This design comes from an exercise in tuning for small area and a short achievable clock period on the open sky130 flow, not from production work.
At most, simulation tests tie the RTL to the original design; equivalence was not proved.
Not every run is shown, and edits may drop behaviour that the tests do not exercise.
No functional check of the RTL was part of run 9.
Power and IR drop assume default switching activity.

### flow/config.mk
export PLATFORM = sky130hd
export DESIGN_NAME = distortion
export DESIGN_NICKNAME = distortion
export VERILOG_FILES = /design/flow/design.v
export SDC_FILE = /design/flow/constraint.sdc
export NUM_CORES = 4
export LEC_CHECK = 0
export CAP_MARGIN = 20
export CORE_MARGIN = 2
export CORE_UTILIZATION = 40
export SETUP_SLACK_MARGIN = 4.2
export SLEW_MARGIN = 20
### flow/constraint.sdc
create_clock -name core_clock -period 7.5 [get_ports {clk}]
set_input_delay 1.5000 -clock core_clock [delete_from_list [all_inputs] [get_ports {clk}]]
set_output_delay 1.5000 -clock core_clock [all_outputs]
set_load 0.01 [all_outputs]
### flow/design.v
module register
#(
    parameter int WIDTH = 24
)
(
    input logic clk,
    input logic reset,
    input logic enable,
    input logic [WIDTH-1:0] in,
    output logic [WIDTH-1:0] out
);
always_ff @(posedge clk or posedge reset) begin
    if(reset)
        out <= '0;
    else if (enable)
        out <= in;
end
endmodule
module delay 
#(
    parameter int WIDTH = 24,
    parameter int CYCLES = 2
)
(
    input logic clk,
    input logic reset,
    input logic enable,
    input logic [WIDTH-1:0] in,
    output logic [WIDTH-1:0] out
);
logic [WIDTH-1:0] regs [CYCLES+1];
for(genvar i = 0; i < CYCLES; i++) begin : reg_array
    register #(.WIDTH(WIDTH))
    reg_array (
        .clk(clk),
        .reset(reset),
        .enable(enable),
        .in(regs[i]),
        .out(regs[i+1])
    );
end 
assign regs[0] = in;
assign out = regs[CYCLES];
endmodule
module multiplexer
#(
    parameter int WIDTH = 24
)
(
    input logic [WIDTH-1:0] in0,
    input logic [WIDTH-1:0] in1,
    input logic sel,
    output logic [WIDTH-1:0]out
);
assign out = sel == 1'b1 ? in1 : in0;
endmodule
module multiplier
#(
    parameter int WIDTH = 24
)
(
    input logic[WIDTH-1:0] a,
    input logic[WIDTH-1:0] b,
    output logic[2*WIDTH-1:0] product
);
assign product = signed'(a) * signed'(b); 
endmodule
module adder
#(
    parameter int WIDTH = 24
)
(
    input logic [WIDTH-1:0] in0, in1,
    input logic carry_in,
    output logic [WIDTH-1:0] sum,
    output logic carry_out
);
assign {carry_out, sum} = in0 + in1 + carry_in;
endmodule
module comparator
#(
    parameter int WIDTH = 24
)
(
    input logic [WIDTH-1:0] in0, in1,
    output logic out
);
    assign out = (in0 >= in1);
endmodule
module rectifier
#(
    parameter int WIDTH = 24
)
(
    input logic [WIDTH-1:0] in,
    output logic [WIDTH-1:0] out
);
    assign out = in[WIDTH-1] ? ~in + 1 : in;
endmodule
module distortion
#(
    parameter int WIDTH = 24
)
(
    input logic clk,
    input logic reset,
    input logic enable,
    input logic [WIDTH-1:0] in,
    input logic [WIDTH-1:0] gain,
    input logic [WIDTH-1:0] threshold,
    output logic [WIDTH-1:0] out
);
logic [23:0] d;
logic [11:0] b_one, b_two, b_neg;
logic        b_g23;
logic [11:0] e_one, e_two, e_neg;
wire  [24:0] gx = {gain, 1'b0};
always_comb begin
    for (int i = 0; i < 12; i++) begin
        e_one[i] = gx[2*i+1] ^ gx[2*i];
        e_two[i] = (gx[2*i+2] & ~gx[2*i+1] & ~gx[2*i]) | (~gx[2*i+2] & gx[2*i+1] & gx[2*i]);
        e_neg[i] = gx[2*i+2] & ~(gx[2*i+1] & gx[2*i]);
    end
end
logic v1, v2;
always_ff @(posedge clk or posedge reset) begin
    if (reset) begin
        v1 <= 1'b0; v2 <= 1'b0;
    end else if (enable) begin
        v1 <= 1'b1; v2 <= v1;
    end
end
always_ff @(posedge clk) begin
    if (enable) begin
        d <= in; b_one <= e_one; b_two <= e_two; b_neg <= e_neg; b_g23 <= gain[23];
    end
end
wire pp_0_0 = ((b_one[0] & d[0]) | (b_two[0] & 1'b0)) ^ b_neg[0];
wire pp_0_1 = ((b_one[0] & d[1]) | (b_two[0] & d[0])) ^ b_neg[0];
wire pp_0_2 = ((b_one[0] & d[2]) | (b_two[0] & d[1])) ^ b_neg[0];
wire pp_0_3 = ((b_one[0] & d[3]) | (b_two[0] & d[2])) ^ b_neg[0];
wire pp_0_4 = ((b_one[0] & d[4]) | (b_two[0] & d[3])) ^ b_neg[0];
wire pp_0_5 = ((b_one[0] & d[5]) | (b_two[0] & d[4])) ^ b_neg[0];
wire pp_0_6 = ((b_one[0] & d[6]) | (b_two[0] & d[5])) ^ b_neg[0];
wire pp_0_7 = ((b_one[0] & d[7]) | (b_two[0] & d[6])) ^ b_neg[0];
wire pp_0_8 = ((b_one[0] & d[8]) | (b_two[0] & d[7])) ^ b_neg[0];
wire pp_0_9 = ((b_one[0] & d[9]) | (b_two[0] & d[8])) ^ b_neg[0];
wire pp_0_10 = ((b_one[0] & d[10]) | (b_two[0] & d[9])) ^ b_neg[0];
wire pp_0_11 = ((b_one[0] & d[11]) | (b_two[0] & d[10])) ^ b_neg[0];
wire pp_0_12 = ((b_one[0] & d[12]) | (b_two[0] & d[11])) ^ b_neg[0];
wire pp_0_13 = ((b_one[0] & d[13]) | (b_two[0] & d[12])) ^ b_neg[0];
wire pp_0_14 = ((b_one[0] & d[14]) | (b_two[0] & d[13])) ^ b_neg[0];
wire pp_0_15 = ((b_one[0] & d[15]) | (b_two[0] & d[14])) ^ b_neg[0];
wire pp_0_16 = ((b_one[0] & d[16]) | (b_two[0] & d[15])) ^ b_neg[0];
wire pp_0_17 = ((b_one[0] & d[17]) | (b_two[0] & d[16])) ^ b_neg[0];
wire pp_0_18 = ((b_one[0] & d[18]) | (b_two[0] & d[17])) ^ b_neg[0];
wire pp_0_19 = ((b_one[0] & d[19]) | (b_two[0] & d[18])) ^ b_neg[0];
wire pp_0_20 = ((b_one[0] & d[20]) | (b_two[0] & d[19])) ^ b_neg[0];
wire pp_0_21 = ((b_one[0] & d[21]) | (b_two[0] & d[20])) ^ b_neg[0];
wire pp_0_22 = ((b_one[0] & d[22]) | (b_two[0] & d[21])) ^ b_neg[0];
wire pp_0_23 = ((b_one[0] & d[23]) | (b_two[0] & d[22])) ^ b_neg[0];
wire pp_0_24 = ((b_one[0] | b_two[0]) & d[23]) ^ b_neg[0];
wire pp_1_0 = ((b_one[1] & d[0]) | (b_two[1] & 1'b0)) ^ b_neg[1];
wire pp_1_1 = ((b_one[1] & d[1]) | (b_two[1] & d[0])) ^ b_neg[1];
wire pp_1_2 = ((b_one[1] & d[2]) | (b_two[1] & d[1])) ^ b_neg[1];
wire pp_1_3 = ((b_one[1] & d[3]) | (b_two[1] & d[2])) ^ b_neg[1];
wire pp_1_4 = ((b_one[1] & d[4]) | (b_two[1] & d[3])) ^ b_neg[1];
wire pp_1_5 = ((b_one[1] & d[5]) | (b_two[1] & d[4])) ^ b_neg[1];
wire pp_1_6 = ((b_one[1] & d[6]) | (b_two[1] & d[5])) ^ b_neg[1];
wire pp_1_7 = ((b_one[1] & d[7]) | (b_two[1] & d[6])) ^ b_neg[1];
wire pp_1_8 = ((b_one[1] & d[8]) | (b_two[1] & d[7])) ^ b_neg[1];
wire pp_1_9 = ((b_one[1] & d[9]) | (b_two[1] & d[8])) ^ b_neg[1];
wire pp_1_10 = ((b_one[1] & d[10]) | (b_two[1] & d[9])) ^ b_neg[1];
wire pp_1_11 = ((b_one[1] & d[11]) | (b_two[1] & d[10])) ^ b_neg[1];
wire pp_1_12 = ((b_one[1] & d[12]) | (b_two[1] & d[11])) ^ b_neg[1];
wire pp_1_13 = ((b_one[1] & d[13]) | (b_two[1] & d[12])) ^ b_neg[1];
wire pp_1_14 = ((b_one[1] & d[14]) | (b_two[1] & d[13])) ^ b_neg[1];
wire pp_1_15 = ((b_one[1] & d[15]) | (b_two[1] & d[14])) ^ b_neg[1];
wire pp_1_16 = ((b_one[1] & d[16]) | (b_two[1] & d[15])) ^ b_neg[1];
wire pp_1_17 = ((b_one[1] & d[17]) | (b_two[1] & d[16])) ^ b_neg[1];
wire pp_1_18 = ((b_one[1] & d[18]) | (b_two[1] & d[17])) ^ b_neg[1];
wire pp_1_19 = ((b_one[1] & d[19]) | (b_two[1] & d[18])) ^ b_neg[1];
wire pp_1_20 = ((b_one[1] & d[20]) | (b_two[1] & d[19])) ^ b_neg[1];
wire pp_1_21 = ((b_one[1] & d[21]) | (b_two[1] & d[20])) ^ b_neg[1];
wire pp_1_22 = ((b_one[1] & d[22]) | (b_two[1] & d[21])) ^ b_neg[1];
wire pp_1_23 = ((b_one[1] & d[23]) | (b_two[1] & d[22])) ^ b_neg[1];
wire pp_1_24 = ((b_one[1] | b_two[1]) & d[23]) ^ b_neg[1];
wire pp_2_0 = ((b_one[2] & d[0]) | (b_two[2] & 1'b0)) ^ b_neg[2];
wire pp_2_1 = ((b_one[2] & d[1]) | (b_two[2] & d[0])) ^ b_neg[2];
wire pp_2_2 = ((b_one[2] & d[2]) | (b_two[2] & d[1])) ^ b_neg[2];
wire pp_2_3 = ((b_one[2] & d[3]) | (b_two[2] & d[2])) ^ b_neg[2];
wire pp_2_4 = ((b_one[2] & d[4]) | (b_two[2] & d[3])) ^ b_neg[2];
wire pp_2_5 = ((b_one[2] & d[5]) | (b_two[2] & d[4])) ^ b_neg[2];
wire pp_2_6 = ((b_one[2] & d[6]) | (b_two[2] & d[5])) ^ b_neg[2];
wire pp_2_7 = ((b_one[2] & d[7]) | (b_two[2] & d[6])) ^ b_neg[2];
wire pp_2_8 = ((b_one[2] & d[8]) | (b_two[2] & d[7])) ^ b_neg[2];
wire pp_2_9 = ((b_one[2] & d[9]) | (b_two[2] & d[8])) ^ b_neg[2];
wire pp_2_10 = ((b_one[2] & d[10]) | (b_two[2] & d[9])) ^ b_neg[2];
wire pp_2_11 = ((b_one[2] & d[11]) | (b_two[2] & d[10])) ^ b_neg[2];
wire pp_2_12 = ((b_one[2] & d[12]) | (b_two[2] & d[11])) ^ b_neg[2];
wire pp_2_13 = ((b_one[2] & d[13]) | (b_two[2] & d[12])) ^ b_neg[2];
wire pp_2_14 = ((b_one[2] & d[14]) | (b_two[2] & d[13])) ^ b_neg[2];
wire pp_2_15 = ((b_one[2] & d[15]) | (b_two[2] & d[14])) ^ b_neg[2];
wire pp_2_16 = ((b_one[2] & d[16]) | (b_two[2] & d[15])) ^ b_neg[2];
wire pp_2_17 = ((b_one[2] & d[17]) | (b_two[2] & d[16])) ^ b_neg[2];
wire pp_2_18 = ((b_one[2] & d[18]) | (b_two[2] & d[17])) ^ b_neg[2];
wire pp_2_19 = ((b_one[2] & d[19]) | (b_two[2] & d[18])) ^ b_neg[2];
wire pp_2_20 = ((b_one[2] & d[20]) | (b_two[2] & d[19])) ^ b_neg[2];
wire pp_2_21 = ((b_one[2] & d[21]) | (b_two[2] & d[20])) ^ b_neg[2];
wire pp_2_22 = ((b_one[2] & d[22]) | (b_two[2] & d[21])) ^ b_neg[2];
wire pp_2_23 = ((b_one[2] & d[23]) | (b_two[2] & d[22])) ^ b_neg[2];
wire pp_2_24 = ((b_one[2] | b_two[2]) & d[23]) ^ b_neg[2];
wire pp_3_0 = ((b_one[3] & d[0]) | (b_two[3] & 1'b0)) ^ b_neg[3];
wire pp_3_1 = ((b_one[3] & d[1]) | (b_two[3] & d[0])) ^ b_neg[3];
wire pp_3_2 = ((b_one[3] & d[2]) | (b_two[3] & d[1])) ^ b_neg[3];
wire pp_3_3 = ((b_one[3] & d[3]) | (b_two[3] & d[2])) ^ b_neg[3];
wire pp_3_4 = ((b_one[3] & d[4]) | (b_two[3] & d[3])) ^ b_neg[3];
wire pp_3_5 = ((b_one[3] & d[5]) | (b_two[3] & d[4])) ^ b_neg[3];
wire pp_3_6 = ((b_one[3] & d[6]) | (b_two[3] & d[5])) ^ b_neg[3];
wire pp_3_7 = ((b_one[3] & d[7]) | (b_two[3] & d[6])) ^ b_neg[3];
wire pp_3_8 = ((b_one[3] & d[8]) | (b_two[3] & d[7])) ^ b_neg[3];
wire pp_3_9 = ((b_one[3] & d[9]) | (b_two[3] & d[8])) ^ b_neg[3];
wire pp_3_10 = ((b_one[3] & d[10]) | (b_two[3] & d[9])) ^ b_neg[3];
wire pp_3_11 = ((b_one[3] & d[11]) | (b_two[3] & d[10])) ^ b_neg[3];
wire pp_3_12 = ((b_one[3] & d[12]) | (b_two[3] & d[11])) ^ b_neg[3];
wire pp_3_13 = ((b_one[3] & d[13]) | (b_two[3] & d[12])) ^ b_neg[3];
wire pp_3_14 = ((b_one[3] & d[14]) | (b_two[3] & d[13])) ^ b_neg[3];
wire pp_3_15 = ((b_one[3] & d[15]) | (b_two[3] & d[14])) ^ b_neg[3];
wire pp_3_16 = ((b_one[3] & d[16]) | (b_two[3] & d[15])) ^ b_neg[3];
wire pp_3_17 = ((b_one[3] & d[17]) | (b_two[3] & d[16])) ^ b_neg[3];
wire pp_3_18 = ((b_one[3] & d[18]) | (b_two[3] & d[17])) ^ b_neg[3];
wire pp_3_19 = ((b_one[3] & d[19]) | (b_two[3] & d[18])) ^ b_neg[3];
wire pp_3_20 = ((b_one[3] & d[20]) | (b_two[3] & d[19])) ^ b_neg[3];
wire pp_3_21 = ((b_one[3] & d[21]) | (b_two[3] & d[20])) ^ b_neg[3];
wire pp_3_22 = ((b_one[3] & d[22]) | (b_two[3] & d[21])) ^ b_neg[3];
wire pp_3_23 = ((b_one[3] & d[23]) | (b_two[3] & d[22])) ^ b_neg[3];
wire pp_3_24 = ((b_one[3] | b_two[3]) & d[23]) ^ b_neg[3];
wire pp_4_0 = ((b_one[4] & d[0]) | (b_two[4] & 1'b0)) ^ b_neg[4];
wire pp_4_1 = ((b_one[4] & d[1]) | (b_two[4] & d[0])) ^ b_neg[4];
wire pp_4_2 = ((b_one[4] & d[2]) | (b_two[4] & d[1])) ^ b_neg[4];
wire pp_4_3 = ((b_one[4] & d[3]) | (b_two[4] & d[2])) ^ b_neg[4];
wire pp_4_4 = ((b_one[4] & d[4]) | (b_two[4] & d[3])) ^ b_neg[4];
wire pp_4_5 = ((b_one[4] & d[5]) | (b_two[4] & d[4])) ^ b_neg[4];
wire pp_4_6 = ((b_one[4] & d[6]) | (b_two[4] & d[5])) ^ b_neg[4];
wire pp_4_7 = ((b_one[4] & d[7]) | (b_two[4] & d[6])) ^ b_neg[4];
wire pp_4_8 = ((b_one[4] & d[8]) | (b_two[4] & d[7])) ^ b_neg[4];
wire pp_4_9 = ((b_one[4] & d[9]) | (b_two[4] & d[8])) ^ b_neg[4];
wire pp_4_10 = ((b_one[4] & d[10]) | (b_two[4] & d[9])) ^ b_neg[4];
wire pp_4_11 = ((b_one[4] & d[11]) | (b_two[4] & d[10])) ^ b_neg[4];
wire pp_4_12 = ((b_one[4] & d[12]) | (b_two[4] & d[11])) ^ b_neg[4];
wire pp_4_13 = ((b_one[4] & d[13]) | (b_two[4] & d[12])) ^ b_neg[4];
wire pp_4_14 = ((b_one[4] & d[14]) | (b_two[4] & d[13])) ^ b_neg[4];
wire pp_4_15 = ((b_one[4] & d[15]) | (b_two[4] & d[14])) ^ b_neg[4];
wire pp_4_16 = ((b_one[4] & d[16]) | (b_two[4] & d[15])) ^ b_neg[4];
wire pp_4_17 = ((b_one[4] & d[17]) | (b_two[4] & d[16])) ^ b_neg[4];
wire pp_4_18 = ((b_one[4] & d[18]) | (b_two[4] & d[17])) ^ b_neg[4];
wire pp_4_19 = ((b_one[4] & d[19]) | (b_two[4] & d[18])) ^ b_neg[4];
wire pp_4_20 = ((b_one[4] & d[20]) | (b_two[4] & d[19])) ^ b_neg[4];
wire pp_4_21 = ((b_one[4] & d[21]) | (b_two[4] & d[20])) ^ b_neg[4];
wire pp_4_22 = ((b_one[4] & d[22]) | (b_two[4] & d[21])) ^ b_neg[4];
wire pp_4_23 = ((b_one[4] & d[23]) | (b_two[4] & d[22])) ^ b_neg[4];
wire pp_4_24 = ((b_one[4] | b_two[4]) & d[23]) ^ b_neg[4];
wire pp_5_0 = ((b_one[5] & d[0]) | (b_two[5] & 1'b0)) ^ b_neg[5];
wire pp_5_1 = ((b_one[5] & d[1]) | (b_two[5] & d[0])) ^ b_neg[5];
wire pp_5_2 = ((b_one[5] & d[2]) | (b_two[5] & d[1])) ^ b_neg[5];
wire pp_5_3 = ((b_one[5] & d[3]) | (b_two[5] & d[2])) ^ b_neg[5];
wire pp_5_4 = ((b_one[5] & d[4]) | (b_two[5] & d[3])) ^ b_neg[5];
wire pp_5_5 = ((b_one[5] & d[5]) | (b_two[5] & d[4])) ^ b_neg[5];
wire pp_5_6 = ((b_one[5] & d[6]) | (b_two[5] & d[5])) ^ b_neg[5];
wire pp_5_7 = ((b_one[5] & d[7]) | (b_two[5] & d[6])) ^ b_neg[5];
wire pp_5_8 = ((b_one[5] & d[8]) | (b_two[5] & d[7])) ^ b_neg[5];
wire pp_5_9 = ((b_one[5] & d[9]) | (b_two[5] & d[8])) ^ b_neg[5];
wire pp_5_10 = ((b_one[5] & d[10]) | (b_two[5] & d[9])) ^ b_neg[5];
wire pp_5_11 = ((b_one[5] & d[11]) | (b_two[5] & d[10])) ^ b_neg[5];
wire pp_5_12 = ((b_one[5] & d[12]) | (b_two[5] & d[11])) ^ b_neg[5];
wire pp_5_13 = ((b_one[5] & d[13]) | (b_two[5] & d[12])) ^ b_neg[5];
wire pp_5_14 = ((b_one[5] & d[14]) | (b_two[5] & d[13])) ^ b_neg[5];
wire pp_5_15 = ((b_one[5] & d[15]) | (b_two[5] & d[14])) ^ b_neg[5];
wire pp_5_16 = ((b_one[5] & d[16]) | (b_two[5] & d[15])) ^ b_neg[5];
wire pp_5_17 = ((b_one[5] & d[17]) | (b_two[5] & d[16])) ^ b_neg[5];
wire pp_5_18 = ((b_one[5] & d[18]) | (b_two[5] & d[17])) ^ b_neg[5];
wire pp_5_19 = ((b_one[5] & d[19]) | (b_two[5] & d[18])) ^ b_neg[5];
wire pp_5_20 = ((b_one[5] & d[20]) | (b_two[5] & d[19])) ^ b_neg[5];
wire pp_5_21 = ((b_one[5] & d[21]) | (b_two[5] & d[20])) ^ b_neg[5];
wire pp_5_22 = ((b_one[5] & d[22]) | (b_two[5] & d[21])) ^ b_neg[5];
wire pp_5_23 = ((b_one[5] & d[23]) | (b_two[5] & d[22])) ^ b_neg[5];
wire pp_5_24 = ((b_one[5] | b_two[5]) & d[23]) ^ b_neg[5];
wire pp_6_0 = ((b_one[6] & d[0]) | (b_two[6] & 1'b0)) ^ b_neg[6];
wire pp_6_1 = ((b_one[6] & d[1]) | (b_two[6] & d[0])) ^ b_neg[6];
wire pp_6_2 = ((b_one[6] & d[2]) | (b_two[6] & d[1])) ^ b_neg[6];
wire pp_6_3 = ((b_one[6] & d[3]) | (b_two[6] & d[2])) ^ b_neg[6];
wire pp_6_4 = ((b_one[6] & d[4]) | (b_two[6] & d[3])) ^ b_neg[6];
wire pp_6_5 = ((b_one[6] & d[5]) | (b_two[6] & d[4])) ^ b_neg[6];
wire pp_6_6 = ((b_one[6] & d[6]) | (b_two[6] & d[5])) ^ b_neg[6];
wire pp_6_7 = ((b_one[6] & d[7]) | (b_two[6] & d[6])) ^ b_neg[6];
wire pp_6_8 = ((b_one[6] & d[8]) | (b_two[6] & d[7])) ^ b_neg[6];
wire pp_6_9 = ((b_one[6] & d[9]) | (b_two[6] & d[8])) ^ b_neg[6];
wire pp_6_10 = ((b_one[6] & d[10]) | (b_two[6] & d[9])) ^ b_neg[6];
wire pp_6_11 = ((b_one[6] & d[11]) | (b_two[6] & d[10])) ^ b_neg[6];
wire pp_6_12 = ((b_one[6] & d[12]) | (b_two[6] & d[11])) ^ b_neg[6];
wire pp_6_13 = ((b_one[6] & d[13]) | (b_two[6] & d[12])) ^ b_neg[6];
wire pp_6_14 = ((b_one[6] & d[14]) | (b_two[6] & d[13])) ^ b_neg[6];
wire pp_6_15 = ((b_one[6] & d[15]) | (b_two[6] & d[14])) ^ b_neg[6];
wire pp_6_16 = ((b_one[6] & d[16]) | (b_two[6] & d[15])) ^ b_neg[6];
wire pp_6_17 = ((b_one[6] & d[17]) | (b_two[6] & d[16])) ^ b_neg[6];
wire pp_6_18 = ((b_one[6] & d[18]) | (b_two[6] & d[17])) ^ b_neg[6];
wire pp_6_19 = ((b_one[6] & d[19]) | (b_two[6] & d[18])) ^ b_neg[6];
wire pp_6_20 = ((b_one[6] & d[20]) | (b_two[6] & d[19])) ^ b_neg[6];
wire pp_6_21 = ((b_one[6] & d[21]) | (b_two[6] & d[20])) ^ b_neg[6];
wire pp_6_22 = ((b_one[6] & d[22]) | (b_two[6] & d[21])) ^ b_neg[6];
wire pp_6_23 = ((b_one[6] & d[23]) | (b_two[6] & d[22])) ^ b_neg[6];
wire pp_6_24 = ((b_one[6] | b_two[6]) & d[23]) ^ b_neg[6];
wire pp_7_0 = ((b_one[7] & d[0]) | (b_two[7] & 1'b0)) ^ b_neg[7];
wire pp_7_1 = ((b_one[7] & d[1]) | (b_two[7] & d[0])) ^ b_neg[7];
wire pp_7_2 = ((b_one[7] & d[2]) | (b_two[7] & d[1])) ^ b_neg[7];
wire pp_7_3 = ((b_one[7] & d[3]) | (b_two[7] & d[2])) ^ b_neg[7];
wire pp_7_4 = ((b_one[7] & d[4]) | (b_two[7] & d[3])) ^ b_neg[7];
wire pp_7_5 = ((b_one[7] & d[5]) | (b_two[7] & d[4])) ^ b_neg[7];
wire pp_7_6 = ((b_one[7] & d[6]) | (b_two[7] & d[5])) ^ b_neg[7];
wire pp_7_7 = ((b_one[7] & d[7]) | (b_two[7] & d[6])) ^ b_neg[7];
wire pp_7_8 = ((b_one[7] & d[8]) | (b_two[7] & d[7])) ^ b_neg[7];
wire pp_7_9 = ((b_one[7] & d[9]) | (b_two[7] & d[8])) ^ b_neg[7];
wire pp_7_10 = ((b_one[7] & d[10]) | (b_two[7] & d[9])) ^ b_neg[7];
wire pp_7_11 = ((b_one[7] & d[11]) | (b_two[7] & d[10])) ^ b_neg[7];
wire pp_7_12 = ((b_one[7] & d[12]) | (b_two[7] & d[11])) ^ b_neg[7];
wire pp_7_13 = ((b_one[7] & d[13]) | (b_two[7] & d[12])) ^ b_neg[7];
wire pp_7_14 = ((b_one[7] & d[14]) | (b_two[7] & d[13])) ^ b_neg[7];
wire pp_7_15 = ((b_one[7] & d[15]) | (b_two[7] & d[14])) ^ b_neg[7];
wire pp_7_16 = ((b_one[7] & d[16]) | (b_two[7] & d[15])) ^ b_neg[7];
wire pp_7_17 = ((b_one[7] & d[17]) | (b_two[7] & d[16])) ^ b_neg[7];
wire pp_7_18 = ((b_one[7] & d[18]) | (b_two[7] & d[17])) ^ b_neg[7];
wire pp_7_19 = ((b_one[7] & d[19]) | (b_two[7] & d[18])) ^ b_neg[7];
wire pp_7_20 = ((b_one[7] & d[20]) | (b_two[7] & d[19])) ^ b_neg[7];
wire pp_7_21 = ((b_one[7] & d[21]) | (b_two[7] & d[20])) ^ b_neg[7];
wire pp_7_22 = ((b_one[7] & d[22]) | (b_two[7] & d[21])) ^ b_neg[7];
wire pp_7_23 = ((b_one[7] & d[23]) | (b_two[7] & d[22])) ^ b_neg[7];
wire pp_7_24 = ((b_one[7] | b_two[7]) & d[23]) ^ b_neg[7];
wire pp_8_0 = ((b_one[8] & d[0]) | (b_two[8] & 1'b0)) ^ b_neg[8];
wire pp_8_1 = ((b_one[8] & d[1]) | (b_two[8] & d[0])) ^ b_neg[8];
wire pp_8_2 = ((b_one[8] & d[2]) | (b_two[8] & d[1])) ^ b_neg[8];
wire pp_8_3 = ((b_one[8] & d[3]) | (b_two[8] & d[2])) ^ b_neg[8];
wire pp_8_4 = ((b_one[8] & d[4]) | (b_two[8] & d[3])) ^ b_neg[8];
wire pp_8_5 = ((b_one[8] & d[5]) | (b_two[8] & d[4])) ^ b_neg[8];
wire pp_8_6 = ((b_one[8] & d[6]) | (b_two[8] & d[5])) ^ b_neg[8];
wire pp_8_7 = ((b_one[8] & d[7]) | (b_two[8] & d[6])) ^ b_neg[8];
wire pp_8_8 = ((b_one[8] & d[8]) | (b_two[8] & d[7])) ^ b_neg[8];
wire pp_8_9 = ((b_one[8] & d[9]) | (b_two[8] & d[8])) ^ b_neg[8];
wire pp_8_10 = ((b_one[8] & d[10]) | (b_two[8] & d[9])) ^ b_neg[8];
wire pp_8_11 = ((b_one[8] & d[11]) | (b_two[8] & d[10])) ^ b_neg[8];
wire pp_8_12 = ((b_one[8] & d[12]) | (b_two[8] & d[11])) ^ b_neg[8];
wire pp_8_13 = ((b_one[8] & d[13]) | (b_two[8] & d[12])) ^ b_neg[8];
wire pp_8_14 = ((b_one[8] & d[14]) | (b_two[8] & d[13])) ^ b_neg[8];
wire pp_8_15 = ((b_one[8] & d[15]) | (b_two[8] & d[14])) ^ b_neg[8];
wire pp_8_16 = ((b_one[8] & d[16]) | (b_two[8] & d[15])) ^ b_neg[8];
wire pp_8_17 = ((b_one[8] & d[17]) | (b_two[8] & d[16])) ^ b_neg[8];
wire pp_8_18 = ((b_one[8] & d[18]) | (b_two[8] & d[17])) ^ b_neg[8];
wire pp_8_19 = ((b_one[8] & d[19]) | (b_two[8] & d[18])) ^ b_neg[8];
wire pp_8_20 = ((b_one[8] & d[20]) | (b_two[8] & d[19])) ^ b_neg[8];
wire pp_8_21 = ((b_one[8] & d[21]) | (b_two[8] & d[20])) ^ b_neg[8];
wire pp_8_22 = ((b_one[8] & d[22]) | (b_two[8] & d[21])) ^ b_neg[8];
wire pp_8_23 = ((b_one[8] & d[23]) | (b_two[8] & d[22])) ^ b_neg[8];
wire pp_8_24 = ((b_one[8] | b_two[8]) & d[23]) ^ b_neg[8];
wire pp_9_0 = ((b_one[9] & d[0]) | (b_two[9] & 1'b0)) ^ b_neg[9];
wire pp_9_1 = ((b_one[9] & d[1]) | (b_two[9] & d[0])) ^ b_neg[9];
wire pp_9_2 = ((b_one[9] & d[2]) | (b_two[9] & d[1])) ^ b_neg[9];
wire pp_9_3 = ((b_one[9] & d[3]) | (b_two[9] & d[2])) ^ b_neg[9];
wire pp_9_4 = ((b_one[9] & d[4]) | (b_two[9] & d[3])) ^ b_neg[9];
wire pp_9_5 = ((b_one[9] & d[5]) | (b_two[9] & d[4])) ^ b_neg[9];
wire pp_9_6 = ((b_one[9] & d[6]) | (b_two[9] & d[5])) ^ b_neg[9];
wire pp_9_7 = ((b_one[9] & d[7]) | (b_two[9] & d[6])) ^ b_neg[9];
wire pp_9_8 = ((b_one[9] & d[8]) | (b_two[9] & d[7])) ^ b_neg[9];
wire pp_9_9 = ((b_one[9] & d[9]) | (b_two[9] & d[8])) ^ b_neg[9];
wire pp_9_10 = ((b_one[9] & d[10]) | (b_two[9] & d[9])) ^ b_neg[9];
wire pp_9_11 = ((b_one[9] & d[11]) | (b_two[9] & d[10])) ^ b_neg[9];
wire pp_9_12 = ((b_one[9] & d[12]) | (b_two[9] & d[11])) ^ b_neg[9];
wire pp_9_13 = ((b_one[9] & d[13]) | (b_two[9] & d[12])) ^ b_neg[9];
wire pp_9_14 = ((b_one[9] & d[14]) | (b_two[9] & d[13])) ^ b_neg[9];
wire pp_9_15 = ((b_one[9] & d[15]) | (b_two[9] & d[14])) ^ b_neg[9];
wire pp_9_16 = ((b_one[9] & d[16]) | (b_two[9] & d[15])) ^ b_neg[9];
wire pp_9_17 = ((b_one[9] & d[17]) | (b_two[9] & d[16])) ^ b_neg[9];
wire pp_9_18 = ((b_one[9] & d[18]) | (b_two[9] & d[17])) ^ b_neg[9];
wire pp_9_19 = ((b_one[9] & d[19]) | (b_two[9] & d[18])) ^ b_neg[9];
wire pp_9_20 = ((b_one[9] & d[20]) | (b_two[9] & d[19])) ^ b_neg[9];
wire pp_9_21 = ((b_one[9] & d[21]) | (b_two[9] & d[20])) ^ b_neg[9];
wire pp_9_22 = ((b_one[9] & d[22]) | (b_two[9] & d[21])) ^ b_neg[9];
wire pp_9_23 = ((b_one[9] & d[23]) | (b_two[9] & d[22])) ^ b_neg[9];
wire pp_9_24 = ((b_one[9] | b_two[9]) & d[23]) ^ b_neg[9];
wire pp_10_0 = ((b_one[10] & d[0]) | (b_two[10] & 1'b0)) ^ b_neg[10];
wire pp_10_1 = ((b_one[10] & d[1]) | (b_two[10] & d[0])) ^ b_neg[10];
wire pp_10_2 = ((b_one[10] & d[2]) | (b_two[10] & d[1])) ^ b_neg[10];
wire pp_10_3 = ((b_one[10] & d[3]) | (b_two[10] & d[2])) ^ b_neg[10];
wire pp_10_4 = ((b_one[10] & d[4]) | (b_two[10] & d[3])) ^ b_neg[10];
wire pp_10_5 = ((b_one[10] & d[5]) | (b_two[10] & d[4])) ^ b_neg[10];
wire pp_10_6 = ((b_one[10] & d[6]) | (b_two[10] & d[5])) ^ b_neg[10];
wire pp_10_7 = ((b_one[10] & d[7]) | (b_two[10] & d[6])) ^ b_neg[10];
wire pp_10_8 = ((b_one[10] & d[8]) | (b_two[10] & d[7])) ^ b_neg[10];
wire pp_10_9 = ((b_one[10] & d[9]) | (b_two[10] & d[8])) ^ b_neg[10];
wire pp_10_10 = ((b_one[10] & d[10]) | (b_two[10] & d[9])) ^ b_neg[10];
wire pp_10_11 = ((b_one[10] & d[11]) | (b_two[10] & d[10])) ^ b_neg[10];
wire pp_10_12 = ((b_one[10] & d[12]) | (b_two[10] & d[11])) ^ b_neg[10];
wire pp_10_13 = ((b_one[10] & d[13]) | (b_two[10] & d[12])) ^ b_neg[10];
wire pp_10_14 = ((b_one[10] & d[14]) | (b_two[10] & d[13])) ^ b_neg[10];
wire pp_10_15 = ((b_one[10] & d[15]) | (b_two[10] & d[14])) ^ b_neg[10];
wire pp_10_16 = ((b_one[10] & d[16]) | (b_two[10] & d[15])) ^ b_neg[10];
wire pp_10_17 = ((b_one[10] & d[17]) | (b_two[10] & d[16])) ^ b_neg[10];
wire pp_10_18 = ((b_one[10] & d[18]) | (b_two[10] & d[17])) ^ b_neg[10];
wire pp_10_19 = ((b_one[10] & d[19]) | (b_two[10] & d[18])) ^ b_neg[10];
wire pp_10_20 = ((b_one[10] & d[20]) | (b_two[10] & d[19])) ^ b_neg[10];
wire pp_10_21 = ((b_one[10] & d[21]) | (b_two[10] & d[20])) ^ b_neg[10];
wire pp_10_22 = ((b_one[10] & d[22]) | (b_two[10] & d[21])) ^ b_neg[10];
wire pp_10_23 = ((b_one[10] & d[23]) | (b_two[10] & d[22])) ^ b_neg[10];
wire pp_11_0 = ((b_one[11] & d[0]) | (b_two[11] & 1'b0)) ^ b_neg[11];
wire pp_11_1 = ((b_one[11] & d[1]) | (b_two[11] & d[0])) ^ b_neg[11];
wire pp_11_2 = ((b_one[11] & d[2]) | (b_two[11] & d[1])) ^ b_neg[11];
wire pp_11_3 = ((b_one[11] & d[3]) | (b_two[11] & d[2])) ^ b_neg[11];
wire pp_11_4 = ((b_one[11] & d[4]) | (b_two[11] & d[3])) ^ b_neg[11];
wire pp_11_5 = ((b_one[11] & d[5]) | (b_two[11] & d[4])) ^ b_neg[11];
wire pp_11_6 = ((b_one[11] & d[6]) | (b_two[11] & d[5])) ^ b_neg[11];
wire pp_11_7 = ((b_one[11] & d[7]) | (b_two[11] & d[6])) ^ b_neg[11];
wire pp_11_8 = ((b_one[11] & d[8]) | (b_two[11] & d[7])) ^ b_neg[11];
wire pp_11_9 = ((b_one[11] & d[9]) | (b_two[11] & d[8])) ^ b_neg[11];
wire pp_11_10 = ((b_one[11] & d[10]) | (b_two[11] & d[9])) ^ b_neg[11];
wire pp_11_11 = ((b_one[11] & d[11]) | (b_two[11] & d[10])) ^ b_neg[11];
wire pp_11_12 = ((b_one[11] & d[12]) | (b_two[11] & d[11])) ^ b_neg[11];
wire pp_11_13 = ((b_one[11] & d[13]) | (b_two[11] & d[12])) ^ b_neg[11];
wire pp_11_14 = ((b_one[11] & d[14]) | (b_two[11] & d[13])) ^ b_neg[11];
wire pp_11_15 = ((b_one[11] & d[15]) | (b_two[11] & d[14])) ^ b_neg[11];
wire pp_11_16 = ((b_one[11] & d[16]) | (b_two[11] & d[15])) ^ b_neg[11];
wire pp_11_17 = ((b_one[11] & d[17]) | (b_two[11] & d[16])) ^ b_neg[11];
wire pp_11_18 = ((b_one[11] & d[18]) | (b_two[11] & d[17])) ^ b_neg[11];
wire pp_11_19 = ((b_one[11] & d[19]) | (b_two[11] & d[18])) ^ b_neg[11];
wire pp_11_20 = ((b_one[11] & d[20]) | (b_two[11] & d[19])) ^ b_neg[11];
wire pp_11_21 = ((b_one[11] & d[21]) | (b_two[11] & d[20])) ^ b_neg[11];
wire pp_12_0 = b_g23 & d[0];
wire pp_12_1 = b_g23 & d[1];
wire pp_12_2 = b_g23 & d[2];
wire pp_12_3 = b_g23 & d[3];
wire pp_12_4 = b_g23 & d[4];
wire pp_12_5 = b_g23 & d[5];
wire pp_12_6 = b_g23 & d[6];
wire pp_12_7 = b_g23 & d[7];
wire pp_12_8 = b_g23 & d[8];
wire pp_12_9 = b_g23 & d[9];
wire pp_12_10 = b_g23 & d[10];
wire pp_12_11 = b_g23 & d[11];
wire pp_12_12 = b_g23 & d[12];
wire pp_12_13 = b_g23 & d[13];
wire pp_12_14 = b_g23 & d[14];
wire pp_12_15 = b_g23 & d[15];
wire pp_12_16 = b_g23 & d[16];
wire pp_12_17 = b_g23 & d[17];
wire pp_12_18 = b_g23 & d[18];
wire pp_12_19 = b_g23 & d[19];
wire s1 = b_neg[8] ^ pp_0_16;
wire c2 = b_neg[8] & pp_0_16;
wire s3 = pp_0_17 ^ pp_1_15;
wire c4 = pp_0_17 & pp_1_15;
wire s5 = b_neg[9] ^ pp_0_18 ^ pp_1_16;
wire c6 = (b_neg[9] & pp_0_18) | (b_neg[9] & pp_1_16) | (pp_0_18 & pp_1_16);
wire s7 = pp_2_14 ^ pp_3_12;
wire c8 = pp_2_14 & pp_3_12;
wire s9 = pp_0_19 ^ pp_1_17 ^ pp_2_15;
wire c10 = (pp_0_19 & pp_1_17) | (pp_0_19 & pp_2_15) | (pp_1_17 & pp_2_15);
wire s11 = pp_3_13 ^ pp_4_11;
wire c12 = pp_3_13 & pp_4_11;
wire s13 = b_neg[10] ^ pp_0_20 ^ pp_1_18;
wire c14 = (b_neg[10] & pp_0_20) | (b_neg[10] & pp_1_18) | (pp_0_20 & pp_1_18);
wire s15 = pp_2_16 ^ pp_3_14 ^ pp_4_12;
wire c16 = (pp_2_16 & pp_3_14) | (pp_2_16 & pp_4_12) | (pp_3_14 & pp_4_12);
wire s17 = pp_5_10 ^ pp_6_8;
wire c18 = pp_5_10 & pp_6_8;
wire s19 = pp_0_21 ^ pp_1_19 ^ pp_2_17;
wire c20 = (pp_0_21 & pp_1_19) | (pp_0_21 & pp_2_17) | (pp_1_19 & pp_2_17);
wire s21 = pp_3_15 ^ pp_4_13 ^ pp_5_11;
wire c22 = (pp_3_15 & pp_4_13) | (pp_3_15 & pp_5_11) | (pp_4_13 & pp_5_11);
wire s23 = pp_6_9 ^ pp_7_7;
wire c24 = pp_6_9 & pp_7_7;
wire s25 = b_neg[11] ^ pp_0_22 ^ pp_1_20;
wire c26 = (b_neg[11] & pp_0_22) | (b_neg[11] & pp_1_20) | (pp_0_22 & pp_1_20);
wire s27 = pp_2_18 ^ pp_3_16 ^ pp_4_14;
wire c28 = (pp_2_18 & pp_3_16) | (pp_2_18 & pp_4_14) | (pp_3_16 & pp_4_14);
wire s29 = pp_5_12 ^ pp_6_10 ^ pp_7_8;
wire c30 = (pp_5_12 & pp_6_10) | (pp_5_12 & pp_7_8) | (pp_6_10 & pp_7_8);
wire s31 = pp_8_6 ^ pp_9_4;
wire c32 = pp_8_6 & pp_9_4;
wire s33 = pp_0_23 ^ pp_1_21 ^ pp_2_19;
wire c34 = (pp_0_23 & pp_1_21) | (pp_0_23 & pp_2_19) | (pp_1_21 & pp_2_19);
wire s35 = pp_3_17 ^ pp_4_15 ^ pp_5_13;
wire c36 = (pp_3_17 & pp_4_15) | (pp_3_17 & pp_5_13) | (pp_4_15 & pp_5_13);
wire s37 = pp_6_11 ^ pp_7_9 ^ pp_8_7;
wire c38 = (pp_6_11 & pp_7_9) | (pp_6_11 & pp_8_7) | (pp_7_9 & pp_8_7);
wire s39 = pp_9_5 ^ pp_10_3;
wire c40 = pp_9_5 & pp_10_3;
wire s41 = pp_12_0 ^ pp_0_24 ^ pp_1_22;
wire c42 = (pp_12_0 & pp_0_24) | (pp_12_0 & pp_1_22) | (pp_0_24 & pp_1_22);
wire s43 = pp_2_20 ^ pp_3_18 ^ pp_4_16;
wire c44 = (pp_2_20 & pp_3_18) | (pp_2_20 & pp_4_16) | (pp_3_18 & pp_4_16);
wire s45 = pp_5_14 ^ pp_6_12 ^ pp_7_10;
wire c46 = (pp_5_14 & pp_6_12) | (pp_5_14 & pp_7_10) | (pp_6_12 & pp_7_10);
wire s47 = pp_8_8 ^ pp_9_6 ^ pp_10_4;
wire c48 = (pp_8_8 & pp_9_6) | (pp_8_8 & pp_10_4) | (pp_9_6 & pp_10_4);
wire s49 = pp_12_1 ^ pp_0_24 ^ pp_1_23;
wire c50 = (pp_12_1 & pp_0_24) | (pp_12_1 & pp_1_23) | (pp_0_24 & pp_1_23);
wire s51 = pp_2_21 ^ pp_3_19 ^ pp_4_17;
wire c52 = (pp_2_21 & pp_3_19) | (pp_2_21 & pp_4_17) | (pp_3_19 & pp_4_17);
wire s53 = pp_5_15 ^ pp_6_13 ^ pp_7_11;
wire c54 = (pp_5_15 & pp_6_13) | (pp_5_15 & pp_7_11) | (pp_6_13 & pp_7_11);
wire s55 = pp_8_9 ^ pp_9_7 ^ pp_10_5;
wire c56 = (pp_8_9 & pp_9_7) | (pp_8_9 & pp_10_5) | (pp_9_7 & pp_10_5);
wire s57 = pp_12_2 ^ ~pp_0_24 ^ ~pp_1_24;
wire c58 = (pp_12_2 & ~pp_0_24) | (pp_12_2 & ~pp_1_24) | (~pp_0_24 & ~pp_1_24);
wire s59 = pp_2_22 ^ pp_3_20 ^ pp_4_18;
wire c60 = (pp_2_22 & pp_3_20) | (pp_2_22 & pp_4_18) | (pp_3_20 & pp_4_18);
wire s61 = pp_5_16 ^ pp_6_14 ^ pp_7_12;
wire c62 = (pp_5_16 & pp_6_14) | (pp_5_16 & pp_7_12) | (pp_6_14 & pp_7_12);
wire s63 = pp_8_10 ^ pp_9_8 ^ pp_10_6;
wire c64 = (pp_8_10 & pp_9_8) | (pp_8_10 & pp_10_6) | (pp_9_8 & pp_10_6);
wire s65 = 1'b1 ^ pp_12_3 ^ pp_2_23;
wire c66 = (1'b1 & pp_12_3) | (1'b1 & pp_2_23) | (pp_12_3 & pp_2_23);
wire s67 = pp_3_21 ^ pp_4_19 ^ pp_5_17;
wire c68 = (pp_3_21 & pp_4_19) | (pp_3_21 & pp_5_17) | (pp_4_19 & pp_5_17);
wire s69 = pp_6_15 ^ pp_7_13 ^ pp_8_11;
wire c70 = (pp_6_15 & pp_7_13) | (pp_6_15 & pp_8_11) | (pp_7_13 & pp_8_11);
wire s71 = pp_9_9 ^ pp_10_7;
wire c72 = pp_9_9 & pp_10_7;
wire s73 = pp_12_4 ^ ~pp_2_24 ^ pp_3_22;
wire c74 = (pp_12_4 & ~pp_2_24) | (pp_12_4 & pp_3_22) | (~pp_2_24 & pp_3_22);
wire s75 = pp_4_20 ^ pp_5_18 ^ pp_6_16;
wire c76 = (pp_4_20 & pp_5_18) | (pp_4_20 & pp_6_16) | (pp_5_18 & pp_6_16);
wire s77 = pp_7_14 ^ pp_8_12 ^ pp_9_10;
wire c78 = (pp_7_14 & pp_8_12) | (pp_7_14 & pp_9_10) | (pp_8_12 & pp_9_10);
wire s79 = 1'b1 ^ pp_12_5 ^ pp_3_23;
wire c80 = (1'b1 & pp_12_5) | (1'b1 & pp_3_23) | (pp_12_5 & pp_3_23);
wire s81 = pp_4_21 ^ pp_5_19 ^ pp_6_17;
wire c82 = (pp_4_21 & pp_5_19) | (pp_4_21 & pp_6_17) | (pp_5_19 & pp_6_17);
wire s83 = pp_7_15 ^ pp_8_13;
wire c84 = pp_7_15 & pp_8_13;
wire s85 = pp_12_6 ^ ~pp_3_24 ^ pp_4_22;
wire c86 = (pp_12_6 & ~pp_3_24) | (pp_12_6 & pp_4_22) | (~pp_3_24 & pp_4_22);
wire s87 = pp_5_20 ^ pp_6_18 ^ pp_7_16;
wire c88 = (pp_5_20 & pp_6_18) | (pp_5_20 & pp_7_16) | (pp_6_18 & pp_7_16);
wire s89 = 1'b1 ^ pp_12_7 ^ pp_4_23;
wire c90 = (1'b1 & pp_12_7) | (1'b1 & pp_4_23) | (pp_12_7 & pp_4_23);
wire s91 = pp_5_21 ^ pp_6_19;
wire c92 = pp_5_21 & pp_6_19;
wire s93 = pp_12_8 ^ ~pp_4_24 ^ pp_5_22;
wire c94 = (pp_12_8 & ~pp_4_24) | (pp_12_8 & pp_5_22) | (~pp_4_24 & pp_5_22);
wire s95 = 1'b1 ^ pp_12_9;
wire c96 = 1'b1 & pp_12_9;
wire s97 = b_neg[5] ^ pp_0_10;
wire c98 = b_neg[5] & pp_0_10;
wire s99 = pp_0_11 ^ pp_1_9;
wire c100 = pp_0_11 & pp_1_9;
wire s101 = b_neg[6] ^ pp_0_12 ^ pp_1_10;
wire c102 = (b_neg[6] & pp_0_12) | (b_neg[6] & pp_1_10) | (pp_0_12 & pp_1_10);
wire s103 = pp_2_8 ^ pp_3_6;
wire c104 = pp_2_8 & pp_3_6;
wire s105 = pp_0_13 ^ pp_1_11 ^ pp_2_9;
wire c106 = (pp_0_13 & pp_1_11) | (pp_0_13 & pp_2_9) | (pp_1_11 & pp_2_9);
wire s107 = pp_3_7 ^ pp_4_5;
wire c108 = pp_3_7 & pp_4_5;
wire s109 = b_neg[7] ^ pp_0_14 ^ pp_1_12;
wire c110 = (b_neg[7] & pp_0_14) | (b_neg[7] & pp_1_12) | (pp_0_14 & pp_1_12);
wire s111 = pp_2_10 ^ pp_3_8 ^ pp_4_6;
wire c112 = (pp_2_10 & pp_3_8) | (pp_2_10 & pp_4_6) | (pp_3_8 & pp_4_6);
wire s113 = pp_5_4 ^ pp_6_2;
wire c114 = pp_5_4 & pp_6_2;
wire s115 = pp_0_15 ^ pp_1_13 ^ pp_2_11;
wire c116 = (pp_0_15 & pp_1_13) | (pp_0_15 & pp_2_11) | (pp_1_13 & pp_2_11);
wire s117 = pp_3_9 ^ pp_4_7 ^ pp_5_5;
wire c118 = (pp_3_9 & pp_4_7) | (pp_3_9 & pp_5_5) | (pp_4_7 & pp_5_5);
wire s119 = pp_6_3 ^ pp_7_1;
wire c120 = pp_6_3 & pp_7_1;
wire s121 = pp_1_14 ^ pp_2_12 ^ pp_3_10;
wire c122 = (pp_1_14 & pp_2_12) | (pp_1_14 & pp_3_10) | (pp_2_12 & pp_3_10);
wire s123 = pp_4_8 ^ pp_5_6 ^ pp_6_4;
wire c124 = (pp_4_8 & pp_5_6) | (pp_4_8 & pp_6_4) | (pp_5_6 & pp_6_4);
wire s125 = pp_7_2 ^ pp_8_0 ^ s1;
wire c126 = (pp_7_2 & pp_8_0) | (pp_7_2 & s1) | (pp_8_0 & s1);
wire s127 = pp_2_13 ^ pp_3_11 ^ pp_4_9;
wire c128 = (pp_2_13 & pp_3_11) | (pp_2_13 & pp_4_9) | (pp_3_11 & pp_4_9);
wire s129 = pp_5_7 ^ pp_6_5 ^ pp_7_3;
wire c130 = (pp_5_7 & pp_6_5) | (pp_5_7 & pp_7_3) | (pp_6_5 & pp_7_3);
wire s131 = pp_8_1 ^ c2 ^ s3;
wire c132 = (pp_8_1 & c2) | (pp_8_1 & s3) | (c2 & s3);
wire s133 = pp_4_10 ^ pp_5_8 ^ pp_6_6;
wire c134 = (pp_4_10 & pp_5_8) | (pp_4_10 & pp_6_6) | (pp_5_8 & pp_6_6);
wire s135 = pp_7_4 ^ pp_8_2 ^ pp_9_0;
wire c136 = (pp_7_4 & pp_8_2) | (pp_7_4 & pp_9_0) | (pp_8_2 & pp_9_0);
wire s137 = c4 ^ s7 ^ s5;
wire c138 = (c4 & s7) | (c4 & s5) | (s7 & s5);
wire s139 = pp_5_9 ^ pp_6_7 ^ pp_7_5;
wire c140 = (pp_5_9 & pp_6_7) | (pp_5_9 & pp_7_5) | (pp_6_7 & pp_7_5);
wire s141 = pp_8_3 ^ pp_9_1 ^ c8;
wire c142 = (pp_8_3 & pp_9_1) | (pp_8_3 & c8) | (pp_9_1 & c8);
wire s143 = s11 ^ c6 ^ s9;
wire c144 = (s11 & c6) | (s11 & s9) | (c6 & s9);
wire s145 = pp_7_6 ^ pp_8_4 ^ pp_9_2;
wire c146 = (pp_7_6 & pp_8_4) | (pp_7_6 & pp_9_2) | (pp_8_4 & pp_9_2);
wire s147 = pp_10_0 ^ c12 ^ s17;
wire c148 = (pp_10_0 & c12) | (pp_10_0 & s17) | (c12 & s17);
wire s149 = c10 ^ s13 ^ s15;
wire c150 = (c10 & s13) | (c10 & s15) | (s13 & s15);
wire s151 = pp_8_5 ^ pp_9_3 ^ pp_10_1;
wire c152 = (pp_8_5 & pp_9_3) | (pp_8_5 & pp_10_1) | (pp_9_3 & pp_10_1);
wire s153 = c18 ^ s23 ^ c14;
wire c154 = (c18 & s23) | (c18 & c14) | (s23 & c14);
wire s155 = c16 ^ s19 ^ s21;
wire c156 = (c16 & s19) | (c16 & s21) | (s19 & s21);
wire s157 = pp_10_2 ^ pp_11_0 ^ c24;
wire c158 = (pp_10_2 & pp_11_0) | (pp_10_2 & c24) | (pp_11_0 & c24);
wire s159 = s31 ^ c20 ^ c22;
wire c160 = (s31 & c20) | (s31 & c22) | (c20 & c22);
wire s161 = s25 ^ s27 ^ s29;
wire c162 = (s25 & s27) | (s25 & s29) | (s27 & s29);
wire s163 = pp_11_1 ^ c32 ^ s39;
wire c164 = (pp_11_1 & c32) | (pp_11_1 & s39) | (c32 & s39);
wire s165 = c26 ^ c28 ^ c30;
wire c166 = (c26 & c28) | (c26 & c30) | (c28 & c30);
wire s167 = s33 ^ s35 ^ s37;
wire c168 = (s33 & s35) | (s33 & s37) | (s35 & s37);
wire s169 = pp_11_2 ^ c40 ^ c34;
wire c170 = (pp_11_2 & c40) | (pp_11_2 & c34) | (c40 & c34);
wire s171 = c36 ^ c38 ^ s41;
wire c172 = (c36 & c38) | (c36 & s41) | (c38 & s41);
wire s173 = s43 ^ s45 ^ s47;
wire c174 = (s43 & s45) | (s43 & s47) | (s45 & s47);
wire s175 = pp_11_3 ^ c42 ^ c44;
wire c176 = (pp_11_3 & c42) | (pp_11_3 & c44) | (c42 & c44);
wire s177 = c46 ^ c48 ^ s49;
wire c178 = (c46 & c48) | (c46 & s49) | (c48 & s49);
wire s179 = s51 ^ s53 ^ s55;
wire c180 = (s51 & s53) | (s51 & s55) | (s53 & s55);
wire s181 = pp_11_4 ^ c50 ^ c52;
wire c182 = (pp_11_4 & c50) | (pp_11_4 & c52) | (c50 & c52);
wire s183 = c54 ^ c56 ^ s57;
wire c184 = (c54 & c56) | (c54 & s57) | (c56 & s57);
wire s185 = s59 ^ s61 ^ s63;
wire c186 = (s59 & s61) | (s59 & s63) | (s61 & s63);
wire s187 = pp_11_5 ^ s71 ^ c58;
wire c188 = (pp_11_5 & s71) | (pp_11_5 & c58) | (s71 & c58);
wire s189 = c60 ^ c62 ^ c64;
wire c190 = (c60 & c62) | (c60 & c64) | (c62 & c64);
wire s191 = s65 ^ s67 ^ s69;
wire c192 = (s65 & s67) | (s65 & s69) | (s67 & s69);
wire s193 = pp_10_8 ^ pp_11_6 ^ c72;
wire c194 = (pp_10_8 & pp_11_6) | (pp_10_8 & c72) | (pp_11_6 & c72);
wire s195 = c66 ^ c68 ^ c70;
wire c196 = (c66 & c68) | (c66 & c70) | (c68 & c70);
wire s197 = s73 ^ s75 ^ s77;
wire c198 = (s73 & s75) | (s73 & s77) | (s75 & s77);
wire s199 = pp_9_11 ^ pp_10_9 ^ pp_11_7;
wire c200 = (pp_9_11 & pp_10_9) | (pp_9_11 & pp_11_7) | (pp_10_9 & pp_11_7);
wire s201 = s83 ^ c74 ^ c76;
wire c202 = (s83 & c74) | (s83 & c76) | (c74 & c76);
wire s203 = c78 ^ s79 ^ s81;
wire c204 = (c78 & s79) | (c78 & s81) | (s79 & s81);
wire s205 = pp_8_14 ^ pp_9_12 ^ pp_10_10;
wire c206 = (pp_8_14 & pp_9_12) | (pp_8_14 & pp_10_10) | (pp_9_12 & pp_10_10);
wire s207 = pp_11_8 ^ c84 ^ c80;
wire c208 = (pp_11_8 & c84) | (pp_11_8 & c80) | (c84 & c80);
wire s209 = c82 ^ s85 ^ s87;
wire c210 = (c82 & s85) | (c82 & s87) | (s85 & s87);
wire s211 = pp_7_17 ^ pp_8_15 ^ pp_9_13;
wire c212 = (pp_7_17 & pp_8_15) | (pp_7_17 & pp_9_13) | (pp_8_15 & pp_9_13);
wire s213 = pp_10_11 ^ pp_11_9 ^ s91;
wire c214 = (pp_10_11 & pp_11_9) | (pp_10_11 & s91) | (pp_11_9 & s91);
wire s215 = c86 ^ c88 ^ s89;
wire c216 = (c86 & c88) | (c86 & s89) | (c88 & s89);
wire s217 = pp_6_20 ^ pp_7_18 ^ pp_8_16;
wire c218 = (pp_6_20 & pp_7_18) | (pp_6_20 & pp_8_16) | (pp_7_18 & pp_8_16);
wire s219 = pp_9_14 ^ pp_10_12 ^ pp_11_10;
wire c220 = (pp_9_14 & pp_10_12) | (pp_9_14 & pp_11_10) | (pp_10_12 & pp_11_10);
wire s221 = c92 ^ c90 ^ s93;
wire c222 = (c92 & c90) | (c92 & s93) | (c90 & s93);
wire s223 = pp_5_23 ^ pp_6_21 ^ pp_7_19;
wire c224 = (pp_5_23 & pp_6_21) | (pp_5_23 & pp_7_19) | (pp_6_21 & pp_7_19);
wire s225 = pp_8_17 ^ pp_9_15 ^ pp_10_13;
wire c226 = (pp_8_17 & pp_9_15) | (pp_8_17 & pp_10_13) | (pp_9_15 & pp_10_13);
wire s227 = pp_11_11 ^ s95 ^ c94;
wire c228 = (pp_11_11 & s95) | (pp_11_11 & c94) | (s95 & c94);
wire s229 = pp_12_10 ^ ~pp_5_24 ^ pp_6_22;
wire c230 = (pp_12_10 & ~pp_5_24) | (pp_12_10 & pp_6_22) | (~pp_5_24 & pp_6_22);
wire s231 = pp_7_20 ^ pp_8_18 ^ pp_9_16;
wire c232 = (pp_7_20 & pp_8_18) | (pp_7_20 & pp_9_16) | (pp_8_18 & pp_9_16);
wire s233 = pp_10_14 ^ pp_11_12 ^ c96;
wire c234 = (pp_10_14 & pp_11_12) | (pp_10_14 & c96) | (pp_11_12 & c96);
wire s235 = 1'b1 ^ pp_12_11 ^ pp_6_23;
wire c236 = (1'b1 & pp_12_11) | (1'b1 & pp_6_23) | (pp_12_11 & pp_6_23);
wire s237 = pp_7_21 ^ pp_8_19 ^ pp_9_17;
wire c238 = (pp_7_21 & pp_8_19) | (pp_7_21 & pp_9_17) | (pp_8_19 & pp_9_17);
wire s239 = pp_10_15 ^ pp_11_13;
wire c240 = pp_10_15 & pp_11_13;
wire s241 = pp_12_12 ^ ~pp_6_24 ^ pp_7_22;
wire c242 = (pp_12_12 & ~pp_6_24) | (pp_12_12 & pp_7_22) | (~pp_6_24 & pp_7_22);
wire s243 = pp_8_20 ^ pp_9_18 ^ pp_10_16;
wire c244 = (pp_8_20 & pp_9_18) | (pp_8_20 & pp_10_16) | (pp_9_18 & pp_10_16);
wire s245 = 1'b1 ^ pp_12_13 ^ pp_7_23;
wire c246 = (1'b1 & pp_12_13) | (1'b1 & pp_7_23) | (pp_12_13 & pp_7_23);
wire s247 = pp_8_21 ^ pp_9_19;
wire c248 = pp_8_21 & pp_9_19;
wire s249 = pp_12_14 ^ ~pp_7_24 ^ pp_8_22;
wire c250 = (pp_12_14 & ~pp_7_24) | (pp_12_14 & pp_8_22) | (~pp_7_24 & pp_8_22);
wire s251 = 1'b1 ^ pp_12_15;
wire c252 = 1'b1 & pp_12_15;
wire s253 = b_neg[3] ^ pp_0_6;
wire c254 = b_neg[3] & pp_0_6;
wire s255 = pp_0_7 ^ pp_1_5;
wire c256 = pp_0_7 & pp_1_5;
wire s257 = b_neg[4] ^ pp_0_8 ^ pp_1_6;
wire c258 = (b_neg[4] & pp_0_8) | (b_neg[4] & pp_1_6) | (pp_0_8 & pp_1_6);
wire s259 = pp_2_4 ^ pp_3_2;
wire c260 = pp_2_4 & pp_3_2;
wire s261 = pp_0_9 ^ pp_1_7 ^ pp_2_5;
wire c262 = (pp_0_9 & pp_1_7) | (pp_0_9 & pp_2_5) | (pp_1_7 & pp_2_5);
wire s263 = pp_3_3 ^ pp_4_1;
wire c264 = pp_3_3 & pp_4_1;
wire s265 = pp_1_8 ^ pp_2_6 ^ pp_3_4;
wire c266 = (pp_1_8 & pp_2_6) | (pp_1_8 & pp_3_4) | (pp_2_6 & pp_3_4);
wire s267 = pp_4_2 ^ pp_5_0 ^ s97;
wire c268 = (pp_4_2 & pp_5_0) | (pp_4_2 & s97) | (pp_5_0 & s97);
wire s269 = pp_2_7 ^ pp_3_5 ^ pp_4_3;
wire c270 = (pp_2_7 & pp_3_5) | (pp_2_7 & pp_4_3) | (pp_3_5 & pp_4_3);
wire s271 = pp_5_1 ^ c98 ^ s99;
wire c272 = (pp_5_1 & c98) | (pp_5_1 & s99) | (c98 & s99);
wire s273 = pp_4_4 ^ pp_5_2 ^ pp_6_0;
wire c274 = (pp_4_4 & pp_5_2) | (pp_4_4 & pp_6_0) | (pp_5_2 & pp_6_0);
wire s275 = c100 ^ s103 ^ s101;
wire c276 = (c100 & s103) | (c100 & s101) | (s103 & s101);
wire s277 = pp_5_3 ^ pp_6_1 ^ c104;
wire c278 = (pp_5_3 & pp_6_1) | (pp_5_3 & c104) | (pp_6_1 & c104);
wire s279 = s107 ^ c102 ^ s105;
wire c280 = (s107 & c102) | (s107 & s105) | (c102 & s105);
wire s281 = pp_7_0 ^ c108 ^ s113;
wire c282 = (pp_7_0 & c108) | (pp_7_0 & s113) | (c108 & s113);
wire s283 = c106 ^ s109 ^ s111;
wire c284 = (c106 & s109) | (c106 & s111) | (s109 & s111);
wire s285 = c114 ^ s119 ^ c110;
wire c286 = (c114 & s119) | (c114 & c110) | (s119 & c110);
wire s287 = c112 ^ s115 ^ s117;
wire c288 = (c112 & s115) | (c112 & s117) | (s115 & s117);
wire s289 = c120 ^ c116 ^ c118;
wire c290 = (c120 & c116) | (c120 & c118) | (c116 & c118);
wire s291 = s121 ^ s123 ^ s125;
wire c292 = (s121 & s123) | (s121 & s125) | (s123 & s125);
wire s293 = c122 ^ c124 ^ s127;
wire c294 = (c122 & c124) | (c122 & s127) | (c124 & s127);
wire s295 = s129 ^ c126 ^ s131;
wire c296 = (s129 & c126) | (s129 & s131) | (c126 & s131);
wire s297 = c128 ^ c130 ^ s133;
wire c298 = (c128 & c130) | (c128 & s133) | (c130 & s133);
wire s299 = s135 ^ c132 ^ s137;
wire c300 = (s135 & c132) | (s135 & s137) | (c132 & s137);
wire s301 = c134 ^ c136 ^ s139;
wire c302 = (c134 & c136) | (c134 & s139) | (c136 & s139);
wire s303 = s141 ^ c138 ^ s143;
wire c304 = (s141 & c138) | (s141 & s143) | (c138 & s143);
wire s305 = c140 ^ s145 ^ c142;
wire c306 = (c140 & s145) | (c140 & c142) | (s145 & c142);
wire s307 = s147 ^ c144 ^ s149;
wire c308 = (s147 & c144) | (s147 & s149) | (c144 & s149);
wire s309 = c146 ^ s151 ^ c148;
wire c310 = (c146 & s151) | (c146 & c148) | (s151 & c148);
wire s311 = c150 ^ s153 ^ s155;
wire c312 = (c150 & s153) | (c150 & s155) | (s153 & s155);
wire s313 = c152 ^ s157 ^ c154;
wire c314 = (c152 & s157) | (c152 & c154) | (s157 & c154);
wire s315 = c156 ^ s159 ^ s161;
wire c316 = (c156 & s159) | (c156 & s161) | (s159 & s161);
wire s317 = c158 ^ s163 ^ c160;
wire c318 = (c158 & s163) | (c158 & c160) | (s163 & c160);
wire s319 = c162 ^ s165 ^ s167;
wire c320 = (c162 & s165) | (c162 & s167) | (s165 & s167);
wire s321 = c164 ^ c166 ^ c168;
wire c322 = (c164 & c166) | (c164 & c168) | (c166 & c168);
wire s323 = s169 ^ s171 ^ s173;
wire c324 = (s169 & s171) | (s169 & s173) | (s171 & s173);
wire s325 = c170 ^ c172 ^ c174;
wire c326 = (c170 & c172) | (c170 & c174) | (c172 & c174);
wire s327 = s175 ^ s177 ^ s179;
wire c328 = (s175 & s177) | (s175 & s179) | (s177 & s179);
wire s329 = c176 ^ c178 ^ c180;
wire c330 = (c176 & c178) | (c176 & c180) | (c178 & c180);
wire s331 = s181 ^ s183 ^ s185;
wire c332 = (s181 & s183) | (s181 & s185) | (s183 & s185);
wire s333 = c182 ^ c184 ^ c186;
wire c334 = (c182 & c184) | (c182 & c186) | (c184 & c186);
wire s335 = s187 ^ s189 ^ s191;
wire c336 = (s187 & s189) | (s187 & s191) | (s189 & s191);
wire s337 = s193 ^ c188 ^ c190;
wire c338 = (s193 & c188) | (s193 & c190) | (c188 & c190);
wire s339 = c192 ^ s195 ^ s197;
wire c340 = (c192 & s195) | (c192 & s197) | (s195 & s197);
wire s341 = s199 ^ c194 ^ c196;
wire c342 = (s199 & c194) | (s199 & c196) | (c194 & c196);
wire s343 = c198 ^ s201 ^ s203;
wire c344 = (c198 & s201) | (c198 & s203) | (s201 & s203);
wire s345 = c200 ^ s205 ^ c202;
wire c346 = (c200 & s205) | (c200 & c202) | (s205 & c202);
wire s347 = c204 ^ s207 ^ s209;
wire c348 = (c204 & s207) | (c204 & s209) | (s207 & s209);
wire s349 = c206 ^ s211 ^ s213;
wire c350 = (c206 & s211) | (c206 & s213) | (s211 & s213);
wire s351 = c208 ^ c210 ^ s215;
wire c352 = (c208 & c210) | (c208 & s215) | (c210 & s215);
wire s353 = c212 ^ s217 ^ s219;
wire c354 = (c212 & s217) | (c212 & s219) | (s217 & s219);
wire s355 = c214 ^ c216 ^ s221;
wire c356 = (c214 & c216) | (c214 & s221) | (c216 & s221);
wire s357 = c218 ^ c220 ^ s223;
wire c358 = (c218 & c220) | (c218 & s223) | (c220 & s223);
wire s359 = s225 ^ c222 ^ s227;
wire c360 = (s225 & c222) | (s225 & s227) | (c222 & s227);
wire s361 = c224 ^ c226 ^ s229;
wire c362 = (c224 & c226) | (c224 & s229) | (c226 & s229);
wire s363 = s231 ^ s233 ^ c228;
wire c364 = (s231 & s233) | (s231 & c228) | (s233 & c228);
wire s365 = s239 ^ c230 ^ c232;
wire c366 = (s239 & c230) | (s239 & c232) | (c230 & c232);
wire s367 = s235 ^ s237 ^ c234;
wire c368 = (s235 & s237) | (s235 & c234) | (s237 & c234);
wire s369 = pp_11_14 ^ c240 ^ c236;
wire c370 = (pp_11_14 & c240) | (pp_11_14 & c236) | (c240 & c236);
wire s371 = c238 ^ s241 ^ s243;
wire c372 = (c238 & s241) | (c238 & s243) | (s241 & s243);
wire s373 = pp_10_17 ^ pp_11_15 ^ s247;
wire c374 = (pp_10_17 & pp_11_15) | (pp_10_17 & s247) | (pp_11_15 & s247);
wire s375 = c242 ^ c244 ^ s245;
wire c376 = (c242 & c244) | (c242 & s245) | (c244 & s245);
wire s377 = pp_9_20 ^ pp_10_18 ^ pp_11_16;
wire c378 = (pp_9_20 & pp_10_18) | (pp_9_20 & pp_11_16) | (pp_10_18 & pp_11_16);
wire s379 = c248 ^ c246 ^ s249;
wire c380 = (c248 & c246) | (c248 & s249) | (c246 & s249);
wire s381 = pp_8_23 ^ pp_9_21 ^ pp_10_19;
wire c382 = (pp_8_23 & pp_9_21) | (pp_8_23 & pp_10_19) | (pp_9_21 & pp_10_19);
wire s383 = pp_11_17 ^ s251 ^ c250;
wire c384 = (pp_11_17 & s251) | (pp_11_17 & c250) | (s251 & c250);
wire s385 = pp_12_16 ^ ~pp_8_24 ^ pp_9_22;
wire c386 = (pp_12_16 & ~pp_8_24) | (pp_12_16 & pp_9_22) | (~pp_8_24 & pp_9_22);
wire s387 = pp_10_20 ^ pp_11_18 ^ c252;
wire c388 = (pp_10_20 & pp_11_18) | (pp_10_20 & c252) | (pp_11_18 & c252);
wire s389 = 1'b1 ^ pp_12_17 ^ pp_9_23;
wire c390 = (1'b1 & pp_12_17) | (1'b1 & pp_9_23) | (pp_12_17 & pp_9_23);
wire s391 = pp_10_21 ^ pp_11_19;
wire c392 = pp_10_21 & pp_11_19;
wire s393 = pp_12_18 ^ ~pp_9_24 ^ pp_10_22;
wire c394 = (pp_12_18 & ~pp_9_24) | (pp_12_18 & pp_10_22) | (~pp_9_24 & pp_10_22);
wire s395 = 1'b1 ^ pp_12_19;
wire c396 = 1'b1 & pp_12_19;
wire s397 = b_neg[2] ^ pp_0_4;
wire c398 = b_neg[2] & pp_0_4;
wire s399 = pp_0_5 ^ pp_1_3;
wire c400 = pp_0_5 & pp_1_3;
wire s401 = pp_1_4 ^ pp_2_2 ^ pp_3_0;
wire c402 = (pp_1_4 & pp_2_2) | (pp_1_4 & pp_3_0) | (pp_2_2 & pp_3_0);
wire s403 = pp_2_3 ^ pp_3_1 ^ c254;
wire c404 = (pp_2_3 & pp_3_1) | (pp_2_3 & c254) | (pp_3_1 & c254);
wire s405 = pp_4_0 ^ c256 ^ s259;
wire c406 = (pp_4_0 & c256) | (pp_4_0 & s259) | (c256 & s259);
wire s407 = c260 ^ s263 ^ c258;
wire c408 = (c260 & s263) | (c260 & c258) | (s263 & c258);
wire s409 = c264 ^ c262 ^ s265;
wire c410 = (c264 & c262) | (c264 & s265) | (c262 & s265);
wire s411 = c266 ^ s269 ^ c268;
wire c412 = (c266 & s269) | (c266 & c268) | (s269 & c268);
wire s413 = c270 ^ s273 ^ c272;
wire c414 = (c270 & s273) | (c270 & c272) | (s273 & c272);
wire s415 = c274 ^ s277 ^ c276;
wire c416 = (c274 & s277) | (c274 & c276) | (s277 & c276);
wire s417 = c278 ^ s281 ^ c280;
wire c418 = (c278 & s281) | (c278 & c280) | (s281 & c280);
wire s419 = c282 ^ c284 ^ s285;
wire c420 = (c282 & c284) | (c282 & s285) | (c284 & s285);
wire s421 = c286 ^ c288 ^ s289;
wire c422 = (c286 & c288) | (c286 & s289) | (c288 & s289);
wire s423 = c290 ^ s293 ^ c292;
wire c424 = (c290 & s293) | (c290 & c292) | (s293 & c292);
wire s425 = c294 ^ s297 ^ c296;
wire c426 = (c294 & s297) | (c294 & c296) | (s297 & c296);
wire s427 = c298 ^ s301 ^ c300;
wire c428 = (c298 & s301) | (c298 & c300) | (s301 & c300);
wire s429 = c302 ^ s305 ^ c304;
wire c430 = (c302 & s305) | (c302 & c304) | (s305 & c304);
wire s431 = c306 ^ s309 ^ c308;
wire c432 = (c306 & s309) | (c306 & c308) | (s309 & c308);
wire s433 = c310 ^ s313 ^ c312;
wire c434 = (c310 & s313) | (c310 & c312) | (s313 & c312);
wire s435 = c314 ^ s317 ^ c316;
wire c436 = (c314 & s317) | (c314 & c316) | (s317 & c316);
wire s437 = c318 ^ s321 ^ c320;
wire c438 = (c318 & s321) | (c318 & c320) | (s321 & c320);
wire s439 = c322 ^ s325 ^ c324;
wire c440 = (c322 & s325) | (c322 & c324) | (s325 & c324);
wire s441 = c326 ^ s329 ^ c328;
wire c442 = (c326 & s329) | (c326 & c328) | (s329 & c328);
wire s443 = c330 ^ s333 ^ c332;
wire c444 = (c330 & s333) | (c330 & c332) | (s333 & c332);
wire s445 = c334 ^ s337 ^ c336;
wire c446 = (c334 & s337) | (c334 & c336) | (s337 & c336);
wire s447 = c338 ^ s341 ^ c340;
wire c448 = (c338 & s341) | (c338 & c340) | (s341 & c340);
wire s449 = c342 ^ s345 ^ c344;
wire c450 = (c342 & s345) | (c342 & c344) | (s345 & c344);
wire s451 = c346 ^ s349 ^ c348;
wire c452 = (c346 & s349) | (c346 & c348) | (s349 & c348);
wire s453 = s353 ^ c350 ^ c352;
wire c454 = (s353 & c350) | (s353 & c352) | (c350 & c352);
wire s455 = c354 ^ s357 ^ s359;
wire c456 = (c354 & s357) | (c354 & s359) | (s357 & s359);
wire s457 = c358 ^ s361 ^ c360;
wire c458 = (c358 & s361) | (c358 & c360) | (s361 & c360);
wire s459 = c362 ^ s365 ^ s367;
wire c460 = (c362 & s365) | (c362 & s367) | (s365 & s367);
wire s461 = c366 ^ s369 ^ c368;
wire c462 = (c366 & s369) | (c366 & c368) | (s369 & c368);
wire s463 = s373 ^ c370 ^ c372;
wire c464 = (s373 & c370) | (s373 & c372) | (c370 & c372);
wire s465 = s377 ^ c374 ^ c376;
wire c466 = (s377 & c374) | (s377 & c376) | (c374 & c376);
wire s467 = c378 ^ s381 ^ c380;
wire c468 = (c378 & s381) | (c378 & c380) | (s381 & c380);
wire s469 = c382 ^ s385 ^ s387;
wire c470 = (c382 & s385) | (c382 & s387) | (s385 & s387);
wire s471 = s391 ^ c386 ^ s389;
wire c472 = (s391 & c386) | (s391 & s389) | (c386 & s389);
wire s473 = pp_11_20 ^ c392 ^ c390;
wire c474 = (pp_11_20 & c392) | (pp_11_20 & c390) | (c392 & c390);
wire s475 = pp_10_23 ^ pp_11_21 ^ s395;
wire c476 = (pp_10_23 & pp_11_21) | (pp_10_23 & s395) | (pp_11_21 & s395);
wire s477 = b_neg[1] ^ pp_0_2;
wire c478 = b_neg[1] & pp_0_2;
wire s479 = pp_0_3 ^ pp_1_1;
wire c480 = pp_0_3 & pp_1_1;
wire s481 = pp_1_2 ^ pp_2_0 ^ s397;
wire c482 = (pp_1_2 & pp_2_0) | (pp_1_2 & s397) | (pp_2_0 & s397);
wire s483 = pp_2_1 ^ c398 ^ s399;
wire c484 = (pp_2_1 & c398) | (pp_2_1 & s399) | (c398 & s399);
wire s485 = c400 ^ s253 ^ s401;
wire c486 = (c400 & s253) | (c400 & s401) | (s253 & s401);
wire s487 = s255 ^ c402 ^ s403;
wire c488 = (s255 & c402) | (s255 & s403) | (c402 & s403);
wire s489 = s257 ^ c404 ^ s405;
wire c490 = (s257 & c404) | (s257 & s405) | (c404 & s405);
wire s491 = s261 ^ c406 ^ s407;
wire c492 = (s261 & c406) | (s261 & s407) | (c406 & s407);
wire s493 = s267 ^ c408 ^ s409;
wire c494 = (s267 & c408) | (s267 & s409) | (c408 & s409);
wire s495 = s271 ^ c410 ^ s411;
wire c496 = (s271 & c410) | (s271 & s411) | (c410 & s411);
wire s497 = s275 ^ c412 ^ s413;
wire c498 = (s275 & c412) | (s275 & s413) | (c412 & s413);
wire s499 = s279 ^ c414 ^ s415;
wire c500 = (s279 & c414) | (s279 & s415) | (c414 & s415);
wire s501 = s283 ^ c416 ^ s417;
wire c502 = (s283 & c416) | (s283 & s417) | (c416 & s417);
wire s503 = s287 ^ c418 ^ s419;
wire c504 = (s287 & c418) | (s287 & s419) | (c418 & s419);
wire s505 = s291 ^ c420 ^ s421;
wire c506 = (s291 & c420) | (s291 & s421) | (c420 & s421);
wire [8:0] lowsum = {1'b0, c486, c484, c482, c480, c478, pp_1_0, pp_0_1, b_neg[0]} + {1'b0, s487, s485, s483, s481, s479, s477, 1'b0, pp_0_0};
logic [100:0] r2;
wire  [100:0] r2_d = {c474, s475, c394, s473, c472, s393, c470, s471, c388, c468, s469, c384, s467, c466, s383, s465, c464, s379, s463, c462, s375, c460, s461, s371, c458, s459, c364, s457, c456, s363, s455, c454, c356, s453, c452, s355, s451, c450, s351, s449, c448, s347, s447, c446, s343, s445, c444, s339, s443, c442, s335, s441, c440, s331, s439, c438, s327, s437, c436, s323, s435, c434, s319, s433, c432, s315, s431, c430, s311, s429, c428, s307, s427, c426, s303, s425, c424, s299, s423, c422, s295, c506, s505, c504, s503, c502, s501, c500, s499, c498, s497, c496, c494, s495, s493, c492, s491, c490, lowsum[8], s489, c488};
always_ff @(posedge clk) begin
    if (enable) r2 <= r2_d;
end
wire q0 = r2[0];
wire q1 = r2[1];
wire q2 = r2[2];
wire q3 = r2[3];
wire q4 = r2[4];
wire q5 = r2[5];
wire q6 = r2[6];
wire q7 = r2[7];
wire q8 = r2[8];
wire q9 = r2[9];
wire q10 = r2[10];
wire q11 = r2[11];
wire q12 = r2[12];
wire q13 = r2[13];
wire q14 = r2[14];
wire q15 = r2[15];
wire q16 = r2[16];
wire q17 = r2[17];
wire q18 = r2[18];
wire q19 = r2[19];
wire q20 = r2[20];
wire q21 = r2[21];
wire q22 = r2[22];
wire q23 = r2[23];
wire q24 = r2[24];
wire q25 = r2[25];
wire q26 = r2[26];
wire q27 = r2[27];
wire q28 = r2[28];
wire q29 = r2[29];
wire q30 = r2[30];
wire q31 = r2[31];
wire q32 = r2[32];
wire q33 = r2[33];
wire q34 = r2[34];
wire q35 = r2[35];
wire q36 = r2[36];
wire q37 = r2[37];
wire q38 = r2[38];
wire q39 = r2[39];
wire q40 = r2[40];
wire q41 = r2[41];
wire q42 = r2[42];
wire q43 = r2[43];
wire q44 = r2[44];
wire q45 = r2[45];
wire q46 = r2[46];
wire q47 = r2[47];
wire q48 = r2[48];
wire q49 = r2[49];
wire q50 = r2[50];
wire q51 = r2[51];
wire q52 = r2[52];
wire q53 = r2[53];
wire q54 = r2[54];
wire q55 = r2[55];
wire q56 = r2[56];
wire q57 = r2[57];
wire q58 = r2[58];
wire q59 = r2[59];
wire q60 = r2[60];
wire q61 = r2[61];
wire q62 = r2[62];
wire q63 = r2[63];
wire q64 = r2[64];
wire q65 = r2[65];
wire q66 = r2[66];
wire q67 = r2[67];
wire q68 = r2[68];
wire q69 = r2[69];
wire q70 = r2[70];
wire q71 = r2[71];
wire q72 = r2[72];
wire q73 = r2[73];
wire q74 = r2[74];
wire q75 = r2[75];
wire q76 = r2[76];
wire q77 = r2[77];
wire q78 = r2[78];
wire q79 = r2[79];
wire q80 = r2[80];
wire q81 = r2[81];
wire q82 = r2[82];
wire q83 = r2[83];
wire q84 = r2[84];
wire q85 = r2[85];
wire q86 = r2[86];
wire q87 = r2[87];
wire q88 = r2[88];
wire q89 = r2[89];
wire q90 = r2[90];
wire q91 = r2[91];
wire q92 = r2[92];
wire q93 = r2[93];
wire q94 = r2[94];
wire q95 = r2[95];
wire q96 = r2[96];
wire q97 = r2[97];
wire q98 = r2[98];
wire q99 = r2[99];
wire q100 = r2[100];
wire s561 = q19 ^ q20 ^ q21;
wire c562 = (q19 & q20) | (q19 & q21) | (q20 & q21);
wire s563 = q23 ^ q24 ^ q25;
wire c564 = (q23 & q24) | (q23 & q25) | (q24 & q25);
wire s565 = q26 ^ q27 ^ q28;
wire c566 = (q26 & q27) | (q26 & q28) | (q27 & q28);
wire s567 = q29 ^ q30 ^ q31;
wire c568 = (q29 & q30) | (q29 & q31) | (q30 & q31);
wire s569 = q32 ^ q33 ^ q34;
wire c570 = (q32 & q33) | (q32 & q34) | (q33 & q34);
wire s571 = q35 ^ q36 ^ q37;
wire c572 = (q35 & q36) | (q35 & q37) | (q36 & q37);
wire s573 = q38 ^ q39 ^ q40;
wire c574 = (q38 & q39) | (q38 & q40) | (q39 & q40);
wire s575 = q41 ^ q42 ^ q43;
wire c576 = (q41 & q42) | (q41 & q43) | (q42 & q43);
wire s577 = q44 ^ q45 ^ q46;
wire c578 = (q44 & q45) | (q44 & q46) | (q45 & q46);
wire s579 = q47 ^ q48 ^ q49;
wire c580 = (q47 & q48) | (q47 & q49) | (q48 & q49);
wire s581 = q50 ^ q51 ^ q52;
wire c582 = (q50 & q51) | (q50 & q52) | (q51 & q52);
wire s583 = q53 ^ q54 ^ q55;
wire c584 = (q53 & q54) | (q53 & q55) | (q54 & q55);
wire s585 = q56 ^ q57 ^ q58;
wire c586 = (q56 & q57) | (q56 & q58) | (q57 & q58);
wire s587 = q59 ^ q60 ^ q61;
wire c588 = (q59 & q60) | (q59 & q61) | (q60 & q61);
wire s589 = q62 ^ q63 ^ q64;
wire c590 = (q62 & q63) | (q62 & q64) | (q63 & q64);
wire s591 = q65 ^ q66 ^ q67;
wire c592 = (q65 & q66) | (q65 & q67) | (q66 & q67);
wire s593 = q68 ^ q69 ^ q70;
wire c594 = (q68 & q69) | (q68 & q70) | (q69 & q70);
wire s595 = q71 ^ q72 ^ q73;
wire c596 = (q71 & q72) | (q71 & q73) | (q72 & q73);
wire s597 = q74 ^ q75 ^ q76;
wire c598 = (q74 & q75) | (q74 & q76) | (q75 & q76);
wire s599 = q77 ^ q78 ^ q79;
wire c600 = (q77 & q78) | (q77 & q79) | (q78 & q79);
wire s601 = q80 ^ q81 ^ q82;
wire c602 = (q80 & q81) | (q80 & q82) | (q81 & q82);
wire s603 = q83 ^ q84 ^ q85;
wire c604 = (q83 & q84) | (q83 & q85) | (q84 & q85);
wire s605 = q86 ^ q87 ^ q88;
wire c606 = (q86 & q87) | (q86 & q88) | (q87 & q88);
wire s607 = q89 ^ q90 ^ q91;
wire c608 = (q89 & q90) | (q89 & q91) | (q90 & q91);
wire s609 = q92 ^ q93 ^ q94;
wire c610 = (q92 & q93) | (q92 & q94) | (q93 & q94);
wire s611 = q95 ^ q96 ^ q97;
wire c612 = (q95 & q96) | (q95 & q97) | (q96 & q97);
wire s613 = q98 ^ q99 ^ q100;
wire c614 = (q98 & q99) | (q98 & q100) | (q99 & q100);
wire [43:0] ra = {c612, c610, c608, c606, c604, c602, c600, c598, c596, c594, c592, c590, c588, c586, c584, c582, c580, c578, c576, c574, c572, c570, c568, c566, c564, c562, s561, q17, q15, q13, q11, q9, q7, q5, q3, q0, 1'b0, 1'b0, 1'b0, 1'b0, 1'b0, 1'b0, 1'b0, 1'b0};
wire [43:0] rb = {s613, s611, s609, s607, s605, s603, s601, s599, s597, s595, s593, s591, s589, s587, s585, s583, s581, s579, s577, s575, s573, s571, s569, s567, s565, s563, q22, q18, q16, q14, q12, q10, q8, q6, q4, q1, 1'b0, 1'b0, 1'b0, 1'b0, 1'b0, 1'b0, 1'b0, 1'b0};
wire [36:0] pa = {ra[43:8], q2}, pb = {rb[43:8], q2};
wire [36:0] pg0 = pa & pb, pp0 = pa ^ pb;
wire [36:0] pg1, pp1;
assign pg1[0] = pg0[0];
assign pp1[0] = pp0[0];
assign pg1[1] = pg0[1] | (pp0[1] & pg0[0]);
assign pp1[1] = pp0[1] & pp0[0];
assign pg1[2] = pg0[2] | (pp0[2] & pg0[1]);
assign pp1[2] = pp0[2] & pp0[1];
assign pg1[3] = pg0[3] | (pp0[3] & pg0[2]);
assign pp1[3] = pp0[3] & pp0[2];
assign pg1[4] = pg0[4] | (pp0[4] & pg0[3]);
assign pp1[4] = pp0[4] & pp0[3];
assign pg1[5] = pg0[5] | (pp0[5] & pg0[4]);
assign pp1[5] = pp0[5] & pp0[4];
assign pg1[6] = pg0[6] | (pp0[6] & pg0[5]);
assign pp1[6] = pp0[6] & pp0[5];
assign pg1[7] = pg0[7] | (pp0[7] & pg0[6]);
assign pp1[7] = pp0[7] & pp0[6];
assign pg1[8] = pg0[8] | (pp0[8] & pg0[7]);
assign pp1[8] = pp0[8] & pp0[7];
assign pg1[9] = pg0[9] | (pp0[9] & pg0[8]);
assign pp1[9] = pp0[9] & pp0[8];
assign pg1[10] = pg0[10] | (pp0[10] & pg0[9]);
assign pp1[10] = pp0[10] & pp0[9];
assign pg1[11] = pg0[11] | (pp0[11] & pg0[10]);
assign pp1[11] = pp0[11] & pp0[10];
assign pg1[12] = pg0[12] | (pp0[12] & pg0[11]);
assign pp1[12] = pp0[12] & pp0[11];
assign pg1[13] = pg0[13] | (pp0[13] & pg0[12]);
assign pp1[13] = pp0[13] & pp0[12];
assign pg1[14] = pg0[14] | (pp0[14] & pg0[13]);
assign pp1[14] = pp0[14] & pp0[13];
assign pg1[15] = pg0[15] | (pp0[15] & pg0[14]);
assign pp1[15] = pp0[15] & pp0[14];
assign pg1[16] = pg0[16] | (pp0[16] & pg0[15]);
assign pp1[16] = pp0[16] & pp0[15];
assign pg1[17] = pg0[17] | (pp0[17] & pg0[16]);
assign pp1[17] = pp0[17] & pp0[16];
assign pg1[18] = pg0[18] | (pp0[18] & pg0[17]);
assign pp1[18] = pp0[18] & pp0[17];
assign pg1[19] = pg0[19] | (pp0[19] & pg0[18]);
assign pp1[19] = pp0[19] & pp0[18];
assign pg1[20] = pg0[20] | (pp0[20] & pg0[19]);
assign pp1[20] = pp0[20] & pp0[19];
assign pg1[21] = pg0[21] | (pp0[21] & pg0[20]);
assign pp1[21] = pp0[21] & pp0[20];
assign pg1[22] = pg0[22] | (pp0[22] & pg0[21]);
assign pp1[22] = pp0[22] & pp0[21];
assign pg1[23] = pg0[23] | (pp0[23] & pg0[22]);
assign pp1[23] = pp0[23] & pp0[22];
assign pg1[24] = pg0[24] | (pp0[24] & pg0[23]);
assign pp1[24] = pp0[24] & pp0[23];
assign pg1[25] = pg0[25] | (pp0[25] & pg0[24]);
assign pp1[25] = pp0[25] & pp0[24];
assign pg1[26] = pg0[26] | (pp0[26] & pg0[25]);
assign pp1[26] = pp0[26] & pp0[25];
assign pg1[27] = pg0[27] | (pp0[27] & pg0[26]);
assign pp1[27] = pp0[27] & pp0[26];
assign pg1[28] = pg0[28] | (pp0[28] & pg0[27]);
assign pp1[28] = pp0[28] & pp0[27];
assign pg1[29] = pg0[29] | (pp0[29] & pg0[28]);
assign pp1[29] = pp0[29] & pp0[28];
assign pg1[30] = pg0[30] | (pp0[30] & pg0[29]);
assign pp1[30] = pp0[30] & pp0[29];
assign pg1[31] = pg0[31] | (pp0[31] & pg0[30]);
assign pp1[31] = pp0[31] & pp0[30];
assign pg1[32] = pg0[32] | (pp0[32] & pg0[31]);
assign pp1[32] = pp0[32] & pp0[31];
assign pg1[33] = pg0[33] | (pp0[33] & pg0[32]);
assign pp1[33] = pp0[33] & pp0[32];
assign pg1[34] = pg0[34] | (pp0[34] & pg0[33]);
assign pp1[34] = pp0[34] & pp0[33];
assign pg1[35] = pg0[35] | (pp0[35] & pg0[34]);
assign pp1[35] = pp0[35] & pp0[34];
assign pg1[36] = pg0[36] | (pp0[36] & pg0[35]);
assign pp1[36] = pp0[36] & pp0[35];
wire [36:0] pg2, pp2;
assign pg2[0] = pg1[0];
assign pp2[0] = pp1[0];
assign pg2[1] = pg1[1];
assign pp2[1] = pp1[1];
assign pg2[2] = pg1[2] | (pp1[2] & pg1[0]);
assign pp2[2] = pp1[2] & pp1[0];
assign pg2[3] = pg1[3] | (pp1[3] & pg1[1]);
assign pp2[3] = pp1[3] & pp1[1];
assign pg2[4] = pg1[4] | (pp1[4] & pg1[2]);
assign pp2[4] = pp1[4] & pp1[2];
assign pg2[5] = pg1[5] | (pp1[5] & pg1[3]);
assign pp2[5] = pp1[5] & pp1[3];
assign pg2[6] = pg1[6] | (pp1[6] & pg1[4]);
assign pp2[6] = pp1[6] & pp1[4];
assign pg2[7] = pg1[7] | (pp1[7] & pg1[5]);
assign pp2[7] = pp1[7] & pp1[5];
assign pg2[8] = pg1[8] | (pp1[8] & pg1[6]);
assign pp2[8] = pp1[8] & pp1[6];
assign pg2[9] = pg1[9] | (pp1[9] & pg1[7]);
assign pp2[9] = pp1[9] & pp1[7];
assign pg2[10] = pg1[10] | (pp1[10] & pg1[8]);
assign pp2[10] = pp1[10] & pp1[8];
assign pg2[11] = pg1[11] | (pp1[11] & pg1[9]);
assign pp2[11] = pp1[11] & pp1[9];
assign pg2[12] = pg1[12] | (pp1[12] & pg1[10]);
assign pp2[12] = pp1[12] & pp1[10];
assign pg2[13] = pg1[13] | (pp1[13] & pg1[11]);
assign pp2[13] = pp1[13] & pp1[11];
assign pg2[14] = pg1[14] | (pp1[14] & pg1[12]);
assign pp2[14] = pp1[14] & pp1[12];
assign pg2[15] = pg1[15] | (pp1[15] & pg1[13]);
assign pp2[15] = pp1[15] & pp1[13];
assign pg2[16] = pg1[16] | (pp1[16] & pg1[14]);
assign pp2[16] = pp1[16] & pp1[14];
assign pg2[17] = pg1[17] | (pp1[17] & pg1[15]);
assign pp2[17] = pp1[17] & pp1[15];
assign pg2[18] = pg1[18] | (pp1[18] & pg1[16]);
assign pp2[18] = pp1[18] & pp1[16];
assign pg2[19] = pg1[19] | (pp1[19] & pg1[17]);
assign pp2[19] = pp1[19] & pp1[17];
assign pg2[20] = pg1[20] | (pp1[20] & pg1[18]);
assign pp2[20] = pp1[20] & pp1[18];
assign pg2[21] = pg1[21] | (pp1[21] & pg1[19]);
assign pp2[21] = pp1[21] & pp1[19];
assign pg2[22] = pg1[22] | (pp1[22] & pg1[20]);
assign pp2[22] = pp1[22] & pp1[20];
assign pg2[23] = pg1[23] | (pp1[23] & pg1[21]);
assign pp2[23] = pp1[23] & pp1[21];
assign pg2[24] = pg1[24] | (pp1[24] & pg1[22]);
assign pp2[24] = pp1[24] & pp1[22];
assign pg2[25] = pg1[25] | (pp1[25] & pg1[23]);
assign pp2[25] = pp1[25] & pp1[23];
assign pg2[26] = pg1[26] | (pp1[26] & pg1[24]);
assign pp2[26] = pp1[26] & pp1[24];
assign pg2[27] = pg1[27] | (pp1[27] & pg1[25]);
assign pp2[27] = pp1[27] & pp1[25];
assign pg2[28] = pg1[28] | (pp1[28] & pg1[26]);
assign pp2[28] = pp1[28] & pp1[26];
assign pg2[29] = pg1[29] | (pp1[29] & pg1[27]);
assign pp2[29] = pp1[29] & pp1[27];
assign pg2[30] = pg1[30] | (pp1[30] & pg1[28]);
assign pp2[30] = pp1[30] & pp1[28];
assign pg2[31] = pg1[31] | (pp1[31] & pg1[29]);
assign pp2[31] = pp1[31] & pp1[29];
assign pg2[32] = pg1[32] | (pp1[32] & pg1[30]);
assign pp2[32] = pp1[32] & pp1[30];
assign pg2[33] = pg1[33] | (pp1[33] & pg1[31]);
assign pp2[33] = pp1[33] & pp1[31];
assign pg2[34] = pg1[34] | (pp1[34] & pg1[32]);
assign pp2[34] = pp1[34] & pp1[32];
assign pg2[35] = pg1[35] | (pp1[35] & pg1[33]);
assign pp2[35] = pp1[35] & pp1[33];
assign pg2[36] = pg1[36] | (pp1[36] & pg1[34]);
assign pp2[36] = pp1[36] & pp1[34];
wire [36:0] pg3, pp3;
assign pg3[0] = pg2[0];
assign pp3[0] = pp2[0];
assign pg3[1] = pg2[1];
assign pp3[1] = pp2[1];
assign pg3[2] = pg2[2];
assign pp3[2] = pp2[2];
assign pg3[3] = pg2[3];
assign pp3[3] = pp2[3];
assign pg3[4] = pg2[4] | (pp2[4] & pg2[0]);
assign pp3[4] = pp2[4] & pp2[0];
assign pg3[5] = pg2[5] | (pp2[5] & pg2[1]);
assign pp3[5] = pp2[5] & pp2[1];
assign pg3[6] = pg2[6] | (pp2[6] & pg2[2]);
assign pp3[6] = pp2[6] & pp2[2];
assign pg3[7] = pg2[7] | (pp2[7] & pg2[3]);
assign pp3[7] = pp2[7] & pp2[3];
assign pg3[8] = pg2[8] | (pp2[8] & pg2[4]);
assign pp3[8] = pp2[8] & pp2[4];
assign pg3[9] = pg2[9] | (pp2[9] & pg2[5]);
assign pp3[9] = pp2[9] & pp2[5];
assign pg3[10] = pg2[10] | (pp2[10] & pg2[6]);
assign pp3[10] = pp2[10] & pp2[6];
assign pg3[11] = pg2[11] | (pp2[11] & pg2[7]);
assign pp3[11] = pp2[11] & pp2[7];
assign pg3[12] = pg2[12] | (pp2[12] & pg2[8]);
assign pp3[12] = pp2[12] & pp2[8];
assign pg3[13] = pg2[13] | (pp2[13] & pg2[9]);
assign pp3[13] = pp2[13] & pp2[9];
assign pg3[14] = pg2[14] | (pp2[14] & pg2[10]);
assign pp3[14] = pp2[14] & pp2[10];
assign pg3[15] = pg2[15] | (pp2[15] & pg2[11]);
assign pp3[15] = pp2[15] & pp2[11];
assign pg3[16] = pg2[16] | (pp2[16] & pg2[12]);
assign pp3[16] = pp2[16] & pp2[12];
assign pg3[17] = pg2[17] | (pp2[17] & pg2[13]);
assign pp3[17] = pp2[17] & pp2[13];
assign pg3[18] = pg2[18] | (pp2[18] & pg2[14]);
assign pp3[18] = pp2[18] & pp2[14];
assign pg3[19] = pg2[19] | (pp2[19] & pg2[15]);
assign pp3[19] = pp2[19] & pp2[15];
assign pg3[20] = pg2[20] | (pp2[20] & pg2[16]);
assign pp3[20] = pp2[20] & pp2[16];
assign pg3[21] = pg2[21] | (pp2[21] & pg2[17]);
assign pp3[21] = pp2[21] & pp2[17];
assign pg3[22] = pg2[22] | (pp2[22] & pg2[18]);
assign pp3[22] = pp2[22] & pp2[18];
assign pg3[23] = pg2[23] | (pp2[23] & pg2[19]);
assign pp3[23] = pp2[23] & pp2[19];
assign pg3[24] = pg2[24] | (pp2[24] & pg2[20]);
assign pp3[24] = pp2[24] & pp2[20];
assign pg3[25] = pg2[25] | (pp2[25] & pg2[21]);
assign pp3[25] = pp2[25] & pp2[21];
assign pg3[26] = pg2[26] | (pp2[26] & pg2[22]);
assign pp3[26] = pp2[26] & pp2[22];
assign pg3[27] = pg2[27] | (pp2[27] & pg2[23]);
assign pp3[27] = pp2[27] & pp2[23];
assign pg3[28] = pg2[28] | (pp2[28] & pg2[24]);
assign pp3[28] = pp2[28] & pp2[24];
assign pg3[29] = pg2[29] | (pp2[29] & pg2[25]);
assign pp3[29] = pp2[29] & pp2[25];
assign pg3[30] = pg2[30] | (pp2[30] & pg2[26]);
assign pp3[30] = pp2[30] & pp2[26];
assign pg3[31] = pg2[31] | (pp2[31] & pg2[27]);
assign pp3[31] = pp2[31] & pp2[27];
assign pg3[32] = pg2[32] | (pp2[32] & pg2[28]);
assign pp3[32] = pp2[32] & pp2[28];
assign pg3[33] = pg2[33] | (pp2[33] & pg2[29]);
assign pp3[33] = pp2[33] & pp2[29];
assign pg3[34] = pg2[34] | (pp2[34] & pg2[30]);
assign pp3[34] = pp2[34] & pp2[30];
assign pg3[35] = pg2[35] | (pp2[35] & pg2[31]);
assign pp3[35] = pp2[35] & pp2[31];
assign pg3[36] = pg2[36] | (pp2[36] & pg2[32]);
assign pp3[36] = pp2[36] & pp2[32];
wire [36:0] pg4, pp4;
assign pg4[0] = pg3[0];
assign pp4[0] = pp3[0];
assign pg4[1] = pg3[1];
assign pp4[1] = pp3[1];
assign pg4[2] = pg3[2];
assign pp4[2] = pp3[2];
assign pg4[3] = pg3[3];
assign pp4[3] = pp3[3];
assign pg4[4] = pg3[4];
assign pp4[4] = pp3[4];
assign pg4[5] = pg3[5];
assign pp4[5] = pp3[5];
assign pg4[6] = pg3[6];
assign pp4[6] = pp3[6];
assign pg4[7] = pg3[7];
assign pp4[7] = pp3[7];
assign pg4[8] = pg3[8] | (pp3[8] & pg3[0]);
assign pp4[8] = pp3[8] & pp3[0];
assign pg4[9] = pg3[9] | (pp3[9] & pg3[1]);
assign pp4[9] = pp3[9] & pp3[1];
assign pg4[10] = pg3[10] | (pp3[10] & pg3[2]);
assign pp4[10] = pp3[10] & pp3[2];
assign pg4[11] = pg3[11] | (pp3[11] & pg3[3]);
assign pp4[11] = pp3[11] & pp3[3];
assign pg4[12] = pg3[12] | (pp3[12] & pg3[4]);
assign pp4[12] = pp3[12] & pp3[4];
assign pg4[13] = pg3[13] | (pp3[13] & pg3[5]);
assign pp4[13] = pp3[13] & pp3[5];
assign pg4[14] = pg3[14] | (pp3[14] & pg3[6]);
assign pp4[14] = pp3[14] & pp3[6];
assign pg4[15] = pg3[15] | (pp3[15] & pg3[7]);
assign pp4[15] = pp3[15] & pp3[7];
assign pg4[16] = pg3[16] | (pp3[16] & pg3[8]);
assign pp4[16] = pp3[16] & pp3[8];
assign pg4[17] = pg3[17] | (pp3[17] & pg3[9]);
assign pp4[17] = pp3[17] & pp3[9];
assign pg4[18] = pg3[18] | (pp3[18] & pg3[10]);
assign pp4[18] = pp3[18] & pp3[10];
assign pg4[19] = pg3[19] | (pp3[19] & pg3[11]);
assign pp4[19] = pp3[19] & pp3[11];
assign pg4[20] = pg3[20] | (pp3[20] & pg3[12]);
assign pp4[20] = pp3[20] & pp3[12];
assign pg4[21] = pg3[21] | (pp3[21] & pg3[13]);
assign pp4[21] = pp3[21] & pp3[13];
assign pg4[22] = pg3[22] | (pp3[22] & pg3[14]);
assign pp4[22] = pp3[22] & pp3[14];
assign pg4[23] = pg3[23] | (pp3[23] & pg3[15]);
assign pp4[23] = pp3[23] & pp3[15];
assign pg4[24] = pg3[24] | (pp3[24] & pg3[16]);
assign pp4[24] = pp3[24] & pp3[16];
assign pg4[25] = pg3[25] | (pp3[25] & pg3[17]);
assign pp4[25] = pp3[25] & pp3[17];
assign pg4[26] = pg3[26] | (pp3[26] & pg3[18]);
assign pp4[26] = pp3[26] & pp3[18];
assign pg4[27] = pg3[27] | (pp3[27] & pg3[19]);
assign pp4[27] = pp3[27] & pp3[19];
assign pg4[28] = pg3[28] | (pp3[28] & pg3[20]);
assign pp4[28] = pp3[28] & pp3[20];
assign pg4[29] = pg3[29] | (pp3[29] & pg3[21]);
assign pp4[29] = pp3[29] & pp3[21];
assign pg4[30] = pg3[30] | (pp3[30] & pg3[22]);
assign pp4[30] = pp3[30] & pp3[22];
assign pg4[31] = pg3[31] | (pp3[31] & pg3[23]);
assign pp4[31] = pp3[31] & pp3[23];
assign pg4[32] = pg3[32] | (pp3[32] & pg3[24]);
assign pp4[32] = pp3[32] & pp3[24];
assign pg4[33] = pg3[33] | (pp3[33] & pg3[25]);
assign pp4[33] = pp3[33] & pp3[25];
assign pg4[34] = pg3[34] | (pp3[34] & pg3[26]);
assign pp4[34] = pp3[34] & pp3[26];
assign pg4[35] = pg3[35] | (pp3[35] & pg3[27]);
assign pp4[35] = pp3[35] & pp3[27];
assign pg4[36] = pg3[36] | (pp3[36] & pg3[28]);
assign pp4[36] = pp3[36] & pp3[28];
wire [36:0] pg5, pp5;
assign pg5[0] = pg4[0];
assign pp5[0] = pp4[0];
assign pg5[1] = pg4[1];
assign pp5[1] = pp4[1];
assign pg5[2] = pg4[2];
assign pp5[2] = pp4[2];
assign pg5[3] = pg4[3];
assign pp5[3] = pp4[3];
assign pg5[4] = pg4[4];
assign pp5[4] = pp4[4];
assign pg5[5] = pg4[5];
assign pp5[5] = pp4[5];
assign pg5[6] = pg4[6];
assign pp5[6] = pp4[6];
assign pg5[7] = pg4[7];
assign pp5[7] = pp4[7];
assign pg5[8] = pg4[8];
assign pp5[8] = pp4[8];
assign pg5[9] = pg4[9];
assign pp5[9] = pp4[9];
assign pg5[10] = pg4[10];
assign pp5[10] = pp4[10];
assign pg5[11] = pg4[11];
assign pp5[11] = pp4[11];
assign pg5[12] = pg4[12];
assign pp5[12] = pp4[12];
assign pg5[13] = pg4[13];
assign pp5[13] = pp4[13];
assign pg5[14] = pg4[14];
assign pp5[14] = pp4[14];
assign pg5[15] = pg4[15];
assign pp5[15] = pp4[15];
assign pg5[16] = pg4[16] | (pp4[16] & pg4[0]);
assign pp5[16] = pp4[16] & pp4[0];
assign pg5[17] = pg4[17] | (pp4[17] & pg4[1]);
assign pp5[17] = pp4[17] & pp4[1];
assign pg5[18] = pg4[18] | (pp4[18] & pg4[2]);
assign pp5[18] = pp4[18] & pp4[2];
assign pg5[19] = pg4[19] | (pp4[19] & pg4[3]);
assign pp5[19] = pp4[19] & pp4[3];
assign pg5[20] = pg4[20] | (pp4[20] & pg4[4]);
assign pp5[20] = pp4[20] & pp4[4];
assign pg5[21] = pg4[21] | (pp4[21] & pg4[5]);
assign pp5[21] = pp4[21] & pp4[5];
assign pg5[22] = pg4[22] | (pp4[22] & pg4[6]);
assign pp5[22] = pp4[22] & pp4[6];
assign pg5[23] = pg4[23] | (pp4[23] & pg4[7]);
assign pp5[23] = pp4[23] & pp4[7];
assign pg5[24] = pg4[24] | (pp4[24] & pg4[8]);
assign pp5[24] = pp4[24] & pp4[8];
assign pg5[25] = pg4[25] | (pp4[25] & pg4[9]);
assign pp5[25] = pp4[25] & pp4[9];
assign pg5[26] = pg4[26] | (pp4[26] & pg4[10]);
assign pp5[26] = pp4[26] & pp4[10];
assign pg5[27] = pg4[27] | (pp4[27] & pg4[11]);
assign pp5[27] = pp4[27] & pp4[11];
assign pg5[28] = pg4[28] | (pp4[28] & pg4[12]);
assign pp5[28] = pp4[28] & pp4[12];
assign pg5[29] = pg4[29] | (pp4[29] & pg4[13]);
assign pp5[29] = pp4[29] & pp4[13];
assign pg5[30] = pg4[30] | (pp4[30] & pg4[14]);
assign pp5[30] = pp4[30] & pp4[14];
assign pg5[31] = pg4[31] | (pp4[31] & pg4[15]);
assign pp5[31] = pp4[31] & pp4[15];
assign pg5[32] = pg4[32] | (pp4[32] & pg4[16]);
assign pp5[32] = pp4[32] & pp4[16];
assign pg5[33] = pg4[33] | (pp4[33] & pg4[17]);
assign pp5[33] = pp4[33] & pp4[17];
assign pg5[34] = pg4[34] | (pp4[34] & pg4[18]);
assign pp5[34] = pp4[34] & pp4[18];
assign pg5[35] = pg4[35] | (pp4[35] & pg4[19]);
assign pp5[35] = pp4[35] & pp4[19];
assign pg5[36] = pg4[36] | (pp4[36] & pg4[20]);
assign pp5[36] = pp4[36] & pp4[20];
wire [36:0] pg6, pp6;
assign pg6[0] = pg5[0];
assign pp6[0] = pp5[0];
assign pg6[1] = pg5[1];
assign pp6[1] = pp5[1];
assign pg6[2] = pg5[2];
assign pp6[2] = pp5[2];
assign pg6[3] = pg5[3];
assign pp6[3] = pp5[3];
assign pg6[4] = pg5[4];
assign pp6[4] = pp5[4];
assign pg6[5] = pg5[5];
assign pp6[5] = pp5[5];
assign pg6[6] = pg5[6];
assign pp6[6] = pp5[6];
assign pg6[7] = pg5[7];
assign pp6[7] = pp5[7];
assign pg6[8] = pg5[8];
assign pp6[8] = pp5[8];
assign pg6[9] = pg5[9];
assign pp6[9] = pp5[9];
assign pg6[10] = pg5[10];
assign pp6[10] = pp5[10];
assign pg6[11] = pg5[11];
assign pp6[11] = pp5[11];
assign pg6[12] = pg5[12];
assign pp6[12] = pp5[12];
assign pg6[13] = pg5[13];
assign pp6[13] = pp5[13];
assign pg6[14] = pg5[14];
assign pp6[14] = pp5[14];
assign pg6[15] = pg5[15];
assign pp6[15] = pp5[15];
assign pg6[16] = pg5[16];
assign pp6[16] = pp5[16];
assign pg6[17] = pg5[17];
assign pp6[17] = pp5[17];
assign pg6[18] = pg5[18];
assign pp6[18] = pp5[18];
assign pg6[19] = pg5[19];
assign pp6[19] = pp5[19];
assign pg6[20] = pg5[20];
assign pp6[20] = pp5[20];
assign pg6[21] = pg5[21];
assign pp6[21] = pp5[21];
assign pg6[22] = pg5[22];
assign pp6[22] = pp5[22];
assign pg6[23] = pg5[23];
assign pp6[23] = pp5[23];
assign pg6[24] = pg5[24];
assign pp6[24] = pp5[24];
assign pg6[25] = pg5[25];
assign pp6[25] = pp5[25];
assign pg6[26] = pg5[26];
assign pp6[26] = pp5[26];
assign pg6[27] = pg5[27];
assign pp6[27] = pp5[27];
assign pg6[28] = pg5[28];
assign pp6[28] = pp5[28];
assign pg6[29] = pg5[29];
assign pp6[29] = pp5[29];
assign pg6[30] = pg5[30];
assign pp6[30] = pp5[30];
assign pg6[31] = pg5[31];
assign pp6[31] = pp5[31];
assign pg6[32] = pg5[32] | (pp5[32] & pg5[0]);
assign pp6[32] = pp5[32] & pp5[0];
assign pg6[33] = pg5[33] | (pp5[33] & pg5[1]);
assign pp6[33] = pp5[33] & pp5[1];
assign pg6[34] = pg5[34] | (pp5[34] & pg5[2]);
assign pp6[34] = pp5[34] & pp5[2];
assign pg6[35] = pg5[35] | (pp5[35] & pg5[3]);
assign pp6[35] = pp5[35] & pp5[3];
assign pg6[36] = pg5[36] | (pp5[36] & pg5[4]);
assign pp6[36] = pp5[36] & pp5[4];
wire [36:0] pcarry = {pg6[35:0], 1'b0};
wire [36:0] psum_w = pp0 ^ pcarry;
wire [43:0] psum = {psum_w, 7'b0};
logic [23:0] x, t;
always_ff @(posedge clk or posedge reset) begin
    if (reset) begin
        x <= '0; t <= '0;
    end else if (enable) begin
        x <= v2 ? psum[43:20] : '0; t <= threshold;
    end
end
wire        cmp_pos = x >= t;
wire [25:0] neg_sum = {{2{x[23]}}, x} + {2'b00, t} + 26'h3FFFFFF;
wire        cmp_neg = neg_sum[25];
wire        cmp = x[23] ? cmp_neg : cmp_pos;
wire [23:0] lvl = x[23] ? (~t + 24'd1) : t;
always_ff @(posedge clk or posedge reset) begin
    if (reset) out <= '0;
    else if (enable) out <= cmp ? lvl : x;
end
endmodule
### flow/run.sh
#!/bin/bash
# synth_recipe.tcl (not shown) runs the flow's synth.tcl, then flattens the netlist and writes it again
# the make line also repeats each setting of config.mk as NAME=value (left out here)
make -C /OpenROAD-flow-scripts/flow DESIGN_CONFIG=/design/flow/config.mk WORK_HOME=/design/flow/orfs CLKGATE_MAP_FILE= SYNTH_SCRIPT=/design/flow/synth_recipe.tcl finish
**Run 1: met3 routing**

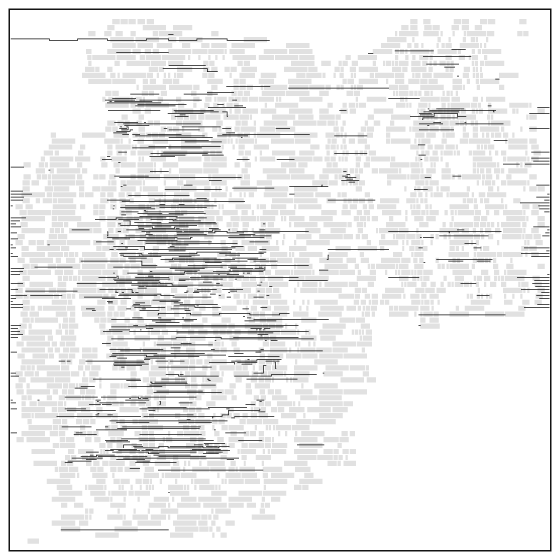
nets with wire on the layer	278
wire length on this layer	7060 um
share of all routed wire	10%
main direction	horizontal
total number of vias: 17728
met3 Usage GRT: 5.54%

**Run 1: port wiring**

The bar under the picture is 50 um long.
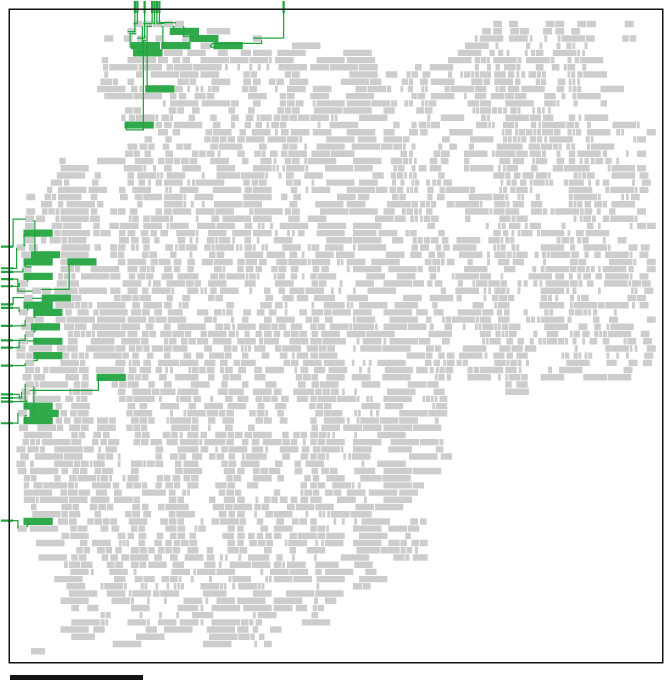
colour	port	bits	direction	end cells	wire
green	in	24	input	24	463 um
total I/O pin count: 99
# port buffers: 98

==> impl_metrics.json, run 1 <==
{
  "cp_max_fo": 4,
  "place_congestion": 0.882,
  "die_w_um": 246,
  "syn_area_um2": 23400,
  "fmax_mhz": 300,
  "vias_per_cell": 5.70,
  "combPwrFrac_pct": 67.0,
  "htreeDepth": 1,
  "fin_crit_ns": 3.34,
  "switching_share_pct": 44.9,
  "seqPwrFrac_pct": 20.4,
  "nets": 2795,
  "dieArea_um2": 60500,
  "power_frac_clock_pct": 12.6,
  "syn_avg_cell_area_um2": 10.4,
  "synthArstFlopShare_pct": 31.4,
  "ys_ff_latch": 236,
  "first_pass_iters": 6,
  "final_cells": 3110,
  "post-route-period-util_pct": 44.5,
  "hpwlAfterDp_um": 43500,
  "synth-seq-area-share_pct": 28.7,
  "slew_headroom_pct": 31.4,
  "critical_path_class": "reg2reg",
  "rsz0062_at_grt": "yes",
  "cap_violations": 0,
  "wire_per_inst_um": 22.3,
  "gr-usage-all-layers_pct": 22.7,
  "antenna_cells": 0,
  "p_per_area_nw_per_um2": 452,
  "die_h_um": 246,
  "synth_edf_count": 162,
  "setup_tns_ns": 0,
  "drt_wl_total_um": 69400,
  "ir_drop_v": 0.000254,
  "leakage_nw": 11.5,
  "finalClockSkew_ns": 0.0163,
  "overflow": 0,
  "clk_latency_ns": 0.60,
  "synth_fp_nets": 2728,
  "cts_tree": "done",
  "drt_iter0_drc": 1900,
  "drv_slew": 0,
  "postCtsHoldBufs": 0,
  "p_switching_mw": 5.59,
  "endpoint_kind": "flop",
  "initial_utilization_pct": 40.5,
  "grt_start_max_net_pins": 97,
  "p_int_mw": 6.88,
  "antenna_found_initial": 0,
  "yosysWarnings": 1,
  "cts.path.max_buffers": 3,
  "syn_inst": 2255,
  "cts_buffers": 30,
  "start_kind": "flop",
  "drc_errors": 0,
  "path_clk_slew_ns": 0.06,
  "grt_pass1_vias": 18777,
  "cp_data_arrival_time_ns": 3.67,
  "grt_pass1_wl_um": 107000,
  "drive_gt1_share_pct": 11.9,
  "final_hold_viol_count": 0,
  "cts_sinks": 236,
  "dp_cells": 2979,
  "setup_violations": 0,
  "syn2layout_area_growth_pct": 17.7,
  "hold_path.class": "reg2reg",
  "ys_types": 74,
  "cp_data_required_time_ns": 7.84,
  "ctsRootBufferMaster": "clkbuf_16",
  "synthFlopType": "edfxtp_1",
  "ant_nets": 0,
  "status": "complete, no violations",
  "worstMarginPinSlew_ns": 1.03
}
**Run 1: placed cells, one colour a class**

Fill, decap, tap and diode cells in grey.
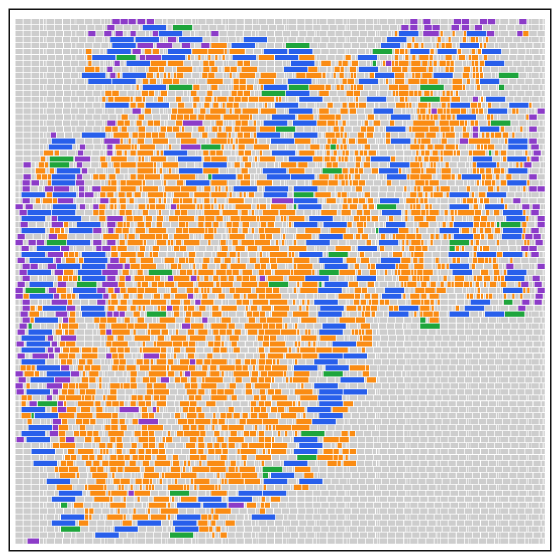
colour	class	cells	share of their area
blue	sequential cells	236	25%
orange	combinational and other logic	1834	62%
purple	remaining buffers and delay cells	220	9.0%
green	clock drivers and dummy loads	55	4.1%
row count: 88
Util after Layout: 47.7%
sequential share of cell area: 24.4%
cell area after layout: 27600 um^2
core area: 57800 um^2

-- run 1: synth_stat cells, types with 19 or more instances --
cell type  instances  area share, %
xnor2_1          206            7.7
a21o_1            31           0.99
a22oi_1          274            8.8
fa_1             241             21
xor2_1           131            4.9
edfxtp_1         162             21
inv_1            302            4.8
nand3_1           22           0.47
ha_1             157            8.4
nand2_1           92            1.5
clkbuf_1         162            2.6
buf_1             19           0.30
a21oi_1           49            1.0
o21ai_0           74            1.6
nor2_1            27           0.43
dfrtp_1           74            7.9
-- run 1: worst paths after layout --
check	cells past startpoint	slack [ns]	end	start
hold / removal	1	0.47	v1	v1
min in group asynchronous	3	1.57	t[21]	reset
setup / recovery	8	4.16	r2[40]	b_one[0]
setup reg to reg	8	4.16	r2[40]	b_one[0]
hold reg to reg	1	0.47	v1	v1
max in group asynchronous	3	5.26	t[6]	reset
-- run 1: power by group through the flow --
stage	combinational [mW]	sequential, mW	clock [mW]
2_1_floorplan	5.63	2.52	0
3_3_place_gp	7.57	2.62	0
3_5_place_dp	7.83	2.63	0
4_1_cts	8.16	2.55	1.62
5_1_grt	9.47	2.60	1.66
6_report	8.35	2.55	1.58
-- run 1: cell usage in the layout, fill, tap and decap left out, types with 12 or more instances in the layout --
cell             netlist  layout
nor3_1                17      17
a31oi_1               13      12
o21ai_0               74      70
inv_1                302     300
clkbuf_16              0      34
xnor2_1              206     204
clkdlybuf4s50_1        0      97
dfrtp_1               74      73
nand2_1               92      91
o31ai_1               18      17
buf_4                  1      59
a21oi_1               49      48
a22oi_2                0      41
fa_1                 241     218
edfxtp_1             162     162
nand3b_1              14      15
o22ai_1               15      15
xor2_1               131     124
a22oi_1              274     233
a21o_1                31      31
nor2_1                27      26
ha_1                 157     157
nand3_1               22      22
nand2b_1              14      14
fa_2                   0      23
buf_6                  2      35
nor2b_1               18      18
buf_12                 0      20
-- run 1: worst max-delay path: stages (launching register included) --
cell and delay (ns):
edfxtp_1 0.54, buf_6 0.21, a22oi_2 0.24, xor2_2 0.12
fa_2 0.42, fa_2 0.64, inv_1 0.08, fa_1 0.41
fa_1 0.43
-- run 1: through the flow --
step / hold slack, ns / instance area, um^2 / total power, mW / util (%) / setup slack (ns)
finish: 0.471 / 27600 / 12.5 / 47.7 / 4.16
global route: 0.479 / 27600 / 13.7 / 47.7 / 4.10
global placement: 0.445 / 25000 / 10.2 / 43.3 / 3.24
detailed placement: 0.451 / 25000 / 10.5 / 43.3 / 3.12
CTS: 0.468 / 26800 / 12.3 / 46.4 / 4.13
floorplan: 0.431 / 23500 / 8.15 / - / 4.20
-- run 1: timing repair --
action                     in CTS  in global routing
setup endpoints to repair     113                 68
cloned                          1                  6
pin swaps                      10                 26
setup buffers                  55                 13
gates resized for setup        22                121
-- run 1: per-layer routing --
metal,up-vias,global-route usage (%),wire [um]
met5,-,0,0
met4,0,8.95,2830
met3,203,5.54,7060
met2,1015,35.6,31100
met1,8707,30.4,28400
li1,7803,-,-
-- run 1: cell families (layout without fill, tap and decap cells) --
group / after synthesis / after routing / share of synthesized area [%]
XOR/XNOR: 337 / 337 / 12.6
AND/OR/NAND/NOR: 248 / 249 / 5.39
adder cells (fa/ha/maj): 398 / 398 / 29.0
AO/OA/AOI/OAI: 543 / 544 / 16.4
buffers and inverters: 492 / 580 / 7.98
flip-flops: 236 / 236 / 28.7
multiplexers: 1 / 1 / 0.0481
-- run 1: flip-flops by register name, indices dropped and copies added (netlist names) --
name	flops
t	24
b_one	12
out	24
v1	1
b_neg	12
r2	101
d	24
b_two	12
b_g23	1
x	24
v2	1
-- run 1: area by class of cell --
class	instances	area, um^2
fill	5274	30200
multi-input combinational	1529	15300
sequential	236	6720
timing repair buffer	220	2390
inverter	305	1160
tap	765	957
clock buffer	34	766
clock inverter	21	324
**Run 1: signal wires by layer**

The bar under the picture is 50 um long.
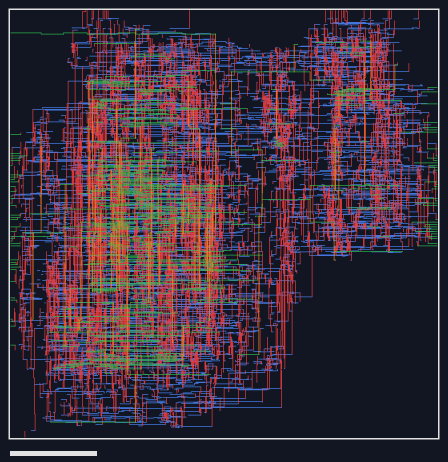

==> run 1 -> run 2 <==
--- a/flow/config.mk
+++ b/flow/config.mk
@@ -8,5 +8,5 @@
 export CAP_MARGIN = 20
 export CORE_MARGIN = 2
 export CORE_UTILIZATION = 40
-export SETUP_SLACK_MARGIN = 4.2
+export SETUP_SLACK_MARGIN = 4.3
 export SLEW_MARGIN = 20
**Run 2: signal wires by layer**

The bar under the picture is 50 um long.
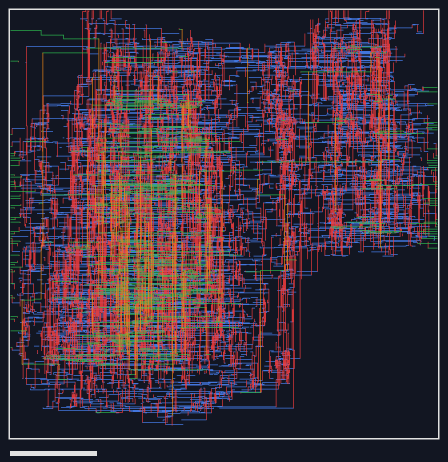
colour	layer	wire length
red	metal 2	31.7 mm
blue	metal 1	28.5 mm
orange	metal 4	3290 um
green	metal 3	6250 um
GRT Total Usage: 22.5%
Wirelength per Cell: 22.3 um
DRT Wirelength: 69700 um
total number of vias: 17819

**Run 2: port wiring**

The bar under the picture is 50 um long.
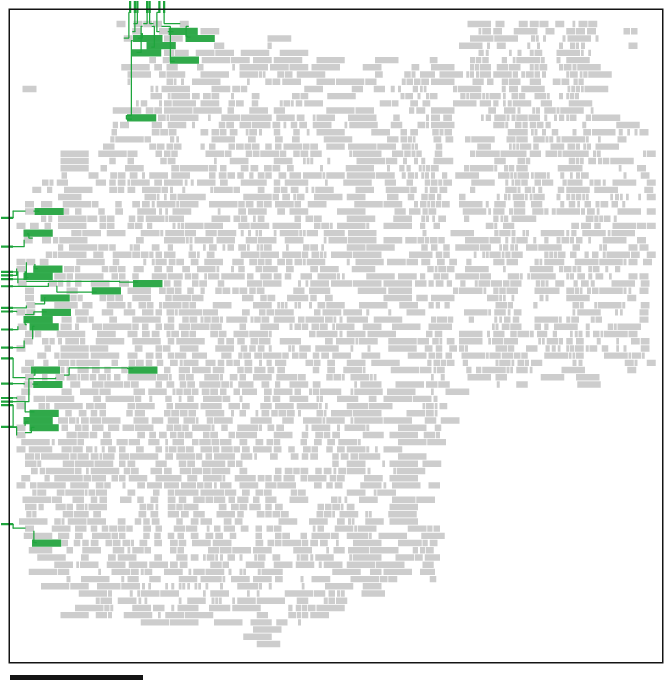
colour	port	bits	direction	end cells	wire
green	in	24	input	24	440 um

==> run 2 against run 1 <==
Net effect:
- clock skew shrank 0.0010 ns
- utilization grew 0.70 points
- non-clock buffer count grew 13
- combinational power grew 4.0%
- synthesized cell count is the same
- via count grew 0.51%
- hold slack lost 0.0055 ns
- setup slack gained 0.035 ns
- die area is the same
- sequential cell count is the same
- cell count grew 0.48%
- first-iteration DRC count shrank 6.5%
- critical endpoint is now r2[43]
==> impl_metrics.json, run 2 <==
{
  "status": "complete, no violations",
  "rsz0062_at_grt": "yes",
  "cts_sinks": 236,
  "start_kind": "flop",
  "p_per_area_nw_per_um2": 453,
  "initial_utilization_pct": 40.5,
  "synthTopCellsByArea": "edfxtp_1 (21%), fa_1 (21%), a22oi_1 (8.8%), ha_1 (8.4%), dfrtp_1 (7.9%)",
  "cts.path.max_buffers": 3,
  "ios": 99,
  "place_congestion": 0.905,
  "cp_data_required_time_ns": 7.84,
  "ys_ff_latch": 236,
  "min_path_cells": 1,
  "crit_path_frequent_cell": "fa_2",
  "worstMarginPinSlew_ns": 0.956,
  "final_common_cell": "inv_1",
  "critical_path_class": "reg2reg",
  "setup_tns_ns": 0,
  "ant_nets": 0,
  "ys_types": 74,
  "dp_slack_ns": 3.62,
  "cts_buffers": 30,
  "hold_path.class": "reg2reg",
  "r2r_start": "b_two[0]",
  "synthFlopType": "edfxtp_1",
  "synth_top_area_share_pct": 20.8,
  "slew_headroom_pct": 36.2,
  "grt_pass1_vias": 18480,
  "drc_errors": 0,
  "clk_latency_ns": 0.61,
  "portBuffers": 98,
  "drv_slew": 0,
  "cap_violations": 0,
  "synthTopCellsByCount": "inv_1 (302), a22oi_1 (274), fa_1 (241)",
  "synth_edf_count": 162,
  "setup_violations": 0,
  "cp_max_fo": 4,
  "nets": 2809,
  "fillerInstances": 5208,
  "dieArea_um2": 60500,
  "path_clk_slew_ns": 0.06,
  "syn_avg_cell_area_um2": 10.4,
  "yosys.area.top_type": "edfxtp_1",
  "coreArea_um2": 57800,
  "largest_reg_flops": 101,
  "ctsRootBufferMaster": "clkbuf_16",
  "synth_fp_nets": 2728,
  "final_hold_viol_count": 0,
  "fmax_mhz": 303,
  "grt_start_max_net_pins": 122,
  "crit_path_cell_trace": "buf_6, a22oi_2, xnor2_2, fa_1, inv_2, fa_2, inv_2, fa_2, fa_2",
  "overflow": 0,
  "min_to": "v1",
  "r2r-end": "r2[43]",
  "die_h_um": 246,
  "placementRows": 88,
  "r2r_slack_ns": 4.20,
  "endpoint_kind": "flop",
  "synth-seq-area-share_pct": 28.7,
  "ff2ff_path_depth": 9,
  "final_cell_mix": "inv_1 (289), a22oi_1 (218), fa_1 (204), xnor2_1 (195), edfxtp_1 (162)",
  "antenna_found_initial": 0,
  "htreeDepth": 1,
  "finalClockSkew_ns": 0.0153,
  "yosysMostFrequentCell": "inv_1",
  "syn2layout_area_growth_pct": 19.4,
  "leakage_nw": 11.6,
  "largest_register": "r2",
  "cp_slowest_cell": "fa_1",
  "syn_area_um2": 23400,
  "first_pass_iters": 6,
  "slowest_delay_ns": 0.59,
  "cp_data_arrival_time_ns": 3.64,
  "min_from": "v1",
  "grt_pass1_wl_um": 106000,
  "yosysWarnings": 1,
  "syn_inst": 2255,
  "vias_per_cell": 5.70,
  "ir_drop_v": 0.000313,
  "hpwlAfterDp_um": 43700,
  "drt_iter0_drc": 1777,
  "drive_gt1_share_pct": 15.2,
  "cp.buffers_inverters": 3,
  "post-route-period-util_pct": 44.0,
  "postCtsHoldBufs": 0,
  "path_delay_family": "adder cells",
  "die_w_um": 246,
  "synthArstFlopShare_pct": 31.4,
  "cts_tree": "done",
  "antenna_cells": 0
}
**Run 2: path with the least slack**

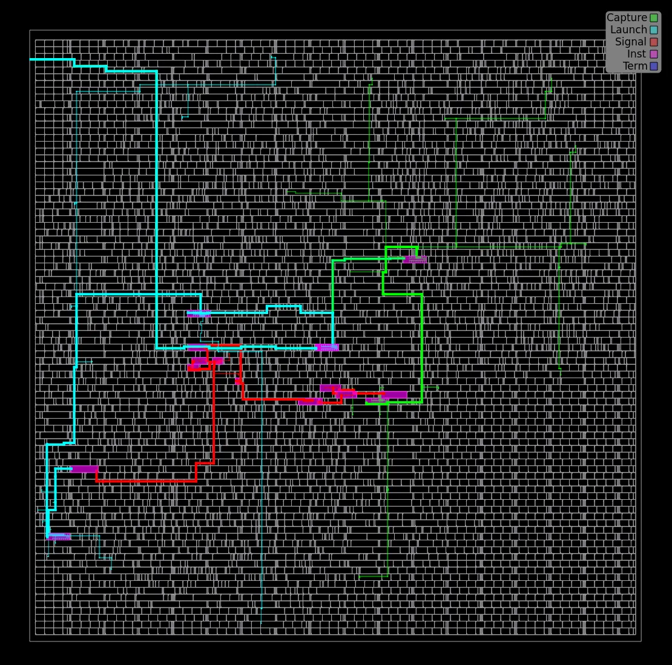
post-route setup slack: 4.20 ns
Tmin final: 3.30 ns

[run 2: cell counts after synthesis]
Identical to the previous run, type by type.
[run 2: kinds of logic after synthesis]
family / after synthesis / share of synthesized area [%]
buffers and inverters: 492 / 7.98
XOR/XNOR: 337 / 12.6
adder cells (fa/ha/maj): 398 / 29.0
multiplexers: 1 / 0.0481
flip-flops: 236 / 28.7
AND/OR/NAND/NOR: 248 / 5.39
AO/OA/AOI/OAI: 543 / 16.4
[run 2: routing by layer]
layer	vias up	GRT usage [%]	wire (um)
met5	-	0	0
li1	7849	-	-
met4	0	9.22	3290
met1	8811	29.8	28500
met3	217	4.61	6250
met2	942	35.8	31700
[run 2: stage by stage]
stage / hold WS, ns / cell area (um^2) / util, % / std cells / power, mW
3_3_place_gp: 0.444 / 25000 / 43.3 / 2979 / 10.2
3_5_place_dp: 0.447 / 25000 / 43.3 / 2980 / 10.5
2_1_floorplan: 0.431 / 23500 / - / 2255 / 8.16
4_1_cts: 0.465 / 27000 / 46.7 / 3092 / 12.3
5_1_grt: 0.481 / 28000 / 48.4 / 3125 / 13.9
6_report: 0.465 / 28000 / 48.4 / 3125 / 12.7
[run 2: area by class of cell]
type	count	area, um^2	share of cell area [%]
Timing Repair Buffer	233	2580	9.23
Tap cell	765	957	3.42
Clock inverter	23	221	0.792
Timing Repair inverter	1	5.00	0.0179
Sequential cell	236	6720	24.0
Multi-Input combinational cell	1529	15600	55.6
Clock buffer	33	762	2.72
Inverter	305	1160	4.15
[run 2: repair_timing]
item / CTS / global route
setup endpoints to repair: 113 / 83
endpoints found under the hold margin: 0 / 0
resized for setup: 86 / 158
pin swaps: 26 / 60
setup buffers: 51 / 26
gates cloned: 5 / 7
[run 2: worst max-delay path by stage]
stage	start	end	slack, ns	depth (start not counted)
after detailed placement	b_neg[6]	r2[46]	3.62	7
after floorplan	b_neg[7]	r2[64]	4.30	10
after global routing	b_two[0]	r2[43]	4.14	9
final	b_two[0]	r2[43]	4.20	9
after CTS	b_two[0]	r2[43]	4.22	9
after global placement	b_neg[6]	r2[46]	3.72	7
[run 2: worst reg2reg max path: cells and delay by family, from the launching register on]
family	cells	cell delay, ns
compound gates	1	0.18
xor+xnor	1	0.10
fa+ha+maj	4	1.92
buf+inv	3	0.31
flops	1	0.54
[run 2: where the power goes]
part / internal [mW] / switching [mW] / total [mW]
sequential: 2.27 / 0.291 / 2.56
clock: 0.836 / 0.609 / 1.45
combinational: 3.84 / 4.84 / 8.68
**Run 2: placed cells, one colour a class**

Fill, decap, tap and diode cells in grey.
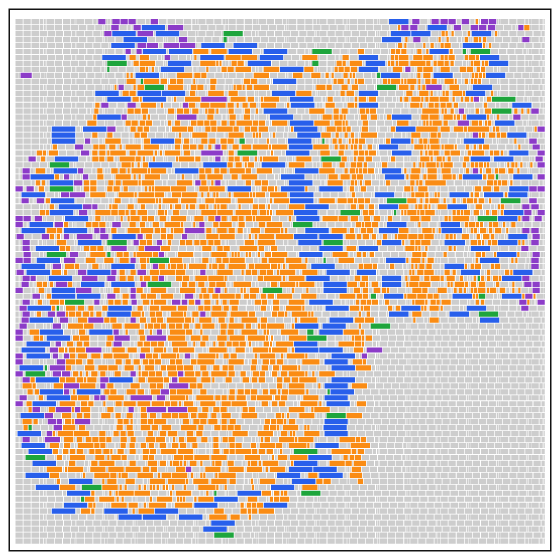

==> run 2 -> run 3 <==
--- a/flow/config.mk
+++ b/flow/config.mk
@@ -8,5 +8,6 @@
 export CAP_MARGIN = 20
 export CORE_MARGIN = 2
 export CORE_UTILIZATION = 40
-export SETUP_SLACK_MARGIN = 4.3
+export SETUP_SLACK_MARGIN = 4.4
 export SLEW_MARGIN = 20
+export TNS_END_PERCENT = 0
**Run 3: placed cells, one colour a class**

Fill, decap, tap and diode cells in grey.
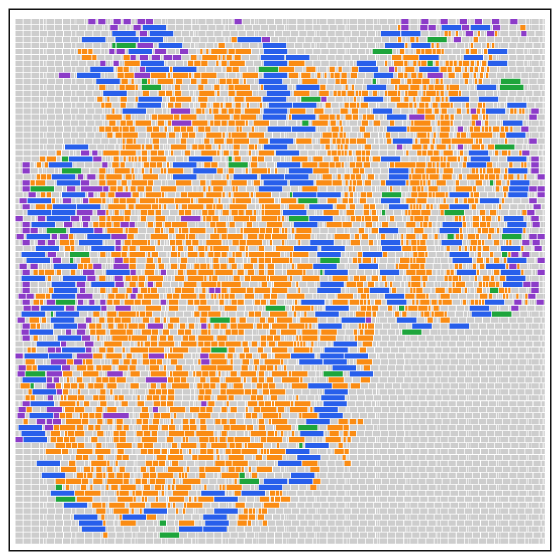
colour	class	cells	share of their area
green	clock drivers and dummy loads	54	3.6%
orange	combinational and other logic	1835	62%
blue	sequential cells	236	25%
purple	remaining buffers and delay cells	217	9.0%
Util after Layout: 47.5%
sequential share of cell area: 24.5%
cell area after layout: 27500 um^2

**Run 3: port wiring**

The bar under the picture is 50 um long.
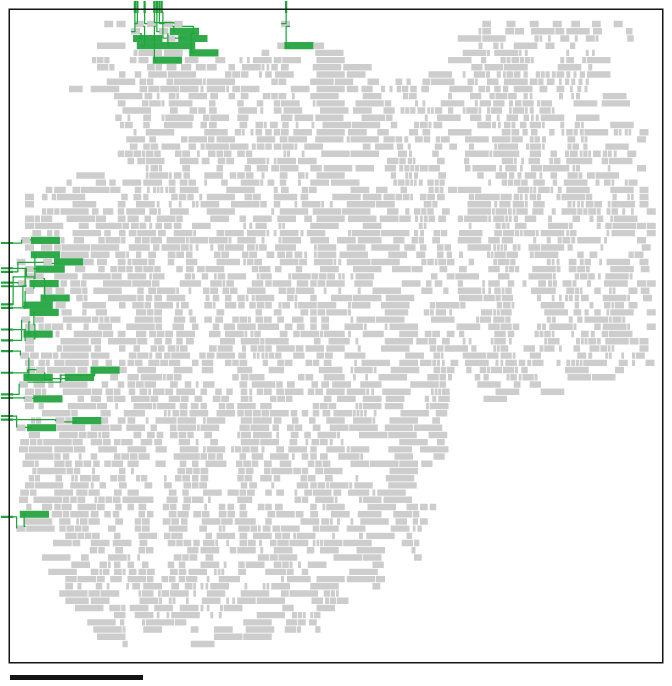

**Run 3: met3 routing**

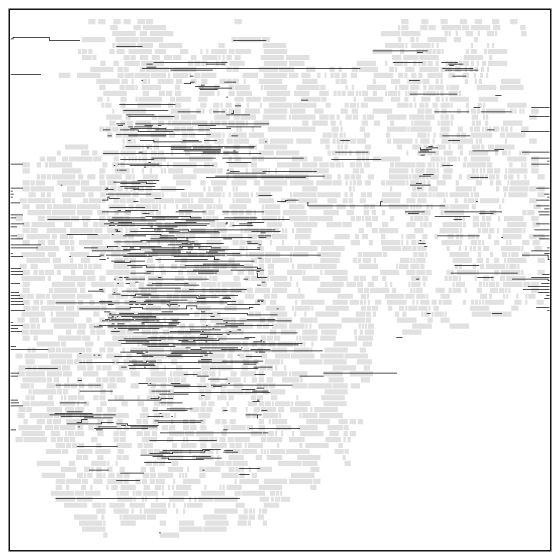
wire length on this layer	6570 um
nets with wire on the layer	262
share of all routed wire	9.5%
main direction	horizontal
total number of vias: 17817
met3 Usage GRT: 4.99%
DRT Wirelength: 68900 um

==> run 3 against run 2 <==
Net effect:
- utilization down 0.90 points
- sequential share of layout area rose by 0.45 points
- clock skew fell by 0.0015 ns
- maximum frequency is essentially flat
- sequential power about the same
- clock power decreased by 3%
- sequential cell count stayed put
- synthesized cell count stayed put
- register-to-register slack about the same
- via count barely moved
- critical path depth increased by 2
==> impl_metrics.json, run 3 <==
{
  "overflow": 0,
  "hpwlAfterDp_um": 43600,
  "setup_violations": 0,
  "cp_data_arrival_time_ns": 3.64,
  "yosys.area.top_type": "edfxtp_1",
  "grt_start_max_net_pins": 75,
  "cp_slowest_cell": "fa_1",
  "ys_ff_latch": 236,
  "grt_pass1_vias": 18623,
  "slowest_delay_ns": 0.55,
  "min_path_cells": 1,
  "fmax_mhz": 303,
  "synth-seq-area-share_pct": 28.7,
  "ir_drop_v": 0.000259,
  "coreArea_um2": 57800,
  "placementRows": 88,
  "syn_area_um2": 23400,
  "synth_fp_nets": 2728,
  "initial_utilization_pct": 40.5,
  "cts_buffers": 29,
  "clk_latency_ns": 0.61,
  "cts.path.max_buffers": 3,
  "slew_headroom_pct": 34.9,
  "cp_max_fo": 6,
  "yosysWarnings": 1,
  "synth_top_area_share_pct": 20.8,
  "place_congestion": 0.894,
  "yosysMostFrequentCell": "inv_1",
  "rsz0062_at_grt": "yes",
  "nets": 2792,
  "crit_path_cell_trace": "buf_6, clkbuf_16, a22oi_2, xor2_1, fa_1, inv_1, fa_1, inv_1, fa_2, inv_2, fa_1",
  "portBuffers": 98,
  "finalClockSkew_ns": 0.0139,
  "synthTopCellsByArea": "edfxtp_1 (21%), fa_1 (21%), a22oi_1 (8.8%), ha_1 (8.4%), dfrtp_1 (7.9%)",
  "final_cell_mix": "inv_1 (296), a22oi_1 (240), fa_1 (219), xnor2_1 (201), edfxtp_1 (162)",
  "seqCellArea_um2": 6720,
  "first_pass_iters": 7,
  "htreeDepth": 1,
  "drive_gt1_share_pct": 11.9,
  "start_kind": "flop",
  "synthArstFlopShare_pct": 31.4,
  "syn2layout_area_growth_pct": 17.2,
  "final_common_cell": "inv_1",
  "grt_pass1_wl_um": 107000,
  "ctsRootBufferMaster": "clkbuf_16",
  "crit_path_frequent_cell": "fa_1",
  "post_dp_cell_area_um2": 25100,
  "fillerInstances": 5286,
  "status": "complete, no violations",
  "fin_hold_ws_ns": 0.469,
  "p_per_area_nw_per_um2": 450,
  "cts_sinks": 236,
  "largest_reg_flops": 101,
  "synth_edf_count": 162,
  "leakage_nw": 11.5,
  "ant_nets": 0,
  "ios": 99,
  "drt_iter0_drc": 1717,
  "syn_inst": 2255,
  "drv_slew": 0,
  "dieArea_um2": 60500,
  "cp_data_required_time_ns": 7.84,
  "setup_tns_ns": 0,
  "vias_per_cell": 5.73,
  "critical_path_class": "reg2reg",
  "endpoint_kind": "flop",
  "ff2ff_path_depth": 11,
  "synthFlopType": "edfxtp_1",
  "die_w_um": 246,
  "wire_per_inst_um": 22.2,
  "cts_tree": "done",
  "cap_violations": 0,
  "die_h_um": 246,
  "final_hold_viol_count": 0,
  "path_clk_slew_ns": 0.06
}
run 3: per-stage QoR:
stage / cells / setup WS [ns] / power, mW / utilization, %
after CTS: 3095 / 4.24 / 12.3 / 46.6
final: 3108 / 4.20 / 12.4 / 47.5
after global routing: 3107 / 4.12 / 13.6 / 47.5
after detailed placement: 2983 / 3.19 / 10.5 / 43.4
after global placement: 2982 / 3.32 / 10.2 / 43.3
after floorplan: 2255 / 4.12 / 8.15 / -
run 3: cells by family (layout without fill, tap and decap cells):
kind of cell / count (synthesis) / after routing / share of synthesized area [%]
AND/OR/NAND/NOR: 248 / 249 / 5.39
AO/OA/AOI/OAI: 543 / 545 / 16.4
other: 0 / 1 / 0
adder cells (fa/ha/maj): 398 / 398 / 29.0
buffers and inverters: 492 / 576 / 7.98
multiplexers: 1 / 1 / 0.0481
flip-flops: 236 / 236 / 28.7
XOR/XNOR: 337 / 337 / 12.6
run 3: repair_timing:
action	4_1_cts	5_1_grt
cloned	5	3
setup endpoints to repair	122	158
resized for setup	70	79
setup buffers	53	9
pin swaps	13	26
endpoints found under the hold margin	0	0
run 3: final timing paths:
check / slack, ns / startpoint / endpoint
min: 0.47 / v1 / v1
max in group asynchronous: 5.26 / reset / t[6]
max: 4.20 / d[20] / r2[64]
min in group asynchronous: 1.55 / reset / out[22]
min reg2reg: 0.47 / v1 / v1
max reg2reg: 4.20 / d[20] / r2[64]
run 3: report_power, final:
| part | switching [mW] | internal, mW | total [mW] |
|---|---|---|---|
| registers | 0.280 | 2.26 | 2.55 |
| logic | 4.76 | 3.66 | 8.42 |
| clock network | 0.613 | 0.788 | 1.40 |
run 3: worst max-delay path: cells and delay by family, from the launching register on:
family / cells / cell delay, ns
flops: 1 / 0.46
xor+xnor: 1 / 0.12
compound gates: 1 / 0.18
buf+inv: 5 / 0.50
fa+ha+maj: 4 / 1.77
run 3: routing by layer:
metal	vias to the layer above	GRT usage, %	routed length, um
met5	-	0	0
met4	0	9.95	2970
met3	229	4.99	6570
met2	932	35.4	30800
met1	8830	30.7	28500
li1	7826	-	-
run 3: cell type report:
class                           count  share of cell area (%)
Timing Repair Buffer              217                    8.68
Sequential cell                   236                    24.5
Tap cell                          765                    3.49
Clock inverter                     23                   0.788
Multi-Input combinational cell   1530                    55.7
Antenna cell                        1                 0.00911
Inverter                          305                    4.23
Clock buffer                       31                    2.67
**Run 3: path with the least slack**

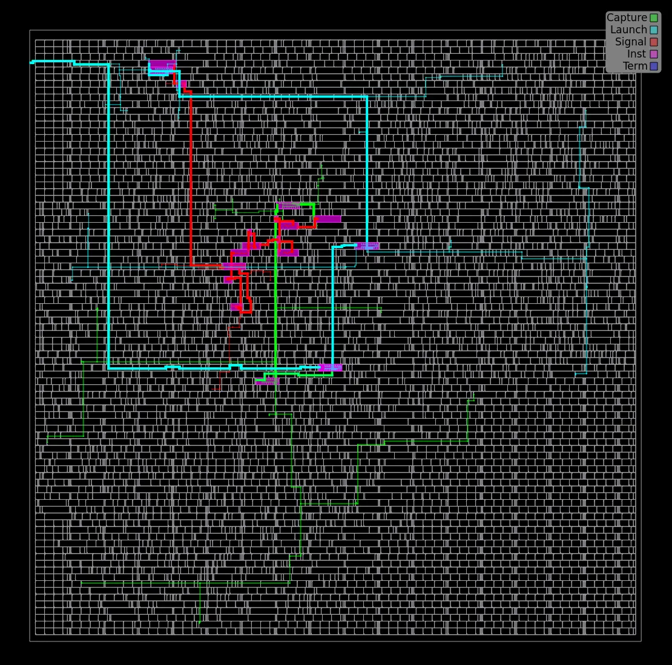

==> run 3 -> run 4 <==
--- a/flow/config.mk
+++ b/flow/config.mk
@@ -5,6 +5,7 @@
 export SDC_FILE = /design/flow/constraint.sdc
 export NUM_CORES = 4
 export LEC_CHECK = 0
+export ABC_AREA = 1
 export CAP_MARGIN = 20
 export CORE_MARGIN = 2
 export CORE_UTILIZATION = 40
**Run 4: path with the least slack**

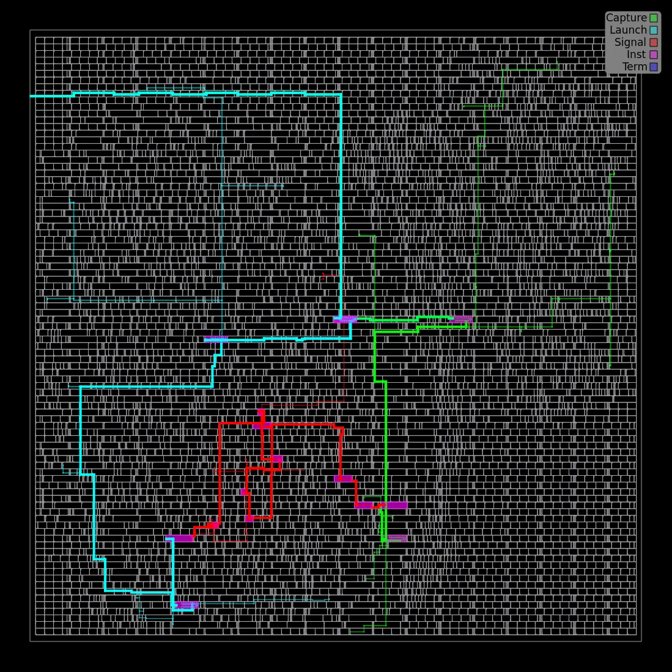
Util after Layout: 48.8%
Setup Total Neg Slack: 0 ns
Tmin final: 3.46 ns
Non-Filler Instances: 3705

**Run 4: signal wires by layer**

The bar under the picture is 100 um long.
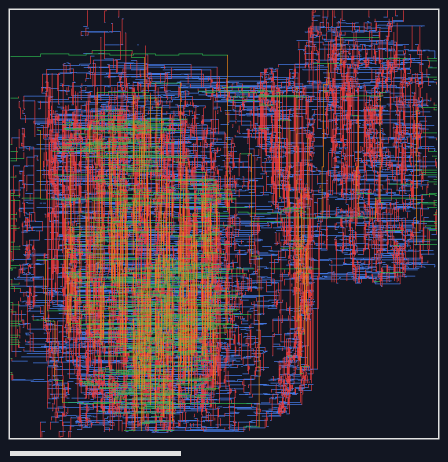
colour	layer	wire length
orange	metal 4	6400 um
red	metal 2	36.1 mm
green	metal 3	8120 um
blue	metal 1	31.9 mm
total number of vias: 20598
DRT Wirelength: 82600 um
Wirelength per Cell: 22.3 um
GRT Total Usage: 25.9%

**Run 4: met3 routing**

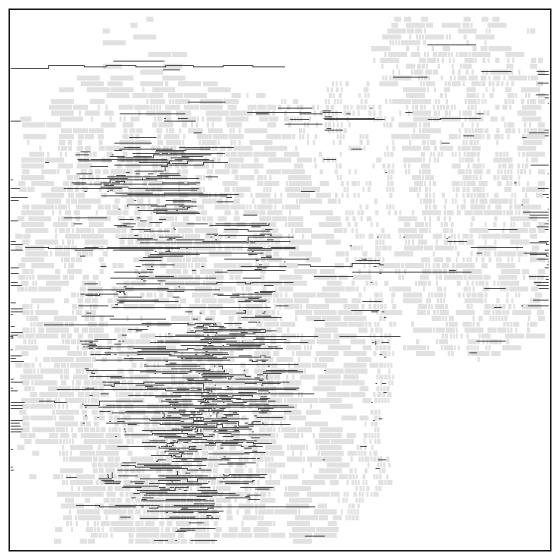
nets with wire on the layer	384
longest straight run	90.6 um
share of all routed wire	9.8%
main direction	horizontal
met3 Usage GRT: 6.28%

==> run 4 against run 3 <==
Net effect:
- still clean on timing, DRC and antenna
- combinational power rose by 12%
- hold slack got worse by 0.0063 ns
- sequential cell count did not move
- synthesized cell count rose by 19%
- wire length rose by 20%
- die area rose by 3.7%
- setup slack got worse by 0.16 ns
- critical path depth fell by 3
- synthesized area rose by 3.7%
- sequential power barely moved
- critical path type unchanged
- highest routed layer unchanged
==> impl_metrics.json, run 4 <==
{
  "cp-startpoint": "b_one[5]",
  "yosysMostFrequentCell": "inv_1",
  "design_area_um2": 29400,
  "status": "complete, no violations",
  "initial_utilization_pct": 40.3,
  "portBuffers": 98,
  "placementRows": 90,
  "syn_inst": 2689,
  "cts_sinks": 236,
  "overflow": 0,
  "drv_slew": 0,
  "synthTopCellsByArea": "edfxtp_1 (20%), fa_1 (20%), xor2_1 (11%), ha_1 (8.1%), dfrtp_1 (7.6%)",
  "hpwlAfterDp_um": 53400,
  "r2r_start": "b_one[5]",
  "min_from": "v1",
  "critical_path_class": "reg2reg",
  "leakage_nw": 13.2,
  "syn_avg_cell_area_um2": 9.04,
  "cts_tree": "done",
  "ios": 99,
  "cts_buffers": 30,
  "post-route-period-util_pct": 46.1,
  "place_congestion": 0.979,
  "path_clk_slew_ns": 0.06,
  "antenna_cells": 0,
  "ys_ff_latch": 236,
  "dieArea_um2": 62700,
  "cap_violations": 0,
  "synthTopCellsByCount": "inv_1 (427), nand2_1 (399), xor2_1 (312)",
  "syn_area_um2": 24300,
  "synthFlopType": "edfxtp_1",
  "cp_data_required_time_ns": 7.82,
  "yosys.area.top_type": "edfxtp_1",
  "largest_reg_flops": 101,
  "die_w_um": 250,
  "htreeDepth": 1,
  "final_cell_mix": "nand2_1 (399), inv_1 (386), xor2_1 (296), o22ai_1 (239), fa_1 (220)",
  "ctsRootBufferMaster": "clkbuf_16",
  "grt_pass1_vias": 20974,
  "antenna_found_initial": 0,
  "post_dp_cell_area_um2": 25800,
  "drive_gt1_share_pct": 16.0,
  "drc_errors": 0,
  "nets": 3373,
  "cts.path.max_buffers": 3,
  "vias_per_cell": 5.56,
  "setup_violations": 0,
  "final_common_cell": "nand2_1",
  "synthArstFlopShare_pct": 31.4,
  "p_per_area_nw_per_um2": 454,
  "yosysWarnings": 1,
  "drt_iter0_drc": 2087,
  "die_h_um": 250,
  "worstMarginPinSlew_ns": 0.978,
  "rsz0062_at_grt": "yes",
  "grt_start_max_net_pins": 94,
  "hold_path.class": "reg2reg",
  "cp_data_arrival_time_ns": 3.78,
  "cp_max_fo": 6,
  "synth_fp_nets": 3162,
  "synth-seq-area-share_pct": 27.6,
  "finalClockSkew_ns": 0.0212,
  "syn2layout_area_growth_pct": 21.0,
  "start_kind": "flop",
  "grt_pass1_wl_um": 124000,
  "slew_headroom_pct": 34.8,
  "largest_register": "r2",
  "ys_types": 41,
  "final_hold_viol_count": 0,
  "clk_latency_ns": 0.60,
  "ir_drop_v": 0.000230,
  "synth_edf_count": 162,
  "coreArea_um2": 60200,
  "endpoint_kind": "flop",
  "fmax_mhz": 289,
  "ant_nets": 0,
  "synth_top_area_share_pct": 20.0,
  "first_pass_iters": 6
}
[run 4: cell types whose count changed in the layout (fill, tap and decap cells not counted), moves of 90 or more]
cell,change
a22oi_1,-240
o22ai_1,+224
inv_1,+90
nand2_1,+309
xnor2_1,-198
xor2_1,+167
buf_4,+99
nor2_1,+94
[run 4: repair_timing]
item                       4_1_cts  5_1_grt
hold endpoints to repair         0        0
pin swaps                       14       32
setup endpoints to repair       88       63
resized for setup              137       74
hold buffers                     0        0
cloned                          29        1
setup buffers                  133       39
[run 4: per-layer routing]
metal	wire length, um	global-route usage, %
met5	0	0
met3	8120	6.28
met4	6400	15.4
met1	31900	32.0
met2	36100	41.4
[run 4: worst max-delay path: stages (launching register included)]
cell and delay [ns]:
edfxtp_1 0.45, buf_4 0.19, clkinvlp_4 0.24, buf_6 0.23, o22ai_1 0.21, xor2_1 0.32
fa_1 0.55, fa_1 0.52, fa_1 0.48
[run 4: report_power, final]
part / total [mW] / switching, mW / leakage [nW] / internal [mW]
logic: 9.39 / 5.91 / 10.2 / 3.48
clock network: 1.43 / 0.591 / 0.469 / 0.836
registers: 2.53 / 0.286 / 2.49 / 2.25
[run 4: cell type report]
class	instances	area, um^2
fill	5538	30800
multi-input combinational	1854	15700
sequential	236	6720
timing repair buffer	295	2950
inverter	454	1850
tap	782	978
clock buffer	35	769
timing repair inverter	29	213
clock inverter	20	200
[run 4: worst paths after layout]
kind	end	slack, ns	depth (start not counted)
min	v1	0.46	2
min in group asynchronous	out[15]	1.58	3
max reg2reg	r2[18]	4.04	8
max	r2[18]	4.04	8
min reg2reg	v1	0.46	2
max in group asynchronous	x[7]	5.28	3
[run 4: cells by family (layout without fill, tap and decap cells)]
group | Yosys count | in the layout | share of synthesized area [%]
fa+ha+maj | 398 | 398 | 27.9
compound gates | 445 | 445 | 10.8
simple gates | 695 | 695 | 12.5
xor+xnor | 316 | 316 | 11.4
flops | 236 | 236 | 27.6
buf+inv | 599 | 833 | 9.69
[run 4: per-stage QoR]
step,worst slack [ns],hold WS (ns),cells,total power [mW]
after global placement,3.29,0.434,3448,11.2
after detailed placement,3.20,0.457,3448,11.5
after global routing,4.03,0.494,3705,14.6
final,4.04,0.463,3705,13.3
after CTS,4.17,0.471,3665,13.2
after floorplan,4.19,0.419,2689,8.59
==> run 4 -> run 5 <==
--- a/flow/config.mk
+++ b/flow/config.mk
@@ -5,10 +5,9 @@
 export SDC_FILE = /design/flow/constraint.sdc
 export NUM_CORES = 4
 export LEC_CHECK = 0
-export ABC_AREA = 1
 export CAP_MARGIN = 20
 export CORE_MARGIN = 2
 export CORE_UTILIZATION = 40
-export SETUP_SLACK_MARGIN = 4.4
+export SETUP_SLACK_MARGIN = 4.6
 export SLEW_MARGIN = 20
 export TNS_END_PERCENT = 0
**Run 5: signal wires by layer**

The bar under the picture is 50 um long.
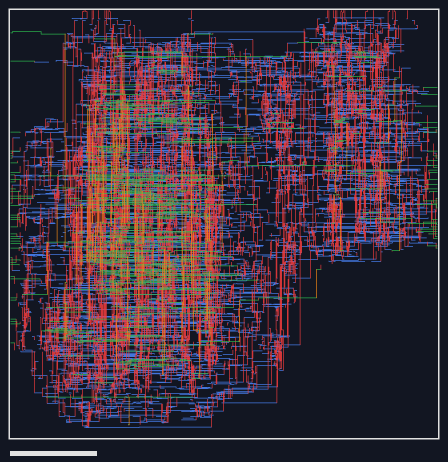
colour	layer	wire length
orange	metal 4	2970 um
green	metal 3	6570 um
red	metal 2	30.8 mm
blue	metal 1	28.5 mm
Wirelength per Cell: 22.2 um
DRT Wirelength: 68900 um

==> run 5 against run 4 <==
Net effect:
- still clean on timing, DRC and antenna
- critical path depth rose by 3
- setup slack improved by 0.16 ns
- cell count shrank 16%
- synthesized area is 3.6% lower
- utilization fell by 1.3 points
- sequential power about the same
- maximum frequency rose by 4.7%
- count of clock-buffer cells in the layout decreased by 4
- wire length fell by 17%
- sequential cell count unchanged
- synthesized cell count is 16% lower
- total power down 7.3%
- critical path type unchanged
==> impl_metrics.json, run 5 <==
{
  "fillerInstances": 5286,
  "die_h_um": 246,
  "ctsRootBufferMaster": "clkbuf_16",
  "p_per_area_nw_per_um2": 450,
  "fmax_mhz": 303,
  "worstMarginPinSlew_ns": 0.975,
  "post_dp_cell_area_um2": 25100,
  "die_w_um": 246,
  "hold_path.class": "reg2reg",
  "drc_errors": 0,
  "drt_iter0_drc": 1717,
  "fin_crit_ns": 3.30,
  "cts_tree": "done",
  "syn2layout_area_growth_pct": 17.2,
  "start_kind": "flop",
  "vias_per_cell": 5.73,
  "slew_headroom_pct": 34.9,
  "leakage_nw": 11.5,
  "final_cell_mix": "inv_1 (296), a22oi_1 (240), fa_1 (219), xnor2_1 (201), edfxtp_1 (162)",
  "final_hold_viol_count": 0,
  "path_clk_slew_ns": 0.06,
  "syn_avg_cell_area_um2": 10.4,
  "placementRows": 88,
  "synthTopCellsByArea": "edfxtp_1 (21%), fa_1 (21%), a22oi_1 (8.8%), ha_1 (8.4%), dfrtp_1 (7.9%)",
  "ys_types": 74,
  "cap_violations": 0,
  "cts_sinks": 236,
  "final_common_cell": "inv_1",
  "via_count": 17817,
  "rsz0062_at_grt": "yes",
  "postCtsHoldBufs": 0,
  "grt_pass1_vias": 18623,
  "syn_area_um2": 23400,
  "synthTopCellsByCount": "inv_1 (302), a22oi_1 (274), fa_1 (241)",
  "dieArea_um2": 60500,
  "cp_max_fo": 6,
  "portBuffers": 98,
  "ir_drop_v": 0.000259,
  "clk_latency_ns": 0.61,
  "drive_gt1_share_pct": 11.9,
  "cts.path.max_buffers": 3,
  "endpoint_kind": "flop",
  "synthArstFlopShare_pct": 31.4,
  "cp_data_arrival_time_ns": 3.64,
  "grt_start_max_net_pins": 75,
  "ios": 99,
  "htreeDepth": 1,
  "synth-seq-area-share_pct": 28.7,
  "overflow": 0,
  "post-route-period-util_pct": 44.0,
  "yosys.area.top_type": "edfxtp_1",
  "antenna_found_initial": 1,
  "status": "complete, no violations",
  "design_area_um2": 27500,
  "first_pass_iters": 7,
  "syn_inst": 2255,
  "finalClockSkew_ns": 0.0139,
  "drv_slew": 0,
  "coreArea_um2": 57800,
  "setup_tns_ns": 0,
  "hpwlAfterDp_um": 43600,
  "cp_data_required_time_ns": 7.84,
  "synth_fp_nets": 2728,
  "ys_ff_latch": 236,
  "yosysMostFrequentCell": "inv_1",
  "nets": 2792,
  "ant_nets": 0,
  "initial_utilization_pct": 40.5,
  "synthFlopType": "edfxtp_1",
  "synth_edf_count": 162,
  "largest_reg_flops": 101,
  "place_congestion": 0.894,
  "largest_register": "r2",
  "gr-usage-all-layers_pct": 22.8,
  "grt_pass1_wl_um": 107000,
  "setup_violations": 0,
  "synth_top_area_share_pct": 20.8,
  "cts_buffers": 29,
  "yosysWarnings": 1,
  "critical_path_class": "reg2reg"
}
[run 5: final cells by class]
class | instances | area (um^2) | share of cell area, %
multi-input combinational | 1530 | 15300 | 55.7
tap | 765 | 957 | 3.49
timing repair buffer | 217 | 2380 | 8.68
clock buffer | 31 | 733 | 2.67
inverter | 305 | 1160 | 4.23
sequential | 236 | 6720 | 24.5
antenna | 1 | 2.50 | 0.00911
clock inverter | 23 | 216 | 0.788
[run 5: repair_timing]
action / in CTS / in global routing
setup endpoints to repair: 218 / 204
hold endpoints to repair: 0 / 0
resized for setup: 70 / 79
pin swaps: 13 / 26
gates cloned: 5 / 3
setup buffers: 53 / 9
[run 5: layer usage]
layer	GRT usage [%]	up-vias	share of wire (%)
li1	-	7826	-
met1	30.7	8830	41
met2	35.4	932	45
met3	4.99	229	9.5
met4	9.95	0	4.3
met5	0	-	0
[run 5: where the power goes]
group | switching (mW) | internal (mW) | total (mW)
logic | 4.76 | 3.66 | 8.42
clock network | 0.613 | 0.788 | 1.40
registers | 0.280 | 2.26 | 2.55
total | 5.65 | 6.72 | 12.4
[run 5: worst max-delay path, cell delays in order (launching register included)]
cell and delay [ns]:
edfxtp_1 0.46, buf_6 0.17, clkbuf_16 0.16, a22oi_2 0.18, xor2_1 0.12, fa_1 0.55
inv_1 0.05, fa_1 0.48, inv_1 0.06, fa_2 0.34, inv_2 0.06, fa_1 0.40
[run 5: cell families (layout without fill, tap and decap cells)]
| logic type | count (synthesis) | after routing | synth area share [%] |
|---|---|---|---|
| AOI/OAI and AO/OA | 543 | 545 | 16.4 |
| buffers and inverters | 492 | 576 | 7.98 |
| adders and majority gates | 398 | 398 | 29.0 |
| xor gates and xnor gates | 337 | 337 | 12.6 |
| and+or+nand+nor | 248 | 249 | 5.39 |
| DFF | 236 | 236 | 28.7 |
| muxes | 1 | 1 | 0.0481 |
| other | 0 | 1 | 0 |
[run 5: metrics by stage]
step | utilization [%] | instances | setup WS (ns) | total power [mW] | hold WS, ns
5_1_grt | 47.5 | 3107 | 4.12 | 13.6 | 0.484
2_1_floorplan | - | 2255 | 4.12 | 8.15 | 0.431
3_3_place_gp | 43.3 | 2982 | 3.32 | 10.2 | 0.444
6_report | 47.5 | 3108 | 4.20 | 12.4 | 0.469
3_5_place_dp | 43.4 | 2983 | 3.19 | 10.5 | 0.452
4_1_cts | 46.6 | 3095 | 4.24 | 12.3 | 0.467
[run 5: worst paths after layout]
kind / endpoint / start / slack [ns] / depth (start not counted)
max: r2[64] / d[20] / 4.20 / 11
min: v1 / v1 / 0.47 / 1
max reg2reg: r2[64] / d[20] / 4.20 / 11
min reg2reg: v1 / v1 / 0.47 / 1
max in group asynchronous: t[6] / reset / 5.26 / 3
min in group asynchronous: out[22] / reset / 1.55 / 3
==> run 5 -> run 6 <==
--- a/flow/design.v
+++ b/flow/design.v
@@ -122,12 +122,12 @@
         e_neg[i] = gx[2*i+2] & ~(gx[2*i+1] & gx[2*i]);
     end
 end
-logic v1, v2;
+logic v1, v2, v3;
 always_ff @(posedge clk or posedge reset) begin
     if (reset) begin
-        v1 <= 1'b0; v2 <= 1'b0;
+        v1 <= 1'b0; v2 <= 1'b0; v3 <= 1'b0;
     end else if (enable) begin
-        v1 <= 1'b1; v2 <= v1;
+        v1 <= 1'b1; v2 <= v1; v3 <= v2;
     end
 end
 always_ff @(posedge clk) begin
@@ -1576,11 +1576,9 @@
 wire [36:0] psum_w = pp0 ^ pcarry;
 wire [43:0] psum = {psum_w, 7'b0};
 logic [23:0] x, t;
-always_ff @(posedge clk or posedge reset) begin
-    if (reset) begin
-        x <= '0; t <= '0;
-    end else if (enable) begin
-        x <= v2 ? psum[43:20] : '0; t <= threshold;
+always_ff @(posedge clk) begin
+    if (enable) begin
+        x <= psum[43:20]; t <= threshold;
     end
 end
 wire        cmp_pos = x >= t;
@@ -1590,6 +1588,6 @@
 wire [23:0] lvl = x[23] ? (~t + 24'd1) : t;
 always_ff @(posedge clk or posedge reset) begin
     if (reset) out <= '0;
-    else if (enable) out <= cmp ? lvl : x;
+    else if (enable) out <= v3 ? (cmp ? lvl : x) : '0;
 end
 endmodule
--- a/flow/config.mk
+++ b/flow/config.mk
@@ -8,6 +8,6 @@
 export CAP_MARGIN = 20
 export CORE_MARGIN = 2
 export CORE_UTILIZATION = 40
-export SETUP_SLACK_MARGIN = 4.6
+export SETUP_SLACK_MARGIN = 4.4
 export SLEW_MARGIN = 20
 export TNS_END_PERCENT = 0
**Run 6: path with the least slack**

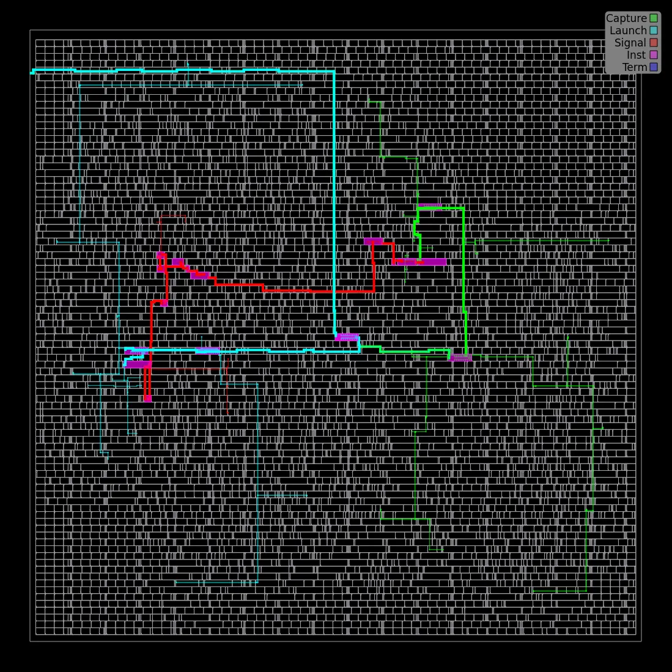
Non-Filler Instances: 2966
Util after Layout: 47.5%
post-route setup slack: 4.19 ns

**Run 6: signal wires by layer**

The bar under the picture is 50 um long.
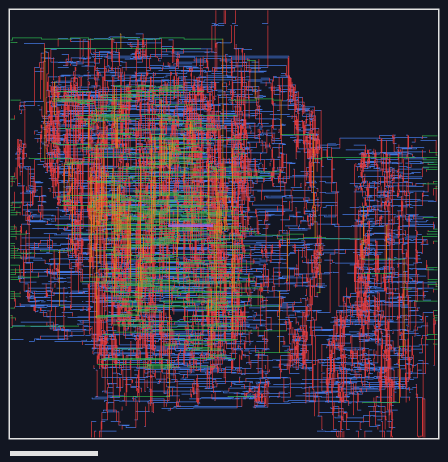
GRT Total Usage: 22.0%
DRT Wirelength: 65000 um
total number of vias: 16444
Wirelength per Cell: 21.9 um

**Run 6: met3 routing**

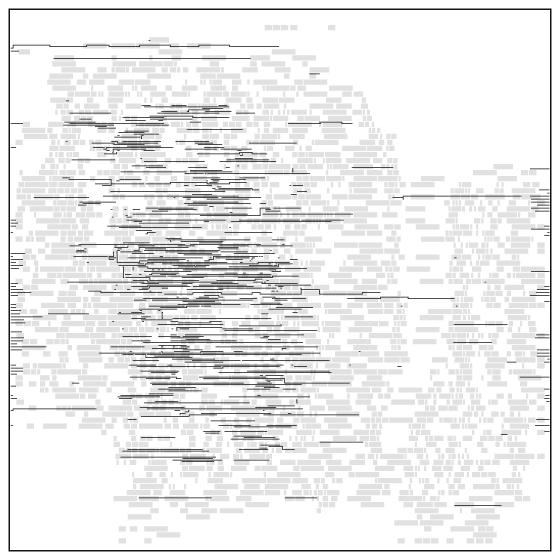
share of all routed wire	11%
main direction	horizontal
longest straight run	88.5 um
nets with wire on the layer	249
wire length on this layer	6970 um
met3 Usage GRT: 5.99%

==> run 6 against run 5 <==
Net effect:
- still clean on timing, DRC and antenna
- non-clock buffer count up 6
- via count shrank 7.7%
- synthesized area down 2.3%
- sequential share of layout area is 1.5 points higher
- utilization hardly changed
- clock skew up 0.0053 ns
- sequential cell count increased by 1
- critical endpoint is now r2[37]
- largest cell class unchanged
==> impl_metrics.json, run 6 <==
{
  "first_pass_iters": 6,
  "cap_violations": 0,
  "synthTopCellsByCount": "inv_1 (329), a22oi_1 (273), fa_1 (241)",
  "ys_ff_latch": 237,
  "die_w_um": 243,
  "coreArea_um2": 56500,
  "r2r-end": "r2[37]",
  "antenna_found_initial": 0,
  "min_path_cells": 1,
  "cts_sinks": 237,
  "drive_gt1_share_pct": 11.1,
  "setup_violations": 0,
  "ios": 99,
  "r2r_start": "b_one[6]",
  "cts.path.max_buffers": 3,
  "leakage_nw": 11.2,
  "cts_tree": "done",
  "ff2ff_path_depth": 10,
  "post_dp_cell_area_um2": 24700,
  "switching_share_pct": 42.6,
  "syn_area_um2": 22900,
  "drc_errors": 0,
  "cts_buffers": 29,
  "start_kind": "flop",
  "synthArstFlopShare_pct": 11.4,
  "ys_types": 60,
  "ant_nets": 0,
  "path_delay_family": "adder cells",
  "portBuffers": 98,
  "min_from": "v1",
  "critical_path_class": "reg2reg",
  "ir_drop_v": 0.000212,
  "finalClockSkew_ns": 0.0191,
  "hpwlAfterDp_um": 40900,
  "largest_register": "r2",
  "cp.buffers_inverters": 4,
  "synth_top_area_share_pct": 27.5,
  "path_clk_slew_ns": 0.06,
  "slowest_delay_ns": 0.56,
  "drt_iter0_drc": 1389,
  "drv_slew": 0,
  "grt_pass1_wl_um": 101000,
  "synthTopCellsByArea": "edfxtp_1 (28%), fa_1 (21%), a22oi_1 (8.9%), xnor2_1 (8.9%), ha_1 (8.6%)",
  "syn_inst": 2104,
  "synth-seq-area-share_pct": 30.5,
  "htreeDepth": 1,
  "largest_reg_flops": 101,
  "min_to": "v1",
  "fin_crit_ns": 3.31,
  "yosys.area.top_type": "edfxtp_1",
  "overflow": 0,
  "final_hold_viol_count": 0,
  "status": "complete, no violations",
  "antenna_cells": 0,
  "p_int_mw": 6.82,
  "dieArea_um2": 59200,
  "cp_data_arrival_time_ns": 3.63,
  "yosysWarnings": 1,
  "cp_data_required_time_ns": 7.83,
  "place_congestion": 0.883,
  "dp_cells": 2835,
  "fillerInstances": 5131,
  "p_per_area_nw_per_um2": 443,
  "clk_latency_ns": 0.60,
  "die_h_um": 243,
  "grt_start_max_net_pins": 86,
  "crit_path_frequent_cell": "fa_1",
  "synthFlopType": "edfxtp_1",
  "fmax_mhz": 302,
  "ctsRootBufferMaster": "clkbuf_16",
  "worstMarginPinSlew_ns": 0.776,
  "synth_edf_count": 210,
  "cp_max_fo": 5,
  "yosysMostFrequentCell": "inv_1",
  "synth_fp_nets": 2577
}
[run 6: kinds of logic (layout without fill, tap and decap cells)]
family,count (synthesis),count (layout),share of synthesized area [%]
simple gates,158,158,3.66
fa+ha+maj,398,398,29.6
mux,25,25,1.10
xor+xnor,340,340,13.0
buf+inv,503,609,8.31
flops,237,237,30.5
compound gates,443,443,13.8
[run 6: layer usage]
| layer | part of all wire (%) | vias up | track usage (%) |
|---|---|---|---|
| met5 | 0.035 | - | 0 |
| met4 | 3.8 | 2 | 7.89 |
| met3 | 11 | 198 | 5.99 |
| met2 | 44 | 893 | 34.1 |
| met1 | 41 | 8081 | 29.6 |
| li1 | - | 7270 | - |
[run 6: repair_timing]
item,in CTS,in global routing
buffers inserted,73,2
cloned,2,0
gates resized for setup,64,24
endpoints found under the setup margin,119,86
hold buffers,0,0
pin swaps,17,8
[run 6: stage by stage]
stage	setup slack (ns)	hold WS (ns)
after floorplan	4.35	0.431
after global placement	3.40	0.445
after detailed placement	3.35	0.458
after CTS	4.24	0.473
after global routing	4.12	0.485
final	4.19	0.470
[run 6: area by class of cell]
class                           instances  area, um^2  share of cell area, %
Clock buffer                           40         798                   2.97
Sequential cell                       237        6980                   26.0
Clock inverter                         14         214                  0.797
Inverter                              332        1250                   4.67
Tap cell                              756         946                   3.52
Multi-Input combinational cell       1364       14300                   53.3
Timing Repair Buffer                  223        2340                   8.72
[run 6: power by group through the flow]
stage | sequential, mW | clock (mW) | combinational [mW]
2_1_floorplan | 2.73 | 0 | 5.07
3_3_place_gp | 2.87 | 0 | 6.86
3_5_place_dp | 2.88 | 0 | 7.13
4_1_cts | 2.77 | 1.54 | 7.59
5_1_grt | 2.83 | 1.59 | 8.66
6_report | 2.77 | 1.50 | 7.63
[run 6: worst max path at each step]
stage | endpoint | cells after the start | startpoint | slack [ns]
6_report | r2[37] | 10 | b_one[6] | 4.19
2_1_floorplan | r2[46] | 9 | d[8] | 4.35
3_5_place_dp | r2[49] | 7 | b_neg[6] | 3.35
3_3_place_gp | r2[49] | 7 | b_neg[6] | 3.40
4_1_cts | r2[49] | 9 | b_one[2] | 4.24
5_1_grt | r2[43] | 9 | d[22] | 4.12
**Run 6: placed cells, one colour a class**

Fill, decap, tap and diode cells in grey.
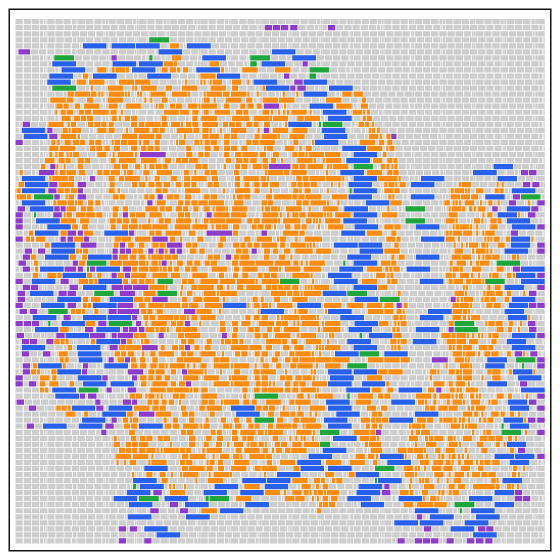

==> run 6 -> run 7 <==
--- a/flow/config.mk
+++ b/flow/config.mk
@@ -7,7 +7,7 @@
 export LEC_CHECK = 0
 export CAP_MARGIN = 20
 export CORE_MARGIN = 2
-export CORE_UTILIZATION = 40
+export CORE_UTILIZATION = 50
 export SETUP_SLACK_MARGIN = 4.4
 export SLEW_MARGIN = 20
 export TNS_END_PERCENT = 0
**Run 7: placed cells, one colour a class**

Fill, decap, tap and diode cells in grey.
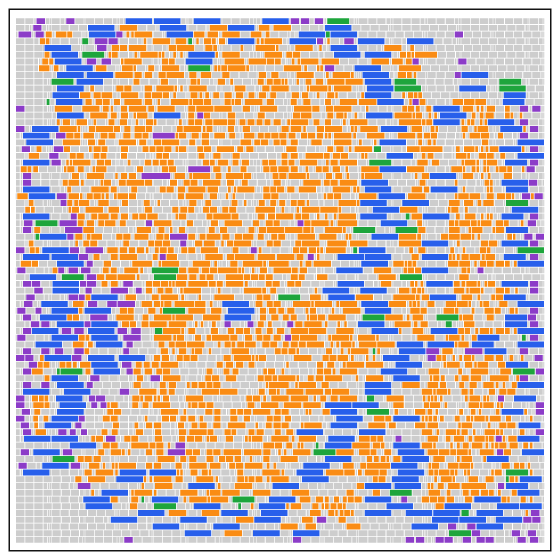
cell area after layout: 26300 um^2
Util after Layout: 58.2%
core area: 45300 um^2
sequential share of cell area: 26.5%

**Run 7: signal wires by layer**

The bar under the picture is 50 um long.
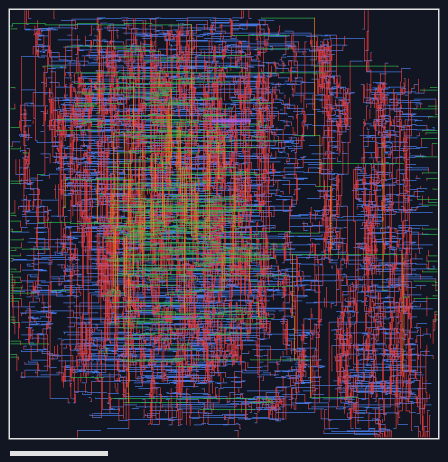
colour	layer	wire length
green	metal 3	5810 um
purple	metal 5	18.4 um
orange	metal 4	2010 um
blue	metal 1	26.1 mm
red	metal 2	28.6 mm
Wirelength per Cell: 22.5 um
GRT Total Usage: 26.9%
DRT Wirelength: 62500 um
total number of vias: 16279

==> run 7 against run 6 <==
Net effect:
- combinational power up 0.5%
- global-route usage up 4.8 points
- count of clock-buffer cells in the layout down 9
- critical path depth down 1
- clock skew up 0.0033 ns
- cell count down 6.3%
- utilization up 11 points
- sequential cell count unchanged
- synthesized area unchanged
- via count down 1.0%
- register-to-register slack about the same
==> impl_metrics.json, run 7 <==
{
  "synth_fp_nets": 2577,
  "hpwlAfterDp_um": 40300,
  "synthTopCellsByCount": "inv_1 (329), a22oi_1 (273), fa_1 (241)",
  "crit_path_cell_trace": "buf_12, o21ai_4, xor2_2, buf_4, fa_2, fa_2, inv_1, fa_2, fa_1",
  "grt_pass1_wl_um": 98300,
  "ys_ff_latch": 237,
  "post-route-period-util_pct": 44.0,
  "critical_path_class": "reg2reg",
  "first_pass_iters": 5,
  "start_kind": "flop",
  "overflow": 0,
  "path_delay_family": "adder cells",
  "power.total_mw": 11.8,
  "cp.buffers_inverters": 3,
  "slew_headroom_pct": 35.0,
  "syn_area_um2": 22900,
  "yosys.area.top_type": "edfxtp_1",
  "grt_start_max_net_pins": 75,
  "finalClockSkew_ns": 0.0225,
  "final_common_cell": "inv_1",
  "drv_slew": 0,
  "synthFlopType": "edfxtp_1",
  "die_h_um": 218,
  "status": "complete, no violations",
  "syn_avg_cell_area_um2": 10.9,
  "htreeDepth": 1,
  "yosysWarnings": 1,
  "drc_errors": 0,
  "nets": 2632,
  "ant_nets": 0,
  "path_clk_slew_ns": 0.06,
  "cts_buffers": 28,
  "cp_max_fo": 6,
  "fmax_mhz": 303,
  "dieArea_um2": 47500,
  "final_cell_mix": "inv_1 (327), a22oi_1 (257), xnor2_1 (230), fa_1 (226), edfxtp_1 (210)",
  "setup_tns_ns": 0,
  "synth_top_area_share_pct": 27.5,
  "cts_sinks": 237,
  "p_per_area_nw_per_um2": 447,
  "r2r_slack_ns": 4.20,
  "leakage_nw": 10.9,
  "ys_types": 60,
  "crit_path_frequent_cell": "fa_2",
  "cap_violations": 0,
  "place_congestion": 0.916,
  "switching_share_pct": 42.8,
  "slowest_delay_ns": 0.54,
  "endpoint_kind": "flop",
  "drive_gt1_share_pct": 9.91,
  "syn2layout_area_growth_pct": 15.0,
  "cp_data_arrival_time_ns": 3.61,
  "cp_slowest_cell": "fa_2",
  "worstMarginPinSlew_ns": 0.969,
  "synthArstFlopShare_pct": 11.4,
  "placementRows": 78,
  "p_int_mw": 6.74,
  "combPwrFrac_pct": 65.1,
  "rsz0062_at_grt": "yes",
  "synthTopCellsByArea": "edfxtp_1 (28%), fa_1 (21%), a22oi_1 (8.9%), xnor2_1 (8.9%), ha_1 (8.6%)",
  "power_frac_clock_pct": 11.5,
  "hold_path.class": "reg2reg",
  "cp_data_required_time_ns": 7.81,
  "p_switching_mw": 5.04,
  "syn_inst": 2104,
  "initial_utilization_pct": 50.6,
  "cts.path.max_buffers": 3,
  "antenna_cells": 0,
  "postCtsHoldBufs": 0,
  "yosysMostFrequentCell": "inv_1",
  "die_w_um": 218,
  "grt_pass1_vias": 17166,
  "portBuffers": 98,
  "ios": 99,
  "antenna_found_initial": 1,
  "ir_drop_v": 0.000239,
  "seqPwrFrac_pct": 23.4,
  "setup_violations": 0,
  "largest_reg_flops": 101,
  "vias_per_cell": 5.86,
  "final_hold_viol_count": 0,
  "cts_tree": "done",
  "ctsRootBufferMaster": "clkbuf_16",
  "drt_iter0_drc": 1716,
  "synth-seq-area-share_pct": 30.5,
  "clk_latency_ns": 0.58,
  "largest_register": "r2",
  "synth_edf_count": 210
}
**Run 7: path with the least slack**

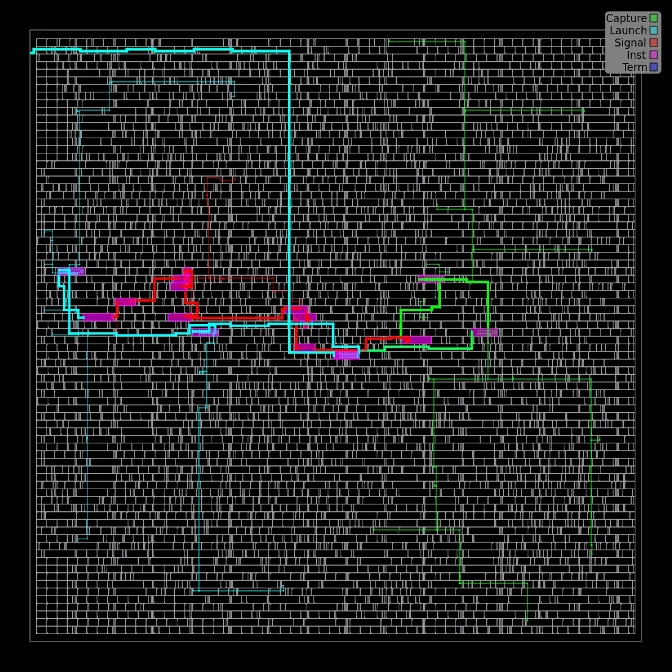
Non-Filler Instances: 2780
Tmin final: 3.30 ns

[run 7: power by group through the flow]
stage	Clock, mW	Sequential (mW)	Combinational [mW]
after floorplan	0	2.73	5.07
after global placement	0	2.80	6.92
after detailed placement	0	2.81	7.12
after CTS	1.40	2.76	7.45
after global routing	1.44	2.81	8.69
final	1.36	2.75	7.67
[run 7: kinds of logic (layout without fill, tap and decap cells)]
group,count (synthesis),after routing,synth area share [%]
AOI/OAI and AO/OA,443,443,13.8
xor gates and xnor gates,340,340,13.0
adders and majority gates,398,398,29.6
buffers and inverters,503,579,8.31
DFF,237,237,30.5
muxes,25,25,1.10
and+or+nand+nor,158,158,3.66
[run 7: layer usage]
layer / vias up / routed length, um / global-route usage [%]
met5: - / 18 / 0
met4: 2 / 2010 / 8.57
met3: 156 / 5810 / 7.02
met2: 802 / 28600 / 42.9
met1: 8129 / 26100 / 35.8
li1: 7190 / - / -
[run 7: final timing paths]
| check | cells after the start | to | startpoint |
|---|---|---|---|
| min in group asynchronous | 2 | out[5] | reset |
| min | 1 | v1 | v1 |
| min reg2reg | 1 | v1 | v1 |
| max in group asynchronous | 2 | out[22] | reset |
| max | 9 | r2[49] | b_two[0] |
| max reg2reg | 9 | r2[49] | b_two[0] |
[run 7: layout make-up]
| cell class | count | area, um^2 |
|---|---|---|
| clock inverters | 20 | 215 |
| fillers | 3893 | 18900 |
| inverters | 332 | 1250 |
| clock buffers | 31 | 712 |
| repair buffers | 196 | 2070 |
| flip-flops and latches | 237 | 6980 |
| well taps | 600 | 751 |
| multi-input cells | 1364 | 14400 |
[run 7: repair_timing]
action / 4_1_cts / 5_1_grt
setup endpoints to repair: 114 / 80
pin swaps: 11 / 14
resized for setup: 49 / 50
buffers inserted: 31 / 8
cloned: 1 / 2
[run 7: stage by stage]
stage               instance area [um^2]  setup WS (ns)  utilization (%)  cells  hold slack [ns]
global placement                   24500           3.48             54.0   2687            0.447
global route                       26300           4.14             58.2   2780            0.503
detailed placement                 24500           3.37             54.0   2687            0.455
finish                             26300           4.20             58.2   2780            0.477
floorplan                          23200           4.35                -   2104            0.431
CTS                                26000           4.27             57.4   2770            0.472
**Run 7: met3 routing**

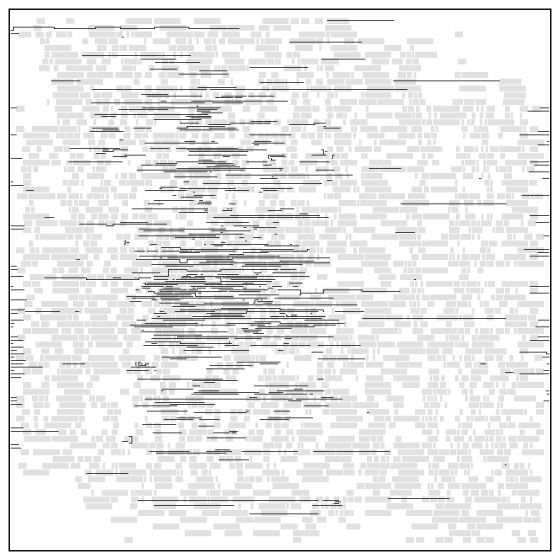

==> run 7 -> run 8 <==
--- a/flow/config.mk
+++ b/flow/config.mk
@@ -7,7 +7,7 @@
 export LEC_CHECK = 0
 export CAP_MARGIN = 20
 export CORE_MARGIN = 2
-export CORE_UTILIZATION = 50
+export CORE_UTILIZATION = 30
 export SETUP_SLACK_MARGIN = 4.4
 export SLEW_MARGIN = 20
 export TNS_END_PERCENT = 0
**Run 8: met3 routing**

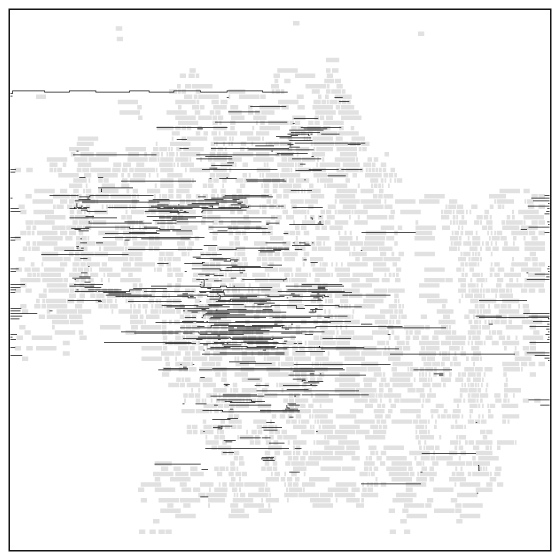
met3 Usage GRT: 3.83%
total number of vias: 16551

**Run 8: placed cells, one colour a class**

Fill, decap, tap and diode cells in grey.
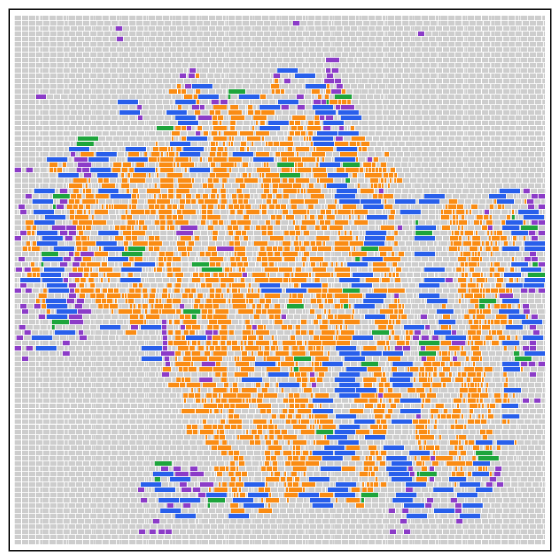
sequential share of cell area: 25.5%
Util after Layout: 36.2%
core area: 75700 um^2
cell area after layout: 27400 um^2

==> run 8 against run 7 <==
Net effect:
- still clean on timing, DRC and antenna
- wire length increased by 9.7%
- count of clock-buffer cells in the layout increased by 2
- cell count increased by 15%
- non-clock buffer count increased by 24
==> impl_metrics.json, run 8 <==
{
  "status": "complete, no violations",
  "htreeDepth": 1,
  "final_common_cell": "inv_1",
  "die_w_um": 280,
  "cts.path.max_buffers": 3,
  "seqCellArea_um2": 6980,
  "fmax_mhz": 306,
  "cp_data_required_time_ns": 7.84,
  "synth_top_area_share_pct": 27.5,
  "min_from": "v1",
  "drive_gt1_share_pct": 12.0,
  "critical_path_class": "reg2reg",
  "initial_utilization_pct": 30.3,
  "post-route-period-util_pct": 43.5,
  "ctsRootBufferMaster": "clkbuf_16",
  "p_per_area_nw_per_um2": 443,
  "dp_slack_ns": 3.37,
  "endpoint_kind": "flop",
  "grtUsageMet2_pct": 27.8,
  "leakage_nw": 11.2,
  "start_kind": "flop",
  "ys_types": 60,
  "cts_sinks": 237,
  "r2r_slack_ns": 4.23,
  "largest_register": "r2",
  "synthFlopType": "edfxtp_1",
  "min_path_cells": 1,
  "ys_ff_latch": 237,
  "drc_errors": 0,
  "yosysMostFrequentCell": "inv_1",
  "rsz0062_at_grt": "yes",
  "antenna_found_initial": 0,
  "cap_violations": 0,
  "r2r_start": "b_two[5]",
  "dieArea_um2": 78600,
  "clk_latency_ns": 0.61,
  "cp_data_arrival_time_ns": 3.60,
  "hpwlAfterDp_um": 43500,
  "setup_violations": 0,
  "final_hold_viol_count": 0,
  "syn_avg_cell_area_um2": 10.9,
  "drt_iter0_drc": 1501,
  "r2r-end": "r2[18]",
  "ir_drop_v": 0.000203,
  "path_clk_slew_ns": 0.06,
  "yosysWarnings": 1,
  "die_h_um": 280,
  "final_cell_mix": "inv_1 (325), a22oi_1 (254), xnor2_1 (230), fa_1 (226), edfxtp_1 (210)",
  "wire_per_inst_um": 21.5,
  "worstMarginPinSlew_ns": 0.897,
  "vias_per_cell": 5.19,
  "syn_area_um2": 22900,
  "postCtsHoldBufs": 0,
  "first_pass_iters": 8,
  "syn_inst": 2104,
  "synth-seq-area-share_pct": 30.5,
  "drv_slew": 0,
  "cts_tree": "done",
  "ios": 99,
  "synth_fp_nets": 2577,
  "portBuffers": 98,
  "min_to": "v1",
  "synthTopCellsByCount": "inv_1 (329), a22oi_1 (273), fa_1 (241)",
  "nets": 2659,
  "ff2ff_path_depth": 9,
  "gr-usage-all-layers_pct": 17.3,
  "hold_path.class": "reg2reg",
  "cp_max_fo": 6,
  "syn2layout_area_growth_pct": 19.5,
  "grt_pass1_vias": 17399,
  "finalClockSkew_ns": 0.0172,
  "setup_tns_ns": 0,
  "drt_wl_total_um": 68600,
  "busiest_layer": "met2",
  "antenna_cells": 0,
  "synthTopCellsByArea": "edfxtp_1 (28%), fa_1 (21%), a22oi_1 (8.9%), xnor2_1 (8.9%), ha_1 (8.6%)",
  "overflow": 0,
  "place_congestion": 0.868,
  "use_met1_pct": 22.7,
  "placementRows": 101,
  "fin_crit_ns": 3.27,
  "cts_buffers": 30,
  "grt_start_max_net_pins": 92,
  "grt_pass1_wl_um": 105000,
  "multiInputGateArea_um2": 14500,
  "fillerInstances": 7397,
  "slew_headroom_pct": 39.5,
  "yosys.area.top_type": "edfxtp_1",
  "largest_reg_flops": 101,
  "synth_edf_count": 210,
  "synthArstFlopShare_pct": 11.4,
  "ant_nets": 0,
  "fin_ws_ns": 4.23
}
**Run 8: port wiring**

The bar under the picture is 100 um long.
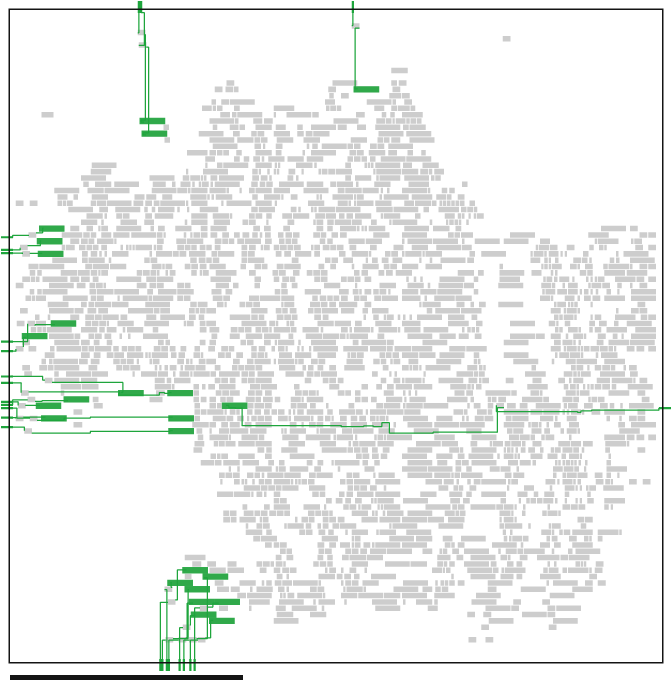
colour	port	bits	direction	end cells	wire
green	in	24	input	24	1020 um

run 8: cell types whose count changed in the layout (fill, tap and decap cells not counted), moves of 3 or more:
cell and change:
buf_6 +8, buf_12 +9, buf_4 +6, clkinv_1 -3, a22oi_1 -3, clkinvlp_4 +3
inv_2 +3, a22oi_2 +3, clkbuf_16 +3
run 8: area by class of cell:
class                   count  area share [%]
multi-input cells        1365            52.8
inverters                 332            4.62
repair buffers            220            8.74
flip-flops and latches    237            25.5
clock buffers              33            2.78
well taps                 978            4.47
clock inverters            22            1.04
run 8: worst max-delay path: stages, from the launching register on:
cell	delay [ns]
edfxtp_1	0.45
buf_6	0.17
clkbuf_16	0.17
a22oi_2	0.20
xor2_2	0.20
fa_2	0.46
fa_2	0.36
fa_1	0.51
inv_1	0.05
fa_1	0.44
run 8: worst max path at each step:
stage / start / to / depth (start not counted)
global placement: x[23] / out[19] / 8
floorplan: d[8] / r2[46] / 9
finish: b_two[5] / r2[18] / 9
global route: t[22] / out[21] / 11
CTS: t[5] / out[23] / 9
detailed placement: x[23] / out[20] / 8
run 8: timing repair:
action                     4_1_cts  5_1_grt
setup endpoints to repair      114       82
pin swaps                       15       20
resized for setup               56       61
setup buffers                   67        7
cloned                           1        3
run 8: through the flow:
step / hold WS (ns) / power [mW] / area, um^2 / util [%] / instances
2_1_floorplan: 0.431 / 7.80 / 23200 / - / 2104
3_3_place_gp: 0.450 / 9.68 / 24900 / 32.9 / 3054
3_5_place_dp: 0.450 / 9.93 / 24900 / 32.9 / 3054
4_1_cts: 0.467 / 12.0 / 26900 / 35.6 / 3177
5_1_grt: 0.492 / 13.3 / 27400 / 36.2 / 3187
6_report: 0.470 / 12.1 / 27400 / 36.2 / 3187
run 8: kinds of logic after synthesis:
kind of cell,synth area share [%]
muxes,1.10
AOI/OAI and AO/OA,13.8
and+or+nand+nor,3.66
buffers and inverters,8.31
DFF,30.5
xor gates and xnor gates,13.0
adders and majority gates,29.6
run 8: layer usage:
metal | routed length, um | up-vias | part of all wire, %
li1 | - | 7259 | -
met1 | 28100 | 8248 | 41
met2 | 31400 | 858 | 46
met3 | 6390 | 186 | 9.3
met4 | 2730 | 0 | 4.0
met5 | 0 | - | 0
run 8: where the power goes:
part	switching, mW	total (mW)	internal (mW)
Clock	0.620	1.53	0.911
Sequential	0.304	2.79	2.48
Combinational	4.25	7.80	3.55
**Run 8: path with the least slack**

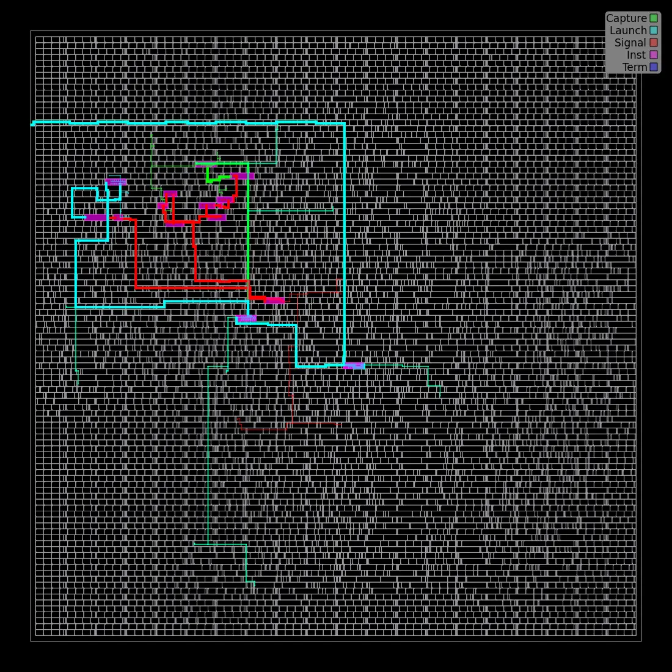

==> run 8 -> run 9 <==
--- a/flow/design.v
+++ b/flow/design.v
@@ -130,8 +130,10 @@
         v1 <= 1'b1; v2 <= v1; v3 <= v2;
     end
 end
-always_ff @(posedge clk) begin
-    if (enable) begin
+always_ff @(posedge clk or posedge reset) begin
+    if (reset) begin
+        d <= '0; b_one <= '0; b_two <= '0; b_neg <= '0; b_g23 <= 1'b0;
+    end else if (enable) begin
         d <= in; b_one <= e_one; b_two <= e_two; b_neg <= e_neg; b_g23 <= gain[23];
     end
 end
--- a/flow/config.mk
+++ b/flow/config.mk
@@ -7,7 +7,7 @@
 export LEC_CHECK = 0
 export CAP_MARGIN = 20
 export CORE_MARGIN = 2
-export CORE_UTILIZATION = 30
+export CORE_UTILIZATION = 40
 export SETUP_SLACK_MARGIN = 4.4
 export SLEW_MARGIN = 20
 export TNS_END_PERCENT = 0
**Run 9: path with the least slack**

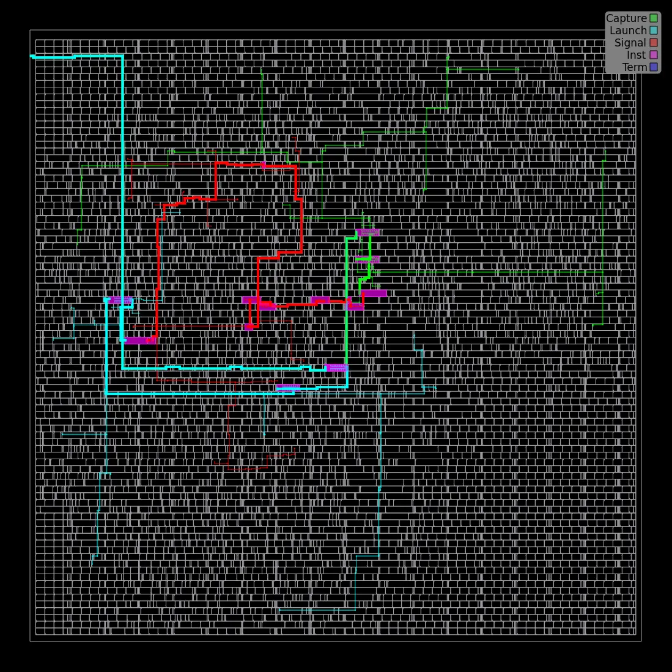
post-route setup slack: 4.06 ns
Util after Layout: 46.1%
Tmin final: 3.44 ns
Non-Filler Instances: 3066

**Run 9: met3 routing**

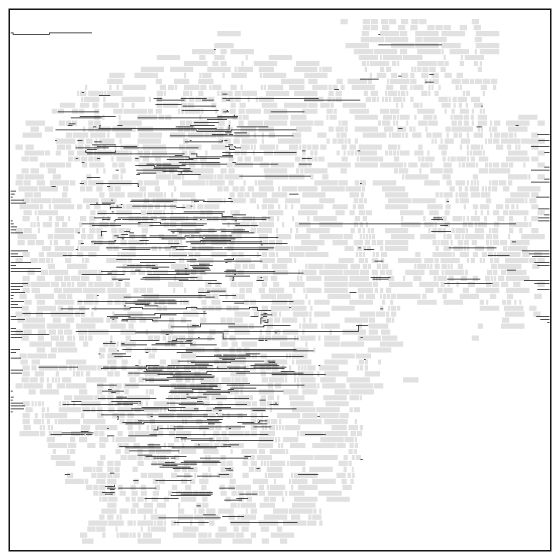
nets with wire on the layer	250
wire length on this layer	6550 um
main direction	horizontal
share of all routed wire	9.4%
longest straight run	129 um
DRT Wirelength: 69700 um
total number of vias: 17267

**Run 9: signal wires by layer**

The bar under the picture is 50 um long.
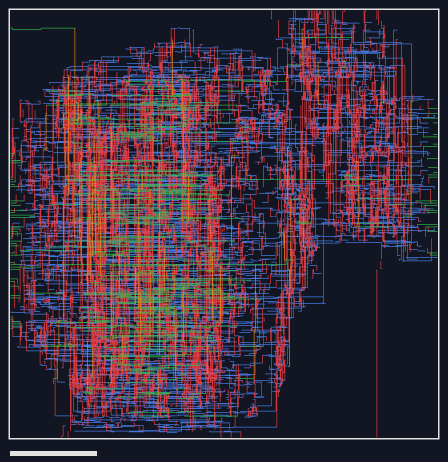
Wirelength per Cell: 22.7 um
GRT Total Usage: 23.2%

==> run 9 against run 8 <==
Net effect:
- sequential power is 5% higher
- hold slack worse by 0.0050 ns
- largest power group unchanged
- global-route usage is 5.9 points higher
- critical endpoint is now r2[52]
- highest routed layer unchanged
- utilization is 9.9 points higher
- sequential cell count stayed put
- non-clock buffer count is 32 lower
==> impl_metrics.json, run 9 <==
{
  "syn_inst": 2248,
  "largest_register": "r2",
  "seqCellArea_um2": 6740,
  "cp_slowest_cell": "fa_1",
  "place_congestion": 0.900,
  "yosys.area.top_type": "fa_1",
  "antenna_cells": 0,
  "cts_sinks": 237,
  "cp_data_arrival_time_ns": 3.76,
  "finalClockSkew_ns": 0.0196,
  "vias_per_cell": 5.63,
  "first_pass_iters": 6,
  "syn_area_um2": 23400,
  "grt_pass1_vias": 18517,
  "dp_slack_ns": 3.19,
  "start_kind": "flop",
  "ys_ff_latch": 237,
  "dieArea_um2": 60500,
  "yosysWarnings": 1,
  "rsz0062_at_grt": "yes",
  "grt_start_max_net_pins": 150,
  "ctsRootBufferMaster": "clkbuf_16",
  "setup_violations": 0,
  "placementRows": 88,
  "ant_nets": 0,
  "portBuffers": 98,
  "crit_path_frequent_cell": "fa_1",
  "final_hold_viol_count": 0,
  "cp_max_fo": 18,
  "final_cell_mix": "xnor2_1 (334), inv_1 (324), a22oi_1 (273), fa_1 (241), ha_1 (151)",
  "synth_top_area_share_pct": 20.6,
  "multiInputGateArea_um2": 14800,
  "hpwlAfterDp_um": 46900,
  "synthTopCellsByCount": "inv_1 (336), xnor2_1 (335), a22oi_1 (273)",
  "die_h_um": 246,
  "initial_utilization_pct": 40.5,
  "syn_avg_cell_area_um2": 10.4,
  "final_common_cell": "xnor2_1",
  "drc_errors": 0,
  "synth-seq-area-share_pct": 28.5,
  "status": "complete, no violations",
  "grt_pass1_wl_um": 108000,
  "ir_drop_v": 0.000213,
  "crit_path_cell_trace": "buf_4, inv_2, xnor2_1, fa_1, fa_1, fa_1, inv_1, fa_1",
  "setup_tns_ns": 0,
  "cts_tree": "done",
  "synth_fp_nets": 2721,
  "coreArea_um2": 57800,
  "ys_types": 55,
  "yosysMostFrequentCell": "inv_1",
  "endpoint_kind": "flop",
  "fmax_mhz": 291,
  "leakage_nw": 10.9,
  "cp_data_required_time_ns": 7.83,
  "syn2layout_area_growth_pct": 13.6,
  "synthTopCellsByArea": "fa_1 (21%), edfxtp_1 (19%), xnor2_1 (13%), dfrtp_1 (9.4%), a22oi_1 (8.7%)",
  "dp_cells": 2968,
  "slew_headroom_pct": 35.2,
  "antenna_found_initial": 0,
  "synthArstFlopShare_pct": 37.1,
  "nets": 2751,
  "synthFlopType": "edfxtp_1",
  "cts_buffers": 29,
  "synth_edf_count": 149,
  "overflow": 0,
  "cap_violations": 0,
  "die_w_um": 246,
  "post-route-period-util_pct": 45.8,
  "drt_iter0_drc": 1612,
  "ios": 99,
  "worstMarginPinSlew_ns": 0.969,
  "fillerInstances": 5369,
  "path_clk_slew_ns": 0.07,
  "clk_latency_ns": 0.59,
  "cts.path.max_buffers": 3,
  "drive_gt1_share_pct": 10.7
}
==> run 9: cell count changes in the layout (fill, tap and decap cells not counted), sizes merged, moves of 13 or more <==
cell	previous run	this run
a21oi	32	60
buf	120	91
dfrtp	27	88
edfxtp	210	149
inv	332	346
mux2	2	38
nand2	50	72
nand2b	15	2
nor2	21	40
xnor2	232	335
xor2	108	6
==> run 9: per-stage QoR <==
stage | hold WS [ns] | area (um^2)
finish | 0.465 | 26600
global placement | 0.446 | 25000
CTS | 0.468 | 26400
detailed placement | 0.450 | 25000
floorplan | 0.431 | 23400
global route | 0.494 | 26600
==> run 9: area by class of cell <==
type,instances,share of cell area [%]
clock buffer,35,2.85
clock inverter,19,0.832
inverter,345,4.98
multi-input combinational,1477,55.8
sequential,237,25.3
tap,765,3.60
timing repair buffer,188,6.69
==> run 9: worst max-delay path: cells and delay by family (launching register included) <==
family | cells | cell delay, ns
adder cells (fa/ha/maj) | 4 | 1.81
XOR/XNOR | 1 | 0.32
buffers and inverters | 3 | 0.70
flip-flops | 1 | 0.32
==> run 9: final timing paths <==
check | startpoint | endpoint | slack, ns | depth (start not counted)
worst max-delay path | b_neg[8] | r2[52] | 4.06 | 8
worst min-delay path | v1 | v1 | 0.46 | 1
worst max register to register | b_neg[8] | r2[52] | 4.06 | 8
worst min register to register | v1 | v1 | 0.46 | 1
max in group asynchronous | reset | b_neg[0] | 4.74 | 3
min in group asynchronous | reset | v2 | 1.35 | 2
==> run 9: routing by layer <==
layer	part of all wire, %	track usage [%]	vias to the layer above
li1	-	-	7619
met1	42	30.8	8545
met2	45	36.7	922
met3	9.4	5.28	181
met4	3.6	9.18	0
met5	0	0	-
==> run 9: power by group <==
part	total, mW	switching [mW]	internal [mW]	leakage (nW)
Sequential	2.93	0.396	2.54	2.48
Clock	1.44	0.601	0.837	0.472
Combinational	9.02	5.12	3.91	7.95
Total	13.4	6.11	7.28	10.9
==> run 9: cells by family (layout without fill, tap and decap cells) <==
group           Yosys count  after routing  share of synthesized area, %
flops                   237            237                          28.5
simple gates            190            190                          4.03
buf+inv                 534            587                          8.66
mux                      62             62                          2.85
compound gates          486            486                          14.3
xor+xnor                341            341                          12.7
fa+ha+maj               398            398                          29.0
==> run 9: timing repair <==
| action | in CTS | in global routing |
|---|---|---|
| cloned | 2 | 0 |
| buffers inserted | 22 | 20 |
| gates resized for setup | 60 | 23 |
| hold endpoints to repair | 0 | 0 |
| pin swaps | 11 | 3 |
| setup endpoints to repair | 118 | 103 |
**Run 9: placed cells, one colour a class**

Fill, decap, tap and diode cells in grey.
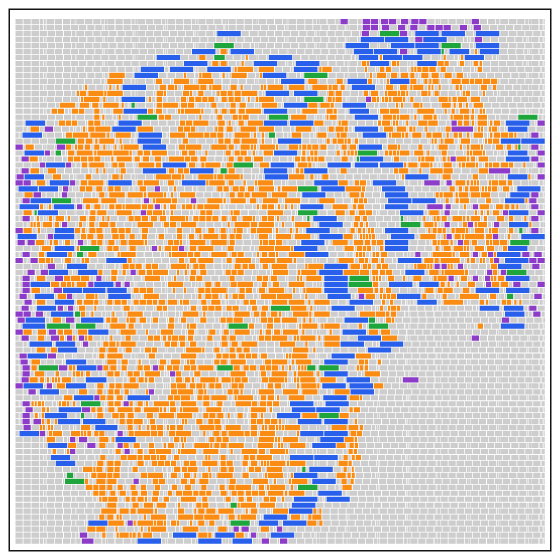

==> run 9 -> run 10 <==
--- a/flow/design.v
+++ b/flow/design.v
@@ -130,10 +130,8 @@
         v1 <= 1'b1; v2 <= v1; v3 <= v2;
     end
 end
-always_ff @(posedge clk or posedge reset) begin
-    if (reset) begin
-        d <= '0; b_one <= '0; b_two <= '0; b_neg <= '0; b_g23 <= 1'b0;
-    end else if (enable) begin
+always_ff @(posedge clk) begin
+    if (enable) begin
         d <= in; b_one <= e_one; b_two <= e_two; b_neg <= e_neg; b_g23 <= gain[23];
     end
 end
==> flow/flow/run.sh (new file) <==
#!/bin/bash
# The standard layout (standard.sh), with one change: the buffers that
# buffer_ports puts on every input and output port are plain buf_1 cells
# instead of the default clkdlybuf4s50_1 delay buffers. The make output goes to
# standard.log; ORFS keeps each step's own log under orfs/logs/.
set -euo pipefail
export BUFFER_PORTS_ARGS="-buffer_cell sky130_fd_sc_hd__buf_1"
bash standard.sh > standard.log 2>&1
==> flow/standard.sh (new file) <==
#!/bin/bash
# synth_recipe.tcl (not shown) runs the flow's synth.tcl, then flattens the netlist and writes it again
# the make line also repeats each setting of config.mk as NAME=value (left out here)
make -C /OpenROAD-flow-scripts/flow DESIGN_CONFIG=/design/flow/config.mk WORK_HOME=/design/flow/orfs CLKGATE_MAP_FILE= SYNTH_SCRIPT=/design/flow/synth_recipe.tcl "${@:-finish}"
removed: flow/run.sh
**Run 10: placed cells, one colour a class**

Fill, decap, tap and diode cells in grey.
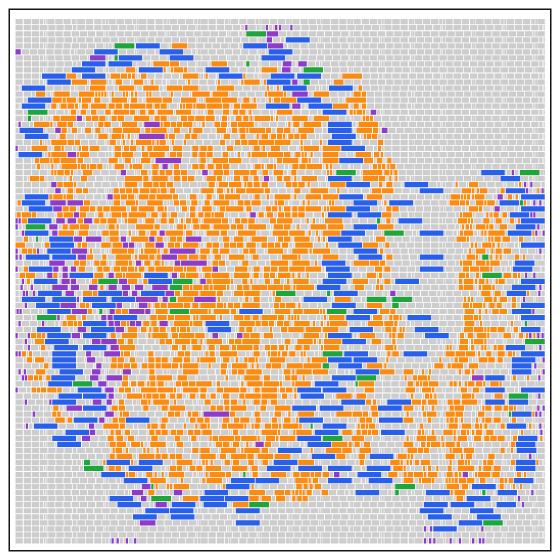
colour	class	cells	share of their area
orange	combinational and other logic	1696	62%
blue	sequential cells	237	27%
purple	remaining buffers and delay cells	231	7.7%
green	clock drivers and dummy loads	51	3.3%
core area: 56500 um^2
cell area after layout: 26600 um^2
row count: 87

**Run 10: path with the least slack**

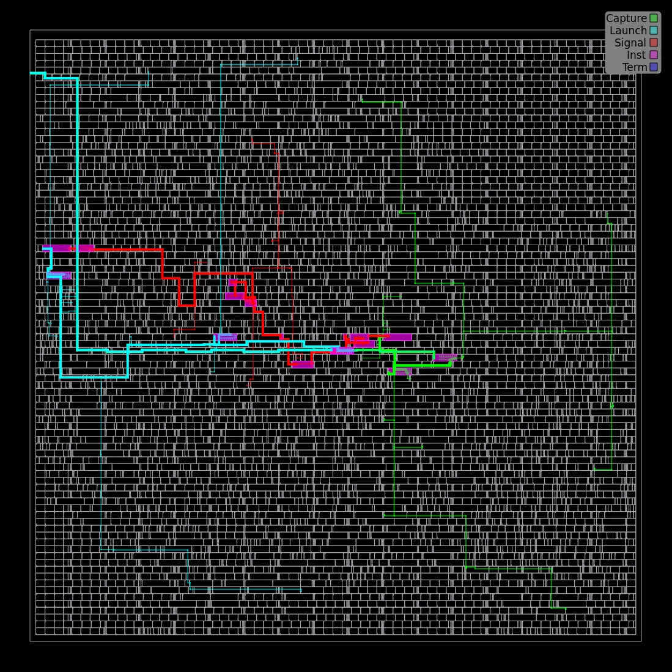
Tmin final: 3.29 ns
Non-Filler Instances: 2971

==> run 10 against run 9 <==
Net effect:
- count of clock-buffer cells in the layout is 5 lower
- critical endpoint is now r2[49]
- non-clock buffer count up 43
- first-iteration DRC count rose by 3.0%
- still clean on timing, DRC and antenna
- sequential power fell by 5%
- final area decreased by 0.11%
- sequential share of layout area up 0.95 points
- total power down 13%
- wire length fell by 5.5%
- sequential cell count unchanged
- setup slack better by 0.15 ns
- hold slack worse by 0.0016 ns
- utilization increased by 1.0 points
==> impl_metrics.json, run 10 <==
{
  "status": "complete, no violations",
  "cp.buffers_inverters": 3,
  "grt_start_max_net_pins": 96,
  "cts_tree": "done",
  "drc_errors": 0,
  "slew_headroom_pct": 47.5,
  "syn_avg_cell_area_um2": 10.9,
  "crit_path_cell_trace": "buf_12, a22oi_2, xnor2_1, fa_1, inv_2, fa_2, inv_1, fa_2, fa_1",
  "yosysWarnings": 1,
  "synthFlopType": "edfxtp_1",
  "syn2layout_area_growth_pct": 16.1,
  "overflow": 0,
  "initial_utilization_pct": 40.5,
  "yosys.area.top_type": "edfxtp_1",
  "antenna_found_initial": 0,
  "cp_slowest_cell": "fa_1",
  "largest_reg_flops": 101,
  "cp_data_arrival_time_ns": 3.60,
  "cp_max_fo": 12,
  "slowest_delay_ns": 0.60,
  "path_delay_family": "adder cells",
  "grt_pass1_vias": 17564,
  "synthTopCellsByArea": "edfxtp_1 (28%), fa_1 (21%), a22oi_1 (8.9%), xnor2_1 (8.9%), ha_1 (8.6%)",
  "cp-startpoint": "b_one[2]",
  "cts.path.max_buffers": 3,
  "antenna_cells": 0,
  "die_h_um": 243,
  "setup_violations": 0,
  "final_common_cell": "inv_1",
  "nets": 2667,
  "drv_slew": 0,
  "cts_buffers": 28,
  "place_congestion": 0.895,
  "worstMarginPinSlew_ns": 0.781,
  "min_from": "v1",
  "ys_ff_latch": 237,
  "syn_inst": 2104,
  "wire_per_inst_um": 22.2,
  "cp_data_required_time_ns": 7.81,
  "htreeDepth": 1,
  "ios": 99,
  "largest_register": "r2",
  "vias_per_cell": 5.60,
  "finalClockSkew_ns": 0.0136,
  "cap_violations": 0,
  "portBuffers": 98,
  "ir_drop_v": 0.000203,
  "grt_pass1_wl_um": 102000,
  "dp_cells": 2834,
  "r2r_slack_ns": 4.21,
  "cts_sinks": 237,
  "ctsRootBufferMaster": "clkbuf_16",
  "synth_fp_nets": 2577,
  "leakage_nw": 11.0,
  "ant_nets": 0,
  "critical_path_class": "reg2reg",
  "final_cell_mix": "inv_1 (326), xnor2_1 (225), a22oi_1 (223), edfxtp_1 (210), fa_1 (208)",
  "hpwlAfterDp_um": 41500,
  "start_kind": "flop",
  "synth_top_area_share_pct": 27.5,
  "yosysMostFrequentCell": "inv_1",
  "synthTopCellsByCount": "inv_1 (329), a22oi_1 (273), fa_1 (241)",
  "gr-usage-all-layers_pct": 22.1,
  "synth_edf_count": 210,
  "die_w_um": 243,
  "path_clk_slew_ns": 0.06,
  "syn_area_um2": 22900,
  "drt_iter0_drc": 1661,
  "post-route-period-util_pct": 43.9,
  "dieArea_um2": 59200,
  "r2r_start": "b_one[2]",
  "hold_path.class": "reg2reg",
  "endpoint_kind": "flop",
  "final_hold_viol_count": 0,
  "rsz0062_at_grt": "yes",
  "clk_latency_ns": 0.58,
  "drive_gt1_share_pct": 14.1,
  "synth-seq-area-share_pct": 30.5,
  "p_per_area_nw_per_um2": 438,
  "synthArstFlopShare_pct": 11.4,
  "ys_types": 60,
  "first_pass_iters": 6,
  "post_dp_cell_area_um2": 24000,
  "via_count": 16648,
  "fmax_mhz": 304,
  "setup_tns_ns": 0
}
**Run 10: met3 routing**

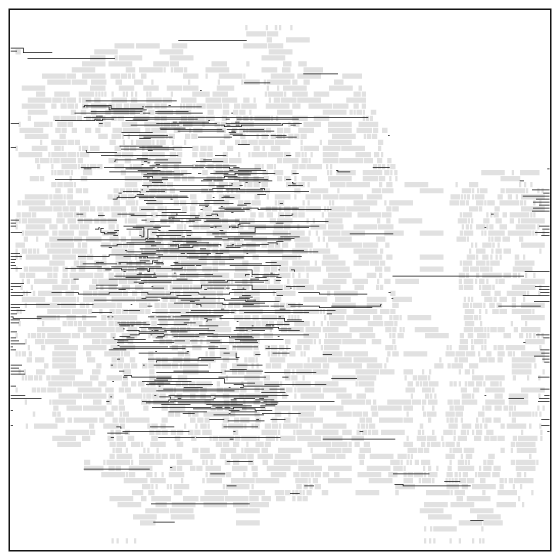
longest straight run	128 um
nets with wire on the layer	266
DRT Wirelength: 65900 um
met3 Usage GRT: 6.11%

==> run 10: cell types whose count changed in the layout (fill, tap and decap cells not counted), moves of 61 or more <==
cell | previous run | this run
xor2_1 | 6 | 103
xnor2_1 | 334 | 225
buf_1 | 0 | 97
clkdlybuf4s50_1 | 97 | 0
edfxtp_1 | 149 | 210
==> run 10: timing repair <==
| item | 4_1_cts | 5_1_grt |
|---|---|---|
| hold buffers | 0 | 0 |
| endpoints found under the setup margin | 180 | 149 |
| pin swaps | 26 | 29 |
| cloned | 6 | 0 |
| hold endpoints to repair | 0 | 0 |
| gates resized for setup | 95 | 76 |
| buffers inserted | 74 | 6 |
==> run 10: path summary, 6_finish.rpt <==
| path | endpoint | cells past startpoint |
|---|---|---|
| hold / removal | v1 | 1 |
| setup / recovery | r2[49] | 9 |
| setup reg to reg | r2[49] | 9 |
| hold reg to reg | v1 | 1 |
| max in group asynchronous | out[16] | 2 |
| min in group asynchronous | out[1] | 2 |
==> run 10: logic make-up after synthesis <==
family	share of synthesized area, %
DFF	30.5
and+or+nand+nor	3.66
muxes	1.10
AOI/OAI and AO/OA	13.8
adders and majority gates	29.6
xor gates and xnor gates	13.0
buffers and inverters	8.31
==> run 10: stage by stage <==
step / power (mW) / hold WS (ns) / util [%] / setup slack [ns]
floorplan: 7.80 / 0.431 / - / 4.35
global placement: 9.67 / 0.447 / 42.5 / 3.51
detailed placement: 9.87 / 0.452 / 42.5 / 3.44
CTS: 11.5 / 0.465 / 46.3 / 4.28
global route: 12.8 / 0.477 / 47.1 / 4.17
finish: 11.6 / 0.463 / 47.1 / 4.21
==> run 10: routing by layer <==
layer  vias to the layer above  part of all wire (%)  track usage (%)
met2                       980                    43             33.7
met5                         -                     0                0
met4                         0                   5.8             10.5
met3                       266                    11             6.11
li1                       7272                     -                -
met1                      8130                    41             29.1
==> run 10: cell type report <==
type	count	area, um^2
multi-input combinational	1364	14600
inverter	332	1250
tap	756	946
clock inverter	21	133
timing repair buffer	231	1980
sequential	237	6980
fill	5079	29900
clock buffer	30	708
==> run 10: power breakdown <==
group	switching, mW	internal, mW	total, mW
Sequential	0.290	2.48	2.77
Clock	0.569	0.686	1.26
Combinational	4.24	3.38	7.62
Total	5.10	6.55	11.6
**Run 10: port wiring**

The bar under the picture is 50 um long.
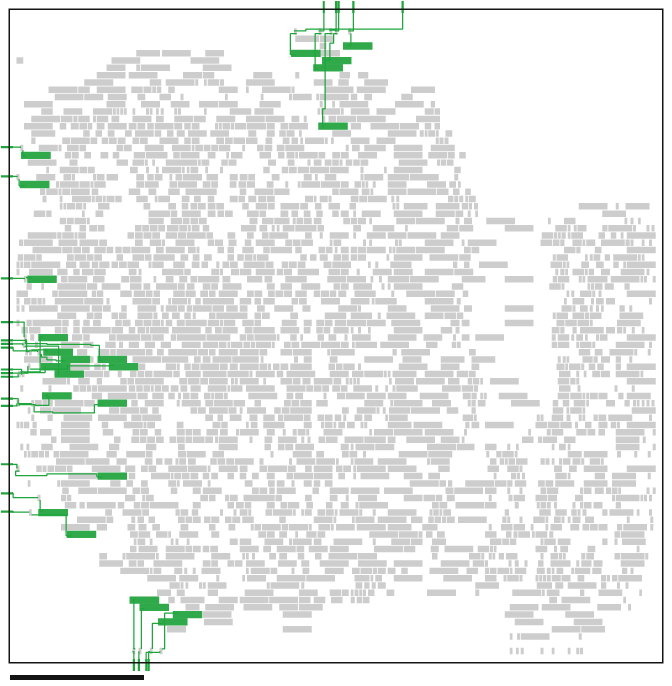

==> run 10 -> run 11 <==
==> flow/flow/run.sh (replaced) <==
#!/bin/bash
# The standard layout (standard.sh) with two changes:
#  1. after the standard synthesis, flow/fixinv.py chooses the polarity of each
#     full-adder cell so that fewer inverters sit between adders (a full adder
#     is self-dual); registers and logic function are unchanged;
#  2. buffer_ports puts plain buf_1 cells on the ports instead of the default
#     clkdlybuf4s50_1 delay buffers (every port still gets its buffer).
# Each tool's output goes to a log file here; ORFS keeps each step's log under
# orfs/logs/.
set -euo pipefail
export BUFFER_PORTS_ARGS="-buffer_cell sky130_fd_sc_hd__buf_1"
R=orfs/results/${FLOW_PLATFORM:-sky130hd}/distortion/base
bash standard.sh synth > standard_synth.log 2>&1
cp $R/1_2_yosys.v $R/1_2_yosys.std.v
python3 flow/fixinv.py $R/1_2_yosys.std.v $R/1_2_yosys.v > fixinv.log 2>&1
rm -f $R/1_synth.odb $R/1_synth.sdc
bash standard.sh > standard.log 2>&1
==> flow/flow/fixinv.py (new file) <==
#!/usr/bin/env python3
"""Move inverters around full adders in a mapped sky130 netlist.

A full adder is self-dual: FA(~a, ~b, ~c) = (~sum, ~cout). Yosys's adder
extraction leaves many single inverters between adder cells. This script
chooses, for every fa_* cell, whether it works on inverted signals, so that
as few inverters as possible are needed, then rebuilds the netlist with one
inverter per signal that still needs an inverted copy. The logic function of
every output and register input is unchanged; no register is touched.

usage: fixinv.py IN.v OUT.v
"""
import re
import sys
from collections import defaultdict

OUT_PINS = {"X", "Y", "Q", "Q_N", "SUM", "COUT", "HI", "LO", "GCLK"}
INV_RE = re.compile(r"sky130_fd_sc_hd__(inv|clkinv)_\d+$")
FA_RE = re.compile(r"sky130_fd_sc_hd__fa_\d+$")

src = open(sys.argv[1]).read()
inst_re = re.compile(r"^(\s*)(sky130_fd_sc_hd__\w+)\s+(\S+)\s*\((.*?)\);\s*$", re.S | re.M)
pin_re = re.compile(r"\.(\w+)\(\s*(.*?)\s*\)(?=\s*,|\s*$)", re.S)

hdr = src[:src.index(");")]
ports = set()
for m in re.finditer(r"^\s*(input|output)\s+(\[\d+:\d+\]\s+)?(\S+);", src, re.M):
    name = m.group(3)
    if m.group(2):
        hi, lo = map(int, re.findall(r"\d+", m.group(2)))
        for i in range(min(hi, lo), max(hi, lo) + 1):
            ports.add(f"{name}[{i}]")
    ports.add(name)

insts = []   # [type, name, [(pin, net)]]
for m in inst_re.finditer(src):
    pins = [(p, n.strip()) for p, n in pin_re.findall(m.group(4))]
    insts.append([m.group(2), m.group(3), pins, m.start(), m.end()])

driver = {}
for k, (typ, name, pins, _, _) in enumerate(insts):
    for p, n in pins:
        if p in OUT_PINS:
            driver[n] = (k, p)


def is_handled_inv(k):
    typ, name, pins, _, _ = insts[k]
    if not INV_RE.search(typ):
        return False
    d = dict(pins)
    a, y = d.get("A"), d.get("Y")
    if a is None or y is None:
        return False
    if y in ports or a == "clk" or y == "clk":
        return False
    if a.startswith("1'") or a.startswith("\\1'"):
        return False
    return True


handled = {k for k in range(len(insts)) if is_handled_inv(k)}


def resolve(net):
    """Follow handled inverters back to the base signal: (base_net, parity)."""
    q = 0
    seen = 0
    while net in driver and driver[net][0] in handled:
        k = driver[net][0]
        net = dict(insts[k][2])["A"]
        q ^= 1
        seen += 1
        if seen > 1000:
            raise SystemExit("inverter loop")
    return net, q


# consumer pins of non-handled cells
cons = []    # (inst k, pin index, base net, parity)
for k, (typ, name, pins, _, _) in enumerate(insts):
    if k in handled:
        continue
    for j, (p, n) in enumerate(pins):
        if p in OUT_PINS:
            continue
        b, q = resolve(n)
        cons.append((k, j, b, q))

fa = [k for k in range(len(insts)) if FA_RE.search(insts[k][0])]
flip = defaultdict(int)
by_src = defaultdict(list)
for c in cons:
    by_src[c[2]].append(c)
fa_inputs = defaultdict(list)
for c in cons:
    if FA_RE.search(insts[c[0]][0]):
        fa_inputs[c[0]].append(c)
fa_outnets = defaultdict(list)
for n, (k, p) in driver.items():
    if FA_RE.search(insts[k][0]):
        fa_outnets[k].append(n)


def fmt(n):
    return n + " " if n.startswith("\\") else n


def avail(net):
    d = driver.get(net)
    if d and FA_RE.search(insts[d[0]][0]):
        return flip[d[0]]
    return 0


def need(c):
    k, j, b, q = c
    pk = flip[k] if FA_RE.search(insts[k][0]) else 0
    return q ^ pk ^ avail(b)


def src_cost(b):
    return 1 if any(need(c) for c in by_src[b]) else 0


def local_cost(k):
    nets = set(fa_outnets[k]) | {c[2] for c in fa_inputs[k]}
    return sum(src_cost(b) for b in nets)


before = sum(src_cost(b) for b in by_src)


def greedy():
    for _ in range(50):
        changed = False
        for k in fa:
            c0 = local_cost(k)
            flip[k] ^= 1
            c1 = local_cost(k)
            if c1 < c0:
                changed = True
            else:
                flip[k] ^= 1
        if not changed:
            break


# greedy descent, then simulated annealing from the best state (fixed seed)
import random
import math
rng = random.Random(1)
greedy()
cur = sum(src_cost(b) for b in by_src)
best, best_flip = cur, dict(flip)
T = 2.0
for it in range(60000):
    k = fa[rng.randrange(len(fa))]
    c0 = local_cost(k)
    flip[k] ^= 1
    c1 = local_cost(k)
    d = c1 - c0
    if d <= 0 or rng.random() < math.exp(-d / T):
        cur += d
        if cur < best:
            best, best_flip = cur, dict(flip)
    else:
        flip[k] ^= 1
    T = max(0.05, T * 0.9999)
flip.clear()
flip.update(best_flip)
greedy()
after = sum(src_cost(b) for b in by_src)
print(f"fixinv: {len(handled)} inverters before, {after} after "
      f"(base signals needing an inverted copy: {before} -> {after}); "
      f"{sum(flip.values())} of {len(fa)} adders flipped", file=sys.stderr)

# rebuild
newnet = {}
extra = []
cnt = 0
for b in sorted(by_src):
    if src_cost(b):
        cnt += 1
        nn = f"_fixinv_n{cnt}_"
        newnet[b] = nn
        extra.append((nn, f"  sky130_fd_sc_hd__inv_1 _fixinv_i{cnt}_ (\n    .A({fmt(b)}),\n    .Y({nn})\n  );\n"))
newpins = {}
for c in cons:
    k, j, b, q = c
    newpins[(k, j)] = newnet[b] if need(c) else b

out = []
pos = 0
for k, (typ, name, pins, s, e) in enumerate(insts):
    out.append(src[pos:s])
    pos = e
    if k in handled:
        continue
    lines = []
    for j, (p, n) in enumerate(pins):
        lines.append(f"    .{p}({fmt(newpins.get((k, j), n))})")
    out.append(f"  {typ} {name} (\n" + ",\n".join(lines) + "\n  );")
tail = src[pos:]
out.append(tail)
text = "".join(out)
decl = "".join(f"  wire {nn};\n" for nn, _ in extra)
cells = "".join(c for _, c in extra)
i = text.rindex("endmodule")
text = text[:i] + cells + text[i:]
j = text.index("  wire ")
text = text[:j] + decl + text[j:]
open(sys.argv[2], "w").write(text)
**Run 11: port wiring**

The bar under the picture is 50 um long.
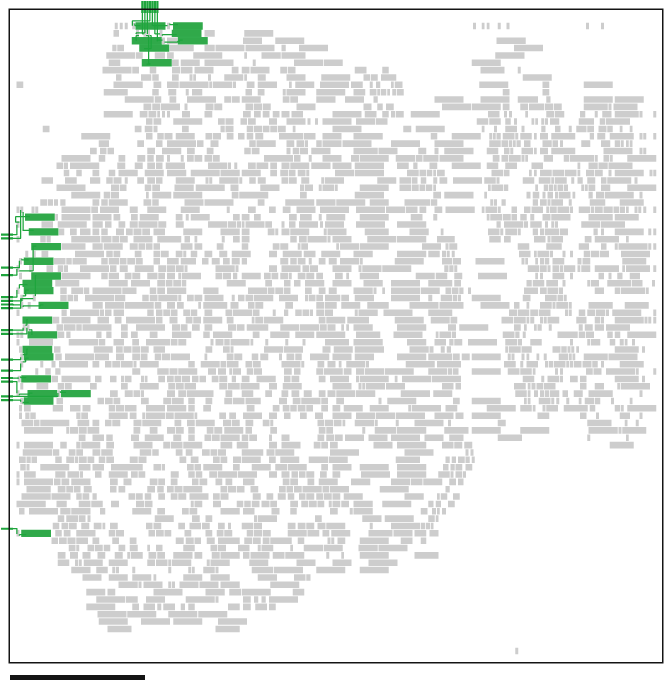

**Run 11: placed cells, one colour a class**

Fill, decap, tap and diode cells in grey.
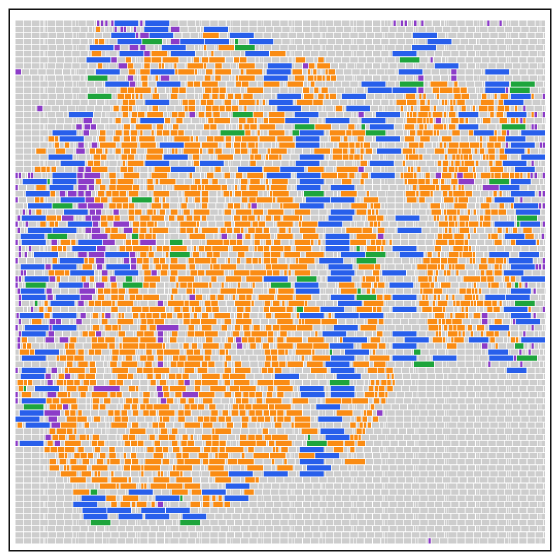
colour	class	cells	share of their area
blue	sequential cells	237	28%
purple	remaining buffers and delay cells	225	6.6%
orange	combinational and other logic	1592	61%
green	clock drivers and dummy loads	55	4.2%
Util after Layout: 46.4%
sequential share of cell area: 27.1%
core area: 55400 um^2

**Run 11: signal wires by layer**

The bar under the picture is 50 um long.
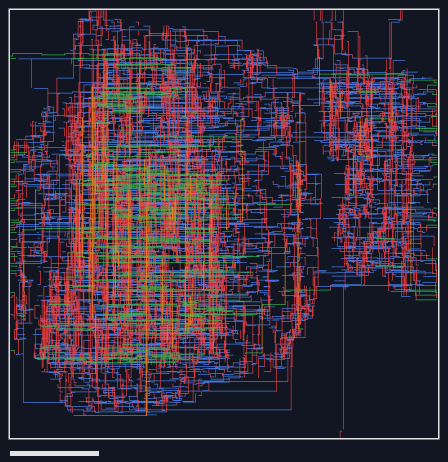
colour	layer	wire length
orange	metal 4	2770 um
red	metal 2	27.5 mm
green	metal 3	6450 um
blue	metal 1	26.7 mm
Wirelength per Cell: 22.2 um
GRT Total Usage: 21.9%
total number of vias: 16049

==> run 11 against run 10 <==
Net effect:
- critical path type unchanged
- still clean on timing, DRC and antenna
- combinational power is 2% lower
- first-iteration DRC count down 9.3%
- setup slack got worse by 0.022 ns
- sequential share of layout area grew 0.88 points
- sequential cell count is the same
- cell count shrank 3.8%
- highest routed layer unchanged
- sequential power barely moved
- hold slack improved by 0.0022 ns
- total power rose by 0.77%
- count of clock-buffer cells in the layout grew 2
- non-clock buffer count decreased by 6
- critical endpoint is now r2[46]
==> impl_metrics.json, run 11 <==
{
  "post-route-period-util_pct": 44.2,
  "setup_violations": 0,
  "vias_per_cell": 5.62,
  "slew_headroom_pct": 34.3,
  "worstMarginPinSlew_ns": 0.986,
  "portBuffers": 98,
  "nets": 2559,
  "die_w_um": 241,
  "cap_violations": 0,
  "grtUsageMet2_pct": 33.6,
  "place_congestion": 0.929,
  "drt_wl_total_um": 63500,
  "synth_fp_nets": 2472,
  "dieArea_um2": 58200,
  "syn_area_um2": 22500,
  "initial_utilization_pct": 40.6,
  "yosysWarnings": 1,
  "setup_tns_ns": 0,
  "antenna_found_initial": 0,
  "cts.path.max_buffers": 3,
  "p_per_area_nw_per_um2": 456,
  "busiest_layer": "met2",
  "grt_start_max_net_pins": 83,
  "placementRows": 86,
  "finalClockSkew_ns": 0.0348,
  "largest_register": "r2",
  "final_hold_viol_count": 0,
  "syn2layout_area_growth_pct": 14.3,
  "first_pass_iters": 6,
  "met3_usage_pct": 5.43,
  "final_common_cell": "a22oi_1",
  "rsz0062_at_grt": "yes",
  "postCtsHoldBufs": 0,
  "use_met1_pct": 29.5,
  "htreeDepth": 1,
  "cts_tree": "done",
  "hold_path.class": "reg2reg",
  "clk_latency_ns": 0.60,
  "drt_iter0_drc": 1506,
  "grt_pass1_vias": 16959,
  "drv_slew": 0,
  "ant_nets": 0,
  "cp_max_fo": 25,
  "status": "complete, no violations",
  "fin_ws_ns": 4.19,
  "drc_errors": 0,
  "cts_sinks": 237,
  "hpwlAfterDp_um": 39900,
  "fin_crit_ns": 3.31,
  "grt_pass1_wl_um": 97700,
  "endpoint_kind": "flop",
  "overflow": 0,
  "ctsRootBufferMaster": "clkbuf_16",
  "syn_inst": 1999,
  "cp_data_required_time_ns": 7.82,
  "drive_gt1_share_pct": 11.2,
  "cts_buffers": 30,
  "antenna_cells": 0,
  "dp_slack_ns": 3.46,
  "path_clk_slew_ns": 0.06,
  "fmax_mhz": 302,
  "leakage_nw": 10.4,
  "syn_avg_cell_area_um2": 11.3,
  "final_cell_mix": "a22oi_1 (262), fa_1 (233), xnor2_1 (230), inv_1 (220), edfxtp_1 (210)",
  "largest_reg_flops": 101,
  "ir_drop_v": 0.000268,
  "start_kind": "flop",
  "cp_data_arrival_time_ns": 3.63,
  "die_h_um": 241,
  "ios": 99,
  "critical_path_class": "reg2reg"
}
-- run 11: per-layer routing --
layer / up-vias / share of wire (%)
li1: 7068 / -
met5: - / 0
met4: 0 / 4.4
met1: 7882 / 42
met2: 911 / 43
met3: 188 / 10
-- run 11: worst paths after layout --
path | start | slack, ns | endpoint | depth (start not counted)
max reg2reg | d[11] | 4.19 | r2[46] | 8
max in group asynchronous | reset | 6.15 | out[2] | 2
max | d[11] | 4.19 | r2[46] | 8
min reg2reg | v1 | 0.47 | v1 | 1
min | v1 | 0.47 | v1 | 1
min in group asynchronous | reset | 0.96 | out[20] | 2
-- run 11: timing repair --
item | in CTS | in global routing
gates resized for setup | 52 | 22
pin swaps | 12 | 11
gates cloned | 3 | 0
setup endpoints to repair | 119 | 82
setup buffers | 63 | 13
-- run 11: area by class of cell --
type                       count  area [um^2]
fill                        5077        29700
multi-input combinational   1365        14300
sequential                   237         6980
timing repair buffer         225         1630
tap                          748          936
inverter                     227          863
clock buffer                  32          758
clock inverter                23          274
-- run 11: worst max-delay path, stage by stage, from the launching register on --
cell and delay, ns:
edfxtp_1 0.32, buf_4 0.38, a22oi_1 0.20, xnor2_1 0.18
fa_1 0.50, inv_1 0.05, fa_1 0.42, fa_1 0.53
fa_1 0.41
-- run 11: metrics by stage --
step                      util, %  hold WS (ns)  instances  power, mW  instance area (um^2)
after CTS                    46.0         0.468       2844       11.5                 25500
after global routing         46.4         0.476       2857       12.9                 25700
after global placement       42.5         0.447       2723       9.50                 23600
final                        46.4         0.466       2857       11.7                 25700
after floorplan                 -         0.431       1999       7.74                 22700
after detailed placement     42.5         0.450       2723       9.68                 23600
-- run 11: where the power goes --
group          switching (mW)  internal (mW)  total [mW]
clock network           0.600          0.909        1.51
registers               0.294           2.48        2.78
logic                    4.07           3.39        7.45
total                    4.96           6.78        11.7
**Run 11: met3 routing**

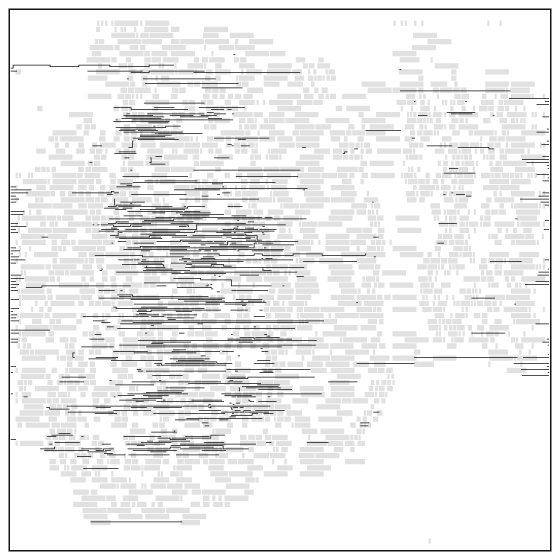

==> run 11 -> run 12 <==
--- a/flow/config.mk
+++ b/flow/config.mk
@@ -7,7 +7,7 @@
 export LEC_CHECK = 0
 export CAP_MARGIN = 20
 export CORE_MARGIN = 2
-export CORE_UTILIZATION = 40
+export CORE_UTILIZATION = 60
 export SETUP_SLACK_MARGIN = 4.4
 export SLEW_MARGIN = 20
 export TNS_END_PERCENT = 0
**Run 12: met3 routing**

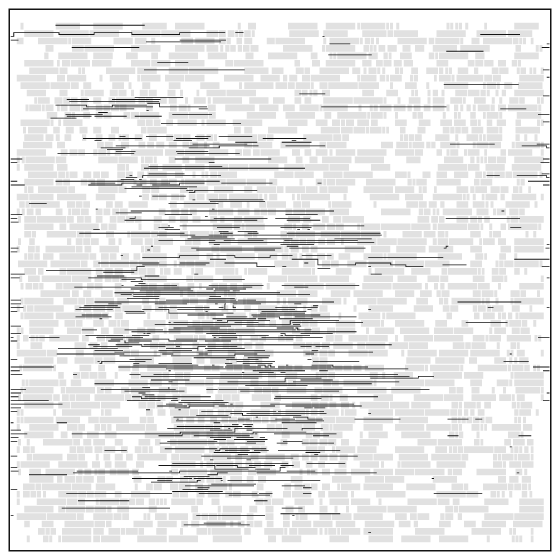
main direction	horizontal
longest straight run	101 um
wire length on this layer	7560 um
nets with wire on the layer	253
share of all routed wire	12%
total number of vias: 16019
met3 Usage GRT: 9.94%

**Run 12: placed cells, one colour a class**

Fill, decap, tap and diode cells in grey.
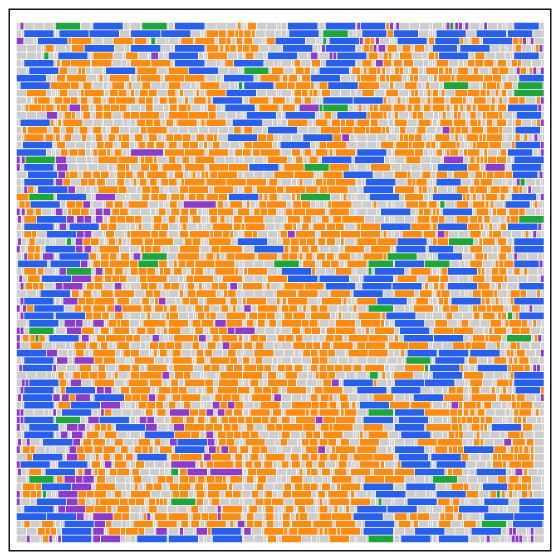
sequential share of cell area: 27.5%
cell area after layout: 25400 um^2
core area: 36800 um^2
row count: 70

**Run 12: port wiring**

The bar under the picture is 50 um long.
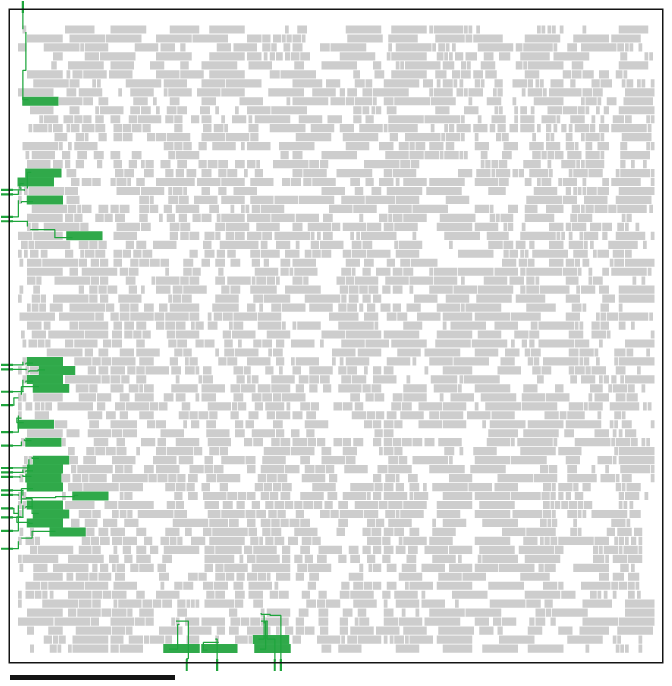
colour	port	bits	direction	end cells	wire
green	in	24	input	24	342 um

==> run 12 against run 11 <==
Net effect:
- via count is 0.19% lower
- setup slack improved by 0.052 ns
- synthesized area stayed put
- first-iteration DRC count grew 7.2%
- critical path depth stayed put
- count of clock-buffer cells in the layout is 1 lower
- die area shrank 33%
- register-to-register slack better by 0.05 ns
- hold slack better by 0.015 ns
- clock skew shrank 0.018 ns
- critical path type unchanged
==> impl_metrics.json, run 12 <==
{
  "cts_buffers": 27,
  "hold_path.class": "reg2reg",
  "drive_gt1_share_pct": 11.3,
  "finalClockSkew_ns": 0.0165,
  "dp_slack_ns": 3.48,
  "cap_violations": 0,
  "status": "complete, no violations",
  "path_clk_slew_ns": 0.06,
  "drv_slew": 0,
  "fin_hold_ws_ns": 0.480,
  "critical_path_class": "reg2reg",
  "cts_tree": "done",
  "die_h_um": 198,
  "power.total_mw": 11.6,
  "cp_data_arrival_time_ns": 3.57,
  "grt_start_max_net_pins": 118,
  "yosysWarnings": 1,
  "fin_crit_ns": 3.26,
  "ios": 99,
  "vias_per_cell": 6.23,
  "fmax_mhz": 307,
  "drt_wl_total_um": 61600,
  "leakage_nw": 10.3,
  "initial_utilization_pct": 61.2,
  "synth_fp_nets": 2472,
  "place_congestion": 0.964,
  "final_core_util_pct": 69.0,
  "worstMarginPinSlew_ns": 0.955,
  "fillerInstances": 2761,
  "seqCellArea_um2": 6980,
  "start_kind": "flop",
  "syn2layout_area_growth_pct": 12.8,
  "setup_violations": 0,
  "dieArea_um2": 39100,
  "hpwlAfterDp_um": 39200,
  "rsz0062_at_grt": "yes",
  "cts_sinks": 237,
  "syn_inst": 1999,
  "multiInputGateArea_um2": 14300,
  "grt_pass1_wl_um": 94700,
  "p_per_area_nw_per_um2": 458,
  "antenna_cells": 0,
  "post_dp_cell_area_um2": 23200,
  "fin_ws_ns": 4.24,
  "syn_avg_cell_area_um2": 11.3,
  "nets": 2554,
  "drc_errors": 0,
  "antenna_found_initial": 0,
  "portBuffers": 98,
  "post-route-period-util_pct": 43.5,
  "syn_area_um2": 22500,
  "cp_data_required_time_ns": 7.81,
  "setup_tns_ns": 0,
  "slew_headroom_pct": 36.2,
  "die_w_um": 198,
  "final_cell_mix": "a22oi_1 (254), fa_1 (231), xnor2_1 (229), inv_1 (223), edfxtp_1 (210)",
  "clk_latency_ns": 0.58,
  "cp_max_fo": 24,
  "htreeDepth": 1,
  "final_cells": 2570,
  "endpoint_kind": "flop",
  "ctsRootBufferMaster": "clkbuf_16",
  "grt_pass1_vias": 16437,
  "largest_register": "r2",
  "gr-usage-all-layers_pct": 32.3,
  "overflow": 0
}
## run 12: changes by cell type in the layout (fill, tap and decap cells not counted), moves of 3 or more
cell and delta:
inv_1 +3, a22oi_2 +8, buf_12 +4, a22oi_1 -8
inv_6 -5, buf_4 -8
## run 12: worst max-delay path, stage by stage, from the launching register on
cell and delay (ns):
edfxtp_1 0.32, buf_4 0.42, xor2_2 0.25, buf_4 0.16, fa_1 0.43, fa_1 0.50
inv_1 0.06, fa_1 0.42, fa_1 0.43
## run 12: timing repair
item,in CTS,in global routing
gates cloned,4,1
gates resized for setup,61,38
pin swaps,13,14
setup endpoints to repair,117,81
buffers inserted,56,18
hold buffers,0,0
## run 12: final cells by class
type | instances | share of cell area (%)
clock buffer | 31 | 2.72
clock inverter | 19 | 0.823
inverter | 227 | 3.39
multi-input combinational | 1365 | 56.5
sequential | 237 | 27.5
tap | 468 | 2.31
timing repair buffer | 223 | 6.76
## run 12: per-layer routing
metal	GRT usage, %	vias up	share of wire, %	routed length (um)
met4	9.47	0	3.5	2170
met5	0	-	0	0
met2	49.1	938	43	26800
li1	-	7053	-	-
met3	9.94	173	12	7560
met1	44.7	7855	41	25100
## run 12: power by group
group	internal, mW	switching [mW]
sequential	2.48	0.286
combinational	3.39	4.12
clock	0.799	0.545
total	6.67	4.95
## run 12: worst paths after layout
path | end | slack (ns) | cells after the start | from
worst min register to register | v1 | 0.48 | 1 | v1
max in group asynchronous | out[21] | 6.09 | 2 | reset
worst max register to register | r2[49] | 4.24 | 8 | b_neg[0]
worst min-delay path | v1 | 0.48 | 1 | v1
min in group asynchronous | out[4] | 0.99 | 2 | reset
worst max-delay path | r2[49] | 4.24 | 8 | b_neg[0]
**Run 12: path with the least slack**

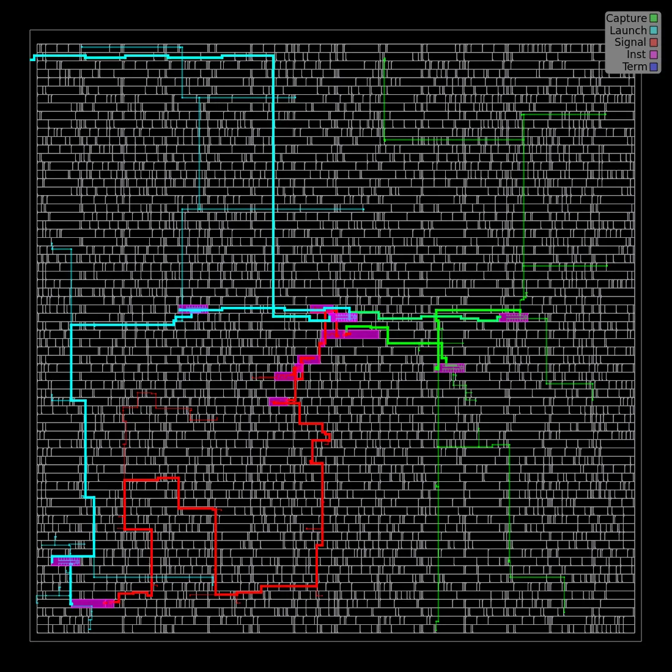

==> run 12 -> run 13 <==
--- a/flow/config.mk
+++ b/flow/config.mk
@@ -7,7 +7,7 @@
 export LEC_CHECK = 0
 export CAP_MARGIN = 20
 export CORE_MARGIN = 2
-export CORE_UTILIZATION = 60
+export CORE_UTILIZATION = 50
 export SETUP_SLACK_MARGIN = 4.4
 export SLEW_MARGIN = 20
 export TNS_END_PERCENT = 0
**Run 13: path with the least slack**

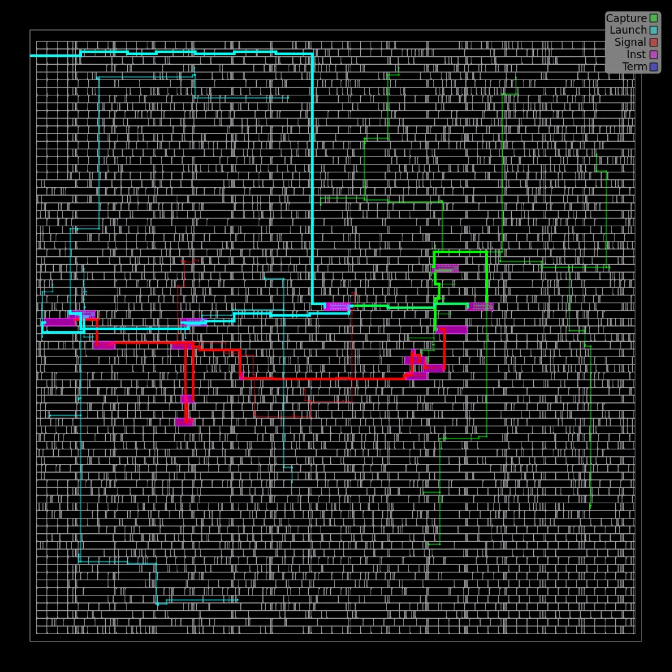
Tmin final: 3.27 ns
Util after Layout: 57.9%
Non-Filler Instances: 2686
post-route setup slack: 4.23 ns

**Run 13: port wiring**

The bar under the picture is 50 um long.
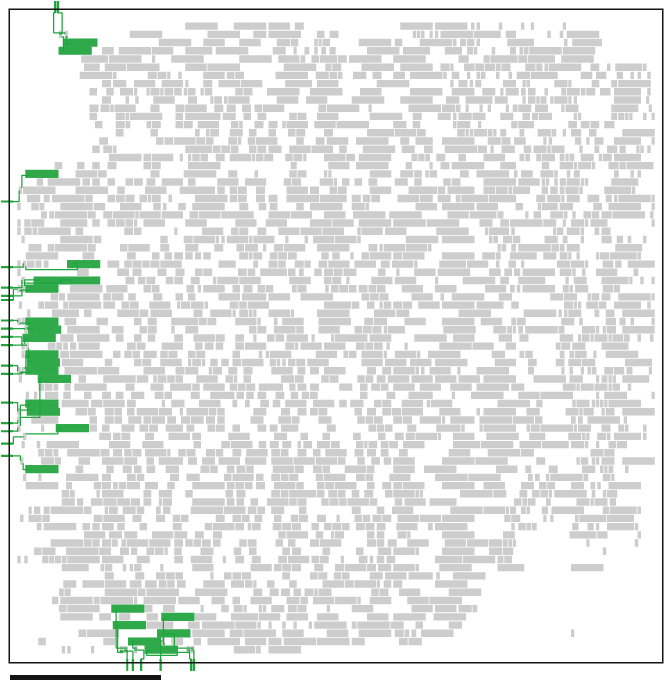

**Run 13: signal wires by layer**

The bar under the picture is 50 um long.
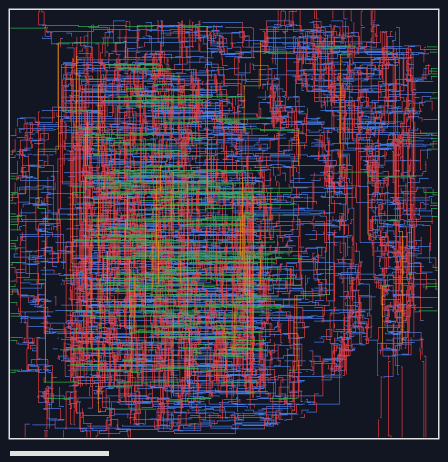
DRT Wirelength: 63100 um
Wirelength per Cell: 23.5 um
GRT Total Usage: 27.4%

==> run 13 against run 12 <==
Net effect:
- synthesized cell count is the same
- clock power increased by 19%
- hold slack worse by 0.019 ns
- critical path depth rose by 1
- die area up 20%
- count of clock-buffer cells in the layout down 2
- sequential cell count is the same
- setup slack worse by 0.0044 ns
- combinational power is essentially flat
- still clean on timing, DRC and antenna
- sequential share of layout area fell by 0.30 points
- total power up 2.4%
- critical path type unchanged
==> impl_metrics.json, run 13 <==
{
  "overflow": 0,
  "final_hold_viol_count": 0,
  "ir_drop_v": 0.000285,
  "seqPwrFrac_pct": 23.3,
  "critical_path_class": "reg2reg",
  "p_int_mw": 6.90,
  "vias_per_cell": 5.97,
  "antenna_found_initial": 0,
  "dp_slack_ns": 3.30,
  "setup_violations": 0,
  "largest_register": "r2",
  "power_frac_clock_pct": 13.4,
  "grt_pass1_vias": 16839,
  "cp_max_fo": 12,
  "die_w_um": 216,
  "setup_tns_ns": 0,
  "rsz0062_at_grt": "yes",
  "ios": 99,
  "first_pass_iters": 6,
  "initial_utilization_pct": 50.8,
  "syn2layout_area_growth_pct": 14.0,
  "start_kind": "flop",
  "slew_headroom_pct": 37.4,
  "syn_inst": 1999,
  "p_per_area_nw_per_um2": 464,
  "cp_data_required_time_ns": 7.82,
  "via_count": 16026,
  "cts_tree": "done",
  "clk_latency_ns": 0.58,
  "nets": 2544,
  "cap_violations": 0,
  "p_switching_mw": 4.99,
  "path_clk_slew_ns": 0.06,
  "drc_errors": 0,
  "cts_buffers": 29,
  "final_common_cell": "a22oi_1",
  "ant_nets": 0,
  "largest_reg_flops": 101,
  "die_h_um": 216,
  "switching_share_pct": 42.0,
  "place_congestion": 0.884,
  "cp_data_arrival_time_ns": 3.58,
  "dp_cells": 2567,
  "dieArea_um2": 46700,
  "drt_iter0_drc": 1478,
  "status": "complete, no violations",
  "cts_sinks": 237,
  "fmax_mhz": 306,
  "coreArea_um2": 44300,
  "grt_start_max_net_pins": 75,
  "syn_avg_cell_area_um2": 11.3,
  "antenna_cells": 0,
  "grt_pass1_wl_um": 98500,
  "finalClockSkew_ns": 0.0169,
  "ctsRootBufferMaster": "clkbuf_16",
  "portBuffers": 98,
  "combPwrFrac_pct": 63.3,
  "yosysWarnings": 1,
  "endpoint_kind": "flop",
  "cts.path.max_buffers": 3,
  "htreeDepth": 1,
  "leakage_nw": 10.4,
  "synth_fp_nets": 2472,
  "drv_slew": 0,
  "placementRows": 77,
  "post-route-period-util_pct": 43.5,
  "final_cell_mix": "a22oi_1 (258), fa_1 (233), xnor2_1 (229), inv_1 (222), edfxtp_1 (210)",
  "hpwlAfterDp_um": 39600,
  "hold_path.class": "reg2reg",
  "drive_gt1_share_pct": 11.0,
  "worstMarginPinSlew_ns": 0.937,
  "syn_area_um2": 22500
}
run 13: cell count changes in the layout (fill, tap and decap cells not counted), moves of 3 or more:
cell / before / now
a22oi_2: 19 / 15
inv_6: 0 / 3
bufinv_16: 4 / 9
a22oi_1: 254 / 258
buf_6: 24 / 29
buf_12: 16 / 19
buf_4: 78 / 61
clkbuf_1: 4 / 0
run 13: power groups by stage:
stage / logic [mW] / registers [mW] / clock network, mW
after floorplan: 5.00 / 2.73 / 0
after global placement: 6.62 / 2.85 / 0
after detailed placement: 6.87 / 2.86 / 0
after CTS: 7.39 / 2.77 / 1.63
after global routing: 8.49 / 2.83 / 1.68
final: 7.53 / 2.77 / 1.59
run 13: critical path, stage by stage, from the launching register on:
cell and delay (ns):
edfxtp_1 0.44, buf_12 0.19, a22oi_2 0.23, xnor2_2 0.11, fa_1 0.57, inv_2 0.09
fa_1 0.42, inv_1 0.07, fa_1 0.43, fa_1 0.47
run 13: routing by layer:
layer | up-vias | part of all wire (%) | track usage (%)
met3 | 143 | 11 | 8.31
li1 | 7040 | - | -
met1 | 7984 | 41 | 37.6
met4 | 0 | 2.9 | 8.52
met2 | 859 | 44 | 41.8
met5 | - | 0 | 0
run 13: repair_timing:
action,CTS,global route
endpoints found under the hold margin,0,0
pin swaps,14,9
buffers inserted,59,2
hold buffers,0,0
gates resized for setup,72,33
endpoints found under the setup margin,119,78
gates cloned,3,1
run 13: layout make-up:
cell class                 instances  area, um^2
fill                            3752       18700
sequential                       237        6980
tap                              592         741
clock inverter                    25         360
clock buffer                      29         726
inverter                         227         863
timing repair buffer             211        1640
multi-input combinational       1365       14300
run 13: final timing paths:
path / from / to / slack [ns] / cells past startpoint
hold / removal: v1 / v1 / 0.46 / 1
min in group asynchronous: reset / out[14] / 1.00 / 2
hold reg to reg: v1 / v1 / 0.46 / 1
max in group asynchronous: reset / v1 / 6.09 / 2
setup reg to reg: d[21] / r2[43] / 4.23 / 9
setup / recovery: d[21] / r2[43] / 4.23 / 9
run 13: through the flow:
step           power [mW]  area (um^2)  hold WS, ns
6_report             11.9        25700        0.462
5_1_grt              13.0        25700        0.470
4_1_cts              11.8        25500        0.468
3_5_place_dp         9.73        23400        0.455
3_3_place_gp         9.47        23400        0.448
2_1_floorplan        7.74        22700        0.431
**Run 13: met3 routing**

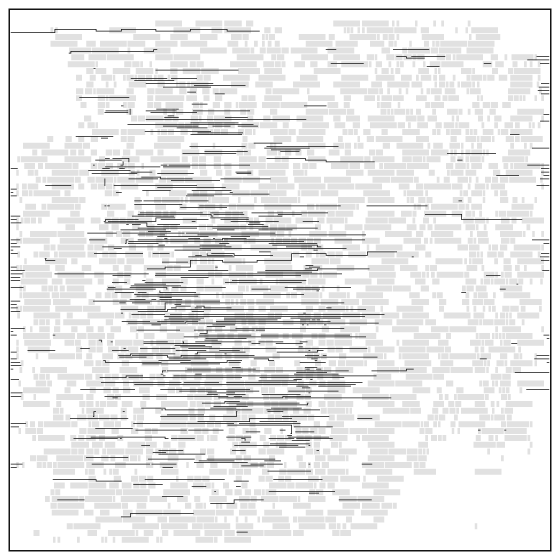

==> run 13 -> run 14 <==
--- a/flow/config.mk
+++ b/flow/config.mk
@@ -7,7 +7,9 @@
 export LEC_CHECK = 0
 export CAP_MARGIN = 20
 export CORE_MARGIN = 2
-export CORE_UTILIZATION = 50
+export CORE_UTILIZATION = 60
+export CTS_BUF_LIST = sky130_fd_sc_hd__clkbuf_4 sky130_fd_sc_hd__clkbuf_8
+export CTS_CLUSTER_SIZE = 20
 export SETUP_SLACK_MARGIN = 4.4
 export SLEW_MARGIN = 20
 export TNS_END_PERCENT = 0
**Run 14: met3 routing**

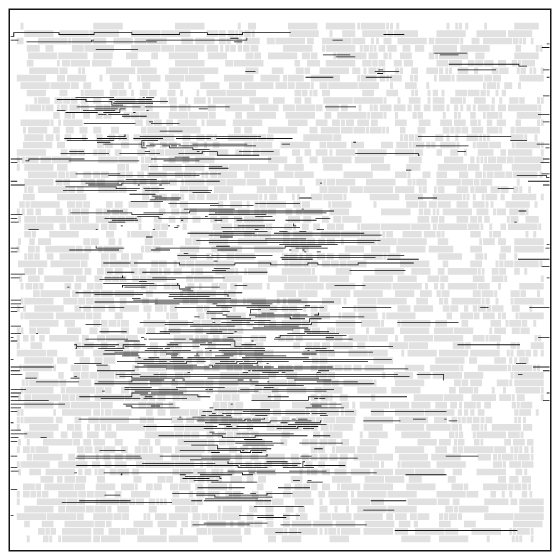
nets with wire on the layer	254
main direction	horizontal
share of all routed wire	12%
wire length on this layer	7600 um
DRT Wirelength: 62000 um
total number of vias: 16138
met3 Usage GRT: 9.66%

**Run 14: signal wires by layer**

The bar under the picture is 50 um long.
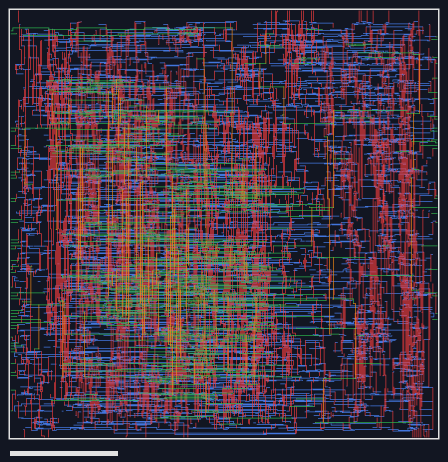
colour	layer	wire length
red	metal 2	26.9 mm
green	metal 3	7600 um
blue	metal 1	25.0 mm
orange	metal 4	2510 um
Wirelength per Cell: 24.0 um
GRT Total Usage: 32.6%

==> run 14 against run 13 <==
Net effect:
- highest routed layer unchanged
- synthesized area unchanged
- critical path depth decreased by 1
- clock skew increased by 0.014 ns
- critical path type unchanged
- wire length decreased by 1.7%
- utilization increased by 10 points
- largest power group unchanged
- sequential power about the same
- non-clock buffer count decreased by 1
- register-to-register slack improved by 0.02 ns
- combinational power decreased by 0.9%
- synthesized cell count unchanged
- sequential cell count unchanged
- critical endpoint is now r2[18]
==> impl_metrics.json, run 14 <==
{
  "vias_per_cell": 6.25,
  "grt_start_max_net_pins": 118,
  "clk_latency_ns": 0.62,
  "slowest_delay_ns": 0.52,
  "finalClockSkew_ns": 0.0307,
  "placementRows": 70,
  "p_per_area_nw_per_um2": 458,
  "setup_violations": 0,
  "grt_pass1_wl_um": 95100,
  "largest_reg_flops": 101,
  "status": "complete, no violations",
  "top_layer": "met4",
  "crit_path_frequent_cell": "fa_1",
  "ant_nets": 0,
  "cp_data_required_time_ns": 7.83,
  "hold_path.class": "reg2reg",
  "power.total_mw": 11.5,
  "seqCellArea_um2": 6980,
  "setup_tns_ns": 0,
  "antenna_cells": 0,
  "portBuffers": 98,
  "drive_gt1_share_pct": 11.4,
  "path_delay_family": "adder cells",
  "overflow": 0,
  "final_common_cell": "a22oi_1",
  "initial_utilization_pct": 61.2,
  "fillerInstances": 2802,
  "cp_data_arrival_time_ns": 3.58,
  "rsz0062_at_grt": "yes",
  "final_hold_viol_count": 0,
  "nets": 2557,
  "cts_tree": "done",
  "die_h_um": 198,
  "first_pass_iters": 6,
  "dieArea_um2": 39100,
  "hpwlAfterDp_um": 39200,
  "ios": 99,
  "fmax_mhz": 308,
  "fin_crit_ns": 3.25,
  "worstMarginPinSlew_ns": 0.969,
  "cp_slowest_cell": "fa_1",
  "place_congestion": 0.964,
  "final_cell_mix": "a22oi_1 (261), fa_1 (237), xnor2_1 (230), inv_1 (222), edfxtp_1 (210)",
  "syn_avg_cell_area_um2": 11.3,
  "dp_cells": 2441,
  "syn_area_um2": 22500,
  "cts_sinks": 237,
  "dr_wl_met2_um": 26900,
  "cap_violations": 0,
  "drc_errors": 0,
  "drt_iter0_drc": 1660,
  "yosysWarnings": 1,
  "syn2layout_area_growth_pct": 11.7,
  "postCtsHoldBufs": 0,
  "cts.path.max_buffers": 3,
  "endpoint_kind": "flop",
  "final_cells": 2582,
  "post-route-period-util_pct": 43.3,
  "cts_buffers": 43,
  "path_clk_slew_ns": 0.06,
  "htreeDepth": 2,
  "ctsRootBufferMaster": "clkbuf_8",
  "die_w_um": 198,
  "antenna_found_initial": 1,
  "slew_headroom_pct": 35.2,
  "syn_inst": 1999,
  "largest_register": "r2",
  "wirelength_met1_um": 25000,
  "coreArea_um2": 36800,
  "critical_path_class": "reg2reg",
  "met3_length_um": 7600,
  "cp_max_fo": 12,
  "grt_pass1_vias": 16592,
  "ir_drop_v": 0.000264,
  "drv_slew": 0,
  "crit_path_cell_trace": "buf_4, bufbuf_16, a22oi_1, xnor2_1, ha_1, fa_1, fa_1, fa_1",
  "multiInputGateArea_um2": 14300,
  "cp.buffers_inverters": 2,
  "synth_fp_nets": 2472,
  "leakage_nw": 10.3,
  "start_kind": "flop"
}
**Run 14: port wiring**

The bar under the picture is 50 um long.
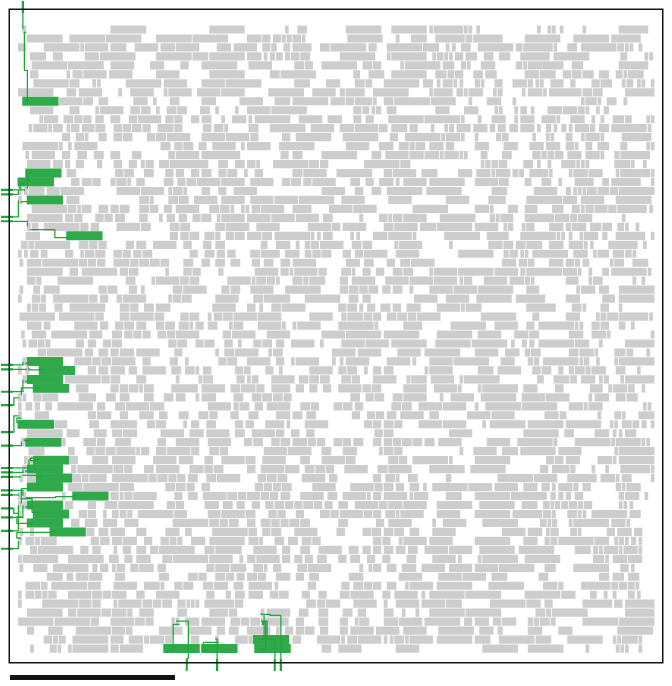

-- run 14: changes by cell type in the layout (fill, tap and decap cells not counted), sizes merged --
cell      change
clkinv        -1
clkinvlp      -2
clkbuf       +30
buf           -1
bufinv        -6
-- run 14: cell type report --
type	instances	area share, %
well taps	468	2.33
multi-input cells	1365	56.8
repair buffers	210	6.14
flip-flops and latches	237	27.8
clock buffers	59	2.88
inverters	227	3.42
clock inverters	16	0.627
-- run 14: routing by layer --
layer  GRT usage (%)  vias to the layer above
met4            12.3                        0
met3            9.66                      202
met5               0                        -
met2            49.6                      987
met1            44.5                     7892
li1                -                     7057
-- run 14: worst paths after layout --
path / from / to / slack, ns / cells after the start
max: d[16] / r2[18] / 4.25 / 8
min: v1 / v1 / 0.47 / 1
max reg2reg: d[16] / r2[18] / 4.25 / 8
min reg2reg: v1 / v1 / 0.47 / 1
max in group asynchronous: reset / out[2] / 6.13 / 2
min in group asynchronous: reset / out[7] / 0.95 / 2
-- run 14: repair_timing --
action,4_1_cts,5_1_grt
endpoints found under the hold margin,0,0
gates cloned,3,1
setup endpoints to repair,116,80
gates resized for setup,41,37
setup buffers,50,12
pin swaps,13,8
-- run 14: where the power goes --
part	switching [mW]	internal [mW]	total (mW)	leakage [nW]
Clock	0.559	0.730	1.29	0.473
Sequential	0.287	2.48	2.77	2.37
Combinational	4.12	3.34	7.46	7.44
-- run 14: metrics by stage --
stage	hold WS (ns)	util, %	setup slack [ns]	cell area (um^2)
finish	0.472	68.3	4.25	25100
global route	0.501	68.3	4.09	25100
CTS	0.471	67.6	4.29	24900
detailed placement	0.456	63.1	3.48	23200
global placement	0.448	63.1	3.53	23200
floorplan	0.431	-	4.35	22700
**Run 14: placed cells, one colour a class**

Fill, decap, tap and diode cells in grey.
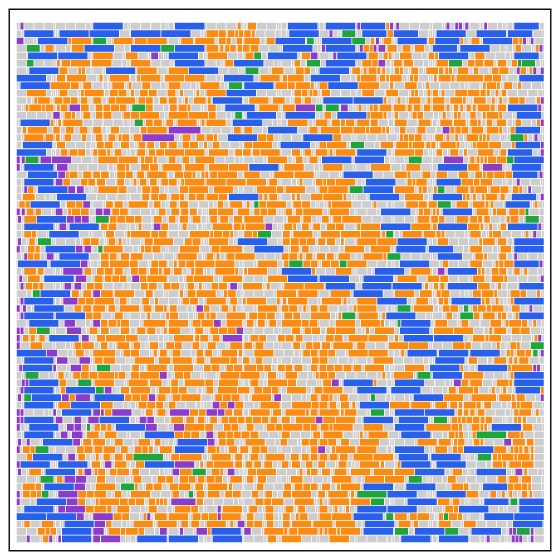

==> run 14 -> run 15 <==
--- a/flow/config.mk
+++ b/flow/config.mk
@@ -8,8 +8,9 @@
 export CAP_MARGIN = 20
 export CORE_MARGIN = 2
 export CORE_UTILIZATION = 60
-export CTS_BUF_LIST = sky130_fd_sc_hd__clkbuf_4 sky130_fd_sc_hd__clkbuf_8
-export CTS_CLUSTER_SIZE = 20
+export CTS_BUF_LIST = sky130_fd_sc_hd__clkbuf_8
+export CTS_CLUSTER_DIAMETER = 60
+export CTS_CLUSTER_SIZE = 30
 export SETUP_SLACK_MARGIN = 4.4
 export SLEW_MARGIN = 20
 export TNS_END_PERCENT = 0
**Run 15: placed cells, one colour a class**

Fill, decap, tap and diode cells in grey.
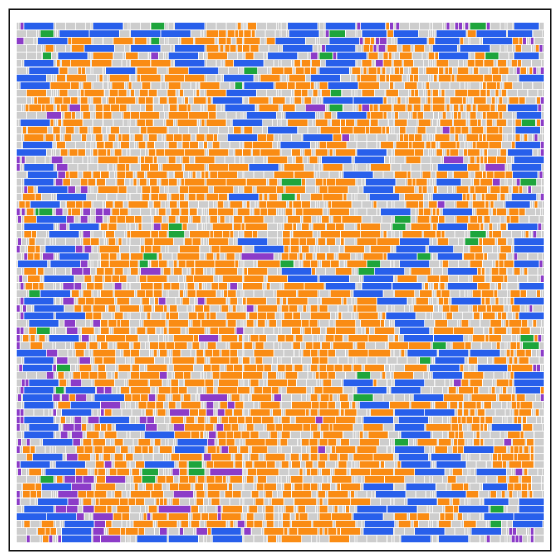
colour	class	cells	share of their area
green	clock drivers and dummy loads	48	2.7%
purple	remaining buffers and delay cells	218	6.7%
blue	sequential cells	237	28%
orange	combinational and other logic	1592	62%
Util after Layout: 68.3%
cell area after layout: 25100 um^2
sequential share of cell area: 27.8%

**Run 15: met3 routing**

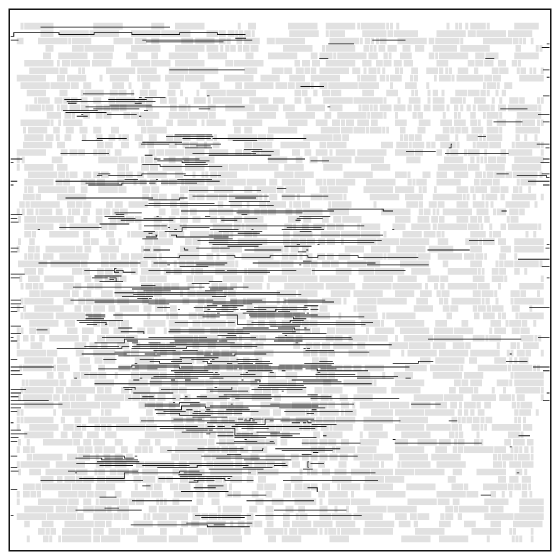
nets with wire on the layer	250
main direction	horizontal
wire length on this layer	7310 um
share of all routed wire	12%
met3 Usage GRT: 9.94%
DRT Wirelength: 61900 um

==> run 15 against run 14 <==
Net effect:
- wire length shrank 0.17%
- first-iteration DRC count fell by 13%
- register-to-register slack worse by 0.02 ns
- synthesized cell count did not move
- global-route usage is 0.30 points lower
- maximum frequency down 0.60%
- cell count shrank 0.74%
- non-clock buffer count rose by 8
- sequential cell count unchanged
- sequential share of layout area about the same
- clock power fell by about 20%
- largest power group unchanged
==> impl_metrics.json, run 15 <==
{
  "status": "complete, no violations",
  "placementRows": 70,
  "drv_slew": 0,
  "largest_reg_flops": 101,
  "dieArea_um2": 39100,
  "final_common_cell": "a22oi_1",
  "cap_violations": 0,
  "slowest_delay_ns": 0.55,
  "fin_crit_ns": 3.27,
  "multiInputGateArea_um2": 14400,
  "r2r_slack_ns": 4.23,
  "dp_cells": 2441,
  "postCtsHoldBufs": 0,
  "wire_per_inst_um": 24.1,
  "endpoint_kind": "flop",
  "yosysWarnings": 1,
  "post-route-period-util_pct": 43.5,
  "setup_tns_ns": 0,
  "portBuffers": 98,
  "rsz0062_at_grt": "yes",
  "p_int_mw": 6.28,
  "overflow": 0,
  "first_pass_iters": 6,
  "htreeDepth": 1,
  "ios": 99,
  "fillerInstances": 2793,
  "r2r-end": "r2[31]",
  "final_hold_viol_count": 0,
  "slew_headroom_pct": 37.2,
  "p_per_area_nw_per_um2": 452,
  "crit_path_cell_trace": "buf_12, a22oi_2, xor2_1, fa_1, inv_1, fa_1, fa_2, fa_1",
  "via_count": 16056,
  "cts_tree": "done",
  "fin_ws_ns": 4.23,
  "cp.buffers_inverters": 2,
  "ir_drop_v": 0.000214,
  "antenna_cells": 0,
  "min_path_cells": 1,
  "hold_path.class": "reg2reg",
  "combPwrFrac_pct": 66.6,
  "cts.path.max_buffers": 3,
  "cp_slowest_cell": "fa_1",
  "grt_start_max_net_pins": 118,
  "ant_nets": 0,
  "crit_path_frequent_cell": "fa_1",
  "dp_slack_ns": 3.48,
  "p_switching_mw": 5.08,
  "seqCellArea_um2": 6980,
  "cts_buffers": 26,
  "drc_errors": 0,
  "seqPwrFrac_pct": 24.3,
  "min_to": "v1",
  "syn_area_um2": 22500,
  "path_clk_slew_ns": 0.12,
  "antenna_found_initial": 0,
  "place_congestion": 0.964,
  "setup_violations": 0,
  "die_w_um": 198,
  "syn_avg_cell_area_um2": 11.3,
  "fmax_mhz": 306,
  "largest_register": "r2",
  "cp_data_required_time_ns": 7.87,
  "nets": 2548,
  "final_cell_mix": "a22oi_1 (250), xnor2_1 (227), fa_1 (222), inv_1 (222), edfxtp_1 (210)",
  "cp_data_arrival_time_ns": 3.64,
  "r2r_start": "b_one[0]",
  "post_dp_cell_area_um2": 23200
}
**Run 15: port wiring**

The bar under the picture is 50 um long.
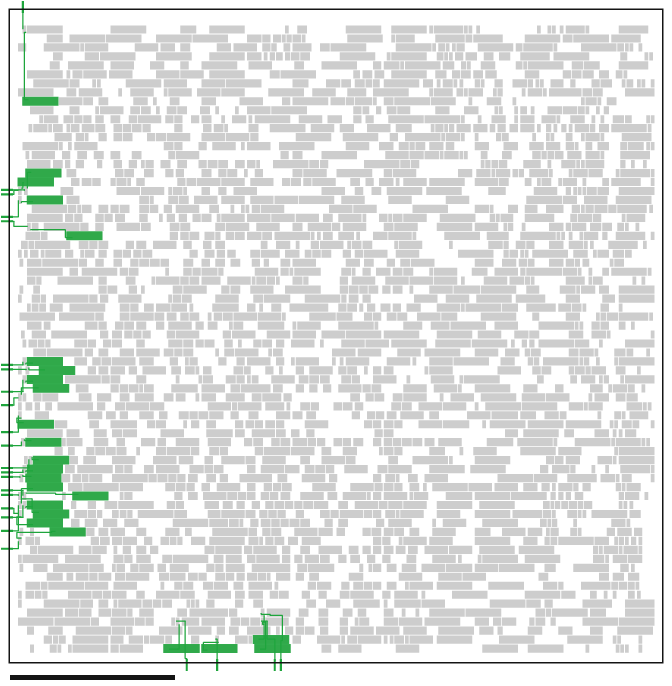

[run 15: timing repair]
item | in CTS | in global routing
buffers inserted | 56 | 13
resized for setup | 67 | 45
endpoints found under the setup margin | 117 | 82
gates cloned | 5 | 0
pin swaps | 28 | 15
[run 15: power groups by stage]
stage          clock network (mW)  logic [mW]  registers (mW)
3_5_place_dp                    0        6.92            2.85
5_1_grt                      1.11        8.47            2.82
2_1_floorplan                   0        5.00            2.73
3_3_place_gp                    0        6.69            2.83
4_1_cts                      1.07        7.34            2.76
6_report                     1.03        7.56            2.76
[run 15: worst reg2reg max path, cell delays in order, from the launching register on]
cell and delay (ns):
edfxtp_1 0.50, buf_12 0.20, a22oi_2 0.19, xor2_1 0.11
fa_1 0.55, inv_1 0.05, fa_1 0.50, fa_2 0.37
fa_1 0.55
[run 15: layout make-up]
| type | count | share of cell area (%) |
|---|---|---|
| Sequential cell | 237 | 27.8 |
| Clock buffer | 26 | 1.42 |
| Tap cell | 468 | 2.33 |
| Clock inverter | 22 | 1.17 |
| Multi-Input combinational cell | 1365 | 57.3 |
| Inverter | 227 | 3.42 |
| Timing Repair Buffer | 218 | 6.55 |
[run 15: how the worst max path moves through the flow]
| stage | startpoint | depth (start not counted) | slack, ns | to |
|---|---|---|---|---|
| floorplan | d[15] | 8 | 4.35 | r2[46] |
| global placement | b_neg[6] | 7 | 3.53 | r2[46] |
| detailed placement | b_neg[6] | 7 | 3.48 | r2[61] |
| CTS | b_one[2] | 9 | 4.29 | r2[43] |
| global route | b_one[0] | 9 | 4.18 | r2[52] |
| finish | b_one[0] | 8 | 4.23 | r2[31] |
[run 15: metal layers]
layer  share of wire [%]  wire (um)  vias to the layer above  global-route usage (%)
li1                    -          -                     7044                       -
met1                  40      25100                     7919                    43.8
met2                  44      27200                      922                    50.0
met3                  12       7300                      169                    9.94
met4                 3.5       2190                        2                    10.0
met5                0.16         96                        -                    1.92
[run 15: per-stage QoR]
step	hold WS, ns	power [mW]
2_1_floorplan	0.431	7.74
3_3_place_gp	0.448	9.52
3_5_place_dp	0.456	9.77
4_1_cts	0.484	11.2
5_1_grt	0.513	12.4
6_report	0.482	11.4

==> screenshots <==
Port wiring.
picture 1
The bar under the picture is 100 um long.
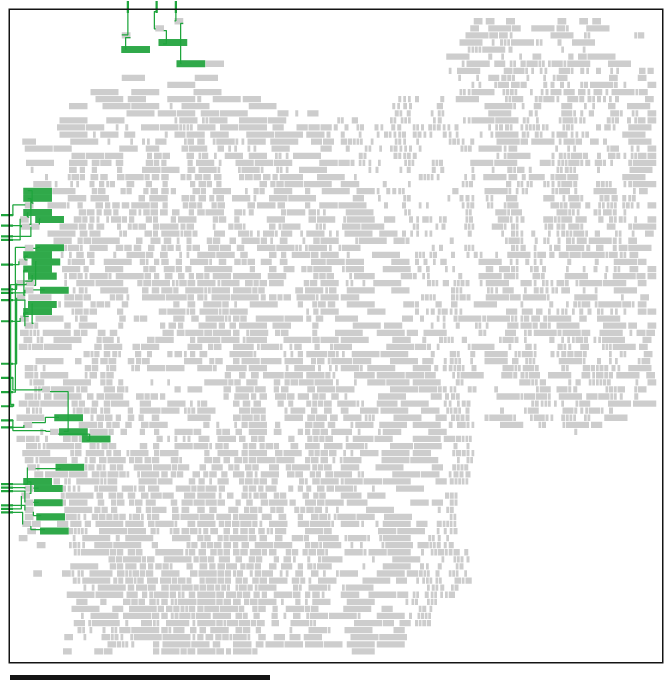
picture 2
The bar under the picture is 50 um long.
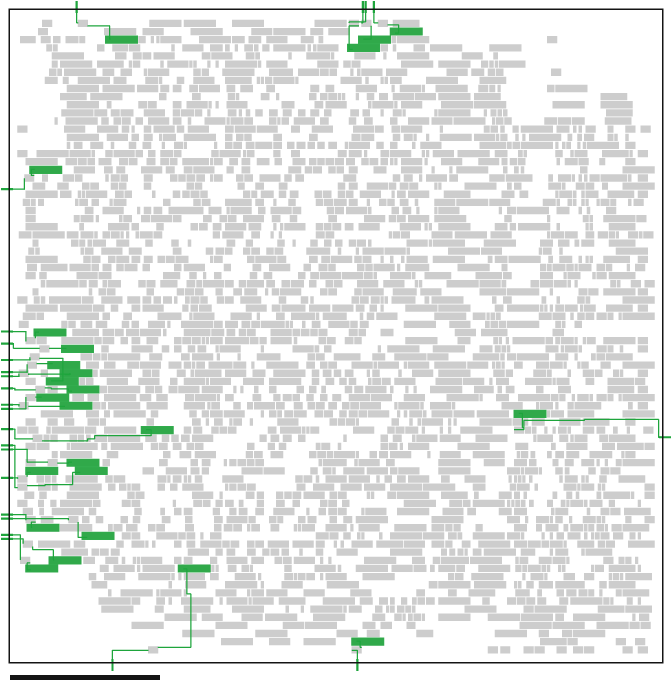
picture 3
The bar under the picture is 50 um long.
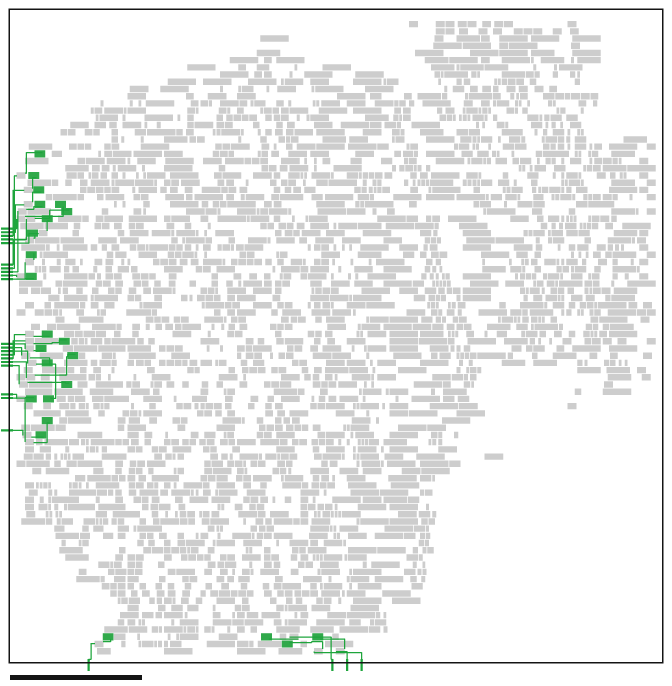
picture 4
The bar under the picture is 50 um long.
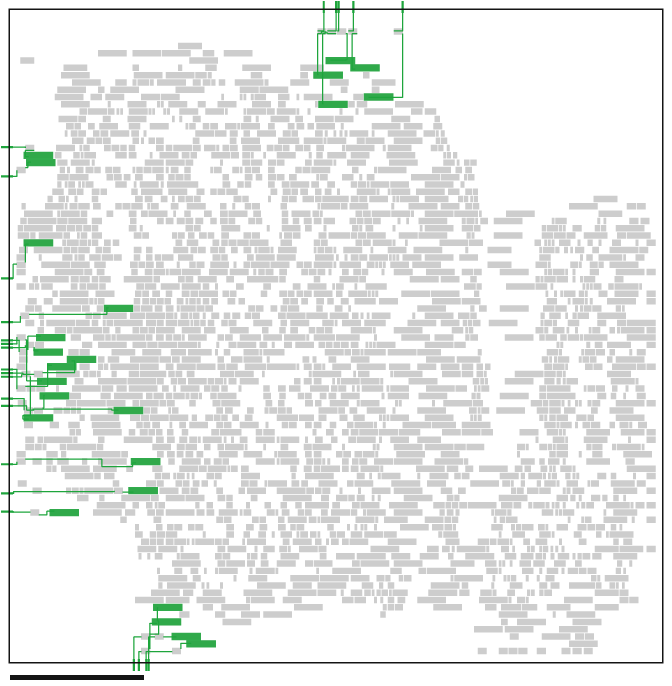
- smallest die: picture 2
For run 9, see picture 3.
For run 4, see picture 1.
For run 6, see picture 4.
For run 7, see picture 2.

## afterwards: timing with drivers on the ports
No port has a modelled driver above. Below, the same layouts with a new extraction and two added sets of constraints. Step 1, drivers: a clkbuf_16 drives clk and a buf_2 each remaining input, both assumed. Step 2 also shifts input and output timing later by t, the mid clock arrival at the registers, as if the neighbouring blocks saw the same clock. Three values: ideal ports, drivers, drivers and shift; two values: the first two.
run	t, ns	setup slack, ns	hold slack, ns	worst setup path at the end
run 1	0.655	4.163 / 4.163 / 3.751	0.471 / 0.471 / 0.471	input to register
run 2	0.667	4.198 / 4.198 / 3.916	0.465 / 0.465 / 0.465	input to register
run 3	0.665	4.199 / 4.199 / 3.825	0.469 / 0.469 / 0.469	input to register
run 4	0.643	4.044 / 4.044 / 4.044	0.463 / 0.463 / 0.463	register to register
run 5	0.665	4.199 / 4.199 / 3.825	0.469 / 0.469 / 0.469	input to register
run 6	0.643	4.194 / 4.194 / 4.043	0.470 / 0.470 / 0.470	input to register
run 7	0.633	4.202 / 4.202 / 4.202	0.477 / 0.477 / 0.477	register to register
run 8	0.661	4.234 / 4.234 / 4.234	0.470 / 0.470 / 0.470	register to register
run 9	0.649	4.062 / 4.062 / 4.062	0.465 / 0.465 / 0.465	register to register
run 10	0.639	4.209 / 4.209 / 3.898	0.463 / 0.463 / 0.463	input to register
run 11	0.647	4.187 / 4.187 / 4.123	0.466 / 0.466 / 0.466	input to register
run 12	0.622	4.238 / 4.238 / 4.104	0.480 / 0.480 / 0.480	input to register
run 13	0.629	4.234 / 4.234 / 4.148	0.462 / 0.462 / 0.462	input to register
run 14	0.653	4.254 / 4.254 / 4.070	0.472 / 0.472 / 0.472	input to register
run 15	0.677	4.235 / 4.235 / 4.108	0.482 / 0.482 / 0.482	input to register
After both steps setup and hold are still met in every run listed. The setup slack of run 1, which loses most, moves by 0.000 ns with the drivers and by -0.412 ns with both steps.
